Context: an optimization exercise on an open-source flow, tuned for small area and a short achievable clock period. The choices shown serve that exercise and are no tape-out recipe.
The RTL was checked by simulation tests, not by an equivalence proof against the original design.
Some runs may be left out. An edit can pass the tests and still lose a function that they never use.
Power is estimated from default activity; no workload was simulated.

--- design/flow/run.sh ---
#!/bin/bash
# synth_recipe.tcl (not shown) runs the flow's synth.tcl, then flattens the netlist and writes it again
# the make line also repeats each setting of config.mk as NAME=value (left out here)
make -C /OpenROAD-flow-scripts/flow DESIGN_CONFIG=/design/flow/config.mk WORK_HOME=/design/flow/orfs CLKGATE_MAP_FILE= SYNTH_SCRIPT=/design/flow/synth_recipe.tcl finish
--- design/flow/config.mk ---
export PLATFORM = sky130hd
export DESIGN_NAME = ex2_1
export DESIGN_NICKNAME = ex2_1
export VERILOG_FILES = /design/flow/design.v
export SDC_FILE = /design/flow/constraint.sdc
export NUM_CORES = 4
export LEC_CHECK = 0
export CAP_MARGIN = 20
export CORE_MARGIN = 2
export CORE_UTILIZATION = 40
export SETUP_SLACK_MARGIN = 5
export SLEW_MARGIN = 20
--- design/flow/constraint.sdc ---
create_clock -name core_clock -period 10.0 [get_ports {clk}]
set_input_delay 2.0000 -clock core_clock [delete_from_list [all_inputs] [get_ports {clk}]]
set_output_delay 2.0000 -clock core_clock [all_outputs]
set_load 0.01 [all_outputs]
--- design/flow/design.v ---
module ex2_1 (
  input               clk, rst, validi,
  input        [31:0] data_in,
  output logic        valido,
  output logic [31:0] data_out
);
  logic        h1, h2;
  always_ff @(posedge clk or posedge rst) begin
    if (rst) begin
      h1     <= 1'b0;
      h2     <= 1'b0;
      valido <= 1'b0;
    end else begin
      h1     <= validi;
      h2     <= h1;
      valido <= validi & h1 & h2;
    end
  end
  logic [31:0] xa;
  logic [15:0] one, two, neg;
  wire  [32:0] be = {xa, 1'b0};
  logic [31:0] sum_r, car_r;
  always_ff @(posedge clk) begin
    xa <= data_in;
    for (int i = 0; i < 16; i++) begin
      one[i] <= be[2*i+1] ^ be[2*i];
      two[i] <= (be[2*i+2] & ~be[2*i+1] & ~be[2*i]) | (~be[2*i+2] & be[2*i+1] & be[2*i]);
      neg[i] <= be[2*i+2] & ~(be[2*i+1] & be[2*i]);
    end
  end
  wire pp1;
  assign pp1 = (one[0] & xa[0]) ^ neg[0];
  wire pp2;
  assign pp2 = ((one[0] & xa[1]) | (two[0] & xa[0])) ^ neg[0];
  wire pp3;
  assign pp3 = ((one[0] & xa[2]) | (two[0] & xa[1])) ^ neg[0];
  wire pp4;
  assign pp4 = ((one[0] & xa[3]) | (two[0] & xa[2])) ^ neg[0];
  wire pp5;
  assign pp5 = ((one[0] & xa[4]) | (two[0] & xa[3])) ^ neg[0];
  wire pp6;
  assign pp6 = ((one[0] & xa[5]) | (two[0] & xa[4])) ^ neg[0];
  wire pp7;
  assign pp7 = ((one[0] & xa[6]) | (two[0] & xa[5])) ^ neg[0];
  wire pp8;
  assign pp8 = ((one[0] & xa[7]) | (two[0] & xa[6])) ^ neg[0];
  wire pp9;
  assign pp9 = ((one[0] & xa[8]) | (two[0] & xa[7])) ^ neg[0];
  wire pp10;
  assign pp10 = ((one[0] & xa[9]) | (two[0] & xa[8])) ^ neg[0];
  wire pp11;
  assign pp11 = ((one[0] & xa[10]) | (two[0] & xa[9])) ^ neg[0];
  wire pp12;
  assign pp12 = ((one[0] & xa[11]) | (two[0] & xa[10])) ^ neg[0];
  wire pp13;
  assign pp13 = ((one[0] & xa[12]) | (two[0] & xa[11])) ^ neg[0];
  wire pp14;
  assign pp14 = ((one[0] & xa[13]) | (two[0] & xa[12])) ^ neg[0];
  wire pp15;
  assign pp15 = ((one[0] & xa[14]) | (two[0] & xa[13])) ^ neg[0];
  wire pp16;
  assign pp16 = ((one[0] & xa[15]) | (two[0] & xa[14])) ^ neg[0];
  wire pp17;
  assign pp17 = ((one[0] & xa[16]) | (two[0] & xa[15])) ^ neg[0];
  wire pp18;
  assign pp18 = ((one[0] & xa[17]) | (two[0] & xa[16])) ^ neg[0];
  wire pp19;
  assign pp19 = ((one[0] & xa[18]) | (two[0] & xa[17])) ^ neg[0];
  wire pp20;
  assign pp20 = ((one[0] & xa[19]) | (two[0] & xa[18])) ^ neg[0];
  wire pp21;
  assign pp21 = ((one[0] & xa[20]) | (two[0] & xa[19])) ^ neg[0];
  wire pp22;
  assign pp22 = ((one[0] & xa[21]) | (two[0] & xa[20])) ^ neg[0];
  wire pp23;
  assign pp23 = ((one[0] & xa[22]) | (two[0] & xa[21])) ^ neg[0];
  wire pp24;
  assign pp24 = ((one[0] & xa[23]) | (two[0] & xa[22])) ^ neg[0];
  wire pp25;
  assign pp25 = ((one[0] & xa[24]) | (two[0] & xa[23])) ^ neg[0];
  wire pp26;
  assign pp26 = ((one[0] & xa[25]) | (two[0] & xa[24])) ^ neg[0];
  wire pp27;
  assign pp27 = ((one[0] & xa[26]) | (two[0] & xa[25])) ^ neg[0];
  wire pp28;
  assign pp28 = ((one[0] & xa[27]) | (two[0] & xa[26])) ^ neg[0];
  wire pp29;
  assign pp29 = ((one[0] & xa[28]) | (two[0] & xa[27])) ^ neg[0];
  wire pp30;
  assign pp30 = ((one[0] & xa[29]) | (two[0] & xa[28])) ^ neg[0];
  wire pp31;
  assign pp31 = ((one[0] & xa[30]) | (two[0] & xa[29])) ^ neg[0];
  wire pp32;
  assign pp32 = ((one[0] & xa[31]) | (two[0] & xa[30])) ^ neg[0];
  wire pp33;
  assign pp33 = (one[1] & xa[0]) ^ neg[1];
  wire pp34;
  assign pp34 = ((one[1] & xa[1]) | (two[1] & xa[0])) ^ neg[1];
  wire pp35;
  assign pp35 = ((one[1] & xa[2]) | (two[1] & xa[1])) ^ neg[1];
  wire pp36;
  assign pp36 = ((one[1] & xa[3]) | (two[1] & xa[2])) ^ neg[1];
  wire pp37;
  assign pp37 = ((one[1] & xa[4]) | (two[1] & xa[3])) ^ neg[1];
  wire pp38;
  assign pp38 = ((one[1] & xa[5]) | (two[1] & xa[4])) ^ neg[1];
  wire pp39;
  assign pp39 = ((one[1] & xa[6]) | (two[1] & xa[5])) ^ neg[1];
  wire pp40;
  assign pp40 = ((one[1] & xa[7]) | (two[1] & xa[6])) ^ neg[1];
  wire pp41;
  assign pp41 = ((one[1] & xa[8]) | (two[1] & xa[7])) ^ neg[1];
  wire pp42;
  assign pp42 = ((one[1] & xa[9]) | (two[1] & xa[8])) ^ neg[1];
  wire pp43;
  assign pp43 = ((one[1] & xa[10]) | (two[1] & xa[9])) ^ neg[1];
  wire pp44;
  assign pp44 = ((one[1] & xa[11]) | (two[1] & xa[10])) ^ neg[1];
  wire pp45;
  assign pp45 = ((one[1] & xa[12]) | (two[1] & xa[11])) ^ neg[1];
  wire pp46;
  assign pp46 = ((one[1] & xa[13]) | (two[1] & xa[12])) ^ neg[1];
  wire pp47;
  assign pp47 = ((one[1] & xa[14]) | (two[1] & xa[13])) ^ neg[1];
  wire pp48;
  assign pp48 = ((one[1] & xa[15]) | (two[1] & xa[14])) ^ neg[1];
  wire pp49;
  assign pp49 = ((one[1] & xa[16]) | (two[1] & xa[15])) ^ neg[1];
  wire pp50;
  assign pp50 = ((one[1] & xa[17]) | (two[1] & xa[16])) ^ neg[1];
  wire pp51;
  assign pp51 = ((one[1] & xa[18]) | (two[1] & xa[17])) ^ neg[1];
  wire pp52;
  assign pp52 = ((one[1] & xa[19]) | (two[1] & xa[18])) ^ neg[1];
  wire pp53;
  assign pp53 = ((one[1] & xa[20]) | (two[1] & xa[19])) ^ neg[1];
  wire pp54;
  assign pp54 = ((one[1] & xa[21]) | (two[1] & xa[20])) ^ neg[1];
  wire pp55;
  assign pp55 = ((one[1] & xa[22]) | (two[1] & xa[21])) ^ neg[1];
  wire pp56;
  assign pp56 = ((one[1] & xa[23]) | (two[1] & xa[22])) ^ neg[1];
  wire pp57;
  assign pp57 = ((one[1] & xa[24]) | (two[1] & xa[23])) ^ neg[1];
  wire pp58;
  assign pp58 = ((one[1] & xa[25]) | (two[1] & xa[24])) ^ neg[1];
  wire pp59;
  assign pp59 = ((one[1] & xa[26]) | (two[1] & xa[25])) ^ neg[1];
  wire pp60;
  assign pp60 = ((one[1] & xa[27]) | (two[1] & xa[26])) ^ neg[1];
  wire pp61;
  assign pp61 = ((one[1] & xa[28]) | (two[1] & xa[27])) ^ neg[1];
  wire pp62;
  assign pp62 = ((one[1] & xa[29]) | (two[1] & xa[28])) ^ neg[1];
  wire pp63;
  assign pp63 = (one[2] & xa[0]) ^ neg[2];
  wire pp64;
  assign pp64 = ((one[2] & xa[1]) | (two[2] & xa[0])) ^ neg[2];
  wire pp65;
  assign pp65 = ((one[2] & xa[2]) | (two[2] & xa[1])) ^ neg[2];
  wire pp66;
  assign pp66 = ((one[2] & xa[3]) | (two[2] & xa[2])) ^ neg[2];
  wire pp67;
  assign pp67 = ((one[2] & xa[4]) | (two[2] & xa[3])) ^ neg[2];
  wire pp68;
  assign pp68 = ((one[2] & xa[5]) | (two[2] & xa[4])) ^ neg[2];
  wire pp69;
  assign pp69 = ((one[2] & xa[6]) | (two[2] & xa[5])) ^ neg[2];
  wire pp70;
  assign pp70 = ((one[2] & xa[7]) | (two[2] & xa[6])) ^ neg[2];
  wire pp71;
  assign pp71 = ((one[2] & xa[8]) | (two[2] & xa[7])) ^ neg[2];
  wire pp72;
  assign pp72 = ((one[2] & xa[9]) | (two[2] & xa[8])) ^ neg[2];
  wire pp73;
  assign pp73 = ((one[2] & xa[10]) | (two[2] & xa[9])) ^ neg[2];
  wire pp74;
  assign pp74 = ((one[2] & xa[11]) | (two[2] & xa[10])) ^ neg[2];
  wire pp75;
  assign pp75 = ((one[2] & xa[12]) | (two[2] & xa[11])) ^ neg[2];
  wire pp76;
  assign pp76 = ((one[2] & xa[13]) | (two[2] & xa[12])) ^ neg[2];
  wire pp77;
  assign pp77 = ((one[2] & xa[14]) | (two[2] & xa[13])) ^ neg[2];
  wire pp78;
  assign pp78 = ((one[2] & xa[15]) | (two[2] & xa[14])) ^ neg[2];
  wire pp79;
  assign pp79 = ((one[2] & xa[16]) | (two[2] & xa[15])) ^ neg[2];
  wire pp80;
  assign pp80 = ((one[2] & xa[17]) | (two[2] & xa[16])) ^ neg[2];
  wire pp81;
  assign pp81 = ((one[2] & xa[18]) | (two[2] & xa[17])) ^ neg[2];
  wire pp82;
  assign pp82 = ((one[2] & xa[19]) | (two[2] & xa[18])) ^ neg[2];
  wire pp83;
  assign pp83 = ((one[2] & xa[20]) | (two[2] & xa[19])) ^ neg[2];
  wire pp84;
  assign pp84 = ((one[2] & xa[21]) | (two[2] & xa[20])) ^ neg[2];
  wire pp85;
  assign pp85 = ((one[2] & xa[22]) | (two[2] & xa[21])) ^ neg[2];
  wire pp86;
  assign pp86 = ((one[2] & xa[23]) | (two[2] & xa[22])) ^ neg[2];
  wire pp87;
  assign pp87 = ((one[2] & xa[24]) | (two[2] & xa[23])) ^ neg[2];
  wire pp88;
  assign pp88 = ((one[2] & xa[25]) | (two[2] & xa[24])) ^ neg[2];
  wire pp89;
  assign pp89 = ((one[2] & xa[26]) | (two[2] & xa[25])) ^ neg[2];
  wire pp90;
  assign pp90 = ((one[2] & xa[27]) | (two[2] & xa[26])) ^ neg[2];
  wire pp91;
  assign pp91 = (one[3] & xa[0]) ^ neg[3];
  wire pp92;
  assign pp92 = ((one[3] & xa[1]) | (two[3] & xa[0])) ^ neg[3];
  wire pp93;
  assign pp93 = ((one[3] & xa[2]) | (two[3] & xa[1])) ^ neg[3];
  wire pp94;
  assign pp94 = ((one[3] & xa[3]) | (two[3] & xa[2])) ^ neg[3];
  wire pp95;
  assign pp95 = ((one[3] & xa[4]) | (two[3] & xa[3])) ^ neg[3];
  wire pp96;
  assign pp96 = ((one[3] & xa[5]) | (two[3] & xa[4])) ^ neg[3];
  wire pp97;
  assign pp97 = ((one[3] & xa[6]) | (two[3] & xa[5])) ^ neg[3];
  wire pp98;
  assign pp98 = ((one[3] & xa[7]) | (two[3] & xa[6])) ^ neg[3];
  wire pp99;
  assign pp99 = ((one[3] & xa[8]) | (two[3] & xa[7])) ^ neg[3];
  wire pp100;
  assign pp100 = ((one[3] & xa[9]) | (two[3] & xa[8])) ^ neg[3];
  wire pp101;
  assign pp101 = ((one[3] & xa[10]) | (two[3] & xa[9])) ^ neg[3];
  wire pp102;
  assign pp102 = ((one[3] & xa[11]) | (two[3] & xa[10])) ^ neg[3];
  wire pp103;
  assign pp103 = ((one[3] & xa[12]) | (two[3] & xa[11])) ^ neg[3];
  wire pp104;
  assign pp104 = ((one[3] & xa[13]) | (two[3] & xa[12])) ^ neg[3];
  wire pp105;
  assign pp105 = ((one[3] & xa[14]) | (two[3] & xa[13])) ^ neg[3];
  wire pp106;
  assign pp106 = ((one[3] & xa[15]) | (two[3] & xa[14])) ^ neg[3];
  wire pp107;
  assign pp107 = ((one[3] & xa[16]) | (two[3] & xa[15])) ^ neg[3];
  wire pp108;
  assign pp108 = ((one[3] & xa[17]) | (two[3] & xa[16])) ^ neg[3];
  wire pp109;
  assign pp109 = ((one[3] & xa[18]) | (two[3] & xa[17])) ^ neg[3];
  wire pp110;
  assign pp110 = ((one[3] & xa[19]) | (two[3] & xa[18])) ^ neg[3];
  wire pp111;
  assign pp111 = ((one[3] & xa[20]) | (two[3] & xa[19])) ^ neg[3];
  wire pp112;
  assign pp112 = ((one[3] & xa[21]) | (two[3] & xa[20])) ^ neg[3];
  wire pp113;
  assign pp113 = ((one[3] & xa[22]) | (two[3] & xa[21])) ^ neg[3];
  wire pp114;
  assign pp114 = ((one[3] & xa[23]) | (two[3] & xa[22])) ^ neg[3];
  wire pp115;
  assign pp115 = ((one[3] & xa[24]) | (two[3] & xa[23])) ^ neg[3];
  wire pp116;
  assign pp116 = ((one[3] & xa[25]) | (two[3] & xa[24])) ^ neg[3];
  wire pp117;
  assign pp117 = (one[4] & xa[0]) ^ neg[4];
  wire pp118;
  assign pp118 = ((one[4] & xa[1]) | (two[4] & xa[0])) ^ neg[4];
  wire pp119;
  assign pp119 = ((one[4] & xa[2]) | (two[4] & xa[1])) ^ neg[4];
  wire pp120;
  assign pp120 = ((one[4] & xa[3]) | (two[4] & xa[2])) ^ neg[4];
  wire pp121;
  assign pp121 = ((one[4] & xa[4]) | (two[4] & xa[3])) ^ neg[4];
  wire pp122;
  assign pp122 = ((one[4] & xa[5]) | (two[4] & xa[4])) ^ neg[4];
  wire pp123;
  assign pp123 = ((one[4] & xa[6]) | (two[4] & xa[5])) ^ neg[4];
  wire pp124;
  assign pp124 = ((one[4] & xa[7]) | (two[4] & xa[6])) ^ neg[4];
  wire pp125;
  assign pp125 = ((one[4] & xa[8]) | (two[4] & xa[7])) ^ neg[4];
  wire pp126;
  assign pp126 = ((one[4] & xa[9]) | (two[4] & xa[8])) ^ neg[4];
  wire pp127;
  assign pp127 = ((one[4] & xa[10]) | (two[4] & xa[9])) ^ neg[4];
  wire pp128;
  assign pp128 = ((one[4] & xa[11]) | (two[4] & xa[10])) ^ neg[4];
  wire pp129;
  assign pp129 = ((one[4] & xa[12]) | (two[4] & xa[11])) ^ neg[4];
  wire pp130;
  assign pp130 = ((one[4] & xa[13]) | (two[4] & xa[12])) ^ neg[4];
  wire pp131;
  assign pp131 = ((one[4] & xa[14]) | (two[4] & xa[13])) ^ neg[4];
  wire pp132;
  assign pp132 = ((one[4] & xa[15]) | (two[4] & xa[14])) ^ neg[4];
  wire pp133;
  assign pp133 = ((one[4] & xa[16]) | (two[4] & xa[15])) ^ neg[4];
  wire pp134;
  assign pp134 = ((one[4] & xa[17]) | (two[4] & xa[16])) ^ neg[4];
  wire pp135;
  assign pp135 = ((one[4] & xa[18]) | (two[4] & xa[17])) ^ neg[4];
  wire pp136;
  assign pp136 = ((one[4] & xa[19]) | (two[4] & xa[18])) ^ neg[4];
  wire pp137;
  assign pp137 = ((one[4] & xa[20]) | (two[4] & xa[19])) ^ neg[4];
  wire pp138;
  assign pp138 = ((one[4] & xa[21]) | (two[4] & xa[20])) ^ neg[4];
  wire pp139;
  assign pp139 = ((one[4] & xa[22]) | (two[4] & xa[21])) ^ neg[4];
  wire pp140;
  assign pp140 = ((one[4] & xa[23]) | (two[4] & xa[22])) ^ neg[4];
  wire pp141;
  assign pp141 = (one[5] & xa[0]) ^ neg[5];
  wire pp142;
  assign pp142 = ((one[5] & xa[1]) | (two[5] & xa[0])) ^ neg[5];
  wire pp143;
  assign pp143 = ((one[5] & xa[2]) | (two[5] & xa[1])) ^ neg[5];
  wire pp144;
  assign pp144 = ((one[5] & xa[3]) | (two[5] & xa[2])) ^ neg[5];
  wire pp145;
  assign pp145 = ((one[5] & xa[4]) | (two[5] & xa[3])) ^ neg[5];
  wire pp146;
  assign pp146 = ((one[5] & xa[5]) | (two[5] & xa[4])) ^ neg[5];
  wire pp147;
  assign pp147 = ((one[5] & xa[6]) | (two[5] & xa[5])) ^ neg[5];
  wire pp148;
  assign pp148 = ((one[5] & xa[7]) | (two[5] & xa[6])) ^ neg[5];
  wire pp149;
  assign pp149 = ((one[5] & xa[8]) | (two[5] & xa[7])) ^ neg[5];
  wire pp150;
  assign pp150 = ((one[5] & xa[9]) | (two[5] & xa[8])) ^ neg[5];
  wire pp151;
  assign pp151 = ((one[5] & xa[10]) | (two[5] & xa[9])) ^ neg[5];
  wire pp152;
  assign pp152 = ((one[5] & xa[11]) | (two[5] & xa[10])) ^ neg[5];
  wire pp153;
  assign pp153 = ((one[5] & xa[12]) | (two[5] & xa[11])) ^ neg[5];
  wire pp154;
  assign pp154 = ((one[5] & xa[13]) | (two[5] & xa[12])) ^ neg[5];
  wire pp155;
  assign pp155 = ((one[5] & xa[14]) | (two[5] & xa[13])) ^ neg[5];
  wire pp156;
  assign pp156 = ((one[5] & xa[15]) | (two[5] & xa[14])) ^ neg[5];
  wire pp157;
  assign pp157 = ((one[5] & xa[16]) | (two[5] & xa[15])) ^ neg[5];
  wire pp158;
  assign pp158 = ((one[5] & xa[17]) | (two[5] & xa[16])) ^ neg[5];
  wire pp159;
  assign pp159 = ((one[5] & xa[18]) | (two[5] & xa[17])) ^ neg[5];
  wire pp160;
  assign pp160 = ((one[5] & xa[19]) | (two[5] & xa[18])) ^ neg[5];
  wire pp161;
  assign pp161 = ((one[5] & xa[20]) | (two[5] & xa[19])) ^ neg[5];
  wire pp162;
  assign pp162 = ((one[5] & xa[21]) | (two[5] & xa[20])) ^ neg[5];
  wire pp163;
  assign pp163 = (one[6] & xa[0]) ^ neg[6];
  wire pp164;
  assign pp164 = ((one[6] & xa[1]) | (two[6] & xa[0])) ^ neg[6];
  wire pp165;
  assign pp165 = ((one[6] & xa[2]) | (two[6] & xa[1])) ^ neg[6];
  wire pp166;
  assign pp166 = ((one[6] & xa[3]) | (two[6] & xa[2])) ^ neg[6];
  wire pp167;
  assign pp167 = ((one[6] & xa[4]) | (two[6] & xa[3])) ^ neg[6];
  wire pp168;
  assign pp168 = ((one[6] & xa[5]) | (two[6] & xa[4])) ^ neg[6];
  wire pp169;
  assign pp169 = ((one[6] & xa[6]) | (two[6] & xa[5])) ^ neg[6];
  wire pp170;
  assign pp170 = ((one[6] & xa[7]) | (two[6] & xa[6])) ^ neg[6];
  wire pp171;
  assign pp171 = ((one[6] & xa[8]) | (two[6] & xa[7])) ^ neg[6];
  wire pp172;
  assign pp172 = ((one[6] & xa[9]) | (two[6] & xa[8])) ^ neg[6];
  wire pp173;
  assign pp173 = ((one[6] & xa[10]) | (two[6] & xa[9])) ^ neg[6];
  wire pp174;
  assign pp174 = ((one[6] & xa[11]) | (two[6] & xa[10])) ^ neg[6];
  wire pp175;
  assign pp175 = ((one[6] & xa[12]) | (two[6] & xa[11])) ^ neg[6];
  wire pp176;
  assign pp176 = ((one[6] & xa[13]) | (two[6] & xa[12])) ^ neg[6];
  wire pp177;
  assign pp177 = ((one[6] & xa[14]) | (two[6] & xa[13])) ^ neg[6];
  wire pp178;
  assign pp178 = ((one[6] & xa[15]) | (two[6] & xa[14])) ^ neg[6];
  wire pp179;
  assign pp179 = ((one[6] & xa[16]) | (two[6] & xa[15])) ^ neg[6];
  wire pp180;
  assign pp180 = ((one[6] & xa[17]) | (two[6] & xa[16])) ^ neg[6];
  wire pp181;
  assign pp181 = ((one[6] & xa[18]) | (two[6] & xa[17])) ^ neg[6];
  wire pp182;
  assign pp182 = ((one[6] & xa[19]) | (two[6] & xa[18])) ^ neg[6];
  wire pp183;
  assign pp183 = (one[7] & xa[0]) ^ neg[7];
  wire pp184;
  assign pp184 = ((one[7] & xa[1]) | (two[7] & xa[0])) ^ neg[7];
  wire pp185;
  assign pp185 = ((one[7] & xa[2]) | (two[7] & xa[1])) ^ neg[7];
  wire pp186;
  assign pp186 = ((one[7] & xa[3]) | (two[7] & xa[2])) ^ neg[7];
  wire pp187;
  assign pp187 = ((one[7] & xa[4]) | (two[7] & xa[3])) ^ neg[7];
  wire pp188;
  assign pp188 = ((one[7] & xa[5]) | (two[7] & xa[4])) ^ neg[7];
  wire pp189;
  assign pp189 = ((one[7] & xa[6]) | (two[7] & xa[5])) ^ neg[7];
  wire pp190;
  assign pp190 = ((one[7] & xa[7]) | (two[7] & xa[6])) ^ neg[7];
  wire pp191;
  assign pp191 = ((one[7] & xa[8]) | (two[7] & xa[7])) ^ neg[7];
  wire pp192;
  assign pp192 = ((one[7] & xa[9]) | (two[7] & xa[8])) ^ neg[7];
  wire pp193;
  assign pp193 = ((one[7] & xa[10]) | (two[7] & xa[9])) ^ neg[7];
  wire pp194;
  assign pp194 = ((one[7] & xa[11]) | (two[7] & xa[10])) ^ neg[7];
  wire pp195;
  assign pp195 = ((one[7] & xa[12]) | (two[7] & xa[11])) ^ neg[7];
  wire pp196;
  assign pp196 = ((one[7] & xa[13]) | (two[7] & xa[12])) ^ neg[7];
  wire pp197;
  assign pp197 = ((one[7] & xa[14]) | (two[7] & xa[13])) ^ neg[7];
  wire pp198;
  assign pp198 = ((one[7] & xa[15]) | (two[7] & xa[14])) ^ neg[7];
  wire pp199;
  assign pp199 = ((one[7] & xa[16]) | (two[7] & xa[15])) ^ neg[7];
  wire pp200;
  assign pp200 = ((one[7] & xa[17]) | (two[7] & xa[16])) ^ neg[7];
  wire pp201;
  assign pp201 = (one[8] & xa[0]) ^ neg[8];
  wire pp202;
  assign pp202 = ((one[8] & xa[1]) | (two[8] & xa[0])) ^ neg[8];
  wire pp203;
  assign pp203 = ((one[8] & xa[2]) | (two[8] & xa[1])) ^ neg[8];
  wire pp204;
  assign pp204 = ((one[8] & xa[3]) | (two[8] & xa[2])) ^ neg[8];
  wire pp205;
  assign pp205 = ((one[8] & xa[4]) | (two[8] & xa[3])) ^ neg[8];
  wire pp206;
  assign pp206 = ((one[8] & xa[5]) | (two[8] & xa[4])) ^ neg[8];
  wire pp207;
  assign pp207 = ((one[8] & xa[6]) | (two[8] & xa[5])) ^ neg[8];
  wire pp208;
  assign pp208 = ((one[8] & xa[7]) | (two[8] & xa[6])) ^ neg[8];
  wire pp209;
  assign pp209 = ((one[8] & xa[8]) | (two[8] & xa[7])) ^ neg[8];
  wire pp210;
  assign pp210 = ((one[8] & xa[9]) | (two[8] & xa[8])) ^ neg[8];
  wire pp211;
  assign pp211 = ((one[8] & xa[10]) | (two[8] & xa[9])) ^ neg[8];
  wire pp212;
  assign pp212 = ((one[8] & xa[11]) | (two[8] & xa[10])) ^ neg[8];
  wire pp213;
  assign pp213 = ((one[8] & xa[12]) | (two[8] & xa[11])) ^ neg[8];
  wire pp214;
  assign pp214 = ((one[8] & xa[13]) | (two[8] & xa[12])) ^ neg[8];
  wire pp215;
  assign pp215 = ((one[8] & xa[14]) | (two[8] & xa[13])) ^ neg[8];
  wire pp216;
  assign pp216 = ((one[8] & xa[15]) | (two[8] & xa[14])) ^ neg[8];
  wire pp217;
  assign pp217 = (one[9] & xa[0]) ^ neg[9];
  wire pp218;
  assign pp218 = ((one[9] & xa[1]) | (two[9] & xa[0])) ^ neg[9];
  wire pp219;
  assign pp219 = ((one[9] & xa[2]) | (two[9] & xa[1])) ^ neg[9];
  wire pp220;
  assign pp220 = ((one[9] & xa[3]) | (two[9] & xa[2])) ^ neg[9];
  wire pp221;
  assign pp221 = ((one[9] & xa[4]) | (two[9] & xa[3])) ^ neg[9];
  wire pp222;
  assign pp222 = ((one[9] & xa[5]) | (two[9] & xa[4])) ^ neg[9];
  wire pp223;
  assign pp223 = ((one[9] & xa[6]) | (two[9] & xa[5])) ^ neg[9];
  wire pp224;
  assign pp224 = ((one[9] & xa[7]) | (two[9] & xa[6])) ^ neg[9];
  wire pp225;
  assign pp225 = ((one[9] & xa[8]) | (two[9] & xa[7])) ^ neg[9];
  wire pp226;
  assign pp226 = ((one[9] & xa[9]) | (two[9] & xa[8])) ^ neg[9];
  wire pp227;
  assign pp227 = ((one[9] & xa[10]) | (two[9] & xa[9])) ^ neg[9];
  wire pp228;
  assign pp228 = ((one[9] & xa[11]) | (two[9] & xa[10])) ^ neg[9];
  wire pp229;
  assign pp229 = ((one[9] & xa[12]) | (two[9] & xa[11])) ^ neg[9];
  wire pp230;
  assign pp230 = ((one[9] & xa[13]) | (two[9] & xa[12])) ^ neg[9];
  wire pp231;
  assign pp231 = (one[10] & xa[0]) ^ neg[10];
  wire pp232;
  assign pp232 = ((one[10] & xa[1]) | (two[10] & xa[0])) ^ neg[10];
  wire pp233;
  assign pp233 = ((one[10] & xa[2]) | (two[10] & xa[1])) ^ neg[10];
  wire pp234;
  assign pp234 = ((one[10] & xa[3]) | (two[10] & xa[2])) ^ neg[10];
  wire pp235;
  assign pp235 = ((one[10] & xa[4]) | (two[10] & xa[3])) ^ neg[10];
  wire pp236;
  assign pp236 = ((one[10] & xa[5]) | (two[10] & xa[4])) ^ neg[10];
  wire pp237;
  assign pp237 = ((one[10] & xa[6]) | (two[10] & xa[5])) ^ neg[10];
  wire pp238;
  assign pp238 = ((one[10] & xa[7]) | (two[10] & xa[6])) ^ neg[10];
  wire pp239;
  assign pp239 = ((one[10] & xa[8]) | (two[10] & xa[7])) ^ neg[10];
  wire pp240;
  assign pp240 = ((one[10] & xa[9]) | (two[10] & xa[8])) ^ neg[10];
  wire pp241;
  assign pp241 = ((one[10] & xa[10]) | (two[10] & xa[9])) ^ neg[10];
  wire pp242;
  assign pp242 = ((one[10] & xa[11]) | (two[10] & xa[10])) ^ neg[10];
  wire pp243;
  assign pp243 = (one[11] & xa[0]) ^ neg[11];
  wire pp244;
  assign pp244 = ((one[11] & xa[1]) | (two[11] & xa[0])) ^ neg[11];
  wire pp245;
  assign pp245 = ((one[11] & xa[2]) | (two[11] & xa[1])) ^ neg[11];
  wire pp246;
  assign pp246 = ((one[11] & xa[3]) | (two[11] & xa[2])) ^ neg[11];
  wire pp247;
  assign pp247 = ((one[11] & xa[4]) | (two[11] & xa[3])) ^ neg[11];
  wire pp248;
  assign pp248 = ((one[11] & xa[5]) | (two[11] & xa[4])) ^ neg[11];
  wire pp249;
  assign pp249 = ((one[11] & xa[6]) | (two[11] & xa[5])) ^ neg[11];
  wire pp250;
  assign pp250 = ((one[11] & xa[7]) | (two[11] & xa[6])) ^ neg[11];
  wire pp251;
  assign pp251 = ((one[11] & xa[8]) | (two[11] & xa[7])) ^ neg[11];
  wire pp252;
  assign pp252 = ((one[11] & xa[9]) | (two[11] & xa[8])) ^ neg[11];
  wire pp253;
  assign pp253 = (one[12] & xa[0]) ^ neg[12];
  wire pp254;
  assign pp254 = ((one[12] & xa[1]) | (two[12] & xa[0])) ^ neg[12];
  wire pp255;
  assign pp255 = ((one[12] & xa[2]) | (two[12] & xa[1])) ^ neg[12];
  wire pp256;
  assign pp256 = ((one[12] & xa[3]) | (two[12] & xa[2])) ^ neg[12];
  wire pp257;
  assign pp257 = ((one[12] & xa[4]) | (two[12] & xa[3])) ^ neg[12];
  wire pp258;
  assign pp258 = ((one[12] & xa[5]) | (two[12] & xa[4])) ^ neg[12];
  wire pp259;
  assign pp259 = ((one[12] & xa[6]) | (two[12] & xa[5])) ^ neg[12];
  wire pp260;
  assign pp260 = ((one[12] & xa[7]) | (two[12] & xa[6])) ^ neg[12];
  wire pp261;
  assign pp261 = (one[13] & xa[0]) ^ neg[13];
  wire pp262;
  assign pp262 = ((one[13] & xa[1]) | (two[13] & xa[0])) ^ neg[13];
  wire pp263;
  assign pp263 = ((one[13] & xa[2]) | (two[13] & xa[1])) ^ neg[13];
  wire pp264;
  assign pp264 = ((one[13] & xa[3]) | (two[13] & xa[2])) ^ neg[13];
  wire pp265;
  assign pp265 = ((one[13] & xa[4]) | (two[13] & xa[3])) ^ neg[13];
  wire pp266;
  assign pp266 = ((one[13] & xa[5]) | (two[13] & xa[4])) ^ neg[13];
  wire pp267;
  assign pp267 = (one[14] & xa[0]) ^ neg[14];
  wire pp268;
  assign pp268 = ((one[14] & xa[1]) | (two[14] & xa[0])) ^ neg[14];
  wire pp269;
  assign pp269 = ((one[14] & xa[2]) | (two[14] & xa[1])) ^ neg[14];
  wire pp270;
  assign pp270 = ((one[14] & xa[3]) | (two[14] & xa[2])) ^ neg[14];
  wire pp271;
  assign pp271 = (one[15] & xa[0]) ^ neg[15];
  wire pp272;
  assign pp272 = ((one[15] & xa[1]) | (two[15] & xa[0])) ^ neg[15];
  wire s273;
  wire c274;
  assign s273 = neg[0] ^ pp1;
  assign c274 = neg[0] & pp1;
  wire s275;
  wire c276;
  assign s275 = pp2 ^ c274;
  assign c276 = pp2 & c274;
  wire s277;
  wire c278;
  assign s277 = neg[1] ^ pp3 ^ pp33;
  assign c278 = (neg[1] & pp3) | (neg[1] & pp33) | (pp3 & pp33);
  wire s279;
  wire c280;
  assign s279 = s277 ^ c276;
  assign c280 = s277 & c276;
  wire s281;
  wire c282;
  assign s281 = pp4 ^ pp34 ^ c278;
  assign c282 = (pp4 & pp34) | (pp4 & c278) | (pp34 & c278);
  wire s283;
  wire c284;
  assign s283 = c280 ^ s281;
  assign c284 = c280 & s281;
  wire s285;
  wire c286;
  assign s285 = neg[2] ^ pp5 ^ pp35;
  assign c286 = (neg[2] & pp5) | (neg[2] & pp35) | (pp5 & pp35);
  wire s287;
  wire c288;
  assign s287 = pp63 ^ s285 ^ c282;
  assign c288 = (pp63 & s285) | (pp63 & c282) | (s285 & c282);
  wire s289;
  wire c290;
  assign s289 = c284 ^ data_in[4];
  assign c290 = c284 & data_in[4];
  wire s291;
  wire c292;
  assign s291 = pp6 ^ pp36 ^ pp64;
  assign c292 = (pp6 & pp36) | (pp6 & pp64) | (pp36 & pp64);
  wire s293;
  wire c294;
  assign s293 = c286 ^ s291 ^ data_in[5];
  assign c294 = (c286 & s291) | (c286 & data_in[5]) | (s291 & data_in[5]);
  wire s295;
  wire c296;
  assign s295 = c288 ^ c290;
  assign c296 = c288 & c290;
  wire s297;
  wire c298;
  assign s297 = neg[3] ^ pp7 ^ pp37;
  assign c298 = (neg[3] & pp7) | (neg[3] & pp37) | (pp7 & pp37);
  wire s299;
  wire c300;
  assign s299 = pp65 ^ pp91 ^ c292;
  assign c300 = (pp65 & pp91) | (pp65 & c292) | (pp91 & c292);
  wire s301;
  wire c302;
  assign s301 = s297 ^ s299 ^ data_in[6];
  assign c302 = (s297 & s299) | (s297 & data_in[6]) | (s299 & data_in[6]);
  wire s303;
  wire c304;
  assign s303 = c294 ^ s301;
  assign c304 = c294 & s301;
  wire s305;
  wire c306;
  assign s305 = pp8 ^ pp38 ^ pp66;
  assign c306 = (pp8 & pp38) | (pp8 & pp66) | (pp38 & pp66);
  wire s307;
  wire c308;
  assign s307 = pp92 ^ c298 ^ s305;
  assign c308 = (pp92 & c298) | (pp92 & s305) | (c298 & s305);
  wire s309;
  wire c310;
  assign s309 = c300 ^ s307 ^ data_in[7];
  assign c310 = (c300 & s307) | (c300 & data_in[7]) | (s307 & data_in[7]);
  wire s311;
  wire c312;
  assign s311 = c302 ^ s309;
  assign c312 = c302 & s309;
  wire s313;
  wire c314;
  assign s313 = neg[4] ^ pp9 ^ pp39;
  assign c314 = (neg[4] & pp9) | (neg[4] & pp39) | (pp9 & pp39);
  wire s315;
  wire c316;
  assign s315 = pp67 ^ pp93 ^ pp117;
  assign c316 = (pp67 & pp93) | (pp67 & pp117) | (pp93 & pp117);
  wire s317;
  wire c318;
  assign s317 = c306 ^ s313 ^ s315;
  assign c318 = (c306 & s313) | (c306 & s315) | (s313 & s315);
  wire s319;
  wire c320;
  assign s319 = c308 ^ s317 ^ data_in[8];
  assign c320 = (c308 & s317) | (c308 & data_in[8]) | (s317 & data_in[8]);
  wire s321;
  wire c322;
  assign s321 = c310 ^ s319;
  assign c322 = c310 & s319;
  wire s323;
  wire c324;
  assign s323 = pp10 ^ pp40 ^ pp68;
  assign c324 = (pp10 & pp40) | (pp10 & pp68) | (pp40 & pp68);
  wire s325;
  wire c326;
  assign s325 = pp94 ^ pp118 ^ c314;
  assign c326 = (pp94 & pp118) | (pp94 & c314) | (pp118 & c314);
  wire s327;
  wire c328;
  assign s327 = c316 ^ s323 ^ s325;
  assign c328 = (c316 & s323) | (c316 & s325) | (s323 & s325);
  wire s329;
  wire c330;
  assign s329 = c318 ^ data_in[9] ^ s327;
  assign c330 = (c318 & data_in[9]) | (c318 & s327) | (data_in[9] & s327);
  wire s331;
  wire c332;
  assign s331 = c320 ^ s329;
  assign c332 = c320 & s329;
  wire s333;
  wire c334;
  assign s333 = neg[5] ^ pp11 ^ pp41;
  assign c334 = (neg[5] & pp11) | (neg[5] & pp41) | (pp11 & pp41);
  wire s335;
  wire c336;
  assign s335 = pp69 ^ pp95 ^ pp119;
  assign c336 = (pp69 & pp95) | (pp69 & pp119) | (pp95 & pp119);
  wire s337;
  wire c338;
  assign s337 = pp141 ^ c324 ^ s333;
  assign c338 = (pp141 & c324) | (pp141 & s333) | (c324 & s333);
  wire s339;
  wire c340;
  assign s339 = s335 ^ c326 ^ s337;
  assign c340 = (s335 & c326) | (s335 & s337) | (c326 & s337);
  wire s341;
  wire c342;
  assign s341 = data_in[10] ^ c328 ^ s339;
  assign c342 = (data_in[10] & c328) | (data_in[10] & s339) | (c328 & s339);
  wire s343;
  wire c344;
  assign s343 = c330 ^ s341;
  assign c344 = c330 & s341;
  wire s345;
  wire c346;
  assign s345 = pp12 ^ pp42 ^ pp70;
  assign c346 = (pp12 & pp42) | (pp12 & pp70) | (pp42 & pp70);
  wire s347;
  wire c348;
  assign s347 = pp96 ^ pp120 ^ pp142;
  assign c348 = (pp96 & pp120) | (pp96 & pp142) | (pp120 & pp142);
  wire s349;
  wire c350;
  assign s349 = c334 ^ c336 ^ s345;
  assign c350 = (c334 & c336) | (c334 & s345) | (c336 & s345);
  wire s351;
  wire c352;
  assign s351 = s347 ^ c338 ^ s349;
  assign c352 = (s347 & c338) | (s347 & s349) | (c338 & s349);
  wire s353;
  wire c354;
  assign s353 = data_in[11] ^ c340 ^ s351;
  assign c354 = (data_in[11] & c340) | (data_in[11] & s351) | (c340 & s351);
  wire s355;
  wire c356;
  assign s355 = c342 ^ s353;
  assign c356 = c342 & s353;
  wire s357;
  wire c358;
  assign s357 = neg[6] ^ pp13 ^ pp43;
  assign c358 = (neg[6] & pp13) | (neg[6] & pp43) | (pp13 & pp43);
  wire s359;
  wire c360;
  assign s359 = pp71 ^ pp97 ^ pp121;
  assign c360 = (pp71 & pp97) | (pp71 & pp121) | (pp97 & pp121);
  wire s361;
  wire c362;
  assign s361 = pp143 ^ pp163 ^ c346;
  assign c362 = (pp143 & pp163) | (pp143 & c346) | (pp163 & c346);
  wire s363;
  wire c364;
  assign s363 = c348 ^ s357 ^ s359;
  assign c364 = (c348 & s357) | (c348 & s359) | (s357 & s359);
  wire s365;
  wire c366;
  assign s365 = s361 ^ c350 ^ s363;
  assign c366 = (s361 & c350) | (s361 & s363) | (c350 & s363);
  wire s367;
  wire c368;
  assign s367 = data_in[12] ^ c352 ^ s365;
  assign c368 = (data_in[12] & c352) | (data_in[12] & s365) | (c352 & s365);
  wire s369;
  wire c370;
  assign s369 = c354 ^ s367;
  assign c370 = c354 & s367;
  wire s371;
  wire c372;
  assign s371 = pp14 ^ pp44 ^ pp72;
  assign c372 = (pp14 & pp44) | (pp14 & pp72) | (pp44 & pp72);
  wire s373;
  wire c374;
  assign s373 = pp98 ^ pp122 ^ pp144;
  assign c374 = (pp98 & pp122) | (pp98 & pp144) | (pp122 & pp144);
  wire s375;
  wire c376;
  assign s375 = pp164 ^ c358 ^ c360;
  assign c376 = (pp164 & c358) | (pp164 & c360) | (c358 & c360);
  wire s377;
  wire c378;
  assign s377 = s371 ^ s373 ^ c362;
  assign c378 = (s371 & s373) | (s371 & c362) | (s373 & c362);
  wire s379;
  wire c380;
  assign s379 = s375 ^ c364 ^ data_in[13];
  assign c380 = (s375 & c364) | (s375 & data_in[13]) | (c364 & data_in[13]);
  wire s381;
  wire c382;
  assign s381 = s377 ^ c366 ^ s379;
  assign c382 = (s377 & c366) | (s377 & s379) | (c366 & s379);
  wire s383;
  wire c384;
  assign s383 = c368 ^ s381;
  assign c384 = c368 & s381;
  wire s385;
  wire c386;
  assign s385 = neg[7] ^ pp15 ^ pp45;
  assign c386 = (neg[7] & pp15) | (neg[7] & pp45) | (pp15 & pp45);
  wire s387;
  wire c388;
  assign s387 = pp73 ^ pp99 ^ pp123;
  assign c388 = (pp73 & pp99) | (pp73 & pp123) | (pp99 & pp123);
  wire s389;
  wire c390;
  assign s389 = pp145 ^ pp165 ^ pp183;
  assign c390 = (pp145 & pp165) | (pp145 & pp183) | (pp165 & pp183);
  wire s391;
  wire c392;
  assign s391 = c372 ^ c374 ^ s385;
  assign c392 = (c372 & c374) | (c372 & s385) | (c374 & s385);
  wire s393;
  wire c394;
  assign s393 = s387 ^ s389 ^ c376;
  assign c394 = (s387 & s389) | (s387 & c376) | (s389 & c376);
  wire s395;
  wire c396;
  assign s395 = s391 ^ data_in[14] ^ c378;
  assign c396 = (s391 & data_in[14]) | (s391 & c378) | (data_in[14] & c378);
  wire s397;
  wire c398;
  assign s397 = s393 ^ c380 ^ s395;
  assign c398 = (s393 & c380) | (s393 & s395) | (c380 & s395);
  wire s399;
  wire c400;
  assign s399 = c382 ^ s397;
  assign c400 = c382 & s397;
  wire s401;
  wire c402;
  assign s401 = pp16 ^ pp46 ^ pp74;
  assign c402 = (pp16 & pp46) | (pp16 & pp74) | (pp46 & pp74);
  wire s403;
  wire c404;
  assign s403 = pp100 ^ pp124 ^ pp146;
  assign c404 = (pp100 & pp124) | (pp100 & pp146) | (pp124 & pp146);
  wire s405;
  wire c406;
  assign s405 = pp166 ^ pp184 ^ c386;
  assign c406 = (pp166 & pp184) | (pp166 & c386) | (pp184 & c386);
  wire s407;
  wire c408;
  assign s407 = c388 ^ c390 ^ s401;
  assign c408 = (c388 & c390) | (c388 & s401) | (c390 & s401);
  wire s409;
  wire c410;
  assign s409 = s403 ^ s405 ^ c392;
  assign c410 = (s403 & s405) | (s403 & c392) | (s405 & c392);
  wire s411;
  wire c412;
  assign s411 = s407 ^ data_in[15] ^ c394;
  assign c412 = (s407 & data_in[15]) | (s407 & c394) | (data_in[15] & c394);
  wire s413;
  wire c414;
  assign s413 = s409 ^ c396 ^ s411;
  assign c414 = (s409 & c396) | (s409 & s411) | (c396 & s411);
  wire s415;
  wire c416;
  assign s415 = c398 ^ s413;
  assign c416 = c398 & s413;
  wire s417;
  wire c418;
  assign s417 = neg[8] ^ pp17 ^ pp47;
  assign c418 = (neg[8] & pp17) | (neg[8] & pp47) | (pp17 & pp47);
  wire s419;
  wire c420;
  assign s419 = pp75 ^ pp101 ^ pp125;
  assign c420 = (pp75 & pp101) | (pp75 & pp125) | (pp101 & pp125);
  wire s421;
  wire c422;
  assign s421 = pp147 ^ pp167 ^ pp185;
  assign c422 = (pp147 & pp167) | (pp147 & pp185) | (pp167 & pp185);
  wire s423;
  wire c424;
  assign s423 = pp201 ^ c402 ^ c404;
  assign c424 = (pp201 & c402) | (pp201 & c404) | (c402 & c404);
  wire s425;
  wire c426;
  assign s425 = s417 ^ s419 ^ s421;
  assign c426 = (s417 & s419) | (s417 & s421) | (s419 & s421);
  wire s427;
  wire c428;
  assign s427 = c406 ^ s423 ^ c408;
  assign c428 = (c406 & s423) | (c406 & c408) | (s423 & c408);
  wire s429;
  wire c430;
  assign s429 = s425 ^ data_in[16] ^ c410;
  assign c430 = (s425 & data_in[16]) | (s425 & c410) | (data_in[16] & c410);
  wire s431;
  wire c432;
  assign s431 = s427 ^ c412 ^ s429;
  assign c432 = (s427 & c412) | (s427 & s429) | (c412 & s429);
  wire s433;
  wire c434;
  assign s433 = c414 ^ s431;
  assign c434 = c414 & s431;
  wire s435;
  wire c436;
  assign s435 = pp18 ^ pp48 ^ pp76;
  assign c436 = (pp18 & pp48) | (pp18 & pp76) | (pp48 & pp76);
  wire s437;
  wire c438;
  assign s437 = pp102 ^ pp126 ^ pp148;
  assign c438 = (pp102 & pp126) | (pp102 & pp148) | (pp126 & pp148);
  wire s439;
  wire c440;
  assign s439 = pp168 ^ pp186 ^ pp202;
  assign c440 = (pp168 & pp186) | (pp168 & pp202) | (pp186 & pp202);
  wire s441;
  wire c442;
  assign s441 = c418 ^ c420 ^ c422;
  assign c442 = (c418 & c420) | (c418 & c422) | (c420 & c422);
  wire s443;
  wire c444;
  assign s443 = s435 ^ s437 ^ s439;
  assign c444 = (s435 & s437) | (s435 & s439) | (s437 & s439);
  wire s445;
  wire c446;
  assign s445 = c424 ^ s441 ^ c426;
  assign c446 = (c424 & s441) | (c424 & c426) | (s441 & c426);
  wire s447;
  wire c448;
  assign s447 = s443 ^ data_in[17] ^ c428;
  assign c448 = (s443 & data_in[17]) | (s443 & c428) | (data_in[17] & c428);
  wire s449;
  wire c450;
  assign s449 = s445 ^ c430 ^ s447;
  assign c450 = (s445 & c430) | (s445 & s447) | (c430 & s447);
  wire s451;
  wire c452;
  assign s451 = c432 ^ s449;
  assign c452 = c432 & s449;
  wire s453;
  wire c454;
  assign s453 = neg[9] ^ pp19 ^ pp49;
  assign c454 = (neg[9] & pp19) | (neg[9] & pp49) | (pp19 & pp49);
  wire s455;
  wire c456;
  assign s455 = pp77 ^ pp103 ^ pp127;
  assign c456 = (pp77 & pp103) | (pp77 & pp127) | (pp103 & pp127);
  wire s457;
  wire c458;
  assign s457 = pp149 ^ pp169 ^ pp187;
  assign c458 = (pp149 & pp169) | (pp149 & pp187) | (pp169 & pp187);
  wire s459;
  wire c460;
  assign s459 = pp203 ^ pp217 ^ c436;
  assign c460 = (pp203 & pp217) | (pp203 & c436) | (pp217 & c436);
  wire s461;
  wire c462;
  assign s461 = c438 ^ c440 ^ s453;
  assign c462 = (c438 & c440) | (c438 & s453) | (c440 & s453);
  wire s463;
  wire c464;
  assign s463 = s455 ^ s457 ^ c442;
  assign c464 = (s455 & s457) | (s455 & c442) | (s457 & c442);
  wire s465;
  wire c466;
  assign s465 = s459 ^ c444 ^ s461;
  assign c466 = (s459 & c444) | (s459 & s461) | (c444 & s461);
  wire s467;
  wire c468;
  assign s467 = data_in[18] ^ c446 ^ s463;
  assign c468 = (data_in[18] & c446) | (data_in[18] & s463) | (c446 & s463);
  wire s469;
  wire c470;
  assign s469 = s465 ^ c448 ^ s467;
  assign c470 = (s465 & c448) | (s465 & s467) | (c448 & s467);
  wire s471;
  wire c472;
  assign s471 = c450 ^ s469;
  assign c472 = c450 & s469;
  wire s473;
  wire c474;
  assign s473 = pp20 ^ pp50 ^ pp78;
  assign c474 = (pp20 & pp50) | (pp20 & pp78) | (pp50 & pp78);
  wire s475;
  wire c476;
  assign s475 = pp104 ^ pp128 ^ pp150;
  assign c476 = (pp104 & pp128) | (pp104 & pp150) | (pp128 & pp150);
  wire s477;
  wire c478;
  assign s477 = pp170 ^ pp188 ^ pp204;
  assign c478 = (pp170 & pp188) | (pp170 & pp204) | (pp188 & pp204);
  wire s479;
  wire c480;
  assign s479 = pp218 ^ c454 ^ c456;
  assign c480 = (pp218 & c454) | (pp218 & c456) | (c454 & c456);
  wire s481;
  wire c482;
  assign s481 = c458 ^ s473 ^ s475;
  assign c482 = (c458 & s473) | (c458 & s475) | (s473 & s475);
  wire s483;
  wire c484;
  assign s483 = s477 ^ c460 ^ s479;
  assign c484 = (s477 & c460) | (s477 & s479) | (c460 & s479);
  wire s485;
  wire c486;
  assign s485 = c462 ^ s481 ^ data_in[19];
  assign c486 = (c462 & s481) | (c462 & data_in[19]) | (s481 & data_in[19]);
  wire s487;
  wire c488;
  assign s487 = c464 ^ c466 ^ s483;
  assign c488 = (c464 & c466) | (c464 & s483) | (c466 & s483);
  wire s489;
  wire c490;
  assign s489 = s485 ^ c468 ^ s487;
  assign c490 = (s485 & c468) | (s485 & s487) | (c468 & s487);
  wire s491;
  wire c492;
  assign s491 = c470 ^ s489;
  assign c492 = c470 & s489;
  wire s493;
  wire c494;
  assign s493 = neg[10] ^ pp21 ^ pp51;
  assign c494 = (neg[10] & pp21) | (neg[10] & pp51) | (pp21 & pp51);
  wire s495;
  wire c496;
  assign s495 = pp79 ^ pp105 ^ pp129;
  assign c496 = (pp79 & pp105) | (pp79 & pp129) | (pp105 & pp129);
  wire s497;
  wire c498;
  assign s497 = pp151 ^ pp171 ^ pp189;
  assign c498 = (pp151 & pp171) | (pp151 & pp189) | (pp171 & pp189);
  wire s499;
  wire c500;
  assign s499 = pp205 ^ pp219 ^ pp231;
  assign c500 = (pp205 & pp219) | (pp205 & pp231) | (pp219 & pp231);
  wire s501;
  wire c502;
  assign s501 = c474 ^ c476 ^ c478;
  assign c502 = (c474 & c476) | (c474 & c478) | (c476 & c478);
  wire s503;
  wire c504;
  assign s503 = s493 ^ s495 ^ s497;
  assign c504 = (s493 & s495) | (s493 & s497) | (s495 & s497);
  wire s505;
  wire c506;
  assign s505 = s499 ^ c480 ^ s501;
  assign c506 = (s499 & c480) | (s499 & s501) | (c480 & s501);
  wire s507;
  wire c508;
  assign s507 = c482 ^ s503 ^ data_in[20];
  assign c508 = (c482 & s503) | (c482 & data_in[20]) | (s503 & data_in[20]);
  wire s509;
  wire c510;
  assign s509 = c484 ^ s505 ^ c486;
  assign c510 = (c484 & s505) | (c484 & c486) | (s505 & c486);
  wire s511;
  wire c512;
  assign s511 = s507 ^ c488 ^ s509;
  assign c512 = (s507 & c488) | (s507 & s509) | (c488 & s509);
  wire s513;
  wire c514;
  assign s513 = c490 ^ s511;
  assign c514 = c490 & s511;
  wire s515;
  wire c516;
  assign s515 = pp22 ^ pp52 ^ pp80;
  assign c516 = (pp22 & pp52) | (pp22 & pp80) | (pp52 & pp80);
  wire s517;
  wire c518;
  assign s517 = pp106 ^ pp130 ^ pp152;
  assign c518 = (pp106 & pp130) | (pp106 & pp152) | (pp130 & pp152);
  wire s519;
  wire c520;
  assign s519 = pp172 ^ pp190 ^ pp206;
  assign c520 = (pp172 & pp190) | (pp172 & pp206) | (pp190 & pp206);
  wire s521;
  wire c522;
  assign s521 = pp220 ^ pp232 ^ c494;
  assign c522 = (pp220 & pp232) | (pp220 & c494) | (pp232 & c494);
  wire s523;
  wire c524;
  assign s523 = c496 ^ c498 ^ c500;
  assign c524 = (c496 & c498) | (c496 & c500) | (c498 & c500);
  wire s525;
  wire c526;
  assign s525 = s515 ^ s517 ^ s519;
  assign c526 = (s515 & s517) | (s515 & s519) | (s517 & s519);
  wire s527;
  wire c528;
  assign s527 = c502 ^ s521 ^ s523;
  assign c528 = (c502 & s521) | (c502 & s523) | (s521 & s523);
  wire s529;
  wire c530;
  assign s529 = c504 ^ s525 ^ data_in[21];
  assign c530 = (c504 & s525) | (c504 & data_in[21]) | (s525 & data_in[21]);
  wire s531;
  wire c532;
  assign s531 = c506 ^ s527 ^ c508;
  assign c532 = (c506 & s527) | (c506 & c508) | (s527 & c508);
  wire s533;
  wire c534;
  assign s533 = s529 ^ c510 ^ s531;
  assign c534 = (s529 & c510) | (s529 & s531) | (c510 & s531);
  wire s535;
  wire c536;
  assign s535 = c512 ^ s533;
  assign c536 = c512 & s533;
  wire s537;
  wire c538;
  assign s537 = neg[11] ^ pp23 ^ pp53;
  assign c538 = (neg[11] & pp23) | (neg[11] & pp53) | (pp23 & pp53);
  wire s539;
  wire c540;
  assign s539 = pp81 ^ pp107 ^ pp131;
  assign c540 = (pp81 & pp107) | (pp81 & pp131) | (pp107 & pp131);
  wire s541;
  wire c542;
  assign s541 = pp153 ^ pp173 ^ pp191;
  assign c542 = (pp153 & pp173) | (pp153 & pp191) | (pp173 & pp191);
  wire s543;
  wire c544;
  assign s543 = pp207 ^ pp221 ^ pp233;
  assign c544 = (pp207 & pp221) | (pp207 & pp233) | (pp221 & pp233);
  wire s545;
  wire c546;
  assign s545 = pp243 ^ c516 ^ c518;
  assign c546 = (pp243 & c516) | (pp243 & c518) | (c516 & c518);
  wire s547;
  wire c548;
  assign s547 = c520 ^ s537 ^ s539;
  assign c548 = (c520 & s537) | (c520 & s539) | (s537 & s539);
  wire s549;
  wire c550;
  assign s549 = s541 ^ s543 ^ c522;
  assign c550 = (s541 & s543) | (s541 & c522) | (s543 & c522);
  wire s551;
  wire c552;
  assign s551 = c524 ^ s545 ^ c526;
  assign c552 = (c524 & s545) | (c524 & c526) | (s545 & c526);
  wire s553;
  wire c554;
  assign s553 = s547 ^ data_in[22] ^ c528;
  assign c554 = (s547 & data_in[22]) | (s547 & c528) | (data_in[22] & c528);
  wire s555;
  wire c556;
  assign s555 = s549 ^ s551 ^ c530;
  assign c556 = (s549 & s551) | (s549 & c530) | (s551 & c530);
  wire s557;
  wire c558;
  assign s557 = s553 ^ c532 ^ s555;
  assign c558 = (s553 & c532) | (s553 & s555) | (c532 & s555);
  wire s559;
  wire c560;
  assign s559 = c534 ^ s557;
  assign c560 = c534 & s557;
  wire s561;
  wire c562;
  assign s561 = pp24 ^ pp54 ^ pp82;
  assign c562 = (pp24 & pp54) | (pp24 & pp82) | (pp54 & pp82);
  wire s563;
  wire c564;
  assign s563 = pp108 ^ pp132 ^ pp154;
  assign c564 = (pp108 & pp132) | (pp108 & pp154) | (pp132 & pp154);
  wire s565;
  wire c566;
  assign s565 = pp174 ^ pp192 ^ pp208;
  assign c566 = (pp174 & pp192) | (pp174 & pp208) | (pp192 & pp208);
  wire s567;
  wire c568;
  assign s567 = pp222 ^ pp234 ^ pp244;
  assign c568 = (pp222 & pp234) | (pp222 & pp244) | (pp234 & pp244);
  wire s569;
  wire c570;
  assign s569 = c538 ^ c540 ^ c542;
  assign c570 = (c538 & c540) | (c538 & c542) | (c540 & c542);
  wire s571;
  wire c572;
  assign s571 = c544 ^ s561 ^ s563;
  assign c572 = (c544 & s561) | (c544 & s563) | (s561 & s563);
  wire s573;
  wire c574;
  assign s573 = s565 ^ s567 ^ c546;
  assign c574 = (s565 & s567) | (s565 & c546) | (s567 & c546);
  wire s575;
  wire c576;
  assign s575 = s569 ^ c548 ^ s571;
  assign c576 = (s569 & c548) | (s569 & s571) | (c548 & s571);
  wire s577;
  wire c578;
  assign s577 = data_in[23] ^ c550 ^ c552;
  assign c578 = (data_in[23] & c550) | (data_in[23] & c552) | (c550 & c552);
  wire s579;
  wire c580;
  assign s579 = s573 ^ s575 ^ c554;
  assign c580 = (s573 & s575) | (s573 & c554) | (s575 & c554);
  wire s581;
  wire c582;
  assign s581 = s577 ^ c556 ^ s579;
  assign c582 = (s577 & c556) | (s577 & s579) | (c556 & s579);
  wire s583;
  wire c584;
  assign s583 = c558 ^ s581;
  assign c584 = c558 & s581;
  wire s585;
  wire c586;
  assign s585 = neg[12] ^ pp25 ^ pp55;
  assign c586 = (neg[12] & pp25) | (neg[12] & pp55) | (pp25 & pp55);
  wire s587;
  wire c588;
  assign s587 = pp83 ^ pp109 ^ pp133;
  assign c588 = (pp83 & pp109) | (pp83 & pp133) | (pp109 & pp133);
  wire s589;
  wire c590;
  assign s589 = pp155 ^ pp175 ^ pp193;
  assign c590 = (pp155 & pp175) | (pp155 & pp193) | (pp175 & pp193);
  wire s591;
  wire c592;
  assign s591 = pp209 ^ pp223 ^ pp235;
  assign c592 = (pp209 & pp223) | (pp209 & pp235) | (pp223 & pp235);
  wire s593;
  wire c594;
  assign s593 = pp245 ^ pp253 ^ c562;
  assign c594 = (pp245 & pp253) | (pp245 & c562) | (pp253 & c562);
  wire s595;
  wire c596;
  assign s595 = c564 ^ c566 ^ c568;
  assign c596 = (c564 & c566) | (c564 & c568) | (c566 & c568);
  wire s597;
  wire c598;
  assign s597 = s585 ^ s587 ^ s589;
  assign c598 = (s585 & s587) | (s585 & s589) | (s587 & s589);
  wire s599;
  wire c600;
  assign s599 = s591 ^ c570 ^ s593;
  assign c600 = (s591 & c570) | (s591 & s593) | (c570 & s593);
  wire s601;
  wire c602;
  assign s601 = s595 ^ c572 ^ s597;
  assign c602 = (s595 & c572) | (s595 & s597) | (c572 & s597);
  wire s603;
  wire c604;
  assign s603 = data_in[24] ^ c574 ^ c576;
  assign c604 = (data_in[24] & c574) | (data_in[24] & c576) | (c574 & c576);
  wire s605;
  wire c606;
  assign s605 = s599 ^ s601 ^ c578;
  assign c606 = (s599 & s601) | (s599 & c578) | (s601 & c578);
  wire s607;
  wire c608;
  assign s607 = s603 ^ c580 ^ s605;
  assign c608 = (s603 & c580) | (s603 & s605) | (c580 & s605);
  wire s609;
  wire c610;
  assign s609 = c582 ^ s607;
  assign c610 = c582 & s607;
  wire s611;
  wire c612;
  assign s611 = pp26 ^ pp56 ^ pp84;
  assign c612 = (pp26 & pp56) | (pp26 & pp84) | (pp56 & pp84);
  wire s613;
  wire c614;
  assign s613 = pp110 ^ pp134 ^ pp156;
  assign c614 = (pp110 & pp134) | (pp110 & pp156) | (pp134 & pp156);
  wire s615;
  wire c616;
  assign s615 = pp176 ^ pp194 ^ pp210;
  assign c616 = (pp176 & pp194) | (pp176 & pp210) | (pp194 & pp210);
  wire s617;
  wire c618;
  assign s617 = pp224 ^ pp236 ^ pp246;
  assign c618 = (pp224 & pp236) | (pp224 & pp246) | (pp236 & pp246);
  wire s619;
  wire c620;
  assign s619 = pp254 ^ c586 ^ c588;
  assign c620 = (pp254 & c586) | (pp254 & c588) | (c586 & c588);
  wire s621;
  wire c622;
  assign s621 = c590 ^ c592 ^ s611;
  assign c622 = (c590 & c592) | (c590 & s611) | (c592 & s611);
  wire s623;
  wire c624;
  assign s623 = s613 ^ s615 ^ s617;
  assign c624 = (s613 & s615) | (s613 & s617) | (s615 & s617);
  wire s625;
  wire c626;
  assign s625 = c594 ^ c596 ^ s619;
  assign c626 = (c594 & c596) | (c594 & s619) | (c596 & s619);
  wire s627;
  wire c628;
  assign s627 = c598 ^ s621 ^ s623;
  assign c628 = (c598 & s621) | (c598 & s623) | (s621 & s623);
  wire s629;
  wire c630;
  assign s629 = data_in[25] ^ c600 ^ c602;
  assign c630 = (data_in[25] & c600) | (data_in[25] & c602) | (c600 & c602);
  wire s631;
  wire c632;
  assign s631 = s625 ^ s627 ^ c604;
  assign c632 = (s625 & s627) | (s625 & c604) | (s627 & c604);
  wire s633;
  wire c634;
  assign s633 = s629 ^ c606 ^ s631;
  assign c634 = (s629 & c606) | (s629 & s631) | (c606 & s631);
  wire s635;
  wire c636;
  assign s635 = c608 ^ s633;
  assign c636 = c608 & s633;
  wire s637;
  wire c638;
  assign s637 = neg[13] ^ pp27 ^ pp57;
  assign c638 = (neg[13] & pp27) | (neg[13] & pp57) | (pp27 & pp57);
  wire s639;
  wire c640;
  assign s639 = pp85 ^ pp111 ^ pp135;
  assign c640 = (pp85 & pp111) | (pp85 & pp135) | (pp111 & pp135);
  wire s641;
  wire c642;
  assign s641 = pp157 ^ pp177 ^ pp195;
  assign c642 = (pp157 & pp177) | (pp157 & pp195) | (pp177 & pp195);
  wire s643;
  wire c644;
  assign s643 = pp211 ^ pp225 ^ pp237;
  assign c644 = (pp211 & pp225) | (pp211 & pp237) | (pp225 & pp237);
  wire s645;
  wire c646;
  assign s645 = pp247 ^ pp255 ^ pp261;
  assign c646 = (pp247 & pp255) | (pp247 & pp261) | (pp255 & pp261);
  wire s647;
  wire c648;
  assign s647 = c612 ^ c614 ^ c616;
  assign c648 = (c612 & c614) | (c612 & c616) | (c614 & c616);
  wire s649;
  wire c650;
  assign s649 = c618 ^ s637 ^ s639;
  assign c650 = (c618 & s637) | (c618 & s639) | (s637 & s639);
  wire s651;
  wire c652;
  assign s651 = s641 ^ s643 ^ s645;
  assign c652 = (s641 & s643) | (s641 & s645) | (s643 & s645);
  wire s653;
  wire c654;
  assign s653 = c620 ^ s647 ^ c622;
  assign c654 = (c620 & s647) | (c620 & c622) | (s647 & c622);
  wire s655;
  wire c656;
  assign s655 = c624 ^ s649 ^ s651;
  assign c656 = (c624 & s649) | (c624 & s651) | (s649 & s651);
  wire s657;
  wire c658;
  assign s657 = data_in[26] ^ c626 ^ c628;
  assign c658 = (data_in[26] & c626) | (data_in[26] & c628) | (c626 & c628);
  wire s659;
  wire c660;
  assign s659 = s653 ^ s655 ^ c630;
  assign c660 = (s653 & s655) | (s653 & c630) | (s655 & c630);
  wire s661;
  wire c662;
  assign s661 = s657 ^ c632 ^ s659;
  assign c662 = (s657 & c632) | (s657 & s659) | (c632 & s659);
  wire s663;
  wire c664;
  assign s663 = c634 ^ s661;
  assign c664 = c634 & s661;
  wire s665;
  wire c666;
  assign s665 = pp28 ^ pp58 ^ pp86;
  assign c666 = (pp28 & pp58) | (pp28 & pp86) | (pp58 & pp86);
  wire s667;
  wire c668;
  assign s667 = pp112 ^ pp136 ^ pp158;
  assign c668 = (pp112 & pp136) | (pp112 & pp158) | (pp136 & pp158);
  wire s669;
  wire c670;
  assign s669 = pp178 ^ pp196 ^ pp212;
  assign c670 = (pp178 & pp196) | (pp178 & pp212) | (pp196 & pp212);
  wire s671;
  wire c672;
  assign s671 = pp226 ^ pp238 ^ pp248;
  assign c672 = (pp226 & pp238) | (pp226 & pp248) | (pp238 & pp248);
  wire s673;
  wire c674;
  assign s673 = pp256 ^ pp262 ^ c638;
  assign c674 = (pp256 & pp262) | (pp256 & c638) | (pp262 & c638);
  wire s675;
  wire c676;
  assign s675 = c640 ^ c642 ^ c644;
  assign c676 = (c640 & c642) | (c640 & c644) | (c642 & c644);
  wire s677;
  wire c678;
  assign s677 = c646 ^ s665 ^ s667;
  assign c678 = (c646 & s665) | (c646 & s667) | (s665 & s667);
  wire s679;
  wire c680;
  assign s679 = s669 ^ s671 ^ c648;
  assign c680 = (s669 & s671) | (s669 & c648) | (s671 & c648);
  wire s681;
  wire c682;
  assign s681 = s673 ^ s675 ^ c650;
  assign c682 = (s673 & s675) | (s673 & c650) | (s675 & c650);
  wire s683;
  wire c684;
  assign s683 = c652 ^ s677 ^ data_in[27];
  assign c684 = (c652 & s677) | (c652 & data_in[27]) | (s677 & data_in[27]);
  wire s685;
  wire c686;
  assign s685 = c654 ^ s679 ^ c656;
  assign c686 = (c654 & s679) | (c654 & c656) | (s679 & c656);
  wire s687;
  wire c688;
  assign s687 = s681 ^ s683 ^ c658;
  assign c688 = (s681 & s683) | (s681 & c658) | (s683 & c658);
  wire s689;
  wire c690;
  assign s689 = s685 ^ c660 ^ s687;
  assign c690 = (s685 & c660) | (s685 & s687) | (c660 & s687);
  wire s691;
  wire c692;
  assign s691 = c662 ^ s689;
  assign c692 = c662 & s689;
  wire s693;
  wire c694;
  assign s693 = neg[14] ^ pp29 ^ pp59;
  assign c694 = (neg[14] & pp29) | (neg[14] & pp59) | (pp29 & pp59);
  wire s695;
  wire c696;
  assign s695 = pp87 ^ pp113 ^ pp137;
  assign c696 = (pp87 & pp113) | (pp87 & pp137) | (pp113 & pp137);
  wire s697;
  wire c698;
  assign s697 = pp159 ^ pp179 ^ pp197;
  assign c698 = (pp159 & pp179) | (pp159 & pp197) | (pp179 & pp197);
  wire s699;
  wire c700;
  assign s699 = pp213 ^ pp227 ^ pp239;
  assign c700 = (pp213 & pp227) | (pp213 & pp239) | (pp227 & pp239);
  wire s701;
  wire c702;
  assign s701 = pp249 ^ pp257 ^ pp263;
  assign c702 = (pp249 & pp257) | (pp249 & pp263) | (pp257 & pp263);
  wire s703;
  wire c704;
  assign s703 = pp267 ^ c666 ^ c668;
  assign c704 = (pp267 & c666) | (pp267 & c668) | (c666 & c668);
  wire s705;
  wire c706;
  assign s705 = c670 ^ c672 ^ s693;
  assign c706 = (c670 & c672) | (c670 & s693) | (c672 & s693);
  wire s707;
  wire c708;
  assign s707 = s695 ^ s697 ^ s699;
  assign c708 = (s695 & s697) | (s695 & s699) | (s697 & s699);
  wire s709;
  wire c710;
  assign s709 = s701 ^ c674 ^ c676;
  assign c710 = (s701 & c674) | (s701 & c676) | (c674 & c676);
  wire s711;
  wire c712;
  assign s711 = s703 ^ c678 ^ s705;
  assign c712 = (s703 & c678) | (s703 & s705) | (c678 & s705);
  wire s713;
  wire c714;
  assign s713 = s707 ^ data_in[28] ^ c680;
  assign c714 = (s707 & data_in[28]) | (s707 & c680) | (data_in[28] & c680);
  wire s715;
  wire c716;
  assign s715 = c682 ^ s709 ^ s711;
  assign c716 = (c682 & s709) | (c682 & s711) | (s709 & s711);
  wire s717;
  wire c718;
  assign s717 = c684 ^ s713 ^ c686;
  assign c718 = (c684 & s713) | (c684 & c686) | (s713 & c686);
  wire s719;
  wire c720;
  assign s719 = s715 ^ c688 ^ s717;
  assign c720 = (s715 & c688) | (s715 & s717) | (c688 & s717);
  wire s721;
  wire c722;
  assign s721 = c690 ^ s719;
  assign c722 = c690 & s719;
  wire s723;
  wire c724;
  assign s723 = pp30 ^ pp60 ^ pp88;
  assign c724 = (pp30 & pp60) | (pp30 & pp88) | (pp60 & pp88);
  wire s725;
  wire c726;
  assign s725 = pp114 ^ pp138 ^ pp160;
  assign c726 = (pp114 & pp138) | (pp114 & pp160) | (pp138 & pp160);
  wire s727;
  wire c728;
  assign s727 = pp180 ^ pp198 ^ pp214;
  assign c728 = (pp180 & pp198) | (pp180 & pp214) | (pp198 & pp214);
  wire s729;
  wire c730;
  assign s729 = pp228 ^ pp240 ^ pp250;
  assign c730 = (pp228 & pp240) | (pp228 & pp250) | (pp240 & pp250);
  wire s731;
  wire c732;
  assign s731 = pp258 ^ pp264 ^ pp268;
  assign c732 = (pp258 & pp264) | (pp258 & pp268) | (pp264 & pp268);
  wire s733;
  wire c734;
  assign s733 = c694 ^ c696 ^ c698;
  assign c734 = (c694 & c696) | (c694 & c698) | (c696 & c698);
  wire s735;
  wire c736;
  assign s735 = c700 ^ c702 ^ s723;
  assign c736 = (c700 & c702) | (c700 & s723) | (c702 & s723);
  wire s737;
  wire c738;
  assign s737 = s725 ^ s727 ^ s729;
  assign c738 = (s725 & s727) | (s725 & s729) | (s727 & s729);
  wire s739;
  wire c740;
  assign s739 = s731 ^ c704 ^ s733;
  assign c740 = (s731 & c704) | (s731 & s733) | (c704 & s733);
  wire s741;
  wire c742;
  assign s741 = c706 ^ c708 ^ s735;
  assign c742 = (c706 & c708) | (c706 & s735) | (c708 & s735);
  wire s743;
  wire c744;
  assign s743 = s737 ^ data_in[29] ^ c710;
  assign c744 = (s737 & data_in[29]) | (s737 & c710) | (data_in[29] & c710);
  wire s745;
  wire c746;
  assign s745 = c712 ^ s739 ^ s741;
  assign c746 = (c712 & s739) | (c712 & s741) | (s739 & s741);
  wire s747;
  wire c748;
  assign s747 = c714 ^ s743 ^ c716;
  assign c748 = (c714 & s743) | (c714 & c716) | (s743 & c716);
  wire s749;
  wire c750;
  assign s749 = s745 ^ c718 ^ s747;
  assign c750 = (s745 & c718) | (s745 & s747) | (c718 & s747);
  wire s751;
  wire c752;
  assign s751 = c720 ^ s749;
  assign c752 = c720 & s749;
  wire s753;
  wire c754;
  assign s753 = neg[15] ^ pp31 ^ pp61;
  assign c754 = (neg[15] & pp31) | (neg[15] & pp61) | (pp31 & pp61);
  wire s755;
  wire c756;
  assign s755 = pp89 ^ pp115 ^ pp139;
  assign c756 = (pp89 & pp115) | (pp89 & pp139) | (pp115 & pp139);
  wire s757;
  wire c758;
  assign s757 = pp161 ^ pp181 ^ pp199;
  assign c758 = (pp161 & pp181) | (pp161 & pp199) | (pp181 & pp199);
  wire s759;
  wire c760;
  assign s759 = pp215 ^ pp229 ^ pp241;
  assign c760 = (pp215 & pp229) | (pp215 & pp241) | (pp229 & pp241);
  wire s761;
  wire c762;
  assign s761 = pp251 ^ pp259 ^ pp265;
  assign c762 = (pp251 & pp259) | (pp251 & pp265) | (pp259 & pp265);
  wire s763;
  wire c764;
  assign s763 = pp269 ^ pp271 ^ c724;
  assign c764 = (pp269 & pp271) | (pp269 & c724) | (pp271 & c724);
  wire s765;
  wire c766;
  assign s765 = c726 ^ c728 ^ c730;
  assign c766 = (c726 & c728) | (c726 & c730) | (c728 & c730);
  wire s767;
  wire c768;
  assign s767 = c732 ^ s753 ^ s755;
  assign c768 = (c732 & s753) | (c732 & s755) | (s753 & s755);
  wire s769;
  wire c770;
  assign s769 = s757 ^ s759 ^ s761;
  assign c770 = (s757 & s759) | (s757 & s761) | (s759 & s761);
  wire s771;
  wire c772;
  assign s771 = c734 ^ s763 ^ s765;
  assign c772 = (c734 & s763) | (c734 & s765) | (s763 & s765);
  wire s773;
  wire c774;
  assign s773 = c736 ^ c738 ^ s767;
  assign c774 = (c736 & c738) | (c736 & s767) | (c738 & s767);
  wire s775;
  wire c776;
  assign s775 = s769 ^ data_in[30] ^ c740;
  assign c776 = (s769 & data_in[30]) | (s769 & c740) | (data_in[30] & c740);
  wire s777;
  wire c778;
  assign s777 = c742 ^ s771 ^ s773;
  assign c778 = (c742 & s771) | (c742 & s773) | (s771 & s773);
  wire s779;
  wire c780;
  assign s779 = c744 ^ s775 ^ c746;
  assign c780 = (c744 & s775) | (c744 & c746) | (s775 & c746);
  wire s781;
  wire c782;
  assign s781 = s777 ^ c748 ^ s779;
  assign c782 = (s777 & c748) | (s777 & s779) | (c748 & s779);
  wire s783;
  wire c784;
  assign s783 = c750 ^ s781;
  assign c784 = c750 & s781;
  wire x785;
  assign x785 = pp32 ^ pp62;
  wire x786;
  assign x786 = pp90 ^ pp116;
  wire x787;
  assign x787 = pp140 ^ pp162;
  wire x788;
  assign x788 = pp182 ^ pp200;
  wire x789;
  assign x789 = pp216 ^ pp230;
  wire x790;
  assign x790 = pp242 ^ pp252;
  wire x791;
  assign x791 = pp260 ^ pp266;
  wire x792;
  assign x792 = pp270 ^ pp272;
  wire x793;
  assign x793 = x785 ^ x786;
  wire x794;
  assign x794 = x787 ^ x788;
  wire x795;
  assign x795 = x789 ^ x790;
  wire x796;
  assign x796 = x791 ^ x792;
  wire x797;
  assign x797 = c754 ^ c756;
  wire x798;
  assign x798 = c758 ^ c760;
  wire x799;
  assign x799 = c762 ^ x793;
  wire x800;
  assign x800 = x794 ^ x795;
  wire x801;
  assign x801 = x796 ^ x797;
  wire x802;
  assign x802 = x798 ^ x799;
  wire x803;
  assign x803 = x800 ^ c764;
  wire x804;
  assign x804 = c766 ^ x801;
  wire x805;
  assign x805 = x802 ^ c768;
  wire x806;
  assign x806 = c770 ^ x803;
  wire x807;
  assign x807 = x804 ^ x805;
  wire x808;
  assign x808 = data_in[31] ^ x806;
  wire x809;
  assign x809 = c772 ^ x807;
  wire x810;
  assign x810 = c774 ^ x808;
  wire x811;
  assign x811 = x809 ^ x810;
  wire x812;
  assign x812 = c776 ^ x811;
  wire x813;
  assign x813 = c778 ^ x812;
  wire x814;
  assign x814 = x813 ^ c780;
  wire x815;
  assign x815 = x814 ^ c782;
  always_ff @(posedge clk) begin
    sum_r <= {c784, c752, c722, c692, c664, c636, c610, c584, c560, c536, c514, c492, c472, c452, c434, c416, c400, c384, c370, c356, c344, c332, c322, c312, c304, c296, s293, s287, data_in[3], data_in[2], data_in[1], data_in[0]};
    car_r <= {x815, s783, s751, s721, s691, s663, s635, s609, s583, s559, s535, s513, s491, s471, s451, s433, s415, s399, s383, s369, s355, s343, s331, s321, s311, s303, s295, s289, s283, s279, s275, s273};
  end
  assign data_out = sum_r + car_r;
endmodule
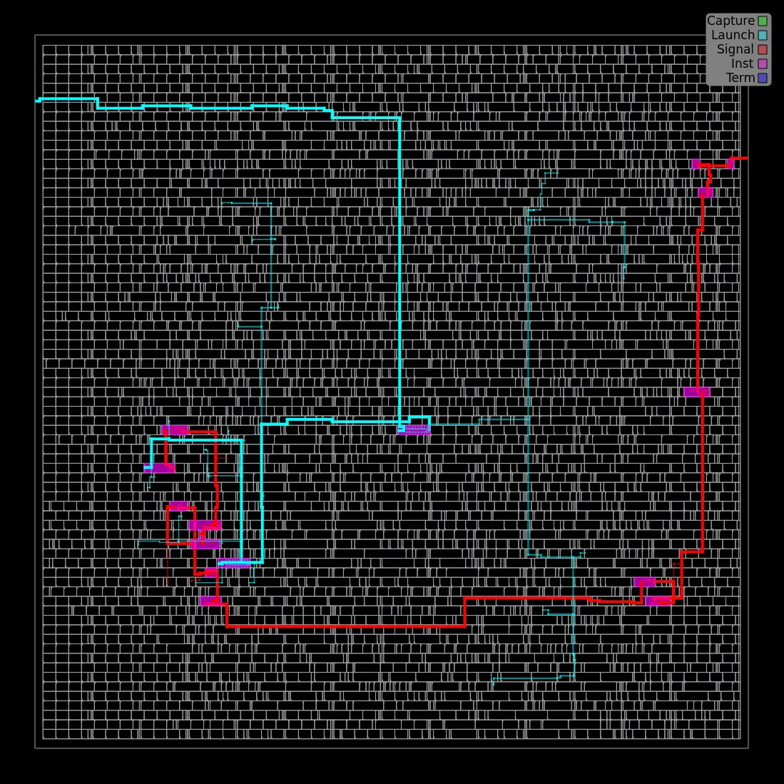
Run 1: path with the least slack
post-layout min period: 5120 ps
Layout Utilization: 0.486
setup slack after layout: 4880 ps
Fin Setup TNS: 0 ps
Final Instance Count excl. Fillers: 2255

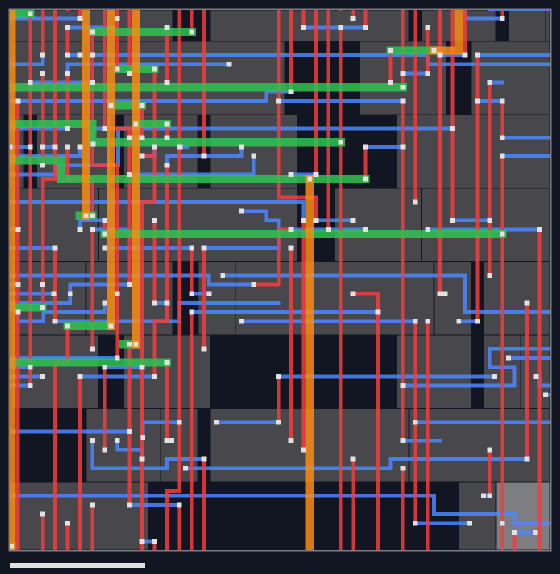
Run 1: a small window of the routed layout
Bar = 5 µm. Window x 143 to 163, y 41 to 61 µm. Cells in grey, sequential cells in the stronger grey; small squares are vias.
[metal 3] green
[metal 2] red
[metal 4] orange
[metal 1] blue
cells with their middle in the window: 27
most frequent: xor2_1 (7), inv_1 (6), fa_1 (6)
sequential cells in the window: 0

==> flow_summary.yaml, run 1 <==
worst_hold_path:
  hold_path_end: "h2$_DFF_PP0_"
  hold_path.class: "flip-flop to flip-flop"
  holdPathStages: 0
  hold_start: "h1$_DFF_PP0_"
detailed_routing:
  routed_wl_um: 49900
  drtAntennaViolNets: 0
  avgRoutedWirePerCell_um: 22.1
  vias_per_cell: 5.61
  drc_errors: 0
final_layout:
  final-seq-area_um2: 2990
  fillCellCount: 3665
  layout-drive-gt1-share: 0.155
  design_area_um2: 19200
  fin_nets: 2053
  areaGrowthSynthToFinish_pct: 20.0
worst_setup_path:
  r2r_setup_slack_ps: 5160
  critPathTopFamily: "compound AO/OA/AOI/OAI gates"
  crit_start: "xa[0]$_DFF_P_"
  critPathMaxFanout: 4
  crit_cells: 13
  critical_path_arrival_ps: 3120
  setup.worst_path.end: "data_out[26]"
  cp.required_ps: 8000
  cpPeakStageDelay_ps: 480
  crit_chain: "buf_12, ha_4, inv_2, fa_2, nor2b_4, o31a_1, o21ba_4, o21ai_4, a21boi_4, o22ai_4, or4_4, nand4_1, buf_2"
  path_buf_inv: 3
  reg2reg_to: "car_r[31]$_DFF_P_"
  path_class: "flip-flop to output pin"
yosys:
  synth-seq-cells: 143
  synth_cell_types: 59
  synth_ff_type: "dfxtp_1"
  yosysMostFrequentCell: "a22oi_1"
  synth_top_area_share: 0.281
  syn_inst: 1686
  syn_avg_cell_area_um2: 9.51
  yosys_warnings: 1
  yosys.area.top_type: "fa_1"
  async_flop_share: 0.0210
timing:
  tightest_slew_ps: 596
  max_freq_ghz: 0.195
  setup_violations: 0
  maxSlewViolCount: 0
  max_slew_margin: 0.603
  period_share: 0.512
  whs_ps: 370
die:
  ioPinCount: 68
  dieArea_um2: 41700
  floorplan.initialDensity: 0.405
  die_h_um: 204
  core_um2: 39600
  die_w_um: 204
clock_tree:
  cts_tree: "done"
  clkTransAtPathRegs_ps: 70
  htree_levels: 4
  clock_sinks: 143
  cts_inserted_buffers: 17
  clock_latency_ps: 460
run_status:
  status: "complete, no violations"
global_routing:
  overflow: 0
  grt_max_degree: 34
  grt_pass1_wl_um: 76400
pwr:
  leakagePower_nw: 8.26
  total_power_mw: 7.64
  powerDensity_nw_per_um2: 397
place:
  place_area_um2: 17100
  post-dp-hpwl_um: 32700
  portBuffers: 67
  gp_congestion: 0.919
job:
  drv_cap: 0
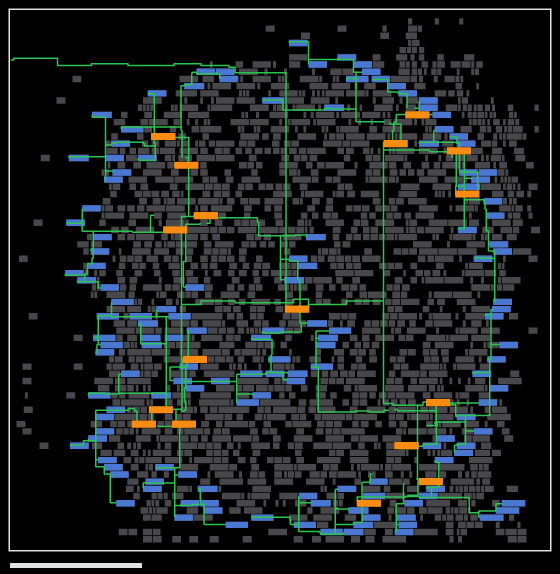
Run 1: routed clock nets over the placement
Bar = 50 µm.
[flip-flops] blue | count: 143
[clock wires] green | length: 2400 µm
[clock drivers] orange | count: 17
flops lie: spread over the die

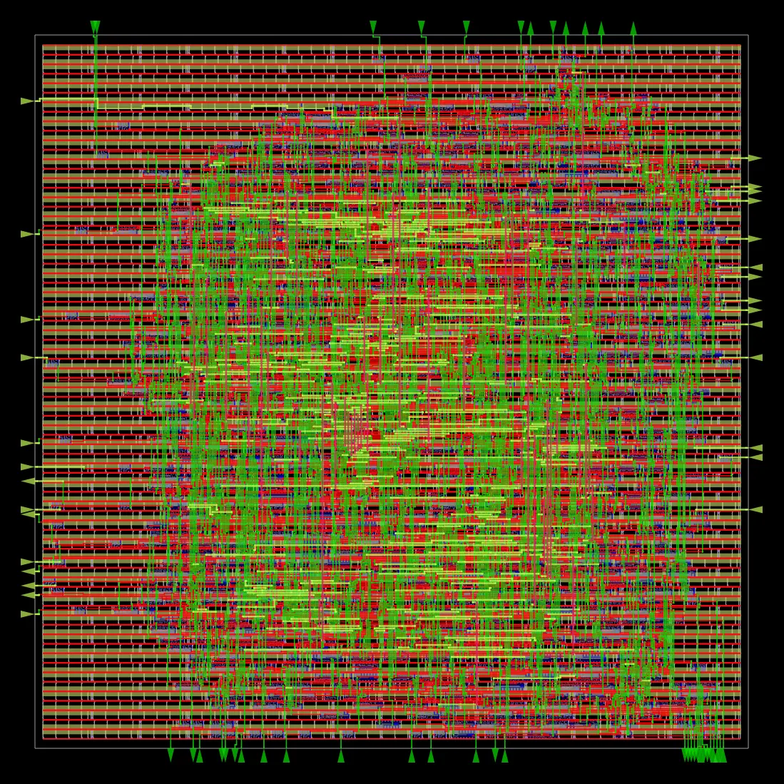
Run 1: signal routing as the flow saved it
Met1 Wirelength: 20200 µm
WL met2: 24300 µm
uppermost layer routed: met4
Vias: 12700
Overall Global Routing Usage: 0.241

## run 1: placed cells by master (no fill, tap or decap), types with 31 or more instances in the layout
cell type / n
buf_4: 31
xor2_1: 168
clkdlybuf4s50_1: 45
inv_1: 230
fa_1: 214
nand2_1: 66
nor2_1: 42
ha_1: 62
dfxtp_1: 93
a22oi_1: 245
xnor2_1: 151
## run 1: metrics by stage
step	utilization	std cells
6_report	0.486	2255
5_1_grt	0.486	2255
4_1_cts	0.468	2235
3_5_place_dp	0.432	2172
3_3_place_gp	0.432	2172
2_1_floorplan	-	1686
## run 1: flip-flops by register name, summed over array words and instances (netlist names)
register,cells
sum_r,28
one,16
h2,1
xa,32
neg,16
valido,1
h1,1
two,16
car_r,32
## run 1: metal layers
metal,global-route usage,vias to the layer above,share of wire
met5,0,-,0
met4,0.0950,0,0.029
met3,0.0399,119,0.081
met2,0.398,652,0.49
met1,0.314,6337,0.40
li1,-,5543,-
## run 1: layout make-up
| type | instances | share of cell area |
|---|---|---|
| Clock inverter | 14 | 0.00637 |
| Inverter | 235 | 0.0458 |
| Tap cell | 525 | 0.0341 |
| Multi-Input combinational cell | 1159 | 0.633 |
| Clock buffer | 18 | 0.0228 |
| Timing Repair Buffer | 161 | 0.103 |
| Sequential cell | 143 | 0.155 |
## run 1: where the power goes
group | internal [mW] | total (mW) | switching [mW]
sequential | 0.854 | 0.974 | 0.120
combinational | 2.82 | 6.04 | 3.22
clock | 0.332 | 0.629 | 0.297
## run 1: repair_timing
item,in CTS,in global routing
gates cloned,7,7
endpoints found under the setup margin,27,20
pin swaps,27,42
hold endpoints to repair,0,0
buffers inserted,24,13
resized for setup,179,125
## run 1: logic make-up after synthesis
| kind of cell | after synthesis | share of synthesized area |
|---|---|---|
| XOR/XNOR | 323 | 0.176 |
| multiplexers | 2 | 0.00133 |
| flip-flops | 143 | 0.179 |
| buffers and inverters | 384 | 0.0905 |
| AO/OA/AOI/OAI | 360 | 0.162 |
| AND/OR/NAND/NOR | 173 | 0.0501 |
| adder cells (fa/ha/maj) | 301 | 0.340 |
## Run 2: what changed since run 1
==> design/flow/flow/run.sh (new file) <==
#!/bin/bash
# The standard layout (standard.sh), with repair_timing asked for a larger setup margin.
export SETUP_SLACK_MARGIN=6
bash standard.sh > standard.log 2>&1
==> design/flow/standard.sh (new file) <==
#!/bin/bash
# synth_recipe.tcl (not shown) runs the flow's synth.tcl, then flattens the netlist and writes it again
# the make line also repeats each setting of config.mk as NAME=value (left out here)
make -C /OpenROAD-flow-scripts/flow DESIGN_CONFIG=/design/flow/config.mk WORK_HOME=/design/flow/orfs CLKGATE_MAP_FILE= SYNTH_SCRIPT=/design/flow/synth_recipe.tcl "${@:-finish}"
--- a/design/flow/config.mk
+++ b/design/flow/config.mk
@@ -8,5 +8,4 @@
 export CAP_MARGIN = 20
 export CORE_MARGIN = 2
 export CORE_UTILIZATION = 40
-export SETUP_SLACK_MARGIN = 5
 export SLEW_MARGIN = 20
removed: design/flow/run.sh
==> run 2 against run 1 <==
Against the previous run:
- worst hold slack better by 11 ps
- sequential power barely moved
- maximum frequency rose by 0.95%
- worst setup slack better by 48 ps
- critical endpoint is now data_out[22]
==> flow_summary.yaml, run 2 <==
run_status:
  status: "complete, no violations"
detailed_routing:
  vias: 12900
  avgRoutedWirePerCell_um: 22.8
  drc_errors: 0
  drtAntennaViolNets: 0
  vias_per_cell: 5.61
  drt_iter0_drc: 1199
  routed_wl_um: 52300
  drtPass1Iterations: 7
die:
  core_um2: 39600
  ioPinCount: 68
  placementRows: 73
  die_h_um: 204
  die_w_um: 204
  floorplan.initialDensity: 0.405
  dieArea_um2: 41700
final_layout:
  layout_commonest_cell: "inv_1"
  final_cell_mix: "205 x inv_1, 198 x a22oi_1, 159 x xor2_1, 158 x fa_1, 140 x xnor2_1"
  largestRegisters: "car_r: 32 flops, xa: 32 flops, sum_r: 28 flops"
  design_area_um2: 20600
  fillCellCount: 3484
  diodes: 0
  fin_nets: 2095
  areaGrowthSynthToFinish_pct: 28.3
  layout-drive-gt1-share: 0.290
pwr:
  p_sw_mw: 3.96
  powerDensity_nw_per_um2: 403
  switching_share: 0.478
  p_seq_frac: 0.118
  power_frac_clock: 0.077
  leakagePower_nw: 8.63
  vdd_drop_max_v: 0.000422
  comb_power_share: 0.806
  p_int_mw: 4.33
worst_setup_path:
  rr_startpoint: "xa[2]$_DFF_P_"
  path_buf_inv: 3
  cpPeakStageDelay_ps: 420
  critical_path_arrival_ps: 3070
  crit_chain: "buf_12, ha_4, inv_2, fa_2, nor2b_2, o31a_1, o21ba_4, o21ai_4, a21boi_4, o22ai_4, or4_1, o2111ai_2, buf_2"
  r2r_setup_slack_ps: 5440
  path_class: "flip-flop to output pin"
  critical_path.slowest_cell: "or4_1"
  critPathMaxFanout: 4
  reg2reg_to: "car_r[31]$_DFF_P_"
  setup.worst_path.end_class: "output pin"
  cp.required_ps: 8000
  r2r_cells: 18
  critPathTopFamily: "compound AO/OA/AOI/OAI gates"
  cp-start-kind: "flip-flop"
  crit_start: "xa[0]$_DFF_P_"
yosys:
  synth-seq-cells: 143
  yosys_warnings: 1
  yosys.area.top_type: "fa_1"
  synth_area_um2: 16000
  yosysSeqAreaShare: 0.179
  synthTopCellsByCount: "256 x a22oi_1, 233 x inv_1, 225 x fa_1, 171 x xor2_1, 152 x xnor2_1"
  synth_ff_type: "dfxtp_1"
  syn_avg_cell_area_um2: 9.51
  async_flop_share: 0.0210
  syn_inst: 1686
  yosysMostFrequentCell: "a22oi_1"
  synth-edff-count: 0
  synth_cell_types: 59
  synth_top_area_share: 0.281
  synth.area.top_cells: "fa_1 28%, dfxtp_1 17%, a22oi_1 12%"
clock_tree:
  hold_buffers: 0
  clock_latency_ps: 460
  cts_tree: "done"
  clock-root-buffer: "clkbuf_16"
  cts_inserted_buffers: 17
  clock_sinks: 143
  cts_buffer_depth: 2
  clkTransAtPathRegs_ps: 70
  htree_levels: 4
timing:
  hold_viol_final: 0
  max_freq_ghz: 0.197
  period_share: 0.507
  max_slew_margin: 0.630
  tightest_slew_ps: 555
  skew_ps: 15.6
  fin_tns_setup_ps: 0
  maxSlewViolCount: 0
  rsz0062_at_grt: "yes"
  setup_violations: 0
worst_hold_path:
  hold_path_end: "h2$_DFF_PP0_"
  hold_path.class: "flip-flop to flip-flop"
  holdPathStages: 0
  hold_start: "h1$_DFF_PP0_"
global_routing:
  overflow: 0
  antenna_found_initial: 0
  grt_pass1_wl_um: 80900
  grt_use_total: 0.259
  grt_max_degree: 33
  grt_pass1_vias: 13500
place:
  place_area_um2: 17300
  portBuffers: 67
  gp_congestion: 0.883
  post-dp-hpwl_um: 32600
job:
  drv_cap: 0
[run 2: layout make-up]
type                    instances  area [µm²]  share of cell area
repair buffers                203        2560               0.124
well taps                     525         657              0.0319
clock inverters                14         121             0.00590
flip-flops and latches        143        3030               0.147
multi-input cells            1159       12900               0.626
inverters                     235         885              0.0430
clock buffers                  18         439              0.0213
[run 2: worst max path at each step]
stage | slack [ps] | endpoint | depth (start not counted)
final | 4930 | data_out[22] | 13
after global routing | 4830 | data_out[22] | 13
after CTS | 4920 | data_out[30] | 14
after detailed placement | 4390 | data_out[26] | 13
after global placement | 4420 | data_out[26] | 13
after floorplan | 5570 | car_r[31]$_DFF_P_ | 16
[run 2: cell families (layout without fill, tap and decap cells)]
group	count (synthesis)	count (layout)	synth area share
adders and majority gates	301	301	0.340
xor gates and xnor gates	323	323	0.176
and+or+nand+nor	173	173	0.0501
muxes	2	2	0.00133
AOI/OAI and AO/OA	360	360	0.162
DFF	143	143	0.179
buffers and inverters	384	470	0.0905
[run 2: power by group through the flow]
stage                     combinational [mW]  sequential, mW  clock (mW)
after floorplan                         4.27           0.904           0
after global placement                  5.90           0.959           0
after detailed placement                6.02           0.961           0
after CTS                               6.40           0.964       0.645
after global routing                    7.70           0.984       0.666
final                                   6.68           0.975       0.634
[run 2: timing repair]
item / CTS / global route
resized for setup: 474 / 87
gates cloned: 18 / 0
hold endpoints to repair: 0 / 0
endpoints found under the setup margin: 67 / 58
buffers inserted: 67 / 11
pin swaps: 144 / 62
[run 2: stage by stage]
step / hold slack [ps] / worst slack (ps) / total power, mW / instances / util
3_5_place_dp: 357 / 4390 / 6.98 / 2169 / 0.437
6_report: 381 / 4930 / 8.29 / 2297 / 0.519
3_3_place_gp: 357 / 4420 / 6.86 / 2169 / 0.437
2_1_floorplan: 346 / 5570 / 5.18 / 1686 / -
4_1_cts: 383 / 4920 / 8.01 / 2286 / 0.508
5_1_grt: 393 / 4830 / 9.35 / 2297 / 0.519
[run 2: routing by layer]
layer	part of all wire	up-vias	track usage
met2	0.48	604	0.431
met5	0	-	0
met1	0.41	6519	0.329
met3	0.071	133	0.0486
li1	-	5625	-
met4	0.041	0	0.107
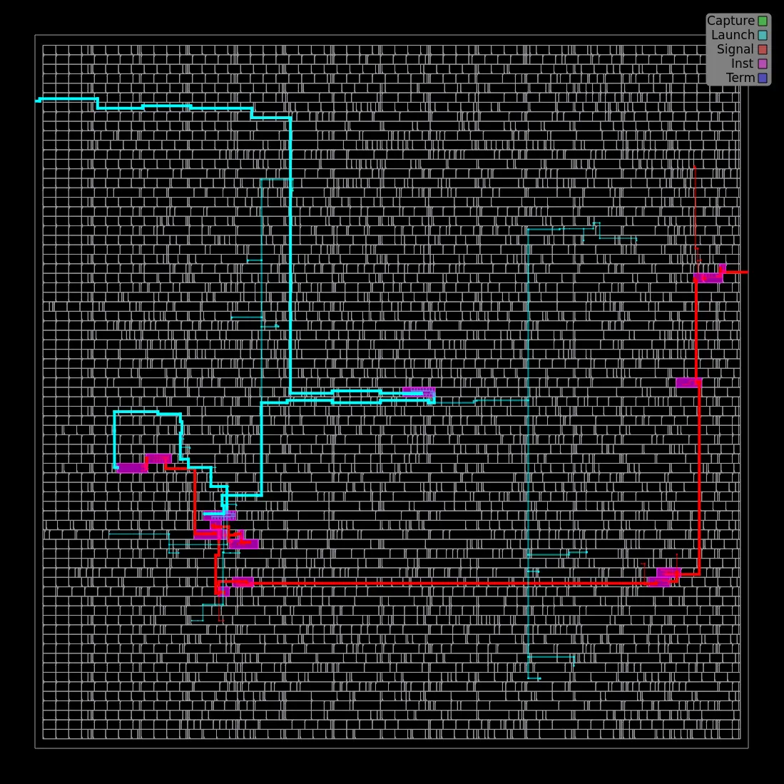
Run 2: path with the least slack
Final Instance Count excl. Fillers: 2297
Layout Utilization: 0.519
post-layout min period: 5070 ps
setup slack after layout: 4930 ps

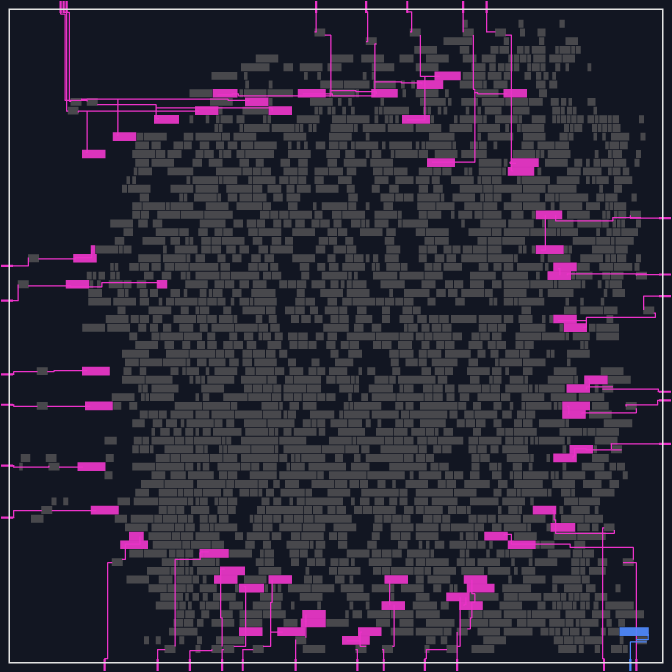
Run 2: nets reached from selected ports
[`data_in`] magenta | direction: input | end cells: 60 | buffers: 32 | wire: 1450 µm
[`valido`] blue | direction: output | end cells: 1 | buffers: 1 | wire: 16.4 µm

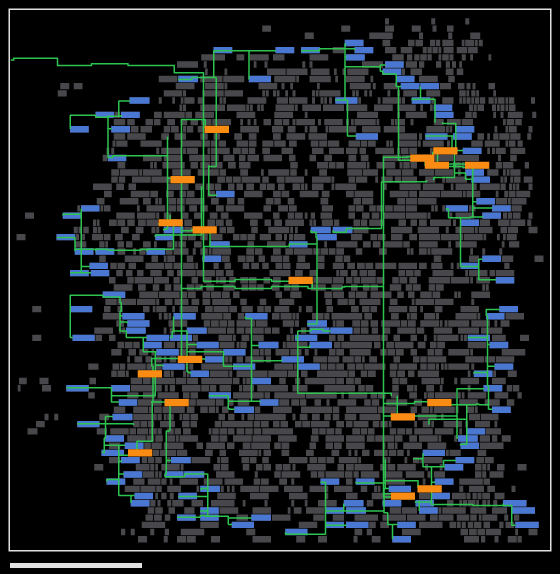
Run 2: routed clock nets over the placement
Bar = 50 µm.
[flip-flops] blue | count: 143
[clock wires] green | length: 2510 µm
[clock drivers] orange | count: 17
flops lie: spread over the die
routed clock nets: 18

==> run 3: a larger rewrite; changed files in full <==
removed: design/flow/flow/run.sh
removed: design/flow/standard.sh
==> design/flow/design.v <==
module ex2_1 (
  input               clk, rst, validi,
  input        [31:0] data_in,
  output logic        valido,
  output logic [31:0] data_out
);
  logic        h1, h2;
  always_ff @(posedge clk or posedge rst) begin
    if (rst) begin
      h1     <= 1'b0;
      h2     <= 1'b0;
      valido <= 1'b0;
    end else begin
      h1     <= validi;
      h2     <= h1;
      valido <= validi & h1 & h2;
    end
  end
  logic [31:0] xa;
  logic [15:0] one, two, neg;
  wire  [32:0] be = {xa, 1'b0};
  always_ff @(posedge clk) begin
    xa <= data_in;
    for (int i = 0; i < 16; i++) begin
      one[i] <= be[2*i+1] ^ be[2*i];
      two[i] <= (be[2*i+2] & ~be[2*i+1] & ~be[2*i]) | (~be[2*i+2] & be[2*i+1] & be[2*i]);
      neg[i] <= be[2*i+2] & ~(be[2*i+1] & be[2*i]);
    end
  end
  logic [46:0] q_r;
  wire  [46:0] q_d;
  ex2_1_tree u_tree (.xa(xa), .one(one), .two(two), .neg(neg), .data_in(data_in), .q(q_d));
  always_ff @(posedge clk) q_r <= q_d;
  wire [31:0] hi0 = {q_r[31], q_r[30], q_r[29], q_r[28], q_r[27], q_r[26], q_r[25], q_r[24], q_r[23], q_r[22], q_r[21], q_r[20], q_r[19], q_r[18], q_r[17], q_r[16], q_r[15], q_r[14], q_r[13], q_r[12], q_r[11], q_r[10], q_r[9], q_r[8], q_r[7], q_r[6], q_r[5], q_r[4], q_r[3], q_r[2], q_r[1], q_r[0]};
  wire [31:0] hi1 = {q_r[45], 1'b0, q_r[44], 1'b0, q_r[43], 1'b0, q_r[42], 1'b0, q_r[41], 1'b0, q_r[40], 1'b0, q_r[39], 1'b0, q_r[38], 1'b0, q_r[37], 1'b0, q_r[36], 1'b0, q_r[35], 1'b0, q_r[34], 1'b0, q_r[33], 1'b0, q_r[32], 1'b0, 1'b0, xa[2], xa[1], xa[0]};
  wire [32:0] hi_sum;
  ex2_1_add #(32) u_hi (.a(hi0), .b(hi1), .ci(1'b0), .s(hi_sum));
  assign data_out = {hi_sum[31] ^ q_r[46], hi_sum[30:0]};
endmodule
module ex2_1_add #(parameter N = 32) (
  input  [N-1:0] a, b,
  input          ci,
  output [N:0]   s
);
  wire [N+1:0] t = {1'b0, a, ci} + {1'b0, b, ci};
  assign s = t[N+1:1];
endmodule
module ex2_1_tree (
  input [31:0] xa, input [15:0] one, two, neg,
  input [31:0] data_in,
  output [46:0] q
);
  wire pp1;
  assign pp1 = (one[0] & xa[0]) ^ neg[0];
  wire pp2;
  assign pp2 = ((one[0] & xa[1]) | (two[0] & xa[0])) ^ neg[0];
  wire pp3;
  assign pp3 = ((one[0] & xa[2]) | (two[0] & xa[1])) ^ neg[0];
  wire pp4;
  assign pp4 = ((one[0] & xa[3]) | (two[0] & xa[2])) ^ neg[0];
  wire pp5;
  assign pp5 = ((one[0] & xa[4]) | (two[0] & xa[3])) ^ neg[0];
  wire pp6;
  assign pp6 = ((one[0] & xa[5]) | (two[0] & xa[4])) ^ neg[0];
  wire pp7;
  assign pp7 = ((one[0] & xa[6]) | (two[0] & xa[5])) ^ neg[0];
  wire pp8;
  assign pp8 = ((one[0] & xa[7]) | (two[0] & xa[6])) ^ neg[0];
  wire pp9;
  assign pp9 = ((one[0] & xa[8]) | (two[0] & xa[7])) ^ neg[0];
  wire pp10;
  assign pp10 = ((one[0] & xa[9]) | (two[0] & xa[8])) ^ neg[0];
  wire pp11;
  assign pp11 = ((one[0] & xa[10]) | (two[0] & xa[9])) ^ neg[0];
  wire pp12;
  assign pp12 = ((one[0] & xa[11]) | (two[0] & xa[10])) ^ neg[0];
  wire pp13;
  assign pp13 = ((one[0] & xa[12]) | (two[0] & xa[11])) ^ neg[0];
  wire pp14;
  assign pp14 = ((one[0] & xa[13]) | (two[0] & xa[12])) ^ neg[0];
  wire pp15;
  assign pp15 = ((one[0] & xa[14]) | (two[0] & xa[13])) ^ neg[0];
  wire pp16;
  assign pp16 = ((one[0] & xa[15]) | (two[0] & xa[14])) ^ neg[0];
  wire pp17;
  assign pp17 = ((one[0] & xa[16]) | (two[0] & xa[15])) ^ neg[0];
  wire pp18;
  assign pp18 = ((one[0] & xa[17]) | (two[0] & xa[16])) ^ neg[0];
  wire pp19;
  assign pp19 = ((one[0] & xa[18]) | (two[0] & xa[17])) ^ neg[0];
  wire pp20;
  assign pp20 = ((one[0] & xa[19]) | (two[0] & xa[18])) ^ neg[0];
  wire pp21;
  assign pp21 = ((one[0] & xa[20]) | (two[0] & xa[19])) ^ neg[0];
  wire pp22;
  assign pp22 = ((one[0] & xa[21]) | (two[0] & xa[20])) ^ neg[0];
  wire pp23;
  assign pp23 = ((one[0] & xa[22]) | (two[0] & xa[21])) ^ neg[0];
  wire pp24;
  assign pp24 = ((one[0] & xa[23]) | (two[0] & xa[22])) ^ neg[0];
  wire pp25;
  assign pp25 = ((one[0] & xa[24]) | (two[0] & xa[23])) ^ neg[0];
  wire pp26;
  assign pp26 = ((one[0] & xa[25]) | (two[0] & xa[24])) ^ neg[0];
  wire pp27;
  assign pp27 = ((one[0] & xa[26]) | (two[0] & xa[25])) ^ neg[0];
  wire pp28;
  assign pp28 = ((one[0] & xa[27]) | (two[0] & xa[26])) ^ neg[0];
  wire pp29;
  assign pp29 = ((one[0] & xa[28]) | (two[0] & xa[27])) ^ neg[0];
  wire pp30;
  assign pp30 = ((one[0] & xa[29]) | (two[0] & xa[28])) ^ neg[0];
  wire pp31;
  assign pp31 = ((one[0] & xa[30]) | (two[0] & xa[29])) ^ neg[0];
  wire pp32;
  assign pp32 = ((one[0] & xa[31]) | (two[0] & xa[30])) ^ neg[0];
  wire pp33;
  assign pp33 = (one[1] & xa[0]) ^ neg[1];
  wire pp34;
  assign pp34 = ((one[1] & xa[1]) | (two[1] & xa[0])) ^ neg[1];
  wire pp35;
  assign pp35 = ((one[1] & xa[2]) | (two[1] & xa[1])) ^ neg[1];
  wire pp36;
  assign pp36 = ((one[1] & xa[3]) | (two[1] & xa[2])) ^ neg[1];
  wire pp37;
  assign pp37 = ((one[1] & xa[4]) | (two[1] & xa[3])) ^ neg[1];
  wire pp38;
  assign pp38 = ((one[1] & xa[5]) | (two[1] & xa[4])) ^ neg[1];
  wire pp39;
  assign pp39 = ((one[1] & xa[6]) | (two[1] & xa[5])) ^ neg[1];
  wire pp40;
  assign pp40 = ((one[1] & xa[7]) | (two[1] & xa[6])) ^ neg[1];
  wire pp41;
  assign pp41 = ((one[1] & xa[8]) | (two[1] & xa[7])) ^ neg[1];
  wire pp42;
  assign pp42 = ((one[1] & xa[9]) | (two[1] & xa[8])) ^ neg[1];
  wire pp43;
  assign pp43 = ((one[1] & xa[10]) | (two[1] & xa[9])) ^ neg[1];
  wire pp44;
  assign pp44 = ((one[1] & xa[11]) | (two[1] & xa[10])) ^ neg[1];
  wire pp45;
  assign pp45 = ((one[1] & xa[12]) | (two[1] & xa[11])) ^ neg[1];
  wire pp46;
  assign pp46 = ((one[1] & xa[13]) | (two[1] & xa[12])) ^ neg[1];
  wire pp47;
  assign pp47 = ((one[1] & xa[14]) | (two[1] & xa[13])) ^ neg[1];
  wire pp48;
  assign pp48 = ((one[1] & xa[15]) | (two[1] & xa[14])) ^ neg[1];
  wire pp49;
  assign pp49 = ((one[1] & xa[16]) | (two[1] & xa[15])) ^ neg[1];
  wire pp50;
  assign pp50 = ((one[1] & xa[17]) | (two[1] & xa[16])) ^ neg[1];
  wire pp51;
  assign pp51 = ((one[1] & xa[18]) | (two[1] & xa[17])) ^ neg[1];
  wire pp52;
  assign pp52 = ((one[1] & xa[19]) | (two[1] & xa[18])) ^ neg[1];
  wire pp53;
  assign pp53 = ((one[1] & xa[20]) | (two[1] & xa[19])) ^ neg[1];
  wire pp54;
  assign pp54 = ((one[1] & xa[21]) | (two[1] & xa[20])) ^ neg[1];
  wire pp55;
  assign pp55 = ((one[1] & xa[22]) | (two[1] & xa[21])) ^ neg[1];
  wire pp56;
  assign pp56 = ((one[1] & xa[23]) | (two[1] & xa[22])) ^ neg[1];
  wire pp57;
  assign pp57 = ((one[1] & xa[24]) | (two[1] & xa[23])) ^ neg[1];
  wire pp58;
  assign pp58 = ((one[1] & xa[25]) | (two[1] & xa[24])) ^ neg[1];
  wire pp59;
  assign pp59 = ((one[1] & xa[26]) | (two[1] & xa[25])) ^ neg[1];
  wire pp60;
  assign pp60 = ((one[1] & xa[27]) | (two[1] & xa[26])) ^ neg[1];
  wire pp61;
  assign pp61 = ((one[1] & xa[28]) | (two[1] & xa[27])) ^ neg[1];
  wire pp62;
  assign pp62 = ((one[1] & xa[29]) | (two[1] & xa[28])) ^ neg[1];
  wire pp63;
  assign pp63 = (one[2] & xa[0]) ^ neg[2];
  wire pp64;
  assign pp64 = ((one[2] & xa[1]) | (two[2] & xa[0])) ^ neg[2];
  wire pp65;
  assign pp65 = ((one[2] & xa[2]) | (two[2] & xa[1])) ^ neg[2];
  wire pp66;
  assign pp66 = ((one[2] & xa[3]) | (two[2] & xa[2])) ^ neg[2];
  wire pp67;
  assign pp67 = ((one[2] & xa[4]) | (two[2] & xa[3])) ^ neg[2];
  wire pp68;
  assign pp68 = ((one[2] & xa[5]) | (two[2] & xa[4])) ^ neg[2];
  wire pp69;
  assign pp69 = ((one[2] & xa[6]) | (two[2] & xa[5])) ^ neg[2];
  wire pp70;
  assign pp70 = ((one[2] & xa[7]) | (two[2] & xa[6])) ^ neg[2];
  wire pp71;
  assign pp71 = ((one[2] & xa[8]) | (two[2] & xa[7])) ^ neg[2];
  wire pp72;
  assign pp72 = ((one[2] & xa[9]) | (two[2] & xa[8])) ^ neg[2];
  wire pp73;
  assign pp73 = ((one[2] & xa[10]) | (two[2] & xa[9])) ^ neg[2];
  wire pp74;
  assign pp74 = ((one[2] & xa[11]) | (two[2] & xa[10])) ^ neg[2];
  wire pp75;
  assign pp75 = ((one[2] & xa[12]) | (two[2] & xa[11])) ^ neg[2];
  wire pp76;
  assign pp76 = ((one[2] & xa[13]) | (two[2] & xa[12])) ^ neg[2];
  wire pp77;
  assign pp77 = ((one[2] & xa[14]) | (two[2] & xa[13])) ^ neg[2];
  wire pp78;
  assign pp78 = ((one[2] & xa[15]) | (two[2] & xa[14])) ^ neg[2];
  wire pp79;
  assign pp79 = ((one[2] & xa[16]) | (two[2] & xa[15])) ^ neg[2];
  wire pp80;
  assign pp80 = ((one[2] & xa[17]) | (two[2] & xa[16])) ^ neg[2];
  wire pp81;
  assign pp81 = ((one[2] & xa[18]) | (two[2] & xa[17])) ^ neg[2];
  wire pp82;
  assign pp82 = ((one[2] & xa[19]) | (two[2] & xa[18])) ^ neg[2];
  wire pp83;
  assign pp83 = ((one[2] & xa[20]) | (two[2] & xa[19])) ^ neg[2];
  wire pp84;
  assign pp84 = ((one[2] & xa[21]) | (two[2] & xa[20])) ^ neg[2];
  wire pp85;
  assign pp85 = ((one[2] & xa[22]) | (two[2] & xa[21])) ^ neg[2];
  wire pp86;
  assign pp86 = ((one[2] & xa[23]) | (two[2] & xa[22])) ^ neg[2];
  wire pp87;
  assign pp87 = ((one[2] & xa[24]) | (two[2] & xa[23])) ^ neg[2];
  wire pp88;
  assign pp88 = ((one[2] & xa[25]) | (two[2] & xa[24])) ^ neg[2];
  wire pp89;
  assign pp89 = ((one[2] & xa[26]) | (two[2] & xa[25])) ^ neg[2];
  wire pp90;
  assign pp90 = ((one[2] & xa[27]) | (two[2] & xa[26])) ^ neg[2];
  wire pp91;
  assign pp91 = (one[3] & xa[0]) ^ neg[3];
  wire pp92;
  assign pp92 = ((one[3] & xa[1]) | (two[3] & xa[0])) ^ neg[3];
  wire pp93;
  assign pp93 = ((one[3] & xa[2]) | (two[3] & xa[1])) ^ neg[3];
  wire pp94;
  assign pp94 = ((one[3] & xa[3]) | (two[3] & xa[2])) ^ neg[3];
  wire pp95;
  assign pp95 = ((one[3] & xa[4]) | (two[3] & xa[3])) ^ neg[3];
  wire pp96;
  assign pp96 = ((one[3] & xa[5]) | (two[3] & xa[4])) ^ neg[3];
  wire pp97;
  assign pp97 = ((one[3] & xa[6]) | (two[3] & xa[5])) ^ neg[3];
  wire pp98;
  assign pp98 = ((one[3] & xa[7]) | (two[3] & xa[6])) ^ neg[3];
  wire pp99;
  assign pp99 = ((one[3] & xa[8]) | (two[3] & xa[7])) ^ neg[3];
  wire pp100;
  assign pp100 = ((one[3] & xa[9]) | (two[3] & xa[8])) ^ neg[3];
  wire pp101;
  assign pp101 = ((one[3] & xa[10]) | (two[3] & xa[9])) ^ neg[3];
  wire pp102;
  assign pp102 = ((one[3] & xa[11]) | (two[3] & xa[10])) ^ neg[3];
  wire pp103;
  assign pp103 = ((one[3] & xa[12]) | (two[3] & xa[11])) ^ neg[3];
  wire pp104;
  assign pp104 = ((one[3] & xa[13]) | (two[3] & xa[12])) ^ neg[3];
  wire pp105;
  assign pp105 = ((one[3] & xa[14]) | (two[3] & xa[13])) ^ neg[3];
  wire pp106;
  assign pp106 = ((one[3] & xa[15]) | (two[3] & xa[14])) ^ neg[3];
  wire pp107;
  assign pp107 = ((one[3] & xa[16]) | (two[3] & xa[15])) ^ neg[3];
  wire pp108;
  assign pp108 = ((one[3] & xa[17]) | (two[3] & xa[16])) ^ neg[3];
  wire pp109;
  assign pp109 = ((one[3] & xa[18]) | (two[3] & xa[17])) ^ neg[3];
  wire pp110;
  assign pp110 = ((one[3] & xa[19]) | (two[3] & xa[18])) ^ neg[3];
  wire pp111;
  assign pp111 = ((one[3] & xa[20]) | (two[3] & xa[19])) ^ neg[3];
  wire pp112;
  assign pp112 = ((one[3] & xa[21]) | (two[3] & xa[20])) ^ neg[3];
  wire pp113;
  assign pp113 = ((one[3] & xa[22]) | (two[3] & xa[21])) ^ neg[3];
  wire pp114;
  assign pp114 = ((one[3] & xa[23]) | (two[3] & xa[22])) ^ neg[3];
  wire pp115;
  assign pp115 = ((one[3] & xa[24]) | (two[3] & xa[23])) ^ neg[3];
  wire pp116;
  assign pp116 = ((one[3] & xa[25]) | (two[3] & xa[24])) ^ neg[3];
  wire pp117;
  assign pp117 = (one[4] & xa[0]) ^ neg[4];
  wire pp118;
  assign pp118 = ((one[4] & xa[1]) | (two[4] & xa[0])) ^ neg[4];
  wire pp119;
  assign pp119 = ((one[4] & xa[2]) | (two[4] & xa[1])) ^ neg[4];
  wire pp120;
  assign pp120 = ((one[4] & xa[3]) | (two[4] & xa[2])) ^ neg[4];
  wire pp121;
  assign pp121 = ((one[4] & xa[4]) | (two[4] & xa[3])) ^ neg[4];
  wire pp122;
  assign pp122 = ((one[4] & xa[5]) | (two[4] & xa[4])) ^ neg[4];
  wire pp123;
  assign pp123 = ((one[4] & xa[6]) | (two[4] & xa[5])) ^ neg[4];
  wire pp124;
  assign pp124 = ((one[4] & xa[7]) | (two[4] & xa[6])) ^ neg[4];
  wire pp125;
  assign pp125 = ((one[4] & xa[8]) | (two[4] & xa[7])) ^ neg[4];
  wire pp126;
  assign pp126 = ((one[4] & xa[9]) | (two[4] & xa[8])) ^ neg[4];
  wire pp127;
  assign pp127 = ((one[4] & xa[10]) | (two[4] & xa[9])) ^ neg[4];
  wire pp128;
  assign pp128 = ((one[4] & xa[11]) | (two[4] & xa[10])) ^ neg[4];
  wire pp129;
  assign pp129 = ((one[4] & xa[12]) | (two[4] & xa[11])) ^ neg[4];
  wire pp130;
  assign pp130 = ((one[4] & xa[13]) | (two[4] & xa[12])) ^ neg[4];
  wire pp131;
  assign pp131 = ((one[4] & xa[14]) | (two[4] & xa[13])) ^ neg[4];
  wire pp132;
  assign pp132 = ((one[4] & xa[15]) | (two[4] & xa[14])) ^ neg[4];
  wire pp133;
  assign pp133 = ((one[4] & xa[16]) | (two[4] & xa[15])) ^ neg[4];
  wire pp134;
  assign pp134 = ((one[4] & xa[17]) | (two[4] & xa[16])) ^ neg[4];
  wire pp135;
  assign pp135 = ((one[4] & xa[18]) | (two[4] & xa[17])) ^ neg[4];
  wire pp136;
  assign pp136 = ((one[4] & xa[19]) | (two[4] & xa[18])) ^ neg[4];
  wire pp137;
  assign pp137 = ((one[4] & xa[20]) | (two[4] & xa[19])) ^ neg[4];
  wire pp138;
  assign pp138 = ((one[4] & xa[21]) | (two[4] & xa[20])) ^ neg[4];
  wire pp139;
  assign pp139 = ((one[4] & xa[22]) | (two[4] & xa[21])) ^ neg[4];
  wire pp140;
  assign pp140 = ((one[4] & xa[23]) | (two[4] & xa[22])) ^ neg[4];
  wire pp141;
  assign pp141 = (one[5] & xa[0]) ^ neg[5];
  wire pp142;
  assign pp142 = ((one[5] & xa[1]) | (two[5] & xa[0])) ^ neg[5];
  wire pp143;
  assign pp143 = ((one[5] & xa[2]) | (two[5] & xa[1])) ^ neg[5];
  wire pp144;
  assign pp144 = ((one[5] & xa[3]) | (two[5] & xa[2])) ^ neg[5];
  wire pp145;
  assign pp145 = ((one[5] & xa[4]) | (two[5] & xa[3])) ^ neg[5];
  wire pp146;
  assign pp146 = ((one[5] & xa[5]) | (two[5] & xa[4])) ^ neg[5];
  wire pp147;
  assign pp147 = ((one[5] & xa[6]) | (two[5] & xa[5])) ^ neg[5];
  wire pp148;
  assign pp148 = ((one[5] & xa[7]) | (two[5] & xa[6])) ^ neg[5];
  wire pp149;
  assign pp149 = ((one[5] & xa[8]) | (two[5] & xa[7])) ^ neg[5];
  wire pp150;
  assign pp150 = ((one[5] & xa[9]) | (two[5] & xa[8])) ^ neg[5];
  wire pp151;
  assign pp151 = ((one[5] & xa[10]) | (two[5] & xa[9])) ^ neg[5];
  wire pp152;
  assign pp152 = ((one[5] & xa[11]) | (two[5] & xa[10])) ^ neg[5];
  wire pp153;
  assign pp153 = ((one[5] & xa[12]) | (two[5] & xa[11])) ^ neg[5];
  wire pp154;
  assign pp154 = ((one[5] & xa[13]) | (two[5] & xa[12])) ^ neg[5];
  wire pp155;
  assign pp155 = ((one[5] & xa[14]) | (two[5] & xa[13])) ^ neg[5];
  wire pp156;
  assign pp156 = ((one[5] & xa[15]) | (two[5] & xa[14])) ^ neg[5];
  wire pp157;
  assign pp157 = ((one[5] & xa[16]) | (two[5] & xa[15])) ^ neg[5];
  wire pp158;
  assign pp158 = ((one[5] & xa[17]) | (two[5] & xa[16])) ^ neg[5];
  wire pp159;
  assign pp159 = ((one[5] & xa[18]) | (two[5] & xa[17])) ^ neg[5];
  wire pp160;
  assign pp160 = ((one[5] & xa[19]) | (two[5] & xa[18])) ^ neg[5];
  wire pp161;
  assign pp161 = ((one[5] & xa[20]) | (two[5] & xa[19])) ^ neg[5];
  wire pp162;
  assign pp162 = ((one[5] & xa[21]) | (two[5] & xa[20])) ^ neg[5];
  wire pp163;
  assign pp163 = (one[6] & xa[0]) ^ neg[6];
  wire pp164;
  assign pp164 = ((one[6] & xa[1]) | (two[6] & xa[0])) ^ neg[6];
  wire pp165;
  assign pp165 = ((one[6] & xa[2]) | (two[6] & xa[1])) ^ neg[6];
  wire pp166;
  assign pp166 = ((one[6] & xa[3]) | (two[6] & xa[2])) ^ neg[6];
  wire pp167;
  assign pp167 = ((one[6] & xa[4]) | (two[6] & xa[3])) ^ neg[6];
  wire pp168;
  assign pp168 = ((one[6] & xa[5]) | (two[6] & xa[4])) ^ neg[6];
  wire pp169;
  assign pp169 = ((one[6] & xa[6]) | (two[6] & xa[5])) ^ neg[6];
  wire pp170;
  assign pp170 = ((one[6] & xa[7]) | (two[6] & xa[6])) ^ neg[6];
  wire pp171;
  assign pp171 = ((one[6] & xa[8]) | (two[6] & xa[7])) ^ neg[6];
  wire pp172;
  assign pp172 = ((one[6] & xa[9]) | (two[6] & xa[8])) ^ neg[6];
  wire pp173;
  assign pp173 = ((one[6] & xa[10]) | (two[6] & xa[9])) ^ neg[6];
  wire pp174;
  assign pp174 = ((one[6] & xa[11]) | (two[6] & xa[10])) ^ neg[6];
  wire pp175;
  assign pp175 = ((one[6] & xa[12]) | (two[6] & xa[11])) ^ neg[6];
  wire pp176;
  assign pp176 = ((one[6] & xa[13]) | (two[6] & xa[12])) ^ neg[6];
  wire pp177;
  assign pp177 = ((one[6] & xa[14]) | (two[6] & xa[13])) ^ neg[6];
  wire pp178;
  assign pp178 = ((one[6] & xa[15]) | (two[6] & xa[14])) ^ neg[6];
  wire pp179;
  assign pp179 = ((one[6] & xa[16]) | (two[6] & xa[15])) ^ neg[6];
  wire pp180;
  assign pp180 = ((one[6] & xa[17]) | (two[6] & xa[16])) ^ neg[6];
  wire pp181;
  assign pp181 = ((one[6] & xa[18]) | (two[6] & xa[17])) ^ neg[6];
  wire pp182;
  assign pp182 = ((one[6] & xa[19]) | (two[6] & xa[18])) ^ neg[6];
  wire pp183;
  assign pp183 = (one[7] & xa[0]) ^ neg[7];
  wire pp184;
  assign pp184 = ((one[7] & xa[1]) | (two[7] & xa[0])) ^ neg[7];
  wire pp185;
  assign pp185 = ((one[7] & xa[2]) | (two[7] & xa[1])) ^ neg[7];
  wire pp186;
  assign pp186 = ((one[7] & xa[3]) | (two[7] & xa[2])) ^ neg[7];
  wire pp187;
  assign pp187 = ((one[7] & xa[4]) | (two[7] & xa[3])) ^ neg[7];
  wire pp188;
  assign pp188 = ((one[7] & xa[5]) | (two[7] & xa[4])) ^ neg[7];
  wire pp189;
  assign pp189 = ((one[7] & xa[6]) | (two[7] & xa[5])) ^ neg[7];
  wire pp190;
  assign pp190 = ((one[7] & xa[7]) | (two[7] & xa[6])) ^ neg[7];
  wire pp191;
  assign pp191 = ((one[7] & xa[8]) | (two[7] & xa[7])) ^ neg[7];
  wire pp192;
  assign pp192 = ((one[7] & xa[9]) | (two[7] & xa[8])) ^ neg[7];
  wire pp193;
  assign pp193 = ((one[7] & xa[10]) | (two[7] & xa[9])) ^ neg[7];
  wire pp194;
  assign pp194 = ((one[7] & xa[11]) | (two[7] & xa[10])) ^ neg[7];
  wire pp195;
  assign pp195 = ((one[7] & xa[12]) | (two[7] & xa[11])) ^ neg[7];
  wire pp196;
  assign pp196 = ((one[7] & xa[13]) | (two[7] & xa[12])) ^ neg[7];
  wire pp197;
  assign pp197 = ((one[7] & xa[14]) | (two[7] & xa[13])) ^ neg[7];
  wire pp198;
  assign pp198 = ((one[7] & xa[15]) | (two[7] & xa[14])) ^ neg[7];
  wire pp199;
  assign pp199 = ((one[7] & xa[16]) | (two[7] & xa[15])) ^ neg[7];
  wire pp200;
  assign pp200 = ((one[7] & xa[17]) | (two[7] & xa[16])) ^ neg[7];
  wire pp201;
  assign pp201 = (one[8] & xa[0]) ^ neg[8];
  wire pp202;
  assign pp202 = ((one[8] & xa[1]) | (two[8] & xa[0])) ^ neg[8];
  wire pp203;
  assign pp203 = ((one[8] & xa[2]) | (two[8] & xa[1])) ^ neg[8];
  wire pp204;
  assign pp204 = ((one[8] & xa[3]) | (two[8] & xa[2])) ^ neg[8];
  wire pp205;
  assign pp205 = ((one[8] & xa[4]) | (two[8] & xa[3])) ^ neg[8];
  wire pp206;
  assign pp206 = ((one[8] & xa[5]) | (two[8] & xa[4])) ^ neg[8];
  wire pp207;
  assign pp207 = ((one[8] & xa[6]) | (two[8] & xa[5])) ^ neg[8];
  wire pp208;
  assign pp208 = ((one[8] & xa[7]) | (two[8] & xa[6])) ^ neg[8];
  wire pp209;
  assign pp209 = ((one[8] & xa[8]) | (two[8] & xa[7])) ^ neg[8];
  wire pp210;
  assign pp210 = ((one[8] & xa[9]) | (two[8] & xa[8])) ^ neg[8];
  wire pp211;
  assign pp211 = ((one[8] & xa[10]) | (two[8] & xa[9])) ^ neg[8];
  wire pp212;
  assign pp212 = ((one[8] & xa[11]) | (two[8] & xa[10])) ^ neg[8];
  wire pp213;
  assign pp213 = ((one[8] & xa[12]) | (two[8] & xa[11])) ^ neg[8];
  wire pp214;
  assign pp214 = ((one[8] & xa[13]) | (two[8] & xa[12])) ^ neg[8];
  wire pp215;
  assign pp215 = ((one[8] & xa[14]) | (two[8] & xa[13])) ^ neg[8];
  wire pp216;
  assign pp216 = ((one[8] & xa[15]) | (two[8] & xa[14])) ^ neg[8];
  wire pp217;
  assign pp217 = (one[9] & xa[0]) ^ neg[9];
  wire pp218;
  assign pp218 = ((one[9] & xa[1]) | (two[9] & xa[0])) ^ neg[9];
  wire pp219;
  assign pp219 = ((one[9] & xa[2]) | (two[9] & xa[1])) ^ neg[9];
  wire pp220;
  assign pp220 = ((one[9] & xa[3]) | (two[9] & xa[2])) ^ neg[9];
  wire pp221;
  assign pp221 = ((one[9] & xa[4]) | (two[9] & xa[3])) ^ neg[9];
  wire pp222;
  assign pp222 = ((one[9] & xa[5]) | (two[9] & xa[4])) ^ neg[9];
  wire pp223;
  assign pp223 = ((one[9] & xa[6]) | (two[9] & xa[5])) ^ neg[9];
  wire pp224;
  assign pp224 = ((one[9] & xa[7]) | (two[9] & xa[6])) ^ neg[9];
  wire pp225;
  assign pp225 = ((one[9] & xa[8]) | (two[9] & xa[7])) ^ neg[9];
  wire pp226;
  assign pp226 = ((one[9] & xa[9]) | (two[9] & xa[8])) ^ neg[9];
  wire pp227;
  assign pp227 = ((one[9] & xa[10]) | (two[9] & xa[9])) ^ neg[9];
  wire pp228;
  assign pp228 = ((one[9] & xa[11]) | (two[9] & xa[10])) ^ neg[9];
  wire pp229;
  assign pp229 = ((one[9] & xa[12]) | (two[9] & xa[11])) ^ neg[9];
  wire pp230;
  assign pp230 = ((one[9] & xa[13]) | (two[9] & xa[12])) ^ neg[9];
  wire pp231;
  assign pp231 = (one[10] & xa[0]) ^ neg[10];
  wire pp232;
  assign pp232 = ((one[10] & xa[1]) | (two[10] & xa[0])) ^ neg[10];
  wire pp233;
  assign pp233 = ((one[10] & xa[2]) | (two[10] & xa[1])) ^ neg[10];
  wire pp234;
  assign pp234 = ((one[10] & xa[3]) | (two[10] & xa[2])) ^ neg[10];
  wire pp235;
  assign pp235 = ((one[10] & xa[4]) | (two[10] & xa[3])) ^ neg[10];
  wire pp236;
  assign pp236 = ((one[10] & xa[5]) | (two[10] & xa[4])) ^ neg[10];
  wire pp237;
  assign pp237 = ((one[10] & xa[6]) | (two[10] & xa[5])) ^ neg[10];
  wire pp238;
  assign pp238 = ((one[10] & xa[7]) | (two[10] & xa[6])) ^ neg[10];
  wire pp239;
  assign pp239 = ((one[10] & xa[8]) | (two[10] & xa[7])) ^ neg[10];
  wire pp240;
  assign pp240 = ((one[10] & xa[9]) | (two[10] & xa[8])) ^ neg[10];
  wire pp241;
  assign pp241 = ((one[10] & xa[10]) | (two[10] & xa[9])) ^ neg[10];
  wire pp242;
  assign pp242 = ((one[10] & xa[11]) | (two[10] & xa[10])) ^ neg[10];
  wire pp243;
  assign pp243 = (one[11] & xa[0]) ^ neg[11];
  wire pp244;
  assign pp244 = ((one[11] & xa[1]) | (two[11] & xa[0])) ^ neg[11];
  wire pp245;
  assign pp245 = ((one[11] & xa[2]) | (two[11] & xa[1])) ^ neg[11];
  wire pp246;
  assign pp246 = ((one[11] & xa[3]) | (two[11] & xa[2])) ^ neg[11];
  wire pp247;
  assign pp247 = ((one[11] & xa[4]) | (two[11] & xa[3])) ^ neg[11];
  wire pp248;
  assign pp248 = ((one[11] & xa[5]) | (two[11] & xa[4])) ^ neg[11];
  wire pp249;
  assign pp249 = ((one[11] & xa[6]) | (two[11] & xa[5])) ^ neg[11];
  wire pp250;
  assign pp250 = ((one[11] & xa[7]) | (two[11] & xa[6])) ^ neg[11];
  wire pp251;
  assign pp251 = ((one[11] & xa[8]) | (two[11] & xa[7])) ^ neg[11];
  wire pp252;
  assign pp252 = ((one[11] & xa[9]) | (two[11] & xa[8])) ^ neg[11];
  wire pp253;
  assign pp253 = (one[12] & xa[0]) ^ neg[12];
  wire pp254;
  assign pp254 = ((one[12] & xa[1]) | (two[12] & xa[0])) ^ neg[12];
  wire pp255;
  assign pp255 = ((one[12] & xa[2]) | (two[12] & xa[1])) ^ neg[12];
  wire pp256;
  assign pp256 = ((one[12] & xa[3]) | (two[12] & xa[2])) ^ neg[12];
  wire pp257;
  assign pp257 = ((one[12] & xa[4]) | (two[12] & xa[3])) ^ neg[12];
  wire pp258;
  assign pp258 = ((one[12] & xa[5]) | (two[12] & xa[4])) ^ neg[12];
  wire pp259;
  assign pp259 = ((one[12] & xa[6]) | (two[12] & xa[5])) ^ neg[12];
  wire pp260;
  assign pp260 = ((one[12] & xa[7]) | (two[12] & xa[6])) ^ neg[12];
  wire pp261;
  assign pp261 = (one[13] & xa[0]) ^ neg[13];
  wire pp262;
  assign pp262 = ((one[13] & xa[1]) | (two[13] & xa[0])) ^ neg[13];
  wire pp263;
  assign pp263 = ((one[13] & xa[2]) | (two[13] & xa[1])) ^ neg[13];
  wire pp264;
  assign pp264 = ((one[13] & xa[3]) | (two[13] & xa[2])) ^ neg[13];
  wire pp265;
  assign pp265 = ((one[13] & xa[4]) | (two[13] & xa[3])) ^ neg[13];
  wire pp266;
  assign pp266 = ((one[13] & xa[5]) | (two[13] & xa[4])) ^ neg[13];
  wire pp267;
  assign pp267 = (one[14] & xa[0]) ^ neg[14];
  wire pp268;
  assign pp268 = ((one[14] & xa[1]) | (two[14] & xa[0])) ^ neg[14];
  wire pp269;
  assign pp269 = ((one[14] & xa[2]) | (two[14] & xa[1])) ^ neg[14];
  wire pp270;
  assign pp270 = ((one[14] & xa[3]) | (two[14] & xa[2])) ^ neg[14];
  wire pp271;
  assign pp271 = (one[15] & xa[0]) ^ neg[15];
  wire pp272;
  assign pp272 = ((one[15] & xa[1]) | (two[15] & xa[0])) ^ neg[15];
  wire s273;
  wire c274;
  assign s273 = neg[0] ^ pp1;
  assign c274 = neg[0] & pp1;
  wire s275;
  wire c276;
  assign s275 = pp2 ^ c274;
  assign c276 = pp2 & c274;
  wire s277;
  wire c278;
  assign {c278, s277} = {1'b0, neg[1]} + {1'b0, pp3} + {1'b0, pp33};
  wire s279;
  wire c280;
  assign s279 = c276 ^ s277;
  assign c280 = c276 & s277;
  wire s281;
  wire c282;
  assign {c282, s281} = {1'b0, pp4} + {1'b0, pp34} + {1'b0, c278};
  wire s283;
  wire c284;
  assign {c284, s283} = {1'b0, c280} + {1'b0, data_in[3]} + {1'b0, s281};
  wire s285;
  wire c286;
  assign {c286, s285} = {1'b0, neg[2]} + {1'b0, pp5} + {1'b0, pp35};
  wire s287;
  wire c288;
  assign {c288, s287} = {1'b0, pp63} + {1'b0, s285} + {1'b0, data_in[4]};
  wire s289;
  wire c290;
  assign {c290, s289} = {1'b0, c282} + {1'b0, s287} + {1'b0, c284};
  wire s291;
  wire c292;
  assign {c292, s291} = {1'b0, pp6} + {1'b0, pp36} + {1'b0, pp64};
  wire s293;
  wire c294;
  assign {c294, s293} = {1'b0, c286} + {1'b0, s291} + {1'b0, data_in[5]};
  wire s295;
  wire c296;
  assign s295 = c288 ^ s293;
  assign c296 = c288 & s293;
  wire s297;
  wire c298;
  assign {c298, s297} = {1'b0, neg[3]} + {1'b0, pp7} + {1'b0, pp37};
  wire s299;
  wire c300;
  assign {c300, s299} = {1'b0, pp65} + {1'b0, pp91} + {1'b0, c292};
  wire s301;
  wire c302;
  assign {c302, s301} = {1'b0, s297} + {1'b0, data_in[6]} + {1'b0, s299};
  wire s303;
  wire c304;
  assign {c304, s303} = {1'b0, c294} + {1'b0, s301} + {1'b0, c296};
  wire s305;
  wire c306;
  assign {c306, s305} = {1'b0, pp8} + {1'b0, pp38} + {1'b0, pp66};
  wire s307;
  wire c308;
  assign {c308, s307} = {1'b0, pp92} + {1'b0, c298} + {1'b0, s305};
  wire s309;
  wire c310;
  assign {c310, s309} = {1'b0, data_in[7]} + {1'b0, c300} + {1'b0, s307};
  wire s311;
  wire c312;
  assign s311 = c302 ^ s309;
  assign c312 = c302 & s309;
  wire s313;
  wire c314;
  assign {c314, s313} = {1'b0, neg[4]} + {1'b0, pp9} + {1'b0, pp39};
  wire s315;
  wire c316;
  assign {c316, s315} = {1'b0, pp67} + {1'b0, pp93} + {1'b0, pp117};
  wire s317;
  wire c318;
  assign {c318, s317} = {1'b0, c306} + {1'b0, s313} + {1'b0, s315};
  wire s319;
  wire c320;
  assign {c320, s319} = {1'b0, data_in[8]} + {1'b0, c308} + {1'b0, s317};
  wire s321;
  wire c322;
  assign {c322, s321} = {1'b0, c310} + {1'b0, s319} + {1'b0, c312};
  wire s323;
  wire c324;
  assign {c324, s323} = {1'b0, pp10} + {1'b0, pp40} + {1'b0, pp68};
  wire s325;
  wire c326;
  assign {c326, s325} = {1'b0, pp94} + {1'b0, pp118} + {1'b0, c314};
  wire s327;
  wire c328;
  assign {c328, s327} = {1'b0, c316} + {1'b0, s323} + {1'b0, data_in[9]};
  wire s329;
  wire c330;
  assign {c330, s329} = {1'b0, c318} + {1'b0, s325} + {1'b0, s327};
  wire s331;
  wire c332;
  assign s331 = c320 ^ s329;
  assign c332 = c320 & s329;
  wire s333;
  wire c334;
  assign {c334, s333} = {1'b0, neg[5]} + {1'b0, pp11} + {1'b0, pp41};
  wire s335;
  wire c336;
  assign {c336, s335} = {1'b0, pp69} + {1'b0, pp95} + {1'b0, pp119};
  wire s337;
  wire c338;
  assign {c338, s337} = {1'b0, pp141} + {1'b0, c324} + {1'b0, s333};
  wire s339;
  wire c340;
  assign {c340, s339} = {1'b0, s335} + {1'b0, data_in[10]} + {1'b0, c326};
  wire s341;
  wire c342;
  assign {c342, s341} = {1'b0, s337} + {1'b0, c328} + {1'b0, s339};
  wire s343;
  wire c344;
  assign {c344, s343} = {1'b0, c330} + {1'b0, s341} + {1'b0, c332};
  wire s345;
  wire c346;
  assign {c346, s345} = {1'b0, pp12} + {1'b0, pp42} + {1'b0, pp70};
  wire s347;
  wire c348;
  assign {c348, s347} = {1'b0, pp96} + {1'b0, pp120} + {1'b0, pp142};
  wire s349;
  wire c350;
  assign {c350, s349} = {1'b0, c334} + {1'b0, c336} + {1'b0, s345};
  wire s351;
  wire c352;
  assign {c352, s351} = {1'b0, s347} + {1'b0, data_in[11]} + {1'b0, c338};
  wire s353;
  wire c354;
  assign {c354, s353} = {1'b0, s349} + {1'b0, c340} + {1'b0, s351};
  wire s355;
  wire c356;
  assign s355 = c342 ^ s353;
  assign c356 = c342 & s353;
  wire s357;
  wire c358;
  assign {c358, s357} = {1'b0, neg[6]} + {1'b0, pp13} + {1'b0, pp43};
  wire s359;
  wire c360;
  assign {c360, s359} = {1'b0, pp71} + {1'b0, pp97} + {1'b0, pp121};
  wire s361;
  wire c362;
  assign {c362, s361} = {1'b0, pp143} + {1'b0, pp163} + {1'b0, c346};
  wire s363;
  wire c364;
  assign {c364, s363} = {1'b0, c348} + {1'b0, s357} + {1'b0, s359};
  wire s365;
  wire c366;
  assign {c366, s365} = {1'b0, data_in[12]} + {1'b0, c350} + {1'b0, s361};
  wire s367;
  wire c368;
  assign {c368, s367} = {1'b0, s363} + {1'b0, c352} + {1'b0, s365};
  wire s369;
  wire c370;
  assign {c370, s369} = {1'b0, c354} + {1'b0, s367} + {1'b0, c356};
  wire s371;
  wire c372;
  assign {c372, s371} = {1'b0, pp14} + {1'b0, pp44} + {1'b0, pp72};
  wire s373;
  wire c374;
  assign {c374, s373} = {1'b0, pp98} + {1'b0, pp122} + {1'b0, pp144};
  wire s375;
  wire c376;
  assign {c376, s375} = {1'b0, pp164} + {1'b0, c358} + {1'b0, c360};
  wire s377;
  wire c378;
  assign {c378, s377} = {1'b0, s371} + {1'b0, s373} + {1'b0, data_in[13]};
  wire s379;
  wire c380;
  assign {c380, s379} = {1'b0, c362} + {1'b0, c364} + {1'b0, s375};
  wire s381;
  wire c382;
  assign {c382, s381} = {1'b0, s377} + {1'b0, c366} + {1'b0, s379};
  wire s383;
  wire c384;
  assign s383 = c368 ^ s381;
  assign c384 = c368 & s381;
  wire s385;
  wire c386;
  assign {c386, s385} = {1'b0, neg[7]} + {1'b0, pp15} + {1'b0, pp45};
  wire s387;
  wire c388;
  assign {c388, s387} = {1'b0, pp73} + {1'b0, pp99} + {1'b0, pp123};
  wire s389;
  wire c390;
  assign {c390, s389} = {1'b0, pp145} + {1'b0, pp165} + {1'b0, pp183};
  wire s391;
  wire c392;
  assign {c392, s391} = {1'b0, c372} + {1'b0, c374} + {1'b0, s385};
  wire s393;
  wire c394;
  assign {c394, s393} = {1'b0, s387} + {1'b0, s389} + {1'b0, data_in[14]};
  wire s395;
  wire c396;
  assign {c396, s395} = {1'b0, c376} + {1'b0, s391} + {1'b0, c378};
  wire s397;
  wire c398;
  assign {c398, s397} = {1'b0, s393} + {1'b0, c380} + {1'b0, s395};
  wire s399;
  wire c400;
  assign {c400, s399} = {1'b0, c382} + {1'b0, c384} + {1'b0, s397};
  wire s401;
  wire c402;
  assign {c402, s401} = {1'b0, pp16} + {1'b0, pp46} + {1'b0, pp74};
  wire s403;
  wire c404;
  assign {c404, s403} = {1'b0, pp100} + {1'b0, pp124} + {1'b0, pp146};
  wire s405;
  wire c406;
  assign {c406, s405} = {1'b0, pp166} + {1'b0, pp184} + {1'b0, c386};
  wire s407;
  wire c408;
  assign {c408, s407} = {1'b0, c388} + {1'b0, c390} + {1'b0, s401};
  wire s409;
  wire c410;
  assign {c410, s409} = {1'b0, s403} + {1'b0, data_in[15]} + {1'b0, c392};
  wire s411;
  wire c412;
  assign {c412, s411} = {1'b0, s405} + {1'b0, s407} + {1'b0, c394};
  wire s413;
  wire c414;
  assign {c414, s413} = {1'b0, s409} + {1'b0, c396} + {1'b0, s411};
  wire s415;
  wire c416;
  assign s415 = c398 ^ s413;
  assign c416 = c398 & s413;
  wire s417;
  wire c418;
  assign {c418, s417} = {1'b0, neg[8]} + {1'b0, pp17} + {1'b0, pp47};
  wire s419;
  wire c420;
  assign {c420, s419} = {1'b0, pp75} + {1'b0, pp101} + {1'b0, pp125};
  wire s421;
  wire c422;
  assign {c422, s421} = {1'b0, pp147} + {1'b0, pp167} + {1'b0, pp185};
  wire s423;
  wire c424;
  assign {c424, s423} = {1'b0, pp201} + {1'b0, c402} + {1'b0, c404};
  wire s425;
  wire c426;
  assign {c426, s425} = {1'b0, s417} + {1'b0, s419} + {1'b0, s421};
  wire s427;
  wire c428;
  assign {c428, s427} = {1'b0, data_in[16]} + {1'b0, c406} + {1'b0, c408};
  wire s429;
  wire c430;
  assign {c430, s429} = {1'b0, s423} + {1'b0, s425} + {1'b0, c410};
  wire s431;
  wire c432;
  assign {c432, s431} = {1'b0, s427} + {1'b0, c412} + {1'b0, s429};
  wire s433;
  wire c434;
  assign {c434, s433} = {1'b0, c414} + {1'b0, s431} + {1'b0, c416};
  wire s435;
  wire c436;
  assign {c436, s435} = {1'b0, pp18} + {1'b0, pp48} + {1'b0, pp76};
  wire s437;
  wire c438;
  assign {c438, s437} = {1'b0, pp102} + {1'b0, pp126} + {1'b0, pp148};
  wire s439;
  wire c440;
  assign {c440, s439} = {1'b0, pp168} + {1'b0, pp186} + {1'b0, pp202};
  wire s441;
  wire c442;
  assign {c442, s441} = {1'b0, c418} + {1'b0, c420} + {1'b0, c422};
  wire s443;
  wire c444;
  assign {c444, s443} = {1'b0, s435} + {1'b0, s437} + {1'b0, s439};
  wire s445;
  wire c446;
  assign {c446, s445} = {1'b0, data_in[17]} + {1'b0, c424} + {1'b0, c426};
  wire s447;
  wire c448;
  assign {c448, s447} = {1'b0, s441} + {1'b0, s443} + {1'b0, c428};
  wire s449;
  wire c450;
  assign {c450, s449} = {1'b0, s445} + {1'b0, c430} + {1'b0, s447};
  wire s451;
  wire c452;
  assign s451 = c432 ^ s449;
  assign c452 = c432 & s449;
  wire s453;
  wire c454;
  assign {c454, s453} = {1'b0, neg[9]} + {1'b0, pp19} + {1'b0, pp49};
  wire s455;
  wire c456;
  assign {c456, s455} = {1'b0, pp77} + {1'b0, pp103} + {1'b0, pp127};
  wire s457;
  wire c458;
  assign {c458, s457} = {1'b0, pp149} + {1'b0, pp169} + {1'b0, pp187};
  wire s459;
  wire c460;
  assign {c460, s459} = {1'b0, pp203} + {1'b0, pp217} + {1'b0, c436};
  wire s461;
  wire c462;
  assign {c462, s461} = {1'b0, c438} + {1'b0, c440} + {1'b0, s453};
  wire s463;
  wire c464;
  assign {c464, s463} = {1'b0, s455} + {1'b0, s457} + {1'b0, data_in[18]};
  wire s465;
  wire c466;
  assign {c466, s465} = {1'b0, c442} + {1'b0, c444} + {1'b0, s459};
  wire s467;
  wire c468;
  assign {c468, s467} = {1'b0, s461} + {1'b0, s463} + {1'b0, c446};
  wire s469;
  wire c470;
  assign {c470, s469} = {1'b0, s465} + {1'b0, c448} + {1'b0, s467};
  wire s471;
  wire c472;
  assign {c472, s471} = {1'b0, c450} + {1'b0, s469} + {1'b0, c452};
  wire s473;
  wire c474;
  assign {c474, s473} = {1'b0, pp20} + {1'b0, pp50} + {1'b0, pp78};
  wire s475;
  wire c476;
  assign {c476, s475} = {1'b0, pp104} + {1'b0, pp128} + {1'b0, pp150};
  wire s477;
  wire c478;
  assign {c478, s477} = {1'b0, pp170} + {1'b0, pp188} + {1'b0, pp204};
  wire s479;
  wire c480;
  assign {c480, s479} = {1'b0, pp218} + {1'b0, c454} + {1'b0, c456};
  wire s481;
  wire c482;
  assign {c482, s481} = {1'b0, c458} + {1'b0, s473} + {1'b0, s475};
  wire s483;
  wire c484;
  assign {c484, s483} = {1'b0, s477} + {1'b0, data_in[19]} + {1'b0, c460};
  wire s485;
  wire c486;
  assign {c486, s485} = {1'b0, c462} + {1'b0, s479} + {1'b0, s481};
  wire s487;
  wire c488;
  assign {c488, s487} = {1'b0, c464} + {1'b0, c466} + {1'b0, s483};
  wire s489;
  wire c490;
  assign {c490, s489} = {1'b0, s485} + {1'b0, c468} + {1'b0, s487};
  wire s491;
  wire c492;
  assign s491 = c470 ^ s489;
  assign c492 = c470 & s489;
  wire s493;
  wire c494;
  assign {c494, s493} = {1'b0, neg[10]} + {1'b0, pp21} + {1'b0, pp51};
  wire s495;
  wire c496;
  assign {c496, s495} = {1'b0, pp79} + {1'b0, pp105} + {1'b0, pp129};
  wire s497;
  wire c498;
  assign {c498, s497} = {1'b0, pp151} + {1'b0, pp171} + {1'b0, pp189};
  wire s499;
  wire c500;
  assign {c500, s499} = {1'b0, pp205} + {1'b0, pp219} + {1'b0, pp231};
  wire s501;
  wire c502;
  assign {c502, s501} = {1'b0, c474} + {1'b0, c476} + {1'b0, c478};
  wire s503;
  wire c504;
  assign {c504, s503} = {1'b0, s493} + {1'b0, s495} + {1'b0, s497};
  wire s505;
  wire c506;
  assign {c506, s505} = {1'b0, s499} + {1'b0, data_in[20]} + {1'b0, c480};
  wire s507;
  wire c508;
  assign {c508, s507} = {1'b0, c482} + {1'b0, s501} + {1'b0, s503};
  wire s509;
  wire c510;
  assign {c510, s509} = {1'b0, c484} + {1'b0, s505} + {1'b0, c486};
  wire s511;
  wire c512;
  assign {c512, s511} = {1'b0, s507} + {1'b0, c488} + {1'b0, s509};
  wire s513;
  wire c514;
  assign {c514, s513} = {1'b0, c490} + {1'b0, s511} + {1'b0, c492};
  wire s515;
  wire c516;
  assign {c516, s515} = {1'b0, pp22} + {1'b0, pp52} + {1'b0, pp80};
  wire s517;
  wire c518;
  assign {c518, s517} = {1'b0, pp106} + {1'b0, pp130} + {1'b0, pp152};
  wire s519;
  wire c520;
  assign {c520, s519} = {1'b0, pp172} + {1'b0, pp190} + {1'b0, pp206};
  wire s521;
  wire c522;
  assign {c522, s521} = {1'b0, pp220} + {1'b0, pp232} + {1'b0, c494};
  wire s523;
  wire c524;
  assign {c524, s523} = {1'b0, c496} + {1'b0, c498} + {1'b0, c500};
  wire s525;
  wire c526;
  assign {c526, s525} = {1'b0, s515} + {1'b0, s517} + {1'b0, s519};
  wire s527;
  wire c528;
  assign {c528, s527} = {1'b0, data_in[21]} + {1'b0, c502} + {1'b0, c504};
  wire s529;
  wire c530;
  assign {c530, s529} = {1'b0, s521} + {1'b0, s523} + {1'b0, s525};
  wire s531;
  wire c532;
  assign {c532, s531} = {1'b0, c506} + {1'b0, c508} + {1'b0, s527};
  wire s533;
  wire c534;
  assign {c534, s533} = {1'b0, s529} + {1'b0, c510} + {1'b0, s531};
  wire s535;
  wire c536;
  assign s535 = c512 ^ s533;
  assign c536 = c512 & s533;
  wire s537;
  wire c538;
  assign {c538, s537} = {1'b0, neg[11]} + {1'b0, pp23} + {1'b0, pp53};
  wire s539;
  wire c540;
  assign {c540, s539} = {1'b0, pp81} + {1'b0, pp107} + {1'b0, pp131};
  wire s541;
  wire c542;
  assign {c542, s541} = {1'b0, pp153} + {1'b0, pp173} + {1'b0, pp191};
  wire s543;
  wire c544;
  assign {c544, s543} = {1'b0, pp207} + {1'b0, pp221} + {1'b0, pp233};
  wire s545;
  wire c546;
  assign {c546, s545} = {1'b0, pp243} + {1'b0, c516} + {1'b0, c518};
  wire s547;
  wire c548;
  assign {c548, s547} = {1'b0, c520} + {1'b0, s537} + {1'b0, s539};
  wire s549;
  wire c550;
  assign {c550, s549} = {1'b0, s541} + {1'b0, s543} + {1'b0, data_in[22]};
  wire s551;
  wire c552;
  assign {c552, s551} = {1'b0, c522} + {1'b0, c524} + {1'b0, c526};
  wire s553;
  wire c554;
  assign {c554, s553} = {1'b0, s545} + {1'b0, s547} + {1'b0, s549};
  wire s555;
  wire c556;
  assign {c556, s555} = {1'b0, c528} + {1'b0, c530} + {1'b0, s551};
  wire s557;
  wire c558;
  assign {c558, s557} = {1'b0, s553} + {1'b0, c532} + {1'b0, s555};
  wire s559;
  wire c560;
  assign {c560, s559} = {1'b0, c534} + {1'b0, s557} + {1'b0, c536};
  wire s561;
  wire c562;
  assign {c562, s561} = {1'b0, pp24} + {1'b0, pp54} + {1'b0, pp82};
  wire s563;
  wire c564;
  assign {c564, s563} = {1'b0, pp108} + {1'b0, pp132} + {1'b0, pp154};
  wire s565;
  wire c566;
  assign {c566, s565} = {1'b0, pp174} + {1'b0, pp192} + {1'b0, pp208};
  wire s567;
  wire c568;
  assign {c568, s567} = {1'b0, pp222} + {1'b0, pp234} + {1'b0, pp244};
  wire s569;
  wire c570;
  assign {c570, s569} = {1'b0, c538} + {1'b0, c540} + {1'b0, c542};
  wire s571;
  wire c572;
  assign {c572, s571} = {1'b0, c544} + {1'b0, s561} + {1'b0, s563};
  wire s573;
  wire c574;
  assign {c574, s573} = {1'b0, s565} + {1'b0, s567} + {1'b0, data_in[23]};
  wire s575;
  wire c576;
  assign {c576, s575} = {1'b0, c546} + {1'b0, c548} + {1'b0, s569};
  wire s577;
  wire c578;
  assign {c578, s577} = {1'b0, s571} + {1'b0, c550} + {1'b0, s573};
  wire s579;
  wire c580;
  assign {c580, s579} = {1'b0, c552} + {1'b0, s575} + {1'b0, c554};
  wire s581;
  wire c582;
  assign {c582, s581} = {1'b0, s577} + {1'b0, c556} + {1'b0, s579};
  wire s583;
  wire c584;
  assign s583 = c558 ^ s581;
  assign c584 = c558 & s581;
  wire s585;
  wire c586;
  assign {c586, s585} = {1'b0, neg[12]} + {1'b0, pp25} + {1'b0, pp55};
  wire s587;
  wire c588;
  assign {c588, s587} = {1'b0, pp83} + {1'b0, pp109} + {1'b0, pp133};
  wire s589;
  wire c590;
  assign {c590, s589} = {1'b0, pp155} + {1'b0, pp175} + {1'b0, pp193};
  wire s591;
  wire c592;
  assign {c592, s591} = {1'b0, pp209} + {1'b0, pp223} + {1'b0, pp235};
  wire s593;
  wire c594;
  assign {c594, s593} = {1'b0, pp245} + {1'b0, pp253} + {1'b0, c562};
  wire s595;
  wire c596;
  assign {c596, s595} = {1'b0, c564} + {1'b0, c566} + {1'b0, c568};
  wire s597;
  wire c598;
  assign {c598, s597} = {1'b0, s585} + {1'b0, s587} + {1'b0, s589};
  wire s599;
  wire c600;
  assign {c600, s599} = {1'b0, s591} + {1'b0, data_in[24]} + {1'b0, c570};
  wire s601;
  wire c602;
  assign {c602, s601} = {1'b0, c572} + {1'b0, s593} + {1'b0, s595};
  wire s603;
  wire c604;
  assign {c604, s603} = {1'b0, s597} + {1'b0, c574} + {1'b0, c576};
  wire s605;
  wire c606;
  assign {c606, s605} = {1'b0, s599} + {1'b0, s601} + {1'b0, c578};
  wire s607;
  wire c608;
  assign {c608, s607} = {1'b0, s603} + {1'b0, c580} + {1'b0, s605};
  wire s609;
  wire c610;
  assign {c610, s609} = {1'b0, c582} + {1'b0, s607} + {1'b0, c584};
  wire s611;
  wire c612;
  assign {c612, s611} = {1'b0, pp26} + {1'b0, pp56} + {1'b0, pp84};
  wire s613;
  wire c614;
  assign {c614, s613} = {1'b0, pp110} + {1'b0, pp134} + {1'b0, pp156};
  wire s615;
  wire c616;
  assign {c616, s615} = {1'b0, pp176} + {1'b0, pp194} + {1'b0, pp210};
  wire s617;
  wire c618;
  assign {c618, s617} = {1'b0, pp224} + {1'b0, pp236} + {1'b0, pp246};
  wire s619;
  wire c620;
  assign {c620, s619} = {1'b0, pp254} + {1'b0, c586} + {1'b0, c588};
  wire s621;
  wire c622;
  assign {c622, s621} = {1'b0, c590} + {1'b0, c592} + {1'b0, s611};
  wire s623;
  wire c624;
  assign {c624, s623} = {1'b0, s613} + {1'b0, s615} + {1'b0, s617};
  wire s625;
  wire c626;
  assign {c626, s625} = {1'b0, data_in[25]} + {1'b0, c594} + {1'b0, c596};
  wire s627;
  wire c628;
  assign {c628, s627} = {1'b0, c598} + {1'b0, s619} + {1'b0, s621};
  wire s629;
  wire c630;
  assign {c630, s629} = {1'b0, s623} + {1'b0, c600} + {1'b0, c602};
  wire s631;
  wire c632;
  assign {c632, s631} = {1'b0, s625} + {1'b0, s627} + {1'b0, c604};
  wire s633;
  wire c634;
  assign {c634, s633} = {1'b0, s629} + {1'b0, c606} + {1'b0, s631};
  wire s635;
  wire c636;
  assign s635 = c608 ^ s633;
  assign c636 = c608 & s633;
  wire s637;
  wire c638;
  assign {c638, s637} = {1'b0, neg[13]} + {1'b0, pp27} + {1'b0, pp57};
  wire s639;
  wire c640;
  assign {c640, s639} = {1'b0, pp85} + {1'b0, pp111} + {1'b0, pp135};
  wire s641;
  wire c642;
  assign {c642, s641} = {1'b0, pp157} + {1'b0, pp177} + {1'b0, pp195};
  wire s643;
  wire c644;
  assign {c644, s643} = {1'b0, pp211} + {1'b0, pp225} + {1'b0, pp237};
  wire s645;
  wire c646;
  assign {c646, s645} = {1'b0, pp247} + {1'b0, pp255} + {1'b0, pp261};
  wire s647;
  wire c648;
  assign {c648, s647} = {1'b0, c612} + {1'b0, c614} + {1'b0, c616};
  wire s649;
  wire c650;
  assign {c650, s649} = {1'b0, c618} + {1'b0, s637} + {1'b0, s639};
  wire s651;
  wire c652;
  assign {c652, s651} = {1'b0, s641} + {1'b0, s643} + {1'b0, s645};
  wire s653;
  wire c654;
  assign {c654, s653} = {1'b0, data_in[26]} + {1'b0, c620} + {1'b0, c622};
  wire s655;
  wire c656;
  assign {c656, s655} = {1'b0, c624} + {1'b0, s647} + {1'b0, s649};
  wire s657;
  wire c658;
  assign {c658, s657} = {1'b0, s651} + {1'b0, c626} + {1'b0, c628};
  wire s659;
  wire c660;
  assign {c660, s659} = {1'b0, s653} + {1'b0, s655} + {1'b0, c630};
  wire s661;
  wire c662;
  assign {c662, s661} = {1'b0, s657} + {1'b0, c632} + {1'b0, s659};
  wire s663;
  wire c664;
  assign {c664, s663} = {1'b0, c634} + {1'b0, s661} + {1'b0, c636};
  wire s665;
  wire c666;
  assign {c666, s665} = {1'b0, pp28} + {1'b0, pp58} + {1'b0, pp86};
  wire s667;
  wire c668;
  assign {c668, s667} = {1'b0, pp112} + {1'b0, pp136} + {1'b0, pp158};
  wire s669;
  wire c670;
  assign {c670, s669} = {1'b0, pp178} + {1'b0, pp196} + {1'b0, pp212};
  wire s671;
  wire c672;
  assign {c672, s671} = {1'b0, pp226} + {1'b0, pp238} + {1'b0, pp248};
  wire s673;
  wire c674;
  assign {c674, s673} = {1'b0, pp256} + {1'b0, pp262} + {1'b0, c638};
  wire s675;
  wire c676;
  assign {c676, s675} = {1'b0, c640} + {1'b0, c642} + {1'b0, c644};
  wire s677;
  wire c678;
  assign {c678, s677} = {1'b0, c646} + {1'b0, s665} + {1'b0, s667};
  wire s679;
  wire c680;
  assign {c680, s679} = {1'b0, s669} + {1'b0, s671} + {1'b0, data_in[27]};
  wire s681;
  wire c682;
  assign {c682, s681} = {1'b0, c648} + {1'b0, c650} + {1'b0, c652};
  wire s683;
  wire c684;
  assign {c684, s683} = {1'b0, s673} + {1'b0, s675} + {1'b0, s677};
  wire s685;
  wire c686;
  assign {c686, s685} = {1'b0, s679} + {1'b0, c654} + {1'b0, c656};
  wire s687;
  wire c688;
  assign {c688, s687} = {1'b0, s681} + {1'b0, s683} + {1'b0, c658};
  wire s689;
  wire c690;
  assign {c690, s689} = {1'b0, s685} + {1'b0, c660} + {1'b0, s687};
  wire s691;
  wire c692;
  assign s691 = c662 ^ s689;
  assign c692 = c662 & s689;
  wire s693;
  wire c694;
  assign {c694, s693} = {1'b0, neg[14]} + {1'b0, pp29} + {1'b0, pp59};
  wire s695;
  wire c696;
  assign {c696, s695} = {1'b0, pp87} + {1'b0, pp113} + {1'b0, pp137};
  wire s697;
  wire c698;
  assign {c698, s697} = {1'b0, pp159} + {1'b0, pp179} + {1'b0, pp197};
  wire s699;
  wire c700;
  assign {c700, s699} = {1'b0, pp213} + {1'b0, pp227} + {1'b0, pp239};
  wire s701;
  wire c702;
  assign {c702, s701} = {1'b0, pp249} + {1'b0, pp257} + {1'b0, pp263};
  wire s703;
  wire c704;
  assign {c704, s703} = {1'b0, pp267} + {1'b0, c666} + {1'b0, c668};
  wire s705;
  wire c706;
  assign {c706, s705} = {1'b0, c670} + {1'b0, c672} + {1'b0, s693};
  wire s707;
  wire c708;
  assign {c708, s707} = {1'b0, s695} + {1'b0, s697} + {1'b0, s699};
  wire s709;
  wire c710;
  assign {c710, s709} = {1'b0, s701} + {1'b0, data_in[28]} + {1'b0, c674};
  wire s711;
  wire c712;
  assign {c712, s711} = {1'b0, c676} + {1'b0, c678} + {1'b0, s703};
  wire s713;
  wire c714;
  assign {c714, s713} = {1'b0, s705} + {1'b0, s707} + {1'b0, c680};
  wire s715;
  wire c716;
  assign {c716, s715} = {1'b0, c682} + {1'b0, s709} + {1'b0, c684};
  wire s717;
  wire c718;
  assign {c718, s717} = {1'b0, s711} + {1'b0, s713} + {1'b0, c686};
  wire s719;
  wire c720;
  assign {c720, s719} = {1'b0, s715} + {1'b0, c688} + {1'b0, s717};
  wire s721;
  wire c722;
  assign {c722, s721} = {1'b0, c690} + {1'b0, s719} + {1'b0, c692};
  wire s723;
  wire c724;
  assign {c724, s723} = {1'b0, pp30} + {1'b0, pp60} + {1'b0, pp88};
  wire s725;
  wire c726;
  assign {c726, s725} = {1'b0, pp114} + {1'b0, pp138} + {1'b0, pp160};
  wire s727;
  wire c728;
  assign {c728, s727} = {1'b0, pp180} + {1'b0, pp198} + {1'b0, pp214};
  wire s729;
  wire c730;
  assign {c730, s729} = {1'b0, pp228} + {1'b0, pp240} + {1'b0, pp250};
  wire s731;
  wire c732;
  assign {c732, s731} = {1'b0, pp258} + {1'b0, pp264} + {1'b0, pp268};
  wire s733;
  wire c734;
  assign {c734, s733} = {1'b0, c694} + {1'b0, c696} + {1'b0, c698};
  wire s735;
  wire c736;
  assign {c736, s735} = {1'b0, c700} + {1'b0, c702} + {1'b0, s723};
  wire s737;
  wire c738;
  assign {c738, s737} = {1'b0, s725} + {1'b0, s727} + {1'b0, s729};
  wire s739;
  wire c740;
  assign {c740, s739} = {1'b0, s731} + {1'b0, data_in[29]} + {1'b0, c704};
  wire s741;
  wire c742;
  assign {c742, s741} = {1'b0, c706} + {1'b0, c708} + {1'b0, s733};
  wire s743;
  wire c744;
  assign {c744, s743} = {1'b0, s735} + {1'b0, s737} + {1'b0, c710};
  wire s745;
  wire c746;
  assign {c746, s745} = {1'b0, c712} + {1'b0, s739} + {1'b0, s741};
  wire s747;
  wire c748;
  assign {c748, s747} = {1'b0, c714} + {1'b0, s743} + {1'b0, c716};
  wire s749;
  wire c750;
  assign {c750, s749} = {1'b0, s745} + {1'b0, c718} + {1'b0, s747};
  wire s751;
  wire c752;
  assign s751 = c720 ^ s749;
  assign c752 = c720 & s749;
  wire s753;
  wire c754;
  assign {c754, s753} = {1'b0, neg[15]} + {1'b0, pp31} + {1'b0, pp61};
  wire s755;
  wire c756;
  assign {c756, s755} = {1'b0, pp89} + {1'b0, pp115} + {1'b0, pp139};
  wire s757;
  wire c758;
  assign {c758, s757} = {1'b0, pp161} + {1'b0, pp181} + {1'b0, pp199};
  wire s759;
  wire c760;
  assign {c760, s759} = {1'b0, pp215} + {1'b0, pp229} + {1'b0, pp241};
  wire s761;
  wire c762;
  assign {c762, s761} = {1'b0, pp251} + {1'b0, pp259} + {1'b0, pp265};
  wire s763;
  wire c764;
  assign {c764, s763} = {1'b0, pp269} + {1'b0, pp271} + {1'b0, c724};
  wire s765;
  wire c766;
  assign {c766, s765} = {1'b0, c726} + {1'b0, c728} + {1'b0, c730};
  wire s767;
  wire c768;
  assign {c768, s767} = {1'b0, c732} + {1'b0, s753} + {1'b0, s755};
  wire s769;
  wire c770;
  assign {c770, s769} = {1'b0, s757} + {1'b0, s759} + {1'b0, s761};
  wire s771;
  wire c772;
  assign {c772, s771} = {1'b0, data_in[30]} + {1'b0, c734} + {1'b0, c736};
  wire s773;
  wire c774;
  assign {c774, s773} = {1'b0, c738} + {1'b0, s763} + {1'b0, s765};
  wire s775;
  wire c776;
  assign {c776, s775} = {1'b0, s767} + {1'b0, s769} + {1'b0, c740};
  wire s777;
  wire c778;
  assign {c778, s777} = {1'b0, c742} + {1'b0, s771} + {1'b0, s773};
  wire s779;
  wire c780;
  assign {c780, s779} = {1'b0, c744} + {1'b0, s775} + {1'b0, c746};
  wire s781;
  wire c782;
  assign {c782, s781} = {1'b0, s777} + {1'b0, c748} + {1'b0, s779};
  wire s783;
  wire c784;
  assign {c784, s783} = {1'b0, c750} + {1'b0, s781} + {1'b0, c752};
  wire x785;
  assign x785 = pp32 ^ pp62;
  wire x786;
  assign x786 = pp90 ^ pp116;
  wire x787;
  assign x787 = pp140 ^ pp162;
  wire x788;
  assign x788 = pp182 ^ pp200;
  wire x789;
  assign x789 = pp216 ^ pp230;
  wire x790;
  assign x790 = pp242 ^ pp252;
  wire x791;
  assign x791 = pp260 ^ pp266;
  wire x792;
  assign x792 = pp270 ^ pp272;
  wire x793;
  assign x793 = x785 ^ x786;
  wire x794;
  assign x794 = x787 ^ x788;
  wire x795;
  assign x795 = x789 ^ x790;
  wire x796;
  assign x796 = x791 ^ x792;
  wire x797;
  assign x797 = x793 ^ x794;
  wire x798;
  assign x798 = x795 ^ x796;
  wire x799;
  assign x799 = c754 ^ c756;
  wire x800;
  assign x800 = c758 ^ c760;
  wire x801;
  assign x801 = c762 ^ x797;
  wire x802;
  assign x802 = x798 ^ x799;
  wire x803;
  assign x803 = x800 ^ x801;
  wire x804;
  assign x804 = x802 ^ data_in[31];
  wire x805;
  assign x805 = c764 ^ c766;
  wire x806;
  assign x806 = c768 ^ c770;
  wire x807;
  assign x807 = x803 ^ x804;
  wire x808;
  assign x808 = x805 ^ x806;
  wire x809;
  assign x809 = x807 ^ x808;
  wire x810;
  assign x810 = c772 ^ c774;
  wire x811;
  assign x811 = x809 ^ x810;
  wire x812;
  assign x812 = c776 ^ x811;
  wire x813;
  assign x813 = c778 ^ x812;
  wire x814;
  assign x814 = x813 ^ c780;
  assign q = {c784, c782, c722, c664, c610, c560, c514, c472, c434, c400, c370, c344, c322, c304, c290, x814, s783, s751, s721, s691, s663, s635, s609, s583, s559, s535, s513, s491, s471, s451, s433, s415, s399, s383, s369, s355, s343, s331, s321, s311, s303, s295, s289, s283, s279, s275, s273};
endmodule
==> design/flow/run.sh <==
#!/bin/bash
# synth_recipe.tcl (not shown) runs the flow's synth.tcl, then flattens the netlist and writes it again
# the make line also repeats each setting of config.mk as NAME=value (left out here)
make -C /OpenROAD-flow-scripts/flow DESIGN_CONFIG=/design/flow/config.mk WORK_HOME=/design/flow/orfs CLKGATE_MAP_FILE= SYNTH_SCRIPT=/design/flow/synth_recipe.tcl finish
==> design/flow/config.mk <==
export PLATFORM = sky130hd
export DESIGN_NAME = ex2_1
export DESIGN_NICKNAME = ex2_1
export VERILOG_FILES = /design/flow/design.v
export SDC_FILE = /design/flow/constraint.sdc
export NUM_CORES = 4
export LEC_CHECK = 0
export CAP_MARGIN = 20
export CORE_MARGIN = 2
export CORE_UTILIZATION = 40
export SETUP_SLACK_MARGIN = 5
export SLEW_MARGIN = 20
==> run 3 against run 2 <==
Against the previous run:
- critical path depth stayed put
- clock power rose by 7.7%
- register-to-register slack got worse by 260 ps
- worst setup slack worse by 160 ps
- final area is 16% lower
- sequential share of layout area increased by 0.67 points
- critical endpoint is now data_out[28]
- non-clock buffer count fell by 76
==> flow_summary.yaml, run 3 <==
run_status:
  status: "complete, no violations"
yosys:
  synth_top_family_by_area: "adder cells"
  synth_cell_types: 56
  synth_simple_gate_area_frac: 0.0417
  synth_xor_xnor_area_share: 0.191
  synth_top_area_share: 0.316
  synthAdderAreaFrac: 0.354
  synth_compound_area_frac: 0.158
  synth.area.top_cells: "fa_1 32%, dfxtp_1 17%, xor2_1 14%"
  syn_inst: 1530
  synthTopCellsByCount: "256 x a22oi_1, 240 x fa_1, 236 x xor2_1, 181 x inv_1, 127 x dfxtp_1"
  synth_area_um2: 15200
  synth-seq-cells: 130
  yosys.area.top_type: "fa_1"
  syn_avg_cell_area_um2: 9.93
  synth-edff-count: 0
  yosysMostFrequentCell: "a22oi_1"
  yosysSeqAreaShare: 0.172
  synth_ff_type: "dfxtp_1"
  yosys_warnings: 1
  async_flop_share: 0.0231
  synthMuxAreaShare: 0.000659
place:
  post-place-cells: 2002
  portBuffers: 67
  place_area_um2: 16200
  post-dp-hpwl_um: 31700
  gp_congestion: 0.862
timing:
  whs_ps: 376
  max_freq_ghz: 0.191
  fin_tns_setup_ps: 0
  tightest_slew_ps: 828
  layout_min_cycle_time_ps: 5240
  maxSlewViolCount: 0
  hold_viol_final: 0
  setup_violations: 0
  period_share: 0.524
  max_slew_margin: 0.447
  rsz0062_at_grt: "yes"
pwr:
  p_sw_mw: 3.33
  leakagePower_nw: 7.27
  powerDensity_nw_per_um2: 403
  seq_power_mw: 0.949
  p_seq_frac: 0.136
  powerComb_mw: 5.36
  power_leader: "combinational logic"
  p_int_mw: 3.66
  comb_power_share: 0.767
  switching_share: 0.476
  vdd_drop_max_v: 0.000312
job:
  drv_cap: 0
worst_setup_path:
  critical_path_arrival_ps: 3240
  cp-start-kind: "flip-flop"
  cp.required_ps: 8000
  setup.worst_path.end_class: "output pin"
  path_class: "flip-flop to output pin"
  critPathMaxFanout: 3
clock_tree:
  cts_tree: "done"
  hold_buffers: 0
  htree_levels: 4
  clock-root-buffer: "clkbuf_16"
  clkTransAtPathRegs_ps: 60
  cts_inserted_buffers: 17
  clock_sinks: 130
  cts_buffer_depth: 2
global_routing:
  grt_use_total: 0.241
  overflow: 0
  top_usage_layer: "met2"
  grt_max_degree: 36
  use_met2: 0.388
  grtUsageMet3: 0.0392
  antenna_found_initial: 0
  grt_use_met1: 0.320
  grt_pass1_wl_um: 70900
  grt_pass1_vias: 12000
die:
  floorplan.initialDensity: 0.404
  core_um2: 37600
  ioPinCount: 68
  dieArea_um2: 39600
  die_w_um: 199
  placementRows: 71
  die_h_um: 199
final_layout:
  largestRegisters: "q_r: 47 flops, xa: 32 flops"
  final_cell_mix: "254 x a22oi_1, 236 x xor2_1, 235 x fa_1, 180 x inv_1, 96 x xnor2_1"
  layout_commonest_cell: "a22oi_1"
  diodes: 0
  fin_nets: 1851
  areaGrowthSynthToFinish_pct: 14.2
  layout-drive-gt1-share: 0.115
  design_area_um2: 17400
  regMostFlops: "q_r"
  instances_no_fill: 2053
  largest_register_ffs: 47
  fillCellCount: 3522
detailed_routing:
  wirelength_met1_um: 18900
  vias: 11400
  routed_wl_um: 45200
  wl_met3_um: 3130
  avgRoutedWirePerCell_um: 22.0
  vias_per_cell: 5.56
  dr.max_layer_used: "met4"
  met2_length_um: 21600
  drtPass1Iterations: 6
  drtAntennaViolNets: 0
  drt_iter0_drc: 1139
  drc_errors: 0
worst_hold_path:
  hold_path.class: "flip-flop to flip-flop"
==> run 3: changes by cell type after synthesis, moves of 6 or more <==
cell      previous run  this run
a21o_1               8         1
a21oi_1             24        12
buf_2                2         8
clkbuf_1           114       102
dfxtp_1            140       127
fa_1               225       240
ha_1                76        46
inv_1              233       181
nand2_1             67        50
nand2b_1             2        10
nor2_1              44        22
o21a_1               7         1
xnor2_1            152        96
xor2_1             171       236
==> run 3: cells by family (layout without fill, tap and decap cells) <==
family	after synthesis	in the layout
XOR/XNOR	332	332
buffers and inverters	327	339
AO/OA/AOI/OAI	326	326
adder cells (fa/ha/maj)	286	286
flip-flops	130	130
AND/OR/NAND/NOR	128	128
multiplexers	1	1
==> run 3: final timing paths <==
check	start	end	slack, ps	cells past startpoint
max	xa[0]$_DFF_P_	data_out[28]	4760	13
min	h1$_DFF_PP0_	h2$_DFF_PP0_	380	0
max reg2reg	xa[3]$_DFF_P_	q_r[28]$_DFF_P_	5180	12
min reg2reg	h1$_DFF_PP0_	h2$_DFF_PP0_	380	0
max in group asynchronous	rst	h1$_DFF_PP0_	8170	2
min in group asynchronous	rst	h2$_DFF_PP0_	1710	2
==> run 3: through the flow <==
step | setup slack [ps] | power (mW) | util
floorplan | 5020 | 4.71 | -
global placement | 4360 | 6.27 | 0.432
detailed placement | 4310 | 6.42 | 0.432
CTS | 4740 | 7.14 | 0.458
global route | 4620 | 7.99 | 0.462
finish | 4760 | 7.00 | 0.462
==> run 3: timing repair <==
action                                  4_1_cts  5_1_grt
resized for setup                            97       60
pin swaps                                    12       10
setup buffers                                12        5
cloned                                        2        1
endpoints found under the setup margin       33       30
==> run 3: worst max-delay path, stage by stage, from the launching register on <==
cell and delay [ps]:
dfxtp_4 350, buf_12 100, ha_4 120, inv_2 40, fa_2 360, and2b_2 260, o2111ai_4 160, a2111o_2 570
a41oi_4 220, buf_6 130, buf_6 80, a21o_1 110, xor2_1 130, buf_2 140
==> run 3: layout make-up <==
| type | instances | area, µm² | share of cell area |
|---|---|---|---|
| multi-input cells | 1073 | 11500 | 0.664 |
| flip-flops and latches | 130 | 2680 | 0.154 |
| repair buffers | 127 | 1210 | 0.0699 |
| inverters | 181 | 679 | 0.0391 |
| well taps | 511 | 639 | 0.0368 |
| clock buffers | 19 | 443 | 0.0255 |
| clock inverters | 12 | 180 | 0.0104 |
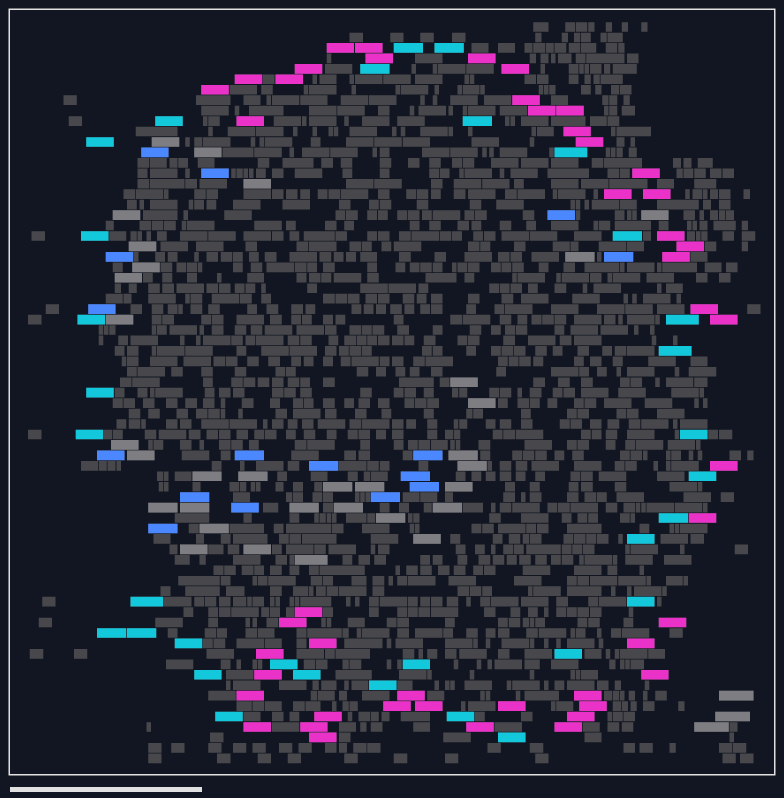
Run 3: sequential cells grouped by signal name
Bar = 50 µm. Other sequential cells in the stronger grey, the rest of the logic in the fainter grey.
[`xa`] cyan | sequential cells: 32 | where: spread over the die
[`one`] blue | sequential cells: 16
[`q_r`] magenta | sequential cells: 47
not coloured: 35

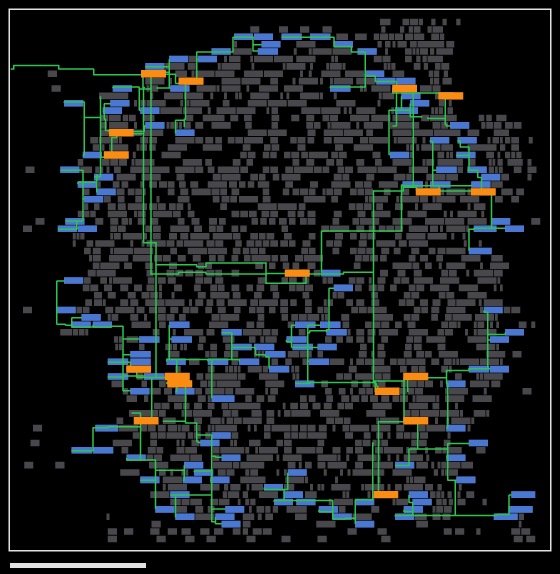
Run 3: routed clock nets over the placement
Bar = 50 µm.
Clock Latency Late Sink: 460 ps
Clk pwr share: 0.098
Clock group: 0.683 mW
clock skew: 10.2 ps

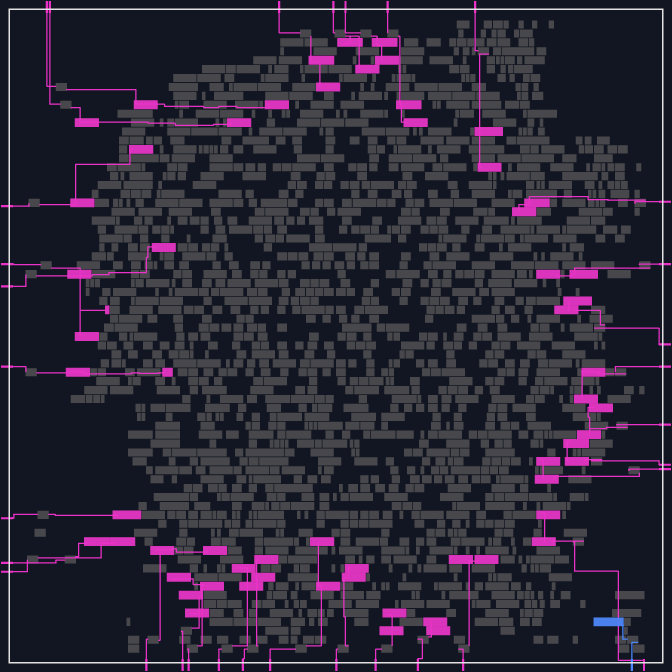
Run 3: nets reached from selected ports
[`data_in`] magenta | direction: input | end cells: 61 | buffers: 32 | wire: 1320 µm
[`valido`] blue | direction: output | end cells: 1 | buffers: 1 | wire: 13.2 µm

## Run 4: what changed since run 3
--- a/design/flow/config.mk
+++ b/design/flow/config.mk
@@ -10,3 +10,4 @@
 export CORE_UTILIZATION = 40
 export SETUP_SLACK_MARGIN = 5
 export SLEW_MARGIN = 20
+export SYNTH_HIERARCHICAL = 1
==> run 4 against run 3 <==
Against the previous run:
- clock-buffer cell count unchanged
- clock power decreased by 4.4%
- non-clock buffer count increased by 12
- via count increased by 4.0%
- critical endpoint is now data_out[23]
- largest power group unchanged
==> flow_summary.yaml, run 4 <==
timing:
  max_slew_margin: 0.479
  fin_tns_setup_ps: 0
  hold_viol_final: 0
  tightest_slew_ps: 781
  period_share: 0.509
  rsz0062_at_grt: "yes"
  layout_min_cycle_time_ps: 5090
  skew_ps: 11.3
  setup_violations: 0
  max_freq_ghz: 0.196
die:
  dieArea_um2: 41400
  die_w_um: 203
  die_h_um: 203
  ioPinCount: 68
  placementRows: 73
yosys:
  synth_area_um2: 15900
  syn_avg_cell_area_um2: 9.93
  yosys_warnings: 7
  syn_inst: 1603
clock_tree:
  clkTransAtPathRegs_ps: 60
  cts_tree: "done"
  cts_inserted_buffers: 17
  hold_buffers: 0
  cts_buffer_depth: 2
  htree_levels: 4
  clock_sinks: 130
  clock-root-buffer: "clkbuf_16"
  clock_latency_ps: 460
detailed_routing:
  vias: 11900
  met2_length_um: 22500
  wl_met3_um: 2940
  avgRoutedWirePerCell_um: 21.5
  drtPass1Iterations: 7
  drt_iter0_drc: 875
  drc_errors: 0
  routed_wl_um: 46500
  drtAntennaViolNets: 0
final_layout:
  diodes: 0
  layout-drive-gt1-share: 0.112
  layout_commonest_cell: "a22oi_1"
  areaGrowthSynthToFinish_pct: 14.1
  multiInputGateArea_um2: 12200
  regMostFlops: "q_r"
  fillCellCount: 3744
  final-seq-area_um2: 2680
  largest_register_ffs: 47
  largestRegisters: "q_r: 47 flops, xa: 32 flops"
worst_setup_path:
  crit_chain: "buf_12, fa_2, a21o_1, nand4_1, nand2_1, o21ai_1, buf_4, o21ai_4, nor2_1, a21oi_1, xor2_1, clkdlybuf4s50_1"
  path_class: "flip-flop to output pin"
  critPathMaxFanout: 4
  path_buf_inv: 3
  critical_path.slowest_cell: "clkdlybuf4s50_1"
  cp.required_ps: 8000
  cpPeakStageDelay_ps: 550
  r2r_setup_slack_ps: 5190
  critical_path_arrival_ps: 3090
  cp-start-kind: "flip-flop"
  setup.worst_path.end_class: "output pin"
pwr:
  comb_power_share: 0.795
  vdd_drop_max_v: 0.000377
  total_power_mw: 7.61
  p_seq_frac: 0.119
  switching_share: 0.475
  p_int_mw: 3.99
  powerDensity_nw_per_um2: 419
place:
  post-dp-hpwl_um: 32600
  gp_congestion: 0.897
global_routing:
  overflow: 0
  grt_pass1_vias: 12800
  antenna_found_initial: 0
  grt_max_degree: 36
  grt_pass1_wl_um: 73100
run_status:
  status: "complete, no violations"
-- run 4: what timing repair did --
item	CTS	global route
pin swaps	22	23
setup endpoints to repair	30	23
cloned	3	0
setup buffers	16	12
endpoints found under the hold margin	0	0
resized for setup	89	56
-- run 4: worst reg2reg max path: stages (launching register included) --
cell and delay [ps]:
dfxtp_2 620, buf_6 350, xor2_1 180, fa_1 400, fa_1 400, fa_1 480, fa_1 460, fa_1 550
inv_1 60, fa_1 500, ha_1 130, inv_1 50, fa_1 490, inv_1 30
-- run 4: power by group through the flow --
stage / clock network [mW] / registers [mW] / logic [mW]
floorplan: 0 / 0.849 / 4.95
global placement: 0 / 0.910 / 5.88
detailed placement: 0 / 0.911 / 6.06
CTS: 0.663 / 0.903 / 6.13
global route: 0.684 / 0.917 / 7.06
finish: 0.653 / 0.907 / 6.05
-- run 4: final cells by class --
type,instances,share of cell area
Multi-Input combinational cell,1144,0.671
Sequential cell,130,0.148
Timing Repair Buffer,139,0.0734
Inverter,192,0.0397
Tap cell,525,0.0362
Clock buffer,19,0.0250
Clock inverter,13,0.00758
-- run 4: routing by layer --
layer / vias up / GRT usage
li1: 5268 / -
met1: 6025 / 0.297
met2: 484 / 0.386
met3: 91 / 0.0443
met4: 0 / 0.0892
met5: - / 0
-- run 4: worst paths after layout --
path / start / to / cells after the start
setup / recovery: xa[0]$_DFF_P_ / data_out[23] / 12
hold / removal: h1$_DFF_PP0_ / h2$_DFF_PP0_ / 0
setup reg to reg: neg[1]$_DFF_P_ / q_r[26]$_DFF_P_ / 13
hold reg to reg: h1$_DFF_PP0_ / h2$_DFF_PP0_ / 0
max in group asynchronous: rst / h1$_DFF_PP0_ / 2
min in group asynchronous: rst / valido$_DFF_PP0_ / 2
-- run 4: stage by stage --
step	hold WS (ps)	cells	worst slack [ps]	instance area, µm²	utilization
final	370	2162	4910	18200	0.460
after detailed placement	364	2099	4240	16900	0.429
after global routing	397	2162	4720	18200	0.460
after CTS	376	2150	4800	17900	0.454
after floorplan	346	1620	5040	16000	-
after global placement	357	2099	4260	16900	0.429
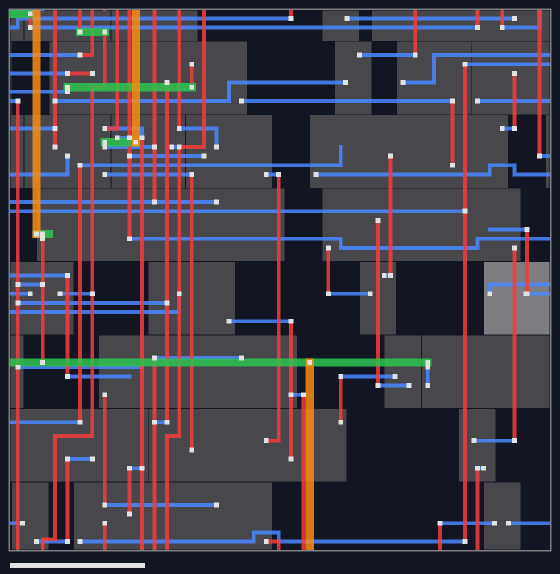
Run 4: a small window of the routed layout
Bar = 5 µm. Window x 143 to 163, y 41 to 61 µm. Cells in grey, sequential cells in the stronger grey; small squares are vias.
[metal 2] red
[metal 3] green
[metal 4] orange
[metal 1] blue
most frequent: fa_1 (7), inv_1 (6), xor2_1 (3)
cells with their middle in the window: 21
sequential cells in the window: 0

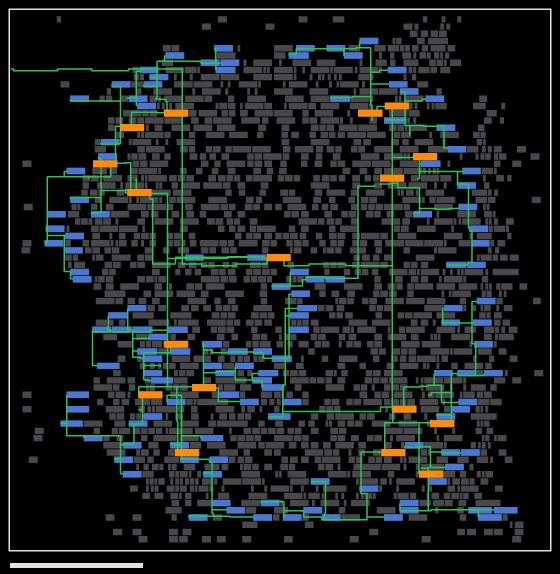
Run 4: routed clock nets over the placement
Bar = 50 µm.
[clock drivers] orange | count: 17
[flip-flops] blue | count: 130
[clock wires] green | length: 2320 µm
routed clock nets: 18
flops lie: spread over the die

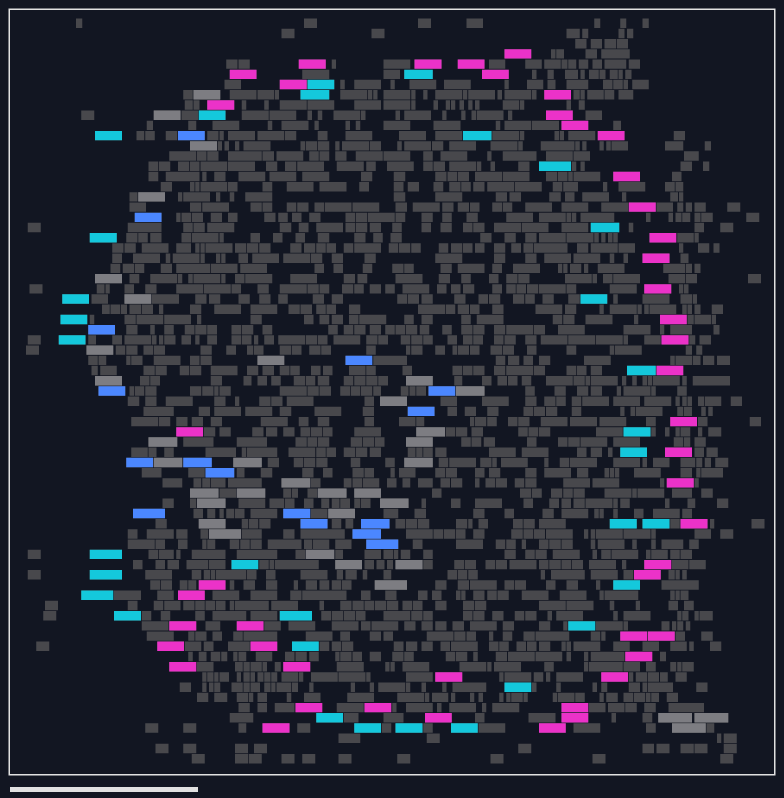
Run 4: sequential cells grouped by signal name
Bar = 50 µm. Other sequential cells in the stronger grey, the rest of the logic in the fainter grey.
[`xa`] cyan | sequential cells: 32 | where: spread over the die
[`one`] blue | sequential cells: 16
[`q_r`] magenta | sequential cells: 47 | where: spread over the die

## Run 5: what changed since run 4
--- a/design/flow/config.mk
+++ b/design/flow/config.mk
@@ -7,7 +7,6 @@
 export LEC_CHECK = 0
 export CAP_MARGIN = 20
 export CORE_MARGIN = 2
-export CORE_UTILIZATION = 40
+export CORE_UTILIZATION = 60
 export SETUP_SLACK_MARGIN = 5
 export SLEW_MARGIN = 20
-export SYNTH_HIERARCHICAL = 1
==> run 5 against run 4 <==
Against the previous run:
- still clean on timing, DRC and antenna
- final cell count shrank 13%
- synthesized area down 4.5%
- first-iteration DRC count grew 61%
- core utilization grew 22 points
- sequential cell count did not move
- critical path depth up 1
- critical path type unchanged
- combinational power fell by 11%
==> flow_summary.yaml, run 5 <==
global_routing:
  grt_max_degree: 36
  grt_pass1_vias: 12000
  overflow: 0
  antenna_found_initial: 1
  grt_pass1_wl_um: 69000
die:
  die_h_um: 163
  core_um2: 25000
  floorplan.initialDensity: 0.607
  dieArea_um2: 26600
  ioPinCount: 68
  die_w_um: 163
  placementRows: 58
worst_setup_path:
  crit_cells: 13
  cp-start-kind: "flip-flop"
  setup.worst_path.end_class: "output pin"
  critPathMaxFanout: 3
  critPathTopFamily: "compound AO/OA/AOI/OAI gates"
  cpPeakStageDelay_ps: 530
  critical_path.slowest_cell: "a2111o_1"
  path_class: "flip-flop to output pin"
  path_buf_inv: 5
  crit_chain: "buf_12, ha_4, inv_2, fa_2, and2b_2, o2111ai_4, a2111o_1, a41oi_2, buf_4, buf_6, a31oi_1, xnor2_1, buf_2"
  critical_path_arrival_ps: 3260
  r2r_cells: 12
  cp.required_ps: 8000
yosys:
  synth-seq-cells: 130
  yosysMostFrequentCell: "a22oi_1"
  synth_area_um2: 15200
  syn_avg_cell_area_um2: 9.93
  synthTopCellsByCount: "256 x a22oi_1, 240 x fa_1, 236 x xor2_1, 181 x inv_1, 127 x dfxtp_1"
  yosys.area.top_type: "fa_1"
  async_flop_share: 0.0231
  yosys_warnings: 1
  synth-edff-count: 0
  synth_top_area_share: 0.316
  synth.area.top_cells: "fa_1 32%, dfxtp_1 17%, xor2_1 14%"
  synth_ff_type: "dfxtp_1"
  syn_inst: 1530
  yosysSeqAreaShare: 0.172
  synth_cell_types: 56
worst_hold_path:
  hold_path.class: "flip-flop to flip-flop"
  holdPathStages: 0
final_layout:
  final_cell_mix: "255 x a22oi_1, 236 x xor2_1, 236 x fa_1, 180 x inv_1"
  largest_register_ffs: 47
  regMostFlops: "q_r"
  layout-drive-gt1-share: 0.109
  layout_commonest_cell: "a22oi_1"
  areaGrowthSynthToFinish_pct: 12.8
  largestRegisters: "q_r: 47 flops, xa: 32 flops"
  fin_nets: 1857
  diodes: 0
pwr:
  leakagePower_nw: 7.34
  powerDensity_nw_per_um2: 410
  vdd_drop_max_v: 0.000583
clock_tree:
  clkTransAtPathRegs_ps: 70
  clock_sinks: 130
  htree_levels: 4
  clock_latency_ps: 440
  cts_tree: "done"
  clock-root-buffer: "clkbuf_16"
  cts_inserted_buffers: 17
  cts_buffer_depth: 2
detailed_routing:
  drtPass1Iterations: 6
  drt_iter0_drc: 1411
  vias_per_cell: 6.09
  drc_errors: 0
  drtAntennaViolNets: 0
job:
  drv_cap: 0
timing:
  max_slew_margin: 0.458
  fin_tns_setup_ps: 0
  whs_ps: 388
  max_freq_ghz: 0.190
  setup_violations: 0
  tightest_slew_ps: 812
  period_share: 0.526
  skew_ps: 17.3
  maxSlewViolCount: 0
  hold_viol_final: 0
  rsz0062_at_grt: "yes"
place:
  post-place-cells: 1825
  post-dp-hpwl_um: 30100
  gp_congestion: 0.890
  portBuffers: 67
  dp_slack_ps: 4420
run_status:
  status: "complete, no violations"
## run 5: changes by cell type in the layout (fill, tap and decap cells not counted), moves of 8 or more
cell / previous run / this run
conb_1: 18 / 0
a21o_1: 14 / 1
a21oi_1: 21 / 8
ha_1: 56 / 44
inv_1: 192 / 180
nand2_1: 41 / 49
nand2b_1: 18 / 10
## run 5: power by group
part           switching (mW)  internal, mW
registers               0.152         0.795
logic                    2.94          2.47
clock network           0.310         0.360
total                    3.40          3.63
## run 5: logic make-up (layout without fill, tap and decap cells)
family	Yosys count	count (layout)	synth area share
flip-flops	130	130	0.172
multiplexers	1	1	0.000659
AND/OR/NAND/NOR	128	128	0.0417
AO/OA/AOI/OAI	326	326	0.158
buffers and inverters	327	346	0.0823
adder cells (fa/ha/maj)	286	286	0.354
XOR/XNOR	332	332	0.191
## run 5: cell type report
class	instances	area (µm²)
repair buffers	133	1290
clock inverters	15	185
inverters	181	679
flip-flops and latches	130	2660
clock buffers	17	425
multi-input cells	1073	11500
well taps	330	413
fillers	1960	7890
## run 5: final timing paths
kind                                    start               end  slack [ps]
max in group asynchronous                 rst  valido$_DFF_PP0_        8140
worst max-delay path            xa[0]$_DFF_P_      data_out[30]        4740
min in group asynchronous                 rst      h1$_DFF_PP0_        1720
worst min register to register   h1$_DFF_PP0_      h2$_DFF_PP0_         390
worst max register to register  xa[9]$_DFF_P_   q_r[30]$_DFF_P_        5190
worst min-delay path             h1$_DFF_PP0_      h2$_DFF_PP0_         390
## run 5: repair_timing
item | 4_1_cts | 5_1_grt
gates cloned | 2 | 1
setup buffers | 11 | 8
endpoints found under the setup margin | 27 | 25
hold buffers | 0 | 0
gates resized for setup | 80 | 48
pin swaps | 14 | 6
## run 5: metrics by stage
step	power [mW]	cell area, µm²
after floorplan	4.71	15200
after global placement	6.19	16000
after detailed placement	6.42	16000
after CTS	7.11	16900
after global routing	8.03	17100
final	7.03	17100
## run 5: metal layers
metal / GRT usage / routed length, µm
met5: 0 / 0
met1: 0.472 / 17600
met3: 0.0602 / 3970
met2: 0.567 / 20800
met4: 0.105 / 1300
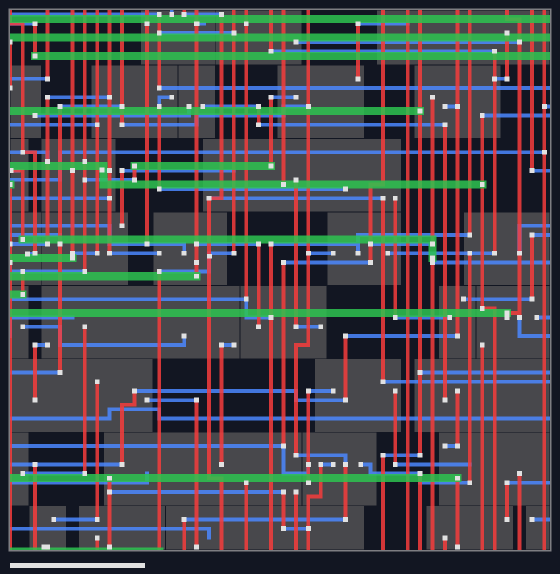
Run 5: a small window of the routed layout
Bar = 5 µm. Window x 112 to 132, y 31 to 51 µm. Cells in grey, sequential cells in the stronger grey; small squares are vias.
[metal 1] blue
[metal 2] red
[metal 3] green
cells with their middle in the window: 27
most frequent: xor2_1 (8), fa_1 (8), a22oi_1 (6)
sequential cells in the window: 0

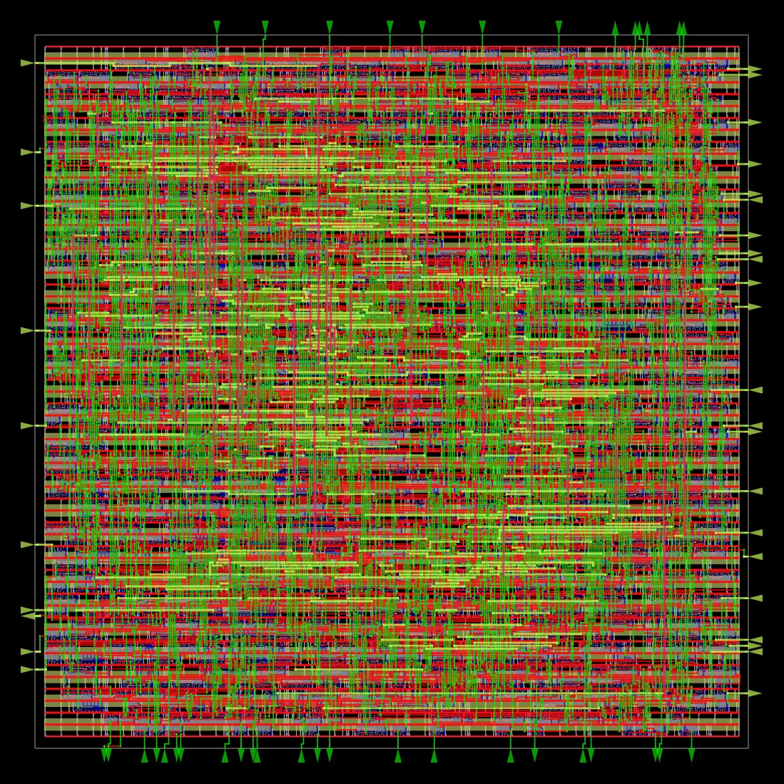
Run 5: signal routing as the flow saved it
Vias: 11400
Post-Route WL: 43600 µm
Overall Global Routing Usage: 0.346
routed length per instance: 23.2 µm
WL met2: 20800 µm

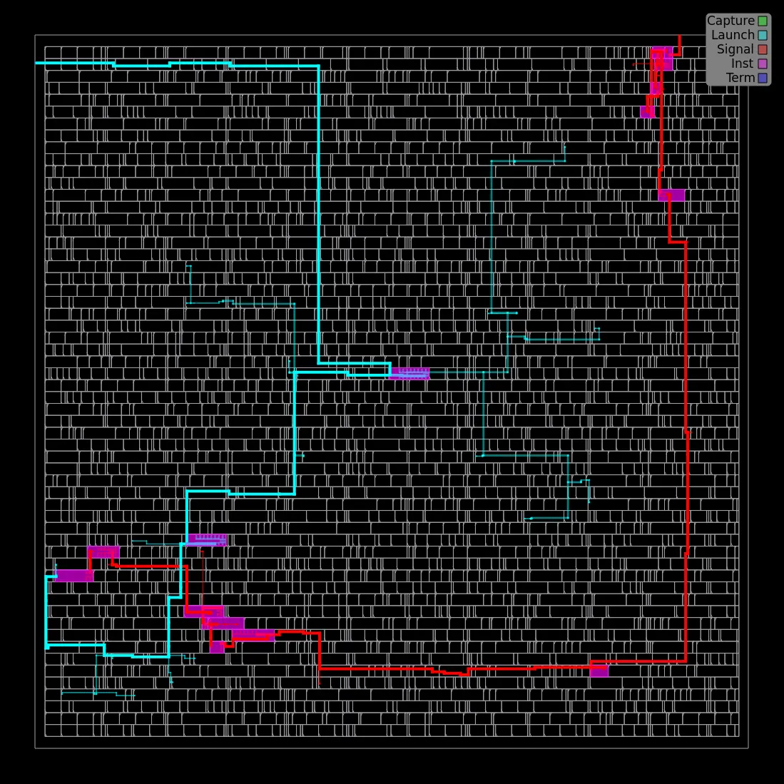
Run 5: path with the least slack
Final Instance Count excl. Fillers: 1879
setup slack after layout: 4740 ps
Layout Utilization: 0.685
post-layout min period: 5260 ps

## Run 6: what changed since run 5
--- a/design/flow/config.mk
+++ b/design/flow/config.mk
@@ -7,6 +7,7 @@
 export LEC_CHECK = 0
 export CAP_MARGIN = 20
 export CORE_MARGIN = 2
-export CORE_UTILIZATION = 60
+export CORE_UTILIZATION = 40
 export SETUP_SLACK_MARGIN = 5
 export SLEW_MARGIN = 20
+export TNS_END_PERCENT = 5
==> run 6 against run 5 <==
Against the previous run:
- sequential cell count stayed put
- non-clock buffer count is 14 lower
- global-route usage is 11 points lower
- still clean
- critical endpoint is now data_out[28]
- sequential power hardly changed
- register-to-register slack worse by 290 ps
- power is 0.17% lower
- largest power group unchanged
- synthesized cell count stayed put
- sequential share of layout area is 0.22 points lower
==> flow_summary.yaml, run 6 <==
worst_setup_path:
  rr_startpoint: "two[0]$_DFF_P_"
  cp-start-kind: "flip-flop"
  critical_path.most_common_cell: "buf_6"
  critical_path_arrival_ps: 3250
  cp.required_ps: 8000
  crit_start: "xa[0]$_DFF_P_"
  r2r_setup_slack_ps: 4900
  crit_chain: "buf_12, ha_4, inv_2, fa_2, and2b_2, o2111ai_4, a2111o_2, a41oi_4, buf_6, buf_6, a21o_1, xor2_1, buf_2"
  critPathMaxFanout: 3
  critical_path.slowest_cell: "a2111o_2"
  path_buf_inv: 5
  cpPeakStageDelay_ps: 570
  path_class: "flip-flop to output pin"
  setup.worst_path.end_class: "output pin"
  r2r_cells: 12
  critPathTopFamily: "compound AO/OA/AOI/OAI gates"
  reg2reg_to: "q_r[28]$_DFF_P_"
final_layout:
  instances_no_fill: 2045
  layout-drive-gt1-share: 0.0782
  layout_commonest_cell: "a22oi_1"
  largestRegisters: "q_r: 47 flops, xa: 32 flops"
  fillCellCount: 3543
  diodes: 0
  final_cell_mix: "256 x a22oi_1, 239 x fa_1, 236 x xor2_1, 180 x inv_1, 119 x dfxtp_1"
  areaGrowthSynthToFinish_pct: 13.1
  largest_register_ffs: 47
  fin_nets: 1843
  regMostFlops: "q_r"
detailed_routing:
  drc_errors: 0
  drt_iter0_drc: 1160
  drtPass1Iterations: 6
  drtAntennaViolNets: 0
  avgRoutedWirePerCell_um: 21.8
  routed_wl_um: 44600
  vias_per_cell: 5.56
  vias: 11400
place:
  dp_slack_ps: 4310
  portBuffers: 67
  gp_congestion: 0.862
  post-place-cells: 2002
  post-dp-hpwl_um: 31700
pwr:
  comb_power_share: 0.768
  p_int_mw: 3.70
  total_power_mw: 7.01
  p_sw_mw: 3.31
  vdd_drop_max_v: 0.000313
  leakagePower_nw: 7.20
  powerDensity_nw_per_um2: 408
  switching_share: 0.472
  p_seq_frac: 0.135
yosys:
  synth_top_family_by_area: "adder cells"
  synth_top_area_share: 0.316
  synth_cell_types: 56
  yosysSeqAreaShare: 0.172
  yosys.area.top_type: "fa_1"
  syn_avg_cell_area_um2: 9.93
  synth_ff_type: "dfxtp_1"
  synth_area_um2: 15200
  synth-seq-cells: 130
  synthMuxAreaShare: 0.000659
  synth.area.top_cells: "fa_1 32%, dfxtp_1 17%, xor2_1 14%"
  async_flop_share: 0.0231
  synthTopCellsByCount: "256 x a22oi_1, 240 x fa_1, 236 x xor2_1, 181 x inv_1, 127 x dfxtp_1"
  synth_compound_area_frac: 0.158
  synth_simple_gate_area_frac: 0.0417
  synth-edff-count: 0
  synth_xor_xnor_area_share: 0.191
  synthAdderAreaFrac: 0.354
  yosys_warnings: 1
  yosysMostFrequentCell: "a22oi_1"
  syn_inst: 1530
timing:
  setup_violations: 0
  max_slew_margin: 0.262
  maxSlewViolCount: 0
  period_share: 0.525
  hold_viol_final: 0
  max_freq_ghz: 0.190
  whs_ps: 376
  tightest_slew_ps: 1100
  setup_slack_ps: 4750
  rsz0062_at_grt: "yes"
  layout_min_cycle_time_ps: 5250
  fin_tns_setup_ps: 0
global_routing:
  overflow: 0
  antenna_found_initial: 0
  grt_pass1_vias: 12000
  grt_pass1_wl_um: 70600
  grt_max_degree: 36
clock_tree:
  cts_buffer_depth: 2
  hold_buffers: 0
  clock-root-buffer: "clkbuf_16"
  htree_levels: 4
  cts_tree: "done"
  cts_inserted_buffers: 17
  clkTransAtPathRegs_ps: 60
  clock_sinks: 130
  clock_latency_ps: 460
die:
  placementRows: 71
  die_w_um: 199
  dieArea_um2: 39600
  ioPinCount: 68
  die_h_um: 199
  floorplan.initialDensity: 0.404
  core_um2: 37600
worst_hold_path:
  holdPathStages: 0
  hold_path_end: "h2$_DFF_PP0_"
  hold_start: "h1$_DFF_PP0_"
  hold_path.class: "flip-flop to flip-flop"
job:
  drv_cap: 0
run_status:
  status: "complete, no violations"
==> run 6: cell types whose count changed in the layout (fill, tap and decap cells not counted), moves of 5 or more <==
cell | before | now
buf_6 | 12 | 3
inv_8 | 5 | 0
buf_2 | 7 | 1
dlymetal6s2s_1 | 5 | 0
dfxtp_1 | 96 | 119
clkdlybuf4s50_1 | 45 | 58
dfxtp_2 | 29 | 7
==> run 6: cell type report <==
class	instances	area, µm²	share of cell area
clock buffers	19	443	0.0258
clock inverters	12	180	0.0105
inverters	181	679	0.0395
multi-input cells	1073	11500	0.667
flip-flops and latches	130	2630	0.153
well taps	511	639	0.0372
repair buffers	119	1150	0.0669
==> run 6: routing by layer <==
layer / wire, µm / GRT usage / vias up
li1: - / - / 4965
met1: 18700 / 0.315 / 5814
met2: 21400 / 0.389 / 504
met3: 3070 / 0.0424 / 86
met4: 1400 / 0.100 / 0
met5: 0 / 0 / -
==> run 6: kinds of logic (layout without fill, tap and decap cells) <==
logic type	count (synthesis)	in the layout
compound gates	326	326
xor+xnor	332	332
fa+ha+maj	286	286
buf+inv	327	331
flops	130	130
mux	1	1
simple gates	128	128
==> run 6: timing repair <==
action	CTS	global route
gates resized for setup	50	6
gates cloned	2	0
buffers inserted	10	0
endpoints found under the setup margin	33	34
pin swaps	9	1
==> run 6: worst max path at each step <==
stage | cells past startpoint | slack (ps) | end
finish | 13 | 4750 | data_out[28]
global route | 13 | 4610 | data_out[28]
CTS | 13 | 4730 | data_out[28]
detailed placement | 11 | 4310 | data_out[30]
global placement | 11 | 4360 | data_out[28]
floorplan | 12 | 5020 | q_r[30]$_DFF_P_
==> run 6: metrics by stage <==
stage / util / cell area, µm²
after global placement: 0.432 / 16200
final: 0.457 / 17200
after floorplan: - / 15200
after global routing: 0.457 / 17200
after detailed placement: 0.432 / 16200
after CTS: 0.457 / 17200
==> run 6: worst reg2reg max path, cell delays in order (launching register included) <==
cell	delay, ps
dfxtp_2	580
buf_4	380
a22oi_1	160
xor2_1	200
fa_1	510
fa_1	520
fa_1	450
fa_1	420
fa_1	490
fa_1	550
inv_1	40
ha_1	190
fa_1	470
==> run 6: power by group through the flow <==
stage	clock [mW]	sequential (mW)	combinational [mW]
global placement	0	0.952	5.32
floorplan	0	0.865	3.85
finish	0.683	0.947	5.38
detailed placement	0	0.952	5.47
CTS	0.698	0.944	5.53
global route	0.715	0.961	6.33
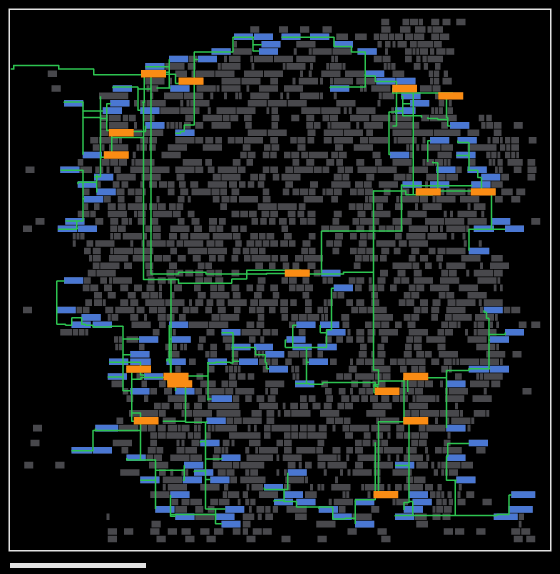
Run 6: routed clock nets over the placement
Bar = 50 µm.
clock skew: 13.3 ps
Clk pwr share: 0.097

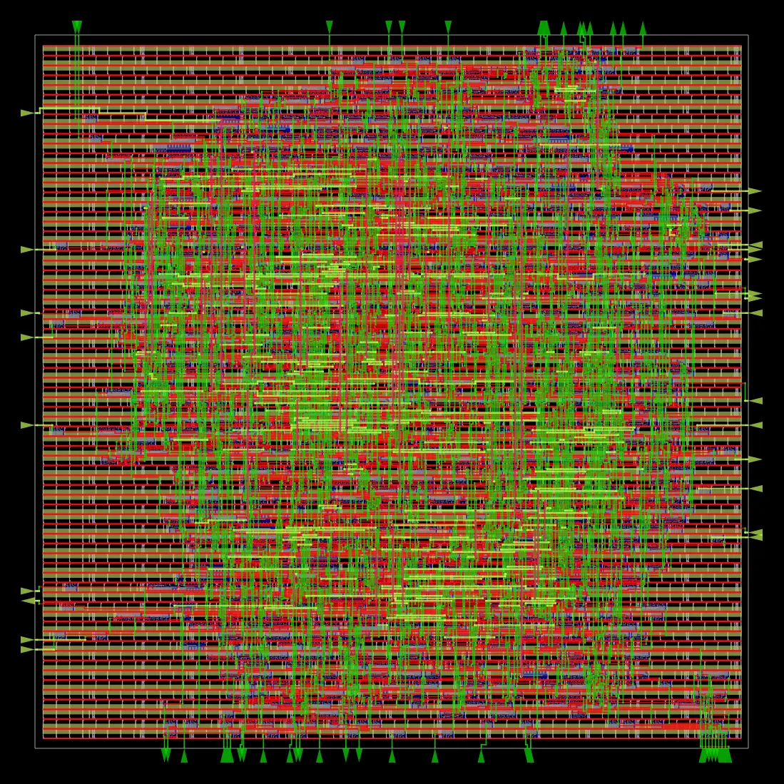
Run 6: signal routing as the flow saved it
Overall Global Routing Usage: 0.239
routed wl met3: 3070 µm

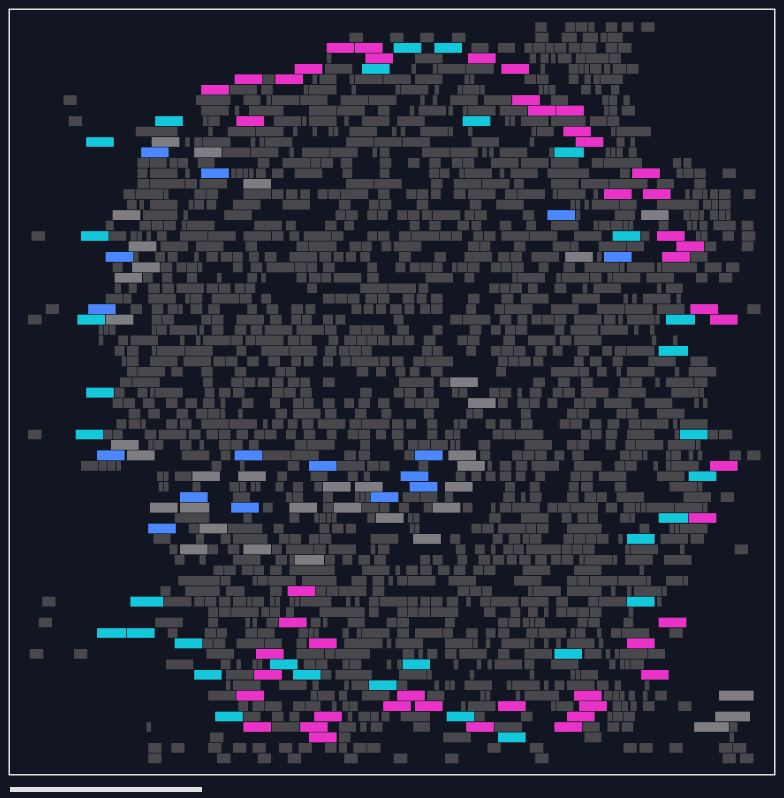
Run 6: sequential cells grouped by signal name
Bar = 50 µm. Other sequential cells in the stronger grey, the rest of the logic in the fainter grey.
[`xa`] cyan | sequential cells: 32 | where: spread over the die
[`one`] blue | sequential cells: 16
[`q_r`] magenta | sequential cells: 47

## Run 7: what changed since run 6
--- a/design/flow/config.mk
+++ b/design/flow/config.mk
@@ -8,6 +8,6 @@
 export CAP_MARGIN = 20
 export CORE_MARGIN = 2
 export CORE_UTILIZATION = 40
-export SETUP_SLACK_MARGIN = 5
+export SETUP_SLACK_MARGIN = 4.5
 export SLEW_MARGIN = 20
 export TNS_END_PERCENT = 5
==> run 7 against run 6 <==
Against the previous run:
- sequential cell count unchanged
- critical path depth down 1
- power down 1.2%
- die area unchanged
- wire length about the same
- register-to-register slack worse by 250 ps
- synthesized area unchanged
- first-iteration DRC count down 2.2%
- synthesized cell count unchanged
- via count down 1.2%
- critical endpoint is now data_out[30]
- highest routed layer unchanged
==> flow_summary.yaml, run 7 <==
worst_setup_path:
  setup.worst_path.end_class: "output pin"
  critical_path_arrival_ps: 3710
  rr_startpoint: "two[0]$_DFF_P_"
  crit_start: "xa[0]$_DFF_P_"
  critPathMaxFanout: 18
  path_class: "flip-flop to output pin"
  cp-start-kind: "flip-flop"
  cp.required_ps: 8000
run_status:
  status: "complete, no violations"
detailed_routing:
  vias_per_cell: 5.52
  drtAntennaViolNets: 0
  vias: 11200
  drc_errors: 0
  routed_wl_um: 44600
  avgRoutedWirePerCell_um: 21.9
  drtPass1Iterations: 9
  drt_iter0_drc: 1134
place:
  gp_congestion: 0.857
  post-place-cells: 2002
  portBuffers: 67
  post-dp-hpwl_um: 31900
timing:
  layout_min_cycle_time_ps: 5710
  tightest_slew_ps: 1030
  maxSlewViolCount: 0
  hold_viol_final: 0
  max_freq_ghz: 0.175
  whs_ps: 379
  period_share: 0.571
  setup_violations: 0
  max_slew_margin: 0.314
  skew_ps: 13.6
  rsz0062_at_grt: "yes"
  fin_tns_setup_ps: 0
pwr:
  p_sw_mw: 3.30
  seq_power_mw: 0.943
  powerComb_mw: 5.37
  p_int_mw: 3.63
  p_seq_frac: 0.136
  power_frac_clock: 0.089
  p_clk_mw: 0.620
  power_leader: "combinational logic"
  leakagePower_nw: 7.13
  powerDensity_nw_per_um2: 409
  vdd_drop_max_v: 0.000252
  comb_power_share: 0.775
  switching_share: 0.476
die:
  dieArea_um2: 39600
  placementRows: 71
  die_w_um: 199
  ioPinCount: 68
  floorplan.initialDensity: 0.404
  die_h_um: 199
  core_um2: 37600
clock_tree:
  clock_latency_ps: 450
  cts_tree: "done"
  hold_buffers: 0
  htree_levels: 4
  cts_inserted_buffers: 17
  clock-root-buffer: "clkbuf_16"
  clkTransAtPathRegs_ps: 60
  cts_buffer_depth: 2
  clock_sinks: 130
final_layout:
  fillCellCount: 3575
  multiInputGateArea_um2: 11400
  layout_commonest_cell: "a22oi_1"
  largest_register_ffs: 47
  fin_nets: 1835
  largestRegisters: "q_r: 47 flops, xa: 32 flops"
  areaGrowthSynthToFinish_pct: 11.4
  diodes: 0
  layout-drive-gt1-share: 0.0616
  instances_no_fill: 2036
  final_cell_mix: "256 x a22oi_1, 240 x fa_1, 236 x xor2_1, 181 x inv_1, 125 x dfxtp_1"
  final-seq-area_um2: 2620
  regMostFlops: "q_r"
global_routing:
  antenna_found_initial: 0
  grt_pass1_vias: 11900
  grt_pass1_wl_um: 70900
  grt_max_degree: 38
  grt_use_total: 0.240
  overflow: 0
yosys:
  yosys_warnings: 1
  synth_top_area_share: 0.316
  syn_avg_cell_area_um2: 9.93
  synth_ff_type: "dfxtp_1"
  synth_cell_types: 56
  synth-seq-cells: 130
  syn_inst: 1530
  yosysMostFrequentCell: "a22oi_1"
  synth-edff-count: 0
  yosys.area.top_type: "fa_1"
  yosysSeqAreaShare: 0.172
  synth_area_um2: 15200
  async_flop_share: 0.0231
  synth.area.top_cells: "fa_1 32%, dfxtp_1 17%, xor2_1 14%"
  synthTopCellsByCount: "256 x a22oi_1, 240 x fa_1, 236 x xor2_1, 181 x inv_1, 127 x dfxtp_1"
worst_hold_path:
  hold_path.class: "flip-flop to flip-flop"
  hold_start: "h1$_DFF_PP0_"
job:
  drv_cap: 0
==> run 7: cell counts after synthesis <==
Identical to the previous run, type by type.
==> run 7: final timing paths <==
path	to	slack, ps	cells past startpoint
max	data_out[30]	4290	12
min	h2$_DFF_PP0_	380	0
max reg2reg	q_r[28]$_DFF_P_	4650	12
min reg2reg	h2$_DFF_PP0_	380	0
max in group asynchronous	h2$_DFF_PP0_	8160	2
min in group asynchronous	valido$_DFF_PP0_	1720	2
==> run 7: worst max-delay path: stages, from the launching register on <==
cell	delay [ps]
dfxtp_2	380
buf_12	190
ha_1	190
inv_1	60
fa_1	390
and2b_1	260
o2111ai_2	180
a2111o_2	640
a41oi_4	310
buf_4	160
a31oi_1	80
xnor2_1	130
dlygate4sd2_1	280
==> run 7: final cells by class <==
type                       count  area share
timing repair buffer         111      0.0622
multi-input combinational   1073       0.672
clock inverter                13     0.00813
clock buffer                  17      0.0251
tap                          511      0.0378
inverter                     181      0.0401
sequential                   130       0.155
==> run 7: through the flow <==
stage / instance area [µm²] / worst slack (ps) / power, mW / util
3_5_place_dp: 16200 / 4250 / 6.43 / 0.432
2_1_floorplan: 15200 / 5000 / 4.71 / -
3_3_place_gp: 16200 / 4360 / 6.27 / 0.432
4_1_cts: 16900 / 4250 / 7.10 / 0.450
6_report: 16900 / 4290 / 6.93 / 0.451
5_1_grt: 16900 / 4170 / 7.89 / 0.451
==> run 7: logic make-up (layout without fill, tap and decap cells) <==
kind of cell / count (synthesis) / in the layout / synth area share
multiplexers: 1 / 1 / 0.000659
XOR/XNOR: 332 / 332 / 0.191
flip-flops: 130 / 130 / 0.172
AO/OA/AOI/OAI: 326 / 326 / 0.158
adder cells (fa/ha/maj): 286 / 286 / 0.354
AND/OR/NAND/NOR: 128 / 128 / 0.0417
buffers and inverters: 327 / 322 / 0.0823
==> run 7: routing by layer <==
metal / routed length, µm / track usage
met1: 18600 / 0.319
met2: 21800 / 0.392
met3: 3000 / 0.0443
met4: 1200 / 0.0868
met5: 0 / 0
==> run 7: timing repair <==
item                                    in CTS  in global routing
cloned                                       1                  0
setup buffers                                3                  0
pin swaps                                    3                  2
gates resized for setup                     16                  8
endpoints found under the setup margin      21                 17
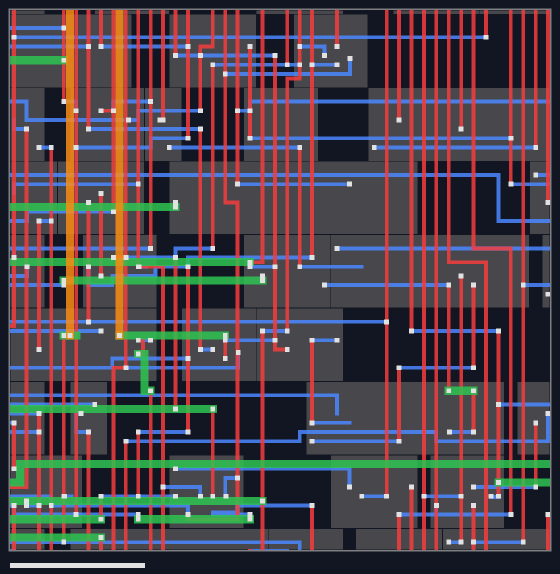
Run 7: a small window of the routed layout
Bar = 5 µm. Window x 139 to 159, y 40 to 60 µm. Cells in grey, sequential cells in the stronger grey; small squares are vias.
[metal 4] orange
[metal 3] green
[metal 2] red
[metal 1] blue
most frequent: a22oi_1 (7), xor2_1 (5), fa_1 (4)
sequential cells in the window: 0
cells with their middle in the window: 20

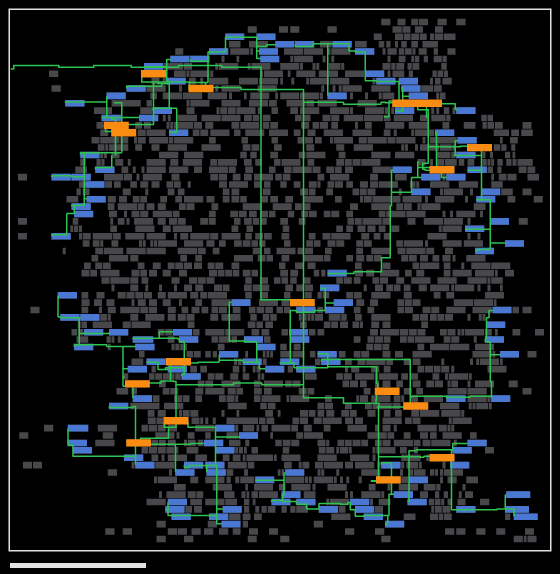
Run 7: routed clock nets over the placement
Bar = 50 µm.
[clock drivers] orange | count: 17
[flip-flops] blue | count: 130
[clock wires] green | length: 2220 µm
routed clock nets: 18

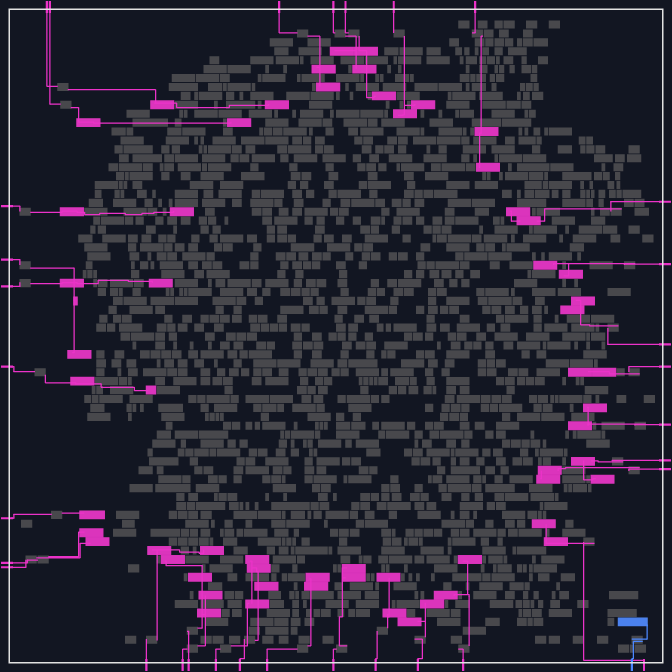
Run 7: nets reached from selected ports
[`valido`] blue | direction: output | end cells: 1 | buffers: 1 | wire: 18.2 µm
[`data_in`] magenta | direction: input | end cells: 61 | buffers: 32 | wire: 1300 µm

## Run 8: what changed since run 7
==> design/flow/flow/run.sh (new file) <==
#!/bin/bash
# The standard layout (standard.sh), with repair_timing asked for a larger setup margin.
export SETUP_SLACK_MARGIN=5.5
bash standard.sh > standard.log 2>&1
==> design/flow/standard.sh (new file) <==
#!/bin/bash
# synth_recipe.tcl (not shown) runs the flow's synth.tcl, then flattens the netlist and writes it again
# the make line also repeats each setting of config.mk as NAME=value (left out here)
make -C /OpenROAD-flow-scripts/flow DESIGN_CONFIG=/design/flow/config.mk WORK_HOME=/design/flow/orfs CLKGATE_MAP_FILE= SYNTH_SCRIPT=/design/flow/synth_recipe.tcl "${@:-finish}"
--- a/design/flow/config.mk
+++ b/design/flow/config.mk
@@ -8,6 +8,5 @@
 export CAP_MARGIN = 20
 export CORE_MARGIN = 2
 export CORE_UTILIZATION = 40
-export SETUP_SLACK_MARGIN = 4.5
 export SLEW_MARGIN = 20
 export TNS_END_PERCENT = 5
removed: design/flow/run.sh
==> run 8 against run 7 <==
Against the previous run:
- synthesized cell count unchanged
- critical endpoint is now data_out[28]
- sequential power down 0.4%
- largest cell class unchanged
- final cell count up 0.83%
- clock power up 11%
- die area unchanged
==> flow_summary.yaml, run 8 <==
run_status:
  status: "complete, no violations"
detailed_routing:
  drtAntennaViolNets: 0
  vias_per_cell: 5.58
  avgRoutedWirePerCell_um: 22.4
  wirelength_met1_um: 18700
  dr.max_layer_used: "met4"
  drt_iter0_drc: 1260
  met2_length_um: 22300
  drtPass1Iterations: 6
  routed_wl_um: 45900
  wl_met3_um: 3480
  vias: 11500
  drc_errors: 0
yosys:
  syn_avg_cell_area_um2: 9.93
  synth_area_um2: 15200
  synth_compound_area_frac: 0.158
  synth_cell_types: 56
  yosysSeqAreaShare: 0.172
  synth_simple_gate_area_frac: 0.0417
  synth_xor_xnor_area_share: 0.191
  synth_ff_type: "dfxtp_1"
  yosys_warnings: 1
  yosys.area.top_type: "fa_1"
  synth_top_area_share: 0.316
  synth-seq-cells: 130
  synth_top_family_by_area: "adder cells"
  syn_inst: 1530
  synth-edff-count: 0
  synthAdderAreaFrac: 0.354
  synthMuxAreaShare: 0.000659
  synthTopCellsByCount: "256 x a22oi_1, 240 x fa_1, 236 x xor2_1, 181 x inv_1, 127 x dfxtp_1"
  async_flop_share: 0.0231
  synth.area.top_cells: "fa_1 32%, dfxtp_1 17%, xor2_1 14%"
  yosysMostFrequentCell: "a22oi_1"
timing:
  maxSlewViolCount: 0
  period_share: 0.516
  tightest_slew_ps: 1110
  setup_violations: 0
  max_freq_ghz: 0.194
  fin_tns_setup_ps: 0
  skew_ps: 10.0
  rsz0062_at_grt: "yes"
  hold_viol_final: 0
  max_slew_margin: 0.256
final_layout:
  final_cell_mix: "256 x a22oi_1, 235 x xor2_1, 231 x fa_1, 179 x inv_1, 120 x dfxtp_1"
  regMostFlops: "q_r"
  fin_nets: 1850
  layout_commonest_cell: "a22oi_1"
  largest_register_ffs: 47
  areaGrowthSynthToFinish_pct: 13.6
  diodes: 0
  largestRegisters: "q_r: 47 flops, xa: 32 flops"
  layout-drive-gt1-share: 0.0921
pwr:
  p_int_mw: 3.71
  p_sw_mw: 3.30
  vdd_drop_max_v: 0.000364
  power_frac_clock: 0.099
  total_power_mw: 7.01
  switching_share: 0.470
  leakagePower_nw: 7.28
  p_seq_frac: 0.134
  powerDensity_nw_per_um2: 406
  comb_power_share: 0.768
die:
  core_um2: 37600
  placementRows: 71
  die_w_um: 199
  floorplan.initialDensity: 0.404
  die_h_um: 199
  ioPinCount: 68
  dieArea_um2: 39600
worst_setup_path:
  path_class: "flip-flop to output pin"
  cp.required_ps: 8000
  critical_path_arrival_ps: 3160
  critPathMaxFanout: 3
  cp-start-kind: "flip-flop"
  setup.worst_path.end_class: "output pin"
global_routing:
  grt_use_total: 0.242
  overflow: 0
  use_met2: 0.399
  antenna_found_initial: 0
  grtUsageMet3: 0.0446
  top_usage_layer: "met2"
  grt_use_met1: 0.313
  grt_pass1_vias: 12300
  grt_max_degree: 36
  grt_pass1_wl_um: 71300
place:
  post-dp-hpwl_um: 31500
  gp_congestion: 0.859
  portBuffers: 67
job:
  drv_cap: 0
worst_hold_path:
  hold_path.class: "flip-flop to flip-flop"
clock_tree:
  cts_tree: "done"
  clock_latency_ps: 450
  cts_inserted_buffers: 17
  clock_sinks: 130
  cts_buffer_depth: 2
  clock-root-buffer: "clkbuf_16"
  htree_levels: 4
  clkTransAtPathRegs_ps: 60
==> run 8: final cells by class <==
| class | instances | area [µm²] |
|---|---|---|
| Fill cell | 3570 | 20300 |
| Multi-Input combinational cell | 1073 | 11500 |
| Sequential cell | 130 | 2630 |
| Timing Repair Buffer | 126 | 1210 |
| Inverter | 181 | 679 |
| Tap cell | 511 | 639 |
| Clock buffer | 18 | 429 |
| Clock inverter | 14 | 199 |
==> run 8: power by group through the flow <==
stage                     logic [mW]  registers [mW]  clock network (mW)
after floorplan                 3.89           0.865                   0
after global placement          5.37           0.941                   0
after detailed placement        5.49           0.944                   0
after CTS                       5.51           0.934               0.704
after global routing            6.39           0.953               0.722
final                           5.38           0.939               0.691
==> run 8: repair_timing <==
action,in CTS,in global routing
cloned,2,1
setup endpoints to repair,50,56
gates resized for setup,42,25
hold buffers,0,0
buffers inserted,11,1
pin swaps,10,10
==> run 8: worst paths after layout <==
path,start,endpoint,slack (ps),cells after the start
worst min register to register,h1$_DFF_PP0_,h2$_DFF_PP0_,380,0
min in group asynchronous,rst,valido$_DFF_PP0_,1710,2
worst max-delay path,xa[0]$_DFF_P_,data_out[28],4840,12
max in group asynchronous,rst,h1$_DFF_PP0_,8160,2
worst min-delay path,h1$_DFF_PP0_,h2$_DFF_PP0_,380,0
worst max register to register,xa[18]$_DFF_P_,q_r[26]$_DFF_P_,4920,11
==> run 8: metrics by stage <==
stage | area, µm² | hold WS (ps) | utilization | instances | setup slack (ps)
finish | 17300 | 376 | 0.459 | 2053 | 4840
global route | 17300 | 394 | 0.459 | 2053 | 4680
CTS | 17200 | 381 | 0.457 | 2051 | 4670
detailed placement | 16300 | 368 | 0.434 | 2006 | 4410
global placement | 16300 | 358 | 0.434 | 2006 | 4430
floorplan | 15300 | 346 | - | 1530 | 5420
==> run 8: critical path, stage by stage (launching register included) <==
cell and delay (ps):
dfxtp_4 360, buf_12 100, ha_4 120, inv_2 40, fa_2 340, and2b_2 240, o2111ai_2 120, a2111o_2 590
a41oi_4 230, buf_6 140, a21o_1 140, xor2_2 140, buf_2 140
==> run 8: kinds of logic (layout without fill, tap and decap cells) <==
group / count (synthesis) / after routing
AO/OA/AOI/OAI: 326 / 326
XOR/XNOR: 332 / 332
adder cells (fa/ha/maj): 286 / 286
buffers and inverters: 327 / 339
flip-flops: 130 / 130
multiplexers: 1 / 1
AND/OR/NAND/NOR: 128 / 128
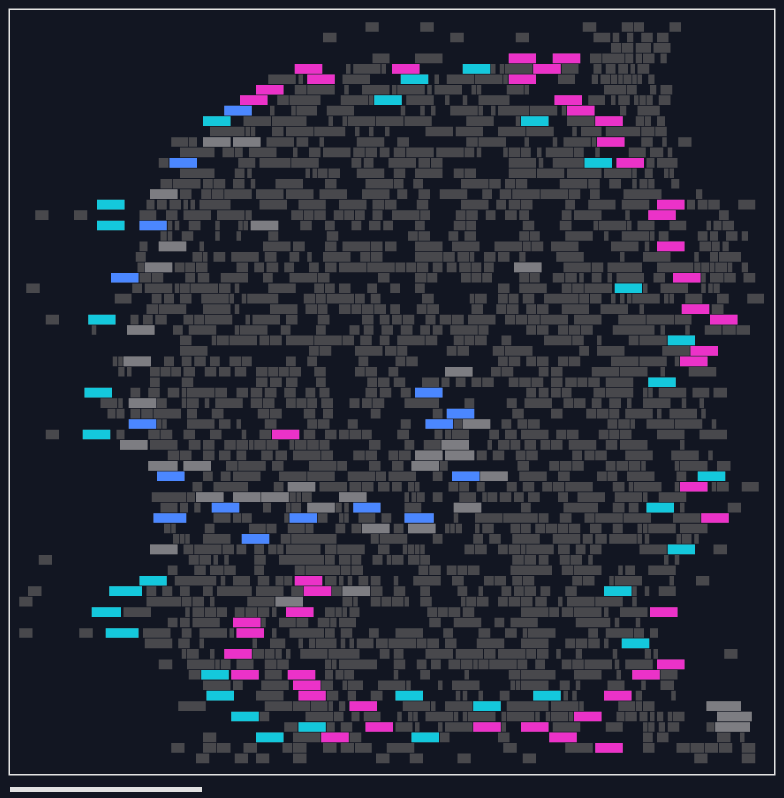
Run 8: sequential cells grouped by signal name
Bar = 50 µm. Other sequential cells in the stronger grey, the rest of the logic in the fainter grey.
[`xa`] cyan | sequential cells: 32 | where: spread over the die
[`one`] blue | sequential cells: 16
[`q_r`] magenta | sequential cells: 47

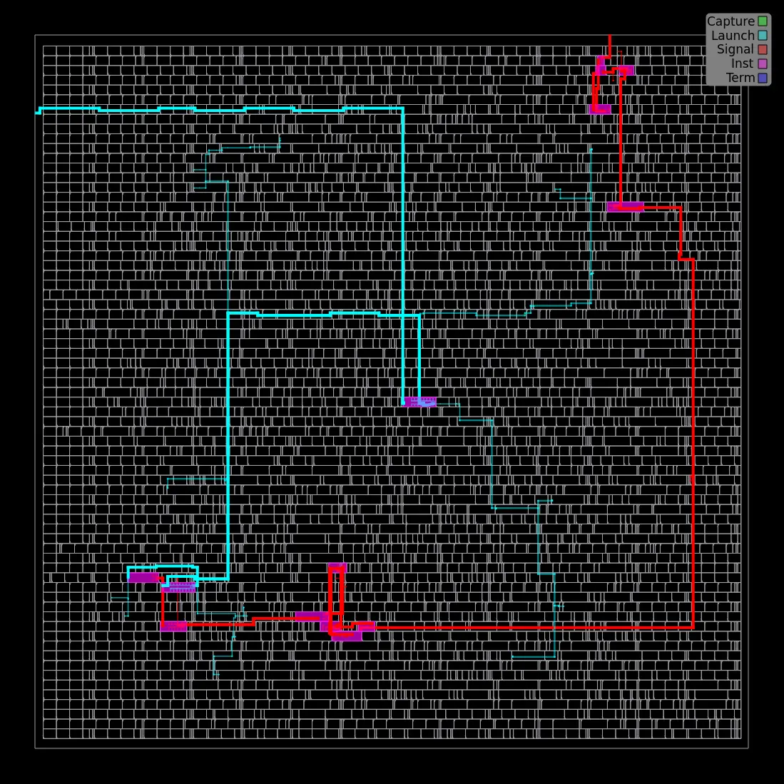
Run 8: path with the least slack
Final Instance Count excl. Fillers: 2053
post-layout min period: 5160 ps
setup slack after layout: 4840 ps

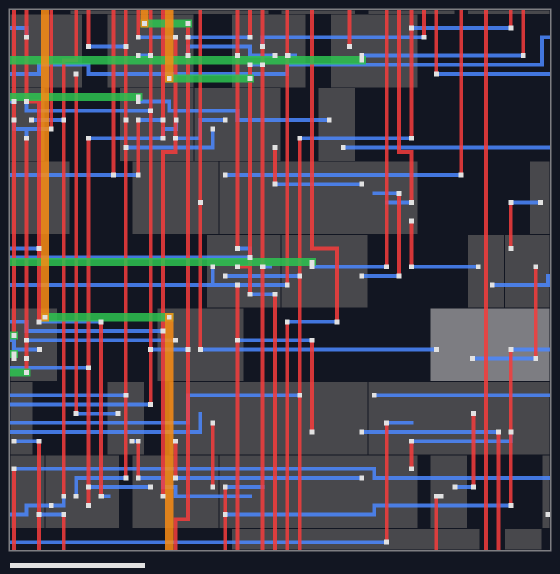
Run 8: a small window of the routed layout
Bar = 5 µm. Window x 139 to 159, y 40 to 60 µm. Cells in grey, sequential cells in the stronger grey; small squares are vias.

## Run 9: what changed since run 8
==> design/flow/flow/run.sh (replaced) <==
#!/bin/bash
# The standard layout (standard.sh), with two changes:
#  - after the standard synthesis, fapol.py removes inverters between full-adder
#    cells by choosing the polarity each full adder computes in (a full adder is
#    self-dual); registers and everything else are left as synthesis made them;
#  - repair_timing is asked for a larger setup margin.
set -e
NET=$PWD/orfs/results/sky130hd/ex2_1/base/1_2_yosys.v
bash standard.sh $NET > synth.log 2>&1
cp $NET 1_2_yosys.orig.v
python3 flow/fapol.py 1_2_yosys.orig.v $NET > fapol.log 2>&1
export SETUP_SLACK_MARGIN=5.5
bash standard.sh > standard.log 2>&1
==> design/flow/flow/fapol.py (new file) <==
#!/usr/bin/env python3
"""Remove inverters around full-adder cells in a mapped netlist.

A full adder is self-dual: FA(~a, ~b, ~c) = (~cout, ~sum). Synthesis leaves
inverters between full adders; this picks, for each full adder, whether it
computes on true or complemented signals so that as few inverters as
possible are needed, and rewrites the netlist accordingly.

usage: fapol.py in.v out.v
"""
import re
import sys
from collections import defaultdict

FA = 'sky130_fd_sc_hd__fa_1'
INV = ('sky130_fd_sc_hd__inv_1',)
OUTPINS = {'X', 'Y', 'Q', 'Q_N', 'SUM', 'COUT', 'HI', 'LO'}

src = open(sys.argv[1]).read()
cell_re = re.compile(r'^(\s*)(sky130_fd_sc_hd__\w+)\s+(\S+)\s*\((.*?)\);\n', re.M | re.S)
pin_re = re.compile(r'\.(\w+)\(((?:[^()]|\([^()]*\))*)\)')

cells = []   # [type, name, [(pin, net)], span]
for m in cell_re.finditer(src):
    pins = [(p, n.strip()) for p, n in pin_re.findall(m.group(4))]
    cells.append([m.group(2), m.group(3), pins, m.span()])

rest = cell_re.sub('', src)
rest = '\n'.join(l for l in rest.split('\n')
                 if not re.match(r'\s*(wire|input|output|inout|reg)\b', l))
outside = set()
for tok in re.findall(r'\\\S+ |[A-Za-z_][\w$]*(?:\[\d+\])?', rest):
    outside.add(tok.strip())

ports = set(re.findall(r'^\s*(?:input|output|inout)\s+(?:\[[^]]*\]\s*)?(\S+?)\s*;', src, re.M))


def is_port(n):
    return re.sub(r'\[\d+\]$', '', n) in ports


driver = {}
for ci, (typ, name, pins, _) in enumerate(cells):
    for p, n in pins:
        if p in OUTPINS:
            driver[n] = (ci, p)

# inverters that can be dissolved: output used only by cell pins
inv_of = {}   # out net -> in net
dissolve = set()
for ci, (typ, name, pins, _) in enumerate(cells):
    if typ in INV:
        d = dict(pins)
        if d['Y'] not in outside and not is_port(d['Y']) and d['Y']:
            inv_of[d['Y']] = d['A']
            dissolve.add(ci)


def resolve(n):
    par = 0
    seen = 0
    while n in inv_of and seen < 100:
        n = inv_of[n]
        par ^= 1
        seen += 1
    return n, par

fas = [ci for ci, c in enumerate(cells) if c[0] == FA]
fa_index = {ci: k for k, ci in enumerate(fas)}
flag = [0] * len(fas)
fixed = set()
for ci in fas:
    for p, n in cells[ci][2]:
        if p in OUTPINS and (n in outside or is_port(n)):
            fixed.add(fa_index[ci])

# consumers of each root: list of (fa k or None, parity)
cons = defaultdict(list)
for ci, (typ, name, pins, _) in enumerate(cells):
    if ci in dissolve:
        continue
    for p, n in pins:
        if p in OUTPINS:
            continue
        if not n or n.startswith("1'"):
            continue
        r, par = resolve(n)
        cons[r].append((fa_index.get(ci), par))
# nets used outside cells (ports, assigns) consume with parity 0 on their resolved root
for n in outside:
    r, par = resolve(n)
    cons[r].append((None, par))

root_drv = {}
for r in cons:
    d = driver.get(r)
    if d and d[0] in fa_index:
        root_drv[r] = fa_index[d[0]]

fa_roots = defaultdict(set)
for r, lst in cons.items():
    if r in root_drv:
        fa_roots[root_drv[r]].add(r)
    for k, _ in lst:
        if k is not None:
            fa_roots[k].add(r)


def root_cost(r):
    pd = flag[root_drv[r]] if r in root_drv else 0
    need = set()
    for k, par in cons[r]:
        pk = flag[k] if k is not None else 0
        need.add(par ^ pk ^ pd)
    return 1 if 1 in need else 0


def total():
    return sum(root_cost(r) for r in cons)

before = total()
import random
rng = random.Random(1)


def descend(order):
    improved = True
    it = 0
    while improved and it < 50:
        improved = False
        it += 1
        for k in order:
            rs = fa_roots[k]
            c0 = sum(root_cost(r) for r in rs)
            flag[k] ^= 1
            c1 = sum(root_cost(r) for r in rs)
            if c1 < c0 or (c1 == c0 and rng.random() < 0.3):
                improved = improved or c1 < c0
            else:
                flag[k] ^= 1

free = [k for k in range(len(fas)) if k not in fixed]
best = (before, list(flag))
for trial in range(60):
    if trial:
        flag[:] = best[1]
        for k in rng.sample(free, max(1, len(free) // 10)):
            flag[k] ^= 1
    order = list(free)
    rng.shuffle(order)
    descend(order)
    c = total()
    if c < best[0]:
        best = (c, list(flag))
flag[:] = best[1]
after = total()
sys.stderr.write(f'fapol: {len(fas)} full adders, {len(dissolve)} inverters dissolved, '
                 f'inverters needed {before} -> {after}, {sum(flag)} flipped\n')

# rewrite
newinv = {}
newwires = []
invcells = []


def inv_net(r):
    if r not in newinv:
        w = f'_fapol_{len(newinv)}_'
        newinv[r] = w
        newwires.append(w)
        invcells.append(f'  {INV[0]} _fapol_inv_{len(invcells)}_ (\n    .A({r if not r.startswith(chr(92)) else r + " "}),\n    .Y({w})\n  );\n')
    return newinv[r]


def fmt(n):
    return n + ' ' if n.startswith('\\') else n

out = []
pos = 0
for ci, (typ, name, pins, span) in enumerate(cells):
    out.append(src[pos:span[0]])
    pos = span[1]
    if ci in dissolve:
        continue
    k = fa_index.get(ci)
    pk = flag[k] if k is not None else 0
    newpins = []
    for p, n in pins:
        if p in OUTPINS or not n or n.startswith("1'"):
            newpins.append((p, n))
            continue
        r, par = resolve(n)
        pd = flag[root_drv[r]] if r in root_drv else 0
        if par ^ pk ^ pd:
            newpins.append((p, inv_net(r)))
        else:
            newpins.append((p, r))
    body = ',\n'.join(f'    .{p}({fmt(n)})' for p, n in newpins)
    out.append(f'  {typ} {name} (\n{body}\n  );\n')
out.append(src[pos:])
res = ''.join(out)
# nets used outside cells whose inverter was dissolved: drive them from the rewritten root
extra = []
for n in sorted(outside):
    if n in inv_of:
        r, par = resolve(n)
        pd = flag[root_drv[r]] if r in root_drv else 0
        extra.append(f'  assign {fmt(n)} = {fmt(inv_net(r)) if par ^ pd else fmt(r)};\n')
decl = ''.join(f'  wire {w};\n' for w in newwires)
i = res.rindex('endmodule')
res = res[:i] + ''.join(invcells) + ''.join(extra) + res[i:]
h = res.index(');', res.index('module ')) + 3
res = res[:h] + decl + res[h:]
open(sys.argv[2], 'w').write(res)
==> run 9 against run 8 <==
Against the previous run:
- clock skew up 1.6 ps
- highest routed layer unchanged
- maximum frequency is 0.82% lower
- worst setup slack lost 43 ps
- final area down 1.6%
- worst hold slack about the same
- critical path type unchanged
==> flow_summary.yaml, run 9 <==
run_status:
  status: "complete, no violations"
clock_tree:
  cts_buffer_depth: 2
  htree_levels: 4
  clock_sinks: 130
  hold_buffers: 0
  cts_tree: "done"
  clock-root-buffer: "clkbuf_16"
  clock_latency_ps: 450
  cts_inserted_buffers: 17
  clkTransAtPathRegs_ps: 60
final_layout:
  layout_commonest_cell: "a22oi_1"
  final-seq-area_um2: 2630
  largest_register_ffs: 47
  regMostFlops: "q_r"
  fillCellCount: 3384
  areaGrowthSynthToFinish_pct: 13.8
  layout-drive-gt1-share: 0.104
  final_cell_mix: "256 x a22oi_1, 235 x xor2_1, 225 x fa_1, 120 x dfxtp_1, 105 x inv_1"
  multiInputGateArea_um2: 11600
  diodes: 0
  fin_nets: 1777
  design_area_um2: 17000
  largestRegisters: "q_r: 47 flops, xa: 32 flops"
yosys:
  yosys_warnings: 1
  synth_area_um2: 14900
  syn_inst: 1456
  syn_avg_cell_area_um2: 10.2
timing:
  rsz0062_at_grt: "yes"
  layout_min_cycle_time_ps: 5200
  fin_tns_setup_ps: 0
  max_slew_margin: 0.308
  hold_viol_final: 0
  skew_ps: 11.6
  tightest_slew_ps: 1040
  setup_violations: 0
  maxSlewViolCount: 0
  period_share: 0.520
  max_freq_ghz: 0.192
global_routing:
  grt_use_met1: 0.321
  grtUsageMet3: 0.0379
  antenna_found_initial: 0
  top_usage_layer: "met2"
  use_met2: 0.392
  grt_use_total: 0.240
  grt_pass1_wl_um: 70500
  grt_max_degree: 36
  grt_pass1_vias: 11800
  overflow: 0
place:
  place_area_um2: 16000
  gp_congestion: 0.872
  portBuffers: 67
  post-dp-hpwl_um: 31300
worst_hold_path:
  holdPathStages: 0
  hold_start: "h1$_DFF_PP0_"
  hold_path.class: "flip-flop to flip-flop"
die:
  dieArea_um2: 38900
  placementRows: 70
  die_w_um: 197
  die_h_um: 197
  floorplan.initialDensity: 0.407
  ioPinCount: 68
  core_um2: 36700
pwr:
  p_int_mw: 3.67
  comb_power_share: 0.779
  power_frac_clock: 0.086
  leakagePower_nw: 6.88
  vdd_drop_max_v: 0.000373
  p_sw_mw: 3.33
  p_seq_frac: 0.135
  powerDensity_nw_per_um2: 412
  total_power_mw: 7.00
  switching_share: 0.476
worst_setup_path:
  cp.required_ps: 8000
  crit_cells: 12
  rr_startpoint: "xa[21]$_DFF_P_"
  critical_path.slowest_cell: "a2111o_2"
  crit_start: "xa[0]$_DFF_P_"
  r2r_cells: 11
  cp-start-kind: "flip-flop"
  critPathMaxFanout: 4
  crit_chain: "buf_12, ha_4, inv_2, fa_2, and2b_2, o2111ai_4, a2111o_2, a41oi_4, buf_6, a31oi_4, xnor2_2, buf_2"
  path_buf_inv: 4
  critical_path_arrival_ps: 3200
  critPathTopFamily: "compound AO/OA/AOI/OAI gates"
  path_class: "flip-flop to output pin"
  setup.worst_path.end_class: "output pin"
  cpPeakStageDelay_ps: 580
detailed_routing:
  drtPass1Iterations: 6
  avgRoutedWirePerCell_um: 23.2
  drc_errors: 0
  vias_per_cell: 5.73
  drt_iter0_drc: 1242
  vias: 11100
  routed_wl_um: 44900
  drtAntennaViolNets: 0
job:
  drv_cap: 0
==> run 9: final cells by class <==
type	count	share of cell area
clock buffer	20	0.0263
clock inverter	12	0.00634
inverter	107	0.0241
multi-input combinational	1073	0.682
sequential	130	0.155
tap	468	0.0345
timing repair buffer	127	0.0719
==> run 9: repair_timing <==
action | 4_1_cts | 5_1_grt
pin swaps | 9 | 13
endpoints found under the setup margin | 52 | 54
buffers inserted | 10 | 5
gates cloned | 2 | 1
resized for setup | 45 | 35
==> run 9: power by group through the flow <==
| stage | clock network [mW] | logic (mW) | registers, mW |
|---|---|---|---|
| finish | 0.605 | 5.45 | 0.943 |
| global route | 0.639 | 6.35 | 0.957 |
| floorplan | 0 | 3.88 | 0.866 |
| global placement | 0 | 5.36 | 0.946 |
| CTS | 0.618 | 5.58 | 0.938 |
| detailed placement | 0 | 5.52 | 0.946 |
==> run 9: per-stage QoR <==
step	setup WS [ps]	util	std cells	hold slack [ps]
after CTS	4650	0.458	1931	377
after detailed placement	4310	0.435	1887	363
after global placement	4380	0.435	1887	358
final	4800	0.463	1937	376
after global routing	4700	0.463	1937	399
after floorplan	5470	-	1456	346
==> run 9: worst paths after layout <==
kind | to | slack [ps]
worst max-delay path | data_out[30] | 4800
worst min-delay path | h2$_DFF_PP0_ | 380
worst max register to register | q_r[30]$_DFF_P_ | 4940
worst min register to register | h2$_DFF_PP0_ | 380
max in group asynchronous | valido$_DFF_PP0_ | 8160
min in group asynchronous | h1$_DFF_PP0_ | 1720
==> run 9: metal layers <==
metal / part of all wire / up-vias
met5: 0 / -
met4: 0.033 / 0
met3: 0.069 / 112
met2: 0.48 / 515
met1: 0.42 / 5629
li1: - / 4836
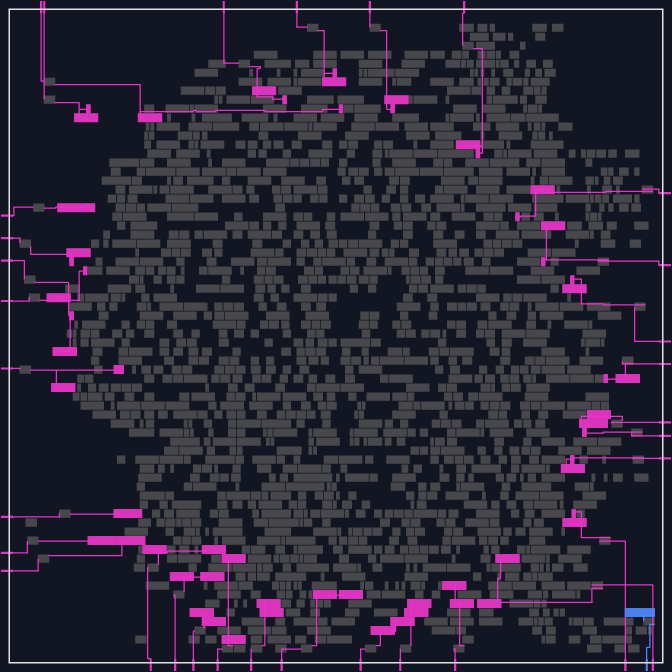
Run 9: nets reached from selected ports
[`valido`] blue | direction: output | end cells: 1 | buffers: 1 | wire: 18.3 µm
[`data_in`] magenta | direction: input | end cells: 61 | buffers: 32 | wire: 1250 µm

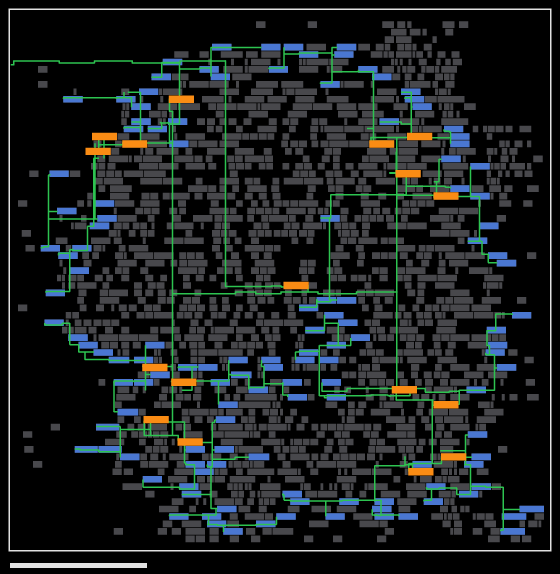
Run 9: routed clock nets over the placement
Bar = 50 µm.
[clock wires] green | length: 2210 µm
[flip-flops] blue | count: 130
[clock drivers] orange | count: 17
routed clock nets: 18
flops lie: spread over the die

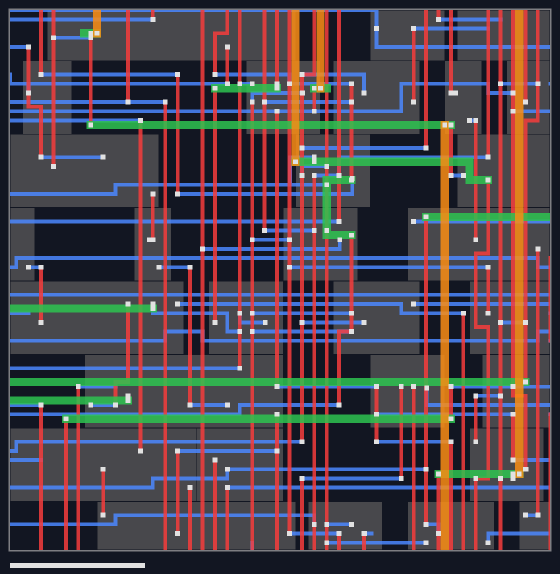
Run 9: a small window of the routed layout
Bar = 5 µm. Window x 138 to 158, y 39 to 59 µm. Cells in grey, sequential cells in the stronger grey; small squares are vias.

## Run 10: what changed since run 9
==> design/flow/flow/run.sh (replaced) <==
#!/bin/bash
# The standard layout (standard.sh), with two changes:
#  - after the standard synthesis, fapol.py removes inverters between full-adder
#    cells by choosing the polarity each full adder computes in (a full adder is
#    self-dual); registers and everything else are left as synthesis made them;
#  - port buffers start as the smallest buffer (repair sizes them up as needed);
#  - repair_timing is asked for a larger setup margin.
set -e
NET=$PWD/orfs/results/sky130hd/ex2_1/base/1_2_yosys.v
bash standard.sh $NET > synth.log 2>&1
cp $NET 1_2_yosys.orig.v
python3 flow/fapol.py 1_2_yosys.orig.v $NET > fapol.log 2>&1
export SETUP_SLACK_MARGIN=5.5
export BUFFER_PORTS_ARGS="-buffer_cell sky130_fd_sc_hd__buf_2"
bash standard.sh > standard.log 2>&1
==> run 10 against run 9 <==
Against the previous run:
- still clean
- register-to-register slack lost 20 ps
- clock power rose by 7.8%
- power fell by 2.6%
- worst hold slack improved by 1.6 ps
- synthesized cell count unchanged
- combinational power fell by 4.2%
- die area unchanged
- wire length increased by 0.25%
- final cell count shrank 0.57%
- final area is 2.5% lower
- sequential cell count is the same
- highest routed layer unchanged
==> flow_summary.yaml, run 10 <==
run_status:
  status: "complete, no violations"
worst_hold_path:
  holdPathStages: 0
  hold_start: "h1$_DFF_PP0_"
  hold_path_end: "h2$_DFF_PP0_"
  hold_path.class: "flip-flop to flip-flop"
clock_tree:
  clkTransAtPathRegs_ps: 60
  cts_inserted_buffers: 17
  clock-root-buffer: "clkbuf_16"
  htree_levels: 4
  cts_buffer_depth: 2
  hold_buffers: 0
  clock_sinks: 130
  cts_tree: "done"
  clock_latency_ps: 450
worst_setup_path:
  critical_path.slowest_cell: "a2111o_2"
  setup.worst_path.end_class: "output pin"
  critPathTopFamily: "compound AO/OA/AOI/OAI gates"
  path_class: "flip-flop to output pin"
  r2r_setup_slack_ps: 4920
  path_buf_inv: 3
  r2r_cells: 10
  cp-start-kind: "flip-flop"
  crit_cells: 11
  critPathMaxFanout: 4
  critical_path_arrival_ps: 3090
  cp.required_ps: 8000
  crit_chain: "buf_12, ha_4, inv_2, fa_2, and2b_2, o2111ai_4, a2111o_2, a41oi_4, a21o_1, xor2_2, buf_2"
  reg2reg_to: "q_r[30]$_DFF_P_"
  cpPeakStageDelay_ps: 590
  rr_startpoint: "one[7]$_DFF_P_"
global_routing:
  grt_pass1_vias: 11800
  grt_pass1_wl_um: 70500
  grt_max_degree: 36
  antenna_found_initial: 0
  overflow: 0
  grt_use_total: 0.242
timing:
  layout_min_cycle_time_ps: 5090
  tightest_slew_ps: 972
  maxSlewViolCount: 0
  fin_tns_setup_ps: 0
  skew_ps: 9.15
  rsz0062_at_grt: "yes"
  max_freq_ghz: 0.197
  period_share: 0.509
  whs_ps: 378
  setup_slack_ps: 4910
  hold_viol_final: 0
  setup_violations: 0
  max_slew_margin: 0.351
final_layout:
  final_cell_mix: "256 x a22oi_1, 235 x xor2_1, 225 x fa_1, 115 x dfxtp_1, 105 x inv_1"
  largestRegisters: "q_r: 47 flops, xa: 32 flops"
  regMostFlops: "q_r"
  largest_register_ffs: 47
  diodes: 0
  fin_nets: 1766
  areaGrowthSynthToFinish_pct: 11.0
  design_area_um2: 16600
  layout-drive-gt1-share: 0.139
  layout_commonest_cell: "a22oi_1"
die:
  dieArea_um2: 38900
  die_w_um: 197
  floorplan.initialDensity: 0.407
  ioPinCount: 68
  die_h_um: 197
  placementRows: 70
  core_um2: 36700
detailed_routing:
  vias_per_cell: 5.71
  drt_iter0_drc: 1205
  drc_errors: 0
  vias: 11000
  drtPass1Iterations: 6
  avgRoutedWirePerCell_um: 23.3
  drtAntennaViolNets: 0
  routed_wl_um: 45000
yosys:
  synth_area_um2: 14900
  syn_inst: 1456
  yosys_warnings: 1
  syn_avg_cell_area_um2: 10.2
place:
  dp_slack_ps: 4770
  gp_congestion: 0.867
  place_area_um2: 15600
  portBuffers: 67
  post-dp-hpwl_um: 31100
pwr:
  leakagePower_nw: 6.75
  total_power_mw: 6.82
  powerDensity_nw_per_um2: 412
  vdd_drop_max_v: 0.000360
job:
  drv_cap: 0
[run 10: metal layers]
metal,part of all wire,track usage,routed length (µm),up-vias
li1,-,-,-,4812
met1,0.43,0.322,19300,5665
met2,0.48,0.401,21700,458
met3,0.064,0.0405,2890,72
met4,0.025,0.0855,1140,0
met5,0,0,0,-
[run 10: power breakdown]
| part | total [mW] | switching [mW] | internal, mW |
|---|---|---|---|
| clock | 0.652 | 0.260 | 0.392 |
| combinational | 5.22 | 2.81 | 2.41 |
| sequential | 0.951 | 0.157 | 0.794 |
| total | 6.82 | 3.22 | 3.60 |
[run 10: worst max-delay path by stage]
stage / start / end / slack, ps
final: xa[0]$_DFF_P_ / data_out[28] / 4910
after global routing: xa[1]$_DFF_P_ / data_out[31] / 4770
after CTS: xa[0]$_DFF_P_ / data_out[24] / 4690
after detailed placement: xa[0]$_DFF_P_ / data_out[30] / 4770
after global placement: xa[0]$_DFF_P_ / data_out[30] / 4840
after floorplan: data_in[28] / q_r[30]$_DFF_P_ / 5470
[run 10: cell type report]
| type | instances | area (µm²) |
|---|---|---|
| inverter | 107 | 409 |
| sequential | 130 | 2640 |
| clock buffer | 20 | 437 |
| timing repair buffer | 116 | 812 |
| tap | 468 | 586 |
| multi-input combinational | 1073 | 11500 |
| fill | 3449 | 20100 |
| clock inverter | 12 | 158 |
[run 10: timing repair]
item,in CTS,in global routing
pin swaps,7,12
endpoints found under the hold margin,0,0
setup endpoints to repair,48,50
buffers inserted,8,1
cloned,2,1
gates resized for setup,19,25
[run 10: through the flow]
step | instances | utilization
5_1_grt | 1926 | 0.451
4_1_cts | 1924 | 0.447
3_5_place_dp | 1882 | 0.425
6_report | 1926 | 0.451
2_1_floorplan | 1456 | -
3_3_place_gp | 1882 | 0.425
[run 10: worst reg2reg max path, cell delays in order (launching register included)]
cell and delay (ps):
dfxtp_1 890, a22oi_1 250, xor2_1 220, fa_1 500, fa_1 520, fa_1 540
fa_2 410, fa_1 540, fa_1 560, inv_1 60, fa_1 460
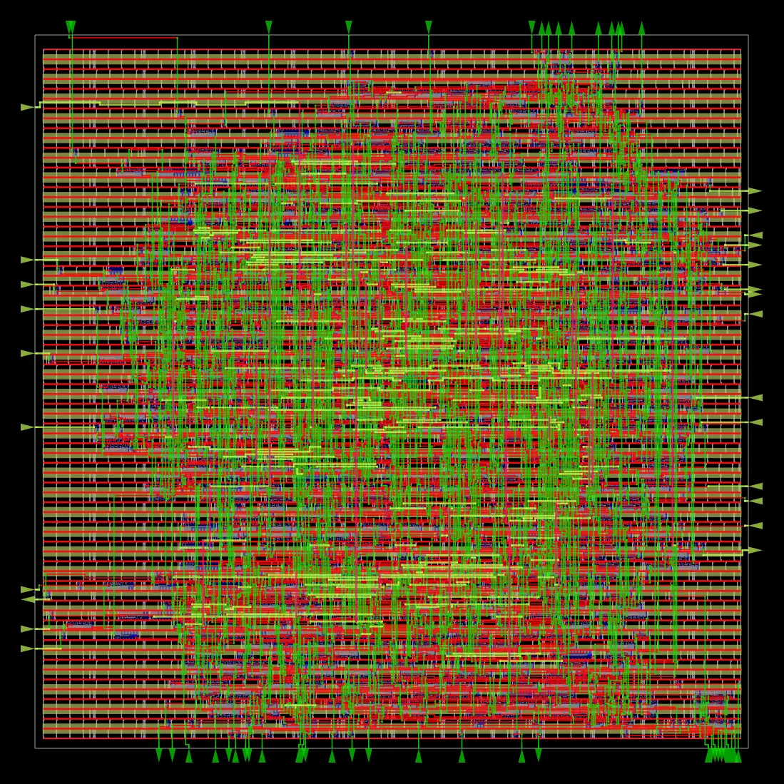
Run 10: signal routing as the flow saved it
Met1 Wirelength: 19300 µm
WL met2: 21700 µm

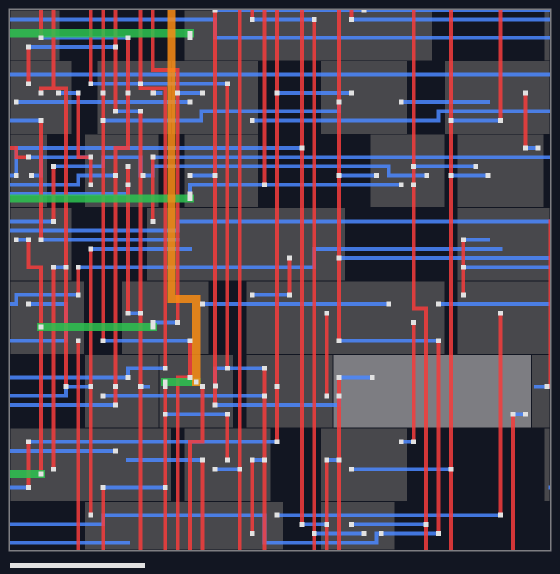
Run 10: a small window of the routed layout
Bar = 5 µm. Window x 138 to 158, y 39 to 59 µm. Cells in grey, sequential cells in the stronger grey; small squares are vias.
[metal 1] blue
[metal 2] red
[metal 4] orange
[metal 3] green
sequential cells in the window: 1
netlist names of flops here include: `neg` (1)
cells with their middle in the window: 24
most frequent: a22oi_1 (8), xor2_1 (8), fa_1 (5)

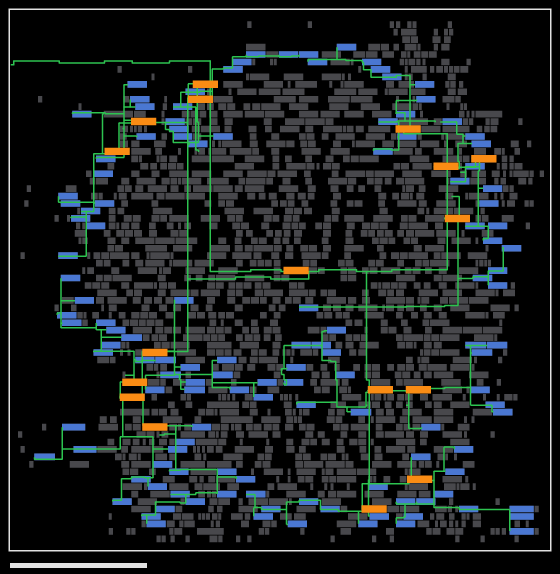
Run 10: routed clock nets over the placement
Bar = 50 µm.
[clock drivers] orange | count: 17
[clock wires] green | length: 2240 µm
[flip-flops] blue | count: 130
flops lie: spread over the die

## Run 11: what changed since run 10
--- a/design/flow/flow/run.sh
+++ b/design/flow/flow/run.sh
@@ -11,5 +11,5 @@
 cp $NET 1_2_yosys.orig.v
 python3 flow/fapol.py 1_2_yosys.orig.v $NET > fapol.log 2>&1
 export SETUP_SLACK_MARGIN=5.5
-export BUFFER_PORTS_ARGS="-buffer_cell sky130_fd_sc_hd__buf_2"
+export BUFFER_PORTS_ARGS="-buffer_cell sky130_fd_sc_hd__buf_1"
 bash standard.sh > standard.log 2>&1
==> run 11 against run 10 <==
Against the previous run:
- still clean on timing, DRC and antenna
- die area stayed put
- clock skew is 0.92 ps lower
- clock power is 5.2% lower
- sequential power is 2% lower
- critical path type unchanged
- synthesized area stayed put
- highest routed layer unchanged
- first-iteration DRC count is 15% lower
- worst setup slack worse by 31 ps
==> flow_summary.yaml, run 11 <==
final_layout:
  fin_nets: 1777
  regMostFlops: "q_r"
  fin_util: 0.451
  design_area_um2: 16600
  layout-drive-gt1-share: 0.0994
  fillCellCount: 3456
  final_cell_mix: "256 x a22oi_1, 235 x xor2_1, 225 x fa_1, 122 x dfxtp_1, 105 x inv_1"
  largest_register_ffs: 47
  diodes: 0
  multiInputGateArea_um2: 11500
  layout_commonest_cell: "a22oi_1"
  largestRegisters: "q_r: 47 flops, xa: 32 flops"
  areaGrowthSynthToFinish_pct: 11.0
  final-seq-area_um2: 2630
global_routing:
  top_usage_layer: "met2"
  overflow: 0
  grt_max_degree: 36
  grt_pass1_vias: 11900
  antenna_found_initial: 0
  grt_use_met1: 0.313
  grt_pass1_wl_um: 70500
  use_met2: 0.391
  grt_use_total: 0.240
worst_setup_path:
  critical_path_arrival_ps: 3120
  critical_path.slowest_cell: "a2111oi_4"
  setup.worst_path.end_class: "output pin"
  cp.required_ps: 8000
  critPathMaxFanout: 7
  path_class: "flip-flop to output pin"
  critical_path.most_common_cell: "a2111oi_4"
  crit_chain: "buf_12, buf_8, ha_4, nand3_4, a2111oi_4, buf_6, o21ai_4, a2111oi_4, o311ai_2, xnor2_1, buf_2"
  cpPeakStageDelay_ps: 460
timing:
  tightest_slew_ps: 857
  maxSlewViolCount: 0
  rsz0062_at_grt: "yes"
  setup_violations: 0
  max_slew_margin: 0.428
  fin_tns_setup_ps: 0
  hold_viol_final: 0
  skew_ps: 8.24
  max_freq_ghz: 0.195
  whs_ps: 375
clock_tree:
  clock_latency_ps: 450
  clock_sinks: 130
  clkTransAtPathRegs_ps: 60
  cts_inserted_buffers: 17
  cts_tree: "done"
  clock-root-buffer: "clkbuf_16"
  hold_buffers: 0
  htree_levels: 4
  cts_buffer_depth: 2
die:
  placementRows: 70
  ioPinCount: 68
  core_um2: 36700
  die_h_um: 197
  floorplan.initialDensity: 0.407
  dieArea_um2: 38900
  die_w_um: 197
place:
  post-dp-hpwl_um: 30900
  place_area_um2: 15500
  dp_slack_ps: 4770
  post-place-cells: 1886
  portBuffers: 67
detailed_routing:
  routed_wl_um: 44700
  vias_per_cell: 5.69
  drtPass1Iterations: 6
  drt_iter0_drc: 1021
  drtAntennaViolNets: 0
  vias: 11000
  avgRoutedWirePerCell_um: 23.1
  drc_errors: 0
yosys:
  syn_inst: 1456
  syn_avg_cell_area_um2: 10.2
  synth_area_um2: 14900
pwr:
  leakagePower_nw: 6.63
  powerDensity_nw_per_um2: 408
  vdd_drop_max_v: 0.000246
run_status:
  status: "complete, no violations"
worst_hold_path:
  hold_path.class: "flip-flop to flip-flop"
[run 11: layout make-up]
type	count	area share
clock buffer	18	0.0265
clock inverter	14	0.00786
inverter	107	0.0247
multi-input combinational	1073	0.696
sequential	130	0.159
tap	468	0.0354
timing repair buffer	127	0.0505
[run 11: path summary, 6_finish.rpt]
| check | slack (ps) | to | start | depth (start not counted) |
|---|---|---|---|---|
| worst min register to register | 370 | h2$_DFF_PP0_ | h1$_DFF_PP0_ | 0 |
| min in group asynchronous | 1370 | h1$_DFF_PP0_ | rst | 2 |
| worst min-delay path | 370 | h2$_DFF_PP0_ | h1$_DFF_PP0_ | 0 |
| worst max-delay path | 4880 | data_out[31] | xa[1]$_DFF_P_ | 11 |
| max in group asynchronous | 8510 | valido$_DFF_PP0_ | rst | 2 |
| worst max register to register | 5080 | q_r[20]$_DFF_P_ | two[2]$_DFF_P_ | 11 |
[run 11: critical path: cells and delay by family (launching register included)]
family          cells  cell delay (ps)
fa+ha+maj           1              270
xor+xnor            1              190
simple gates        1               80
buf+inv             4              610
compound gates      4             1140
flops               1              350
[run 11: metal layers]
metal  vias up  routed length (µm)
li1       4836                   -
met1      5617               18600
met2       479               21600
met3        89                3110
met4         0                1450
met5         -                   0
[run 11: repair_timing]
action	4_1_cts	5_1_grt
setup endpoints to repair	46	46
cloned	2	1
resized for setup	25	21
pin swaps	7	14
buffers inserted	8	7
[run 11: where the power goes]
part / internal, mW / switching (mW) / leakage [nW]
combinational: 2.37 / 2.83 / 5.25
sequential: 0.793 / 0.140 / 1.11
clock: 0.351 / 0.267 / 0.271
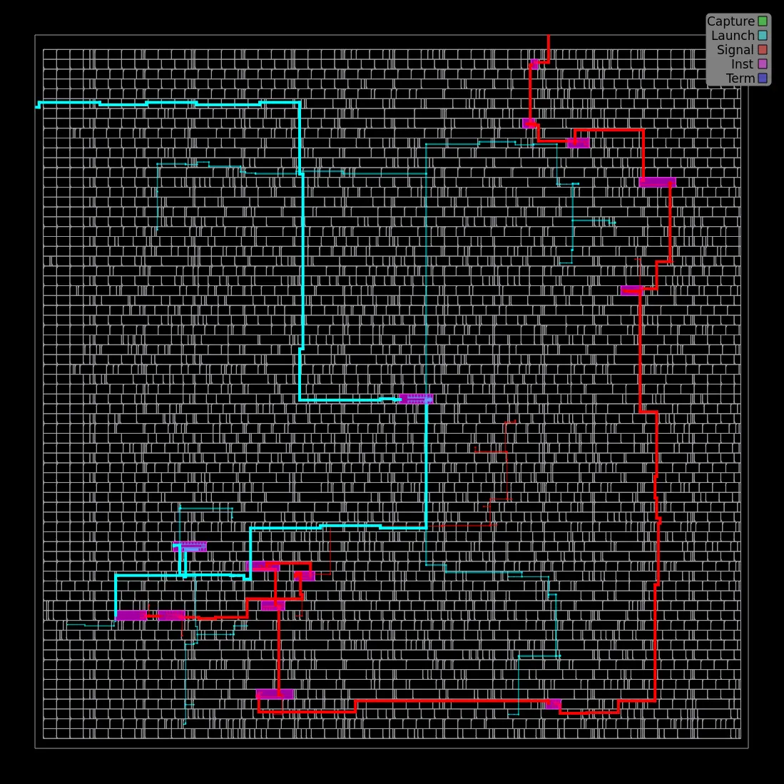
Run 11: path with the least slack
post-layout min period: 5120 ps
setup slack after layout: 4880 ps
Final Instance Count excl. Fillers: 1937

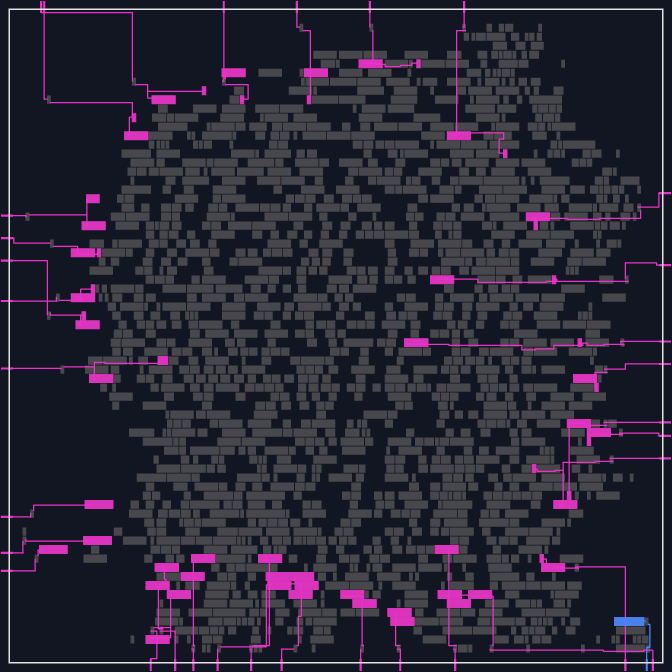
Run 11: nets reached from selected ports
[`valido`] blue | direction: output | end cells: 1 | buffers: 1 | wire: 13.2 µm
[`data_in`] magenta | direction: input | end cells: 61 | buffers: 32 | wire: 1350 µm

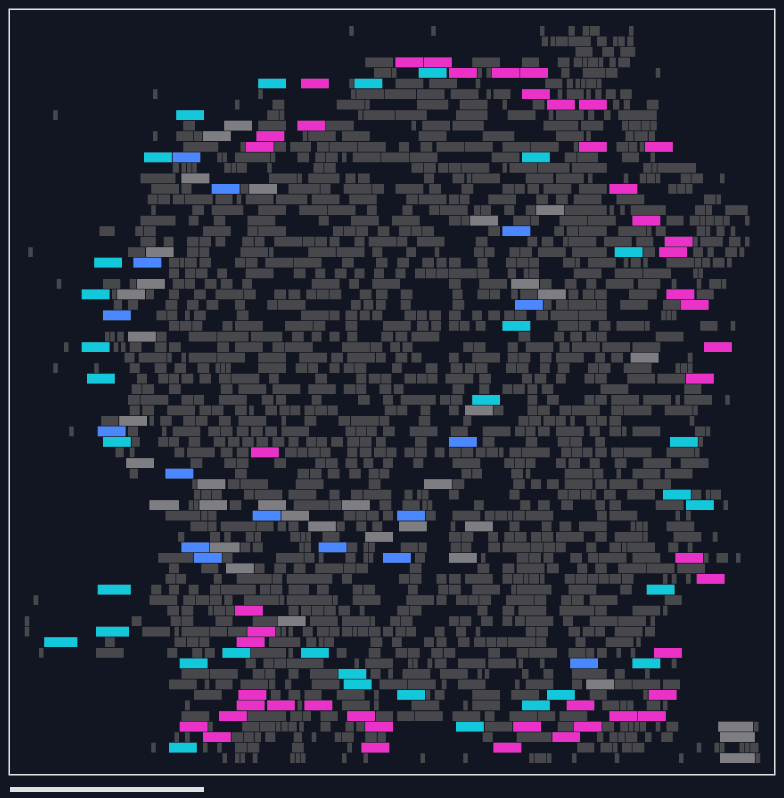
Run 11: sequential cells grouped by signal name
Bar = 50 µm. Other sequential cells in the stronger grey, the rest of the logic in the fainter grey.
[`xa`] cyan | sequential cells: 32 | where: spread over the die
[`one`] blue | sequential cells: 16
[`q_r`] magenta | sequential cells: 47


## Gallery

Nets reached from selected ports.
picture 1
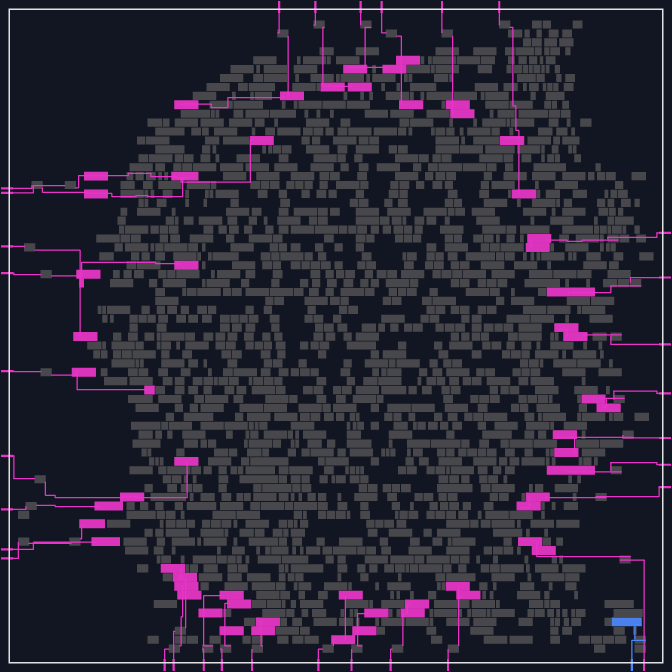
picture 2
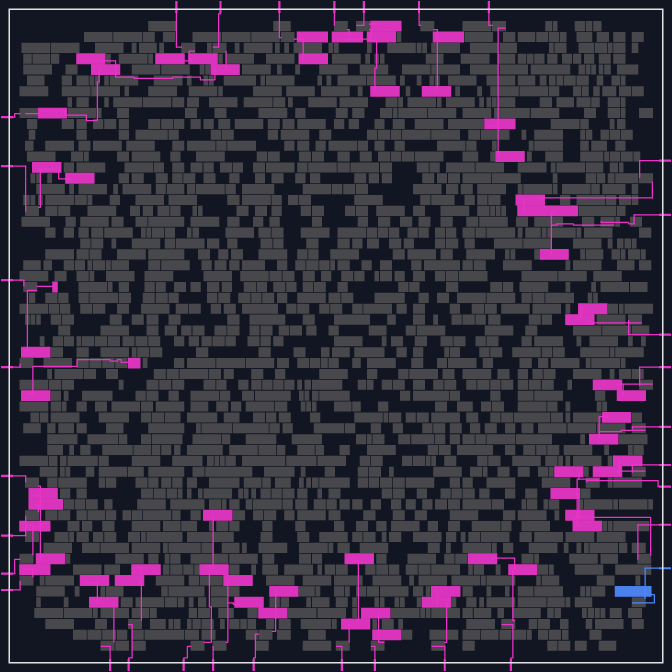
picture 3
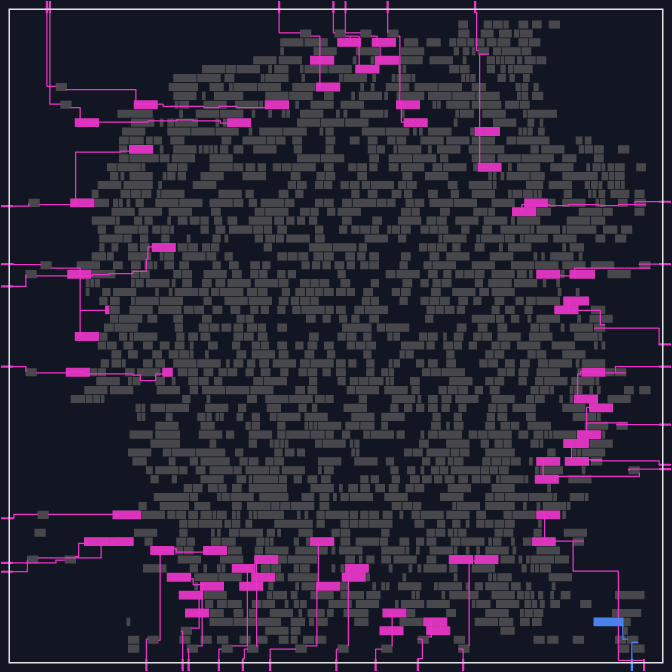
picture 4
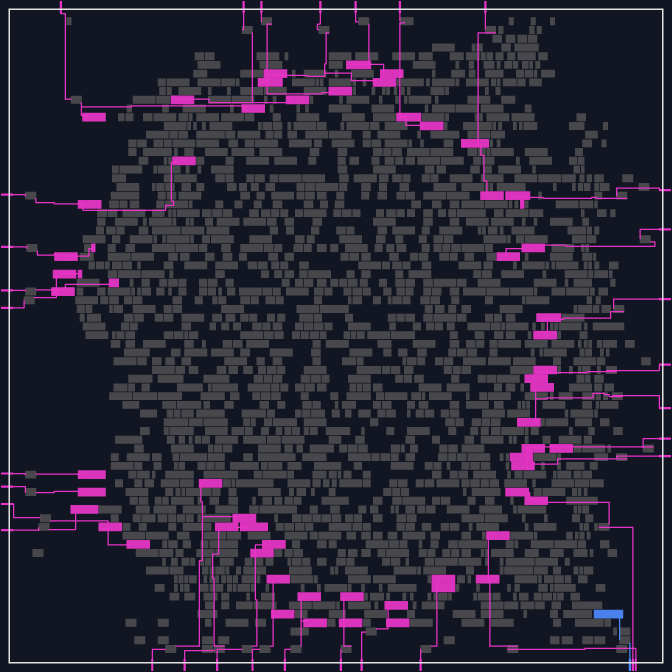
picture 3: run 6
picture 1: run 8
picture 4: run 4
picture 2: run 5

Key to picture 4:
[`valido`] blue | direction: output | end cells: 1 | buffers: 1 | wire: 13.7 µm
[`data_in`] magenta | direction: input | end cells: 61 | buffers: 32 | wire: 1530 µm


## Gallery

Routed clock nets over the placement.
Bar = 50 µm.
Plate I
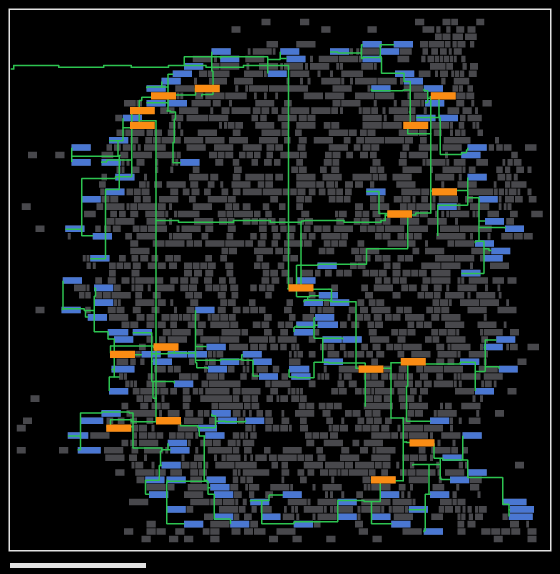
Plate II
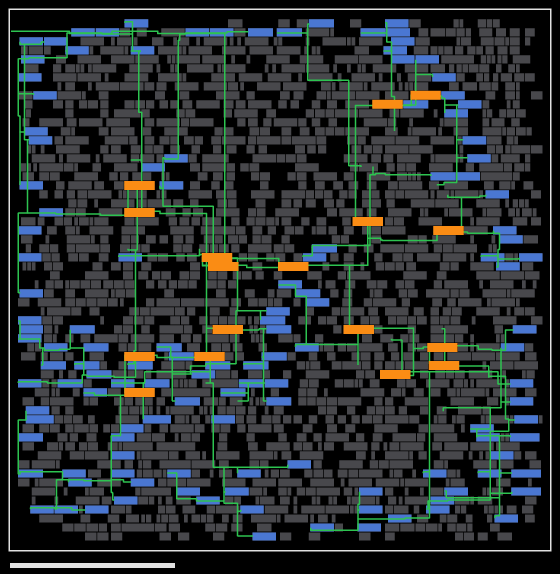
The one with the largest die is Plate I.
Plate II comes from run 5.
Plate I comes from run 8.

==> separate check: timing with driven ports <==
No port has a modelled driver above. Below, the same layouts with a new extraction and two added sets of constraints.
Step 1, drivers: a clkbuf_16 drives clk and a buf_2 each remaining input, both assumed.
Step 2 times the ports against the registers' clock, not the clock port: input delays grow and output delays shrink by t, the midpoint of the rising clock arrivals with the driver on.
a / b / c = ideal / step 1 / step 2; a / b = the first two.
| run | shift t [ns] | setup WS [ns] | hold slack, ns | worst setup path after step 2 |
|---|---|---|---|---|
| run 1 | 0.510 | 4.880 / 4.823 / 4.838 | 0.370 / 0.370 / 0.370 | input to register |
| run 2 | 0.511 | 4.928 / 4.870 / 5.073 | 0.381 / 0.381 / 0.381 | input to register |
| run 3 | 0.504 | 4.763 / 4.711 / 4.648 | 0.376 / 0.376 / 0.376 | input to register |
| run 4 | 0.504 | 4.906 / 4.853 / 4.642 | 0.370 / 0.370 / 0.370 | input to register |
| run 5 | 0.481 | 4.743 / 4.694 / 4.685 | 0.388 / 0.388 / 0.388 | input to register |
| run 6 | 0.503 | 4.748 / 4.696 / 4.584 | 0.376 / 0.376 / 0.376 | input to register |
| run 7 | 0.503 | 4.292 / 4.237 / 4.573 | 0.379 / 0.379 / 0.379 | input to register |
| run 8 | 0.503 | 4.839 / 4.785 / 4.782 | 0.376 / 0.376 / 0.376 | input to register |
| run 9 | 0.496 | 4.796 / 4.743 / 4.759 | 0.376 / 0.376 / 0.376 | input to register |
| run 10 | 0.502 | 4.913 / 4.860 / 4.921 | 0.378 / 0.378 / 0.378 | register to register |
| run 11 | 0.502 | 4.882 / 4.828 / 5.075 | 0.375 / 0.375 / 0.375 | register to register |
After both steps every run listed still meets setup and hold. For run 4, which loses most, drivers alone change the setup slack by -0.053 ns; drivers and shift together by -0.264 ns.
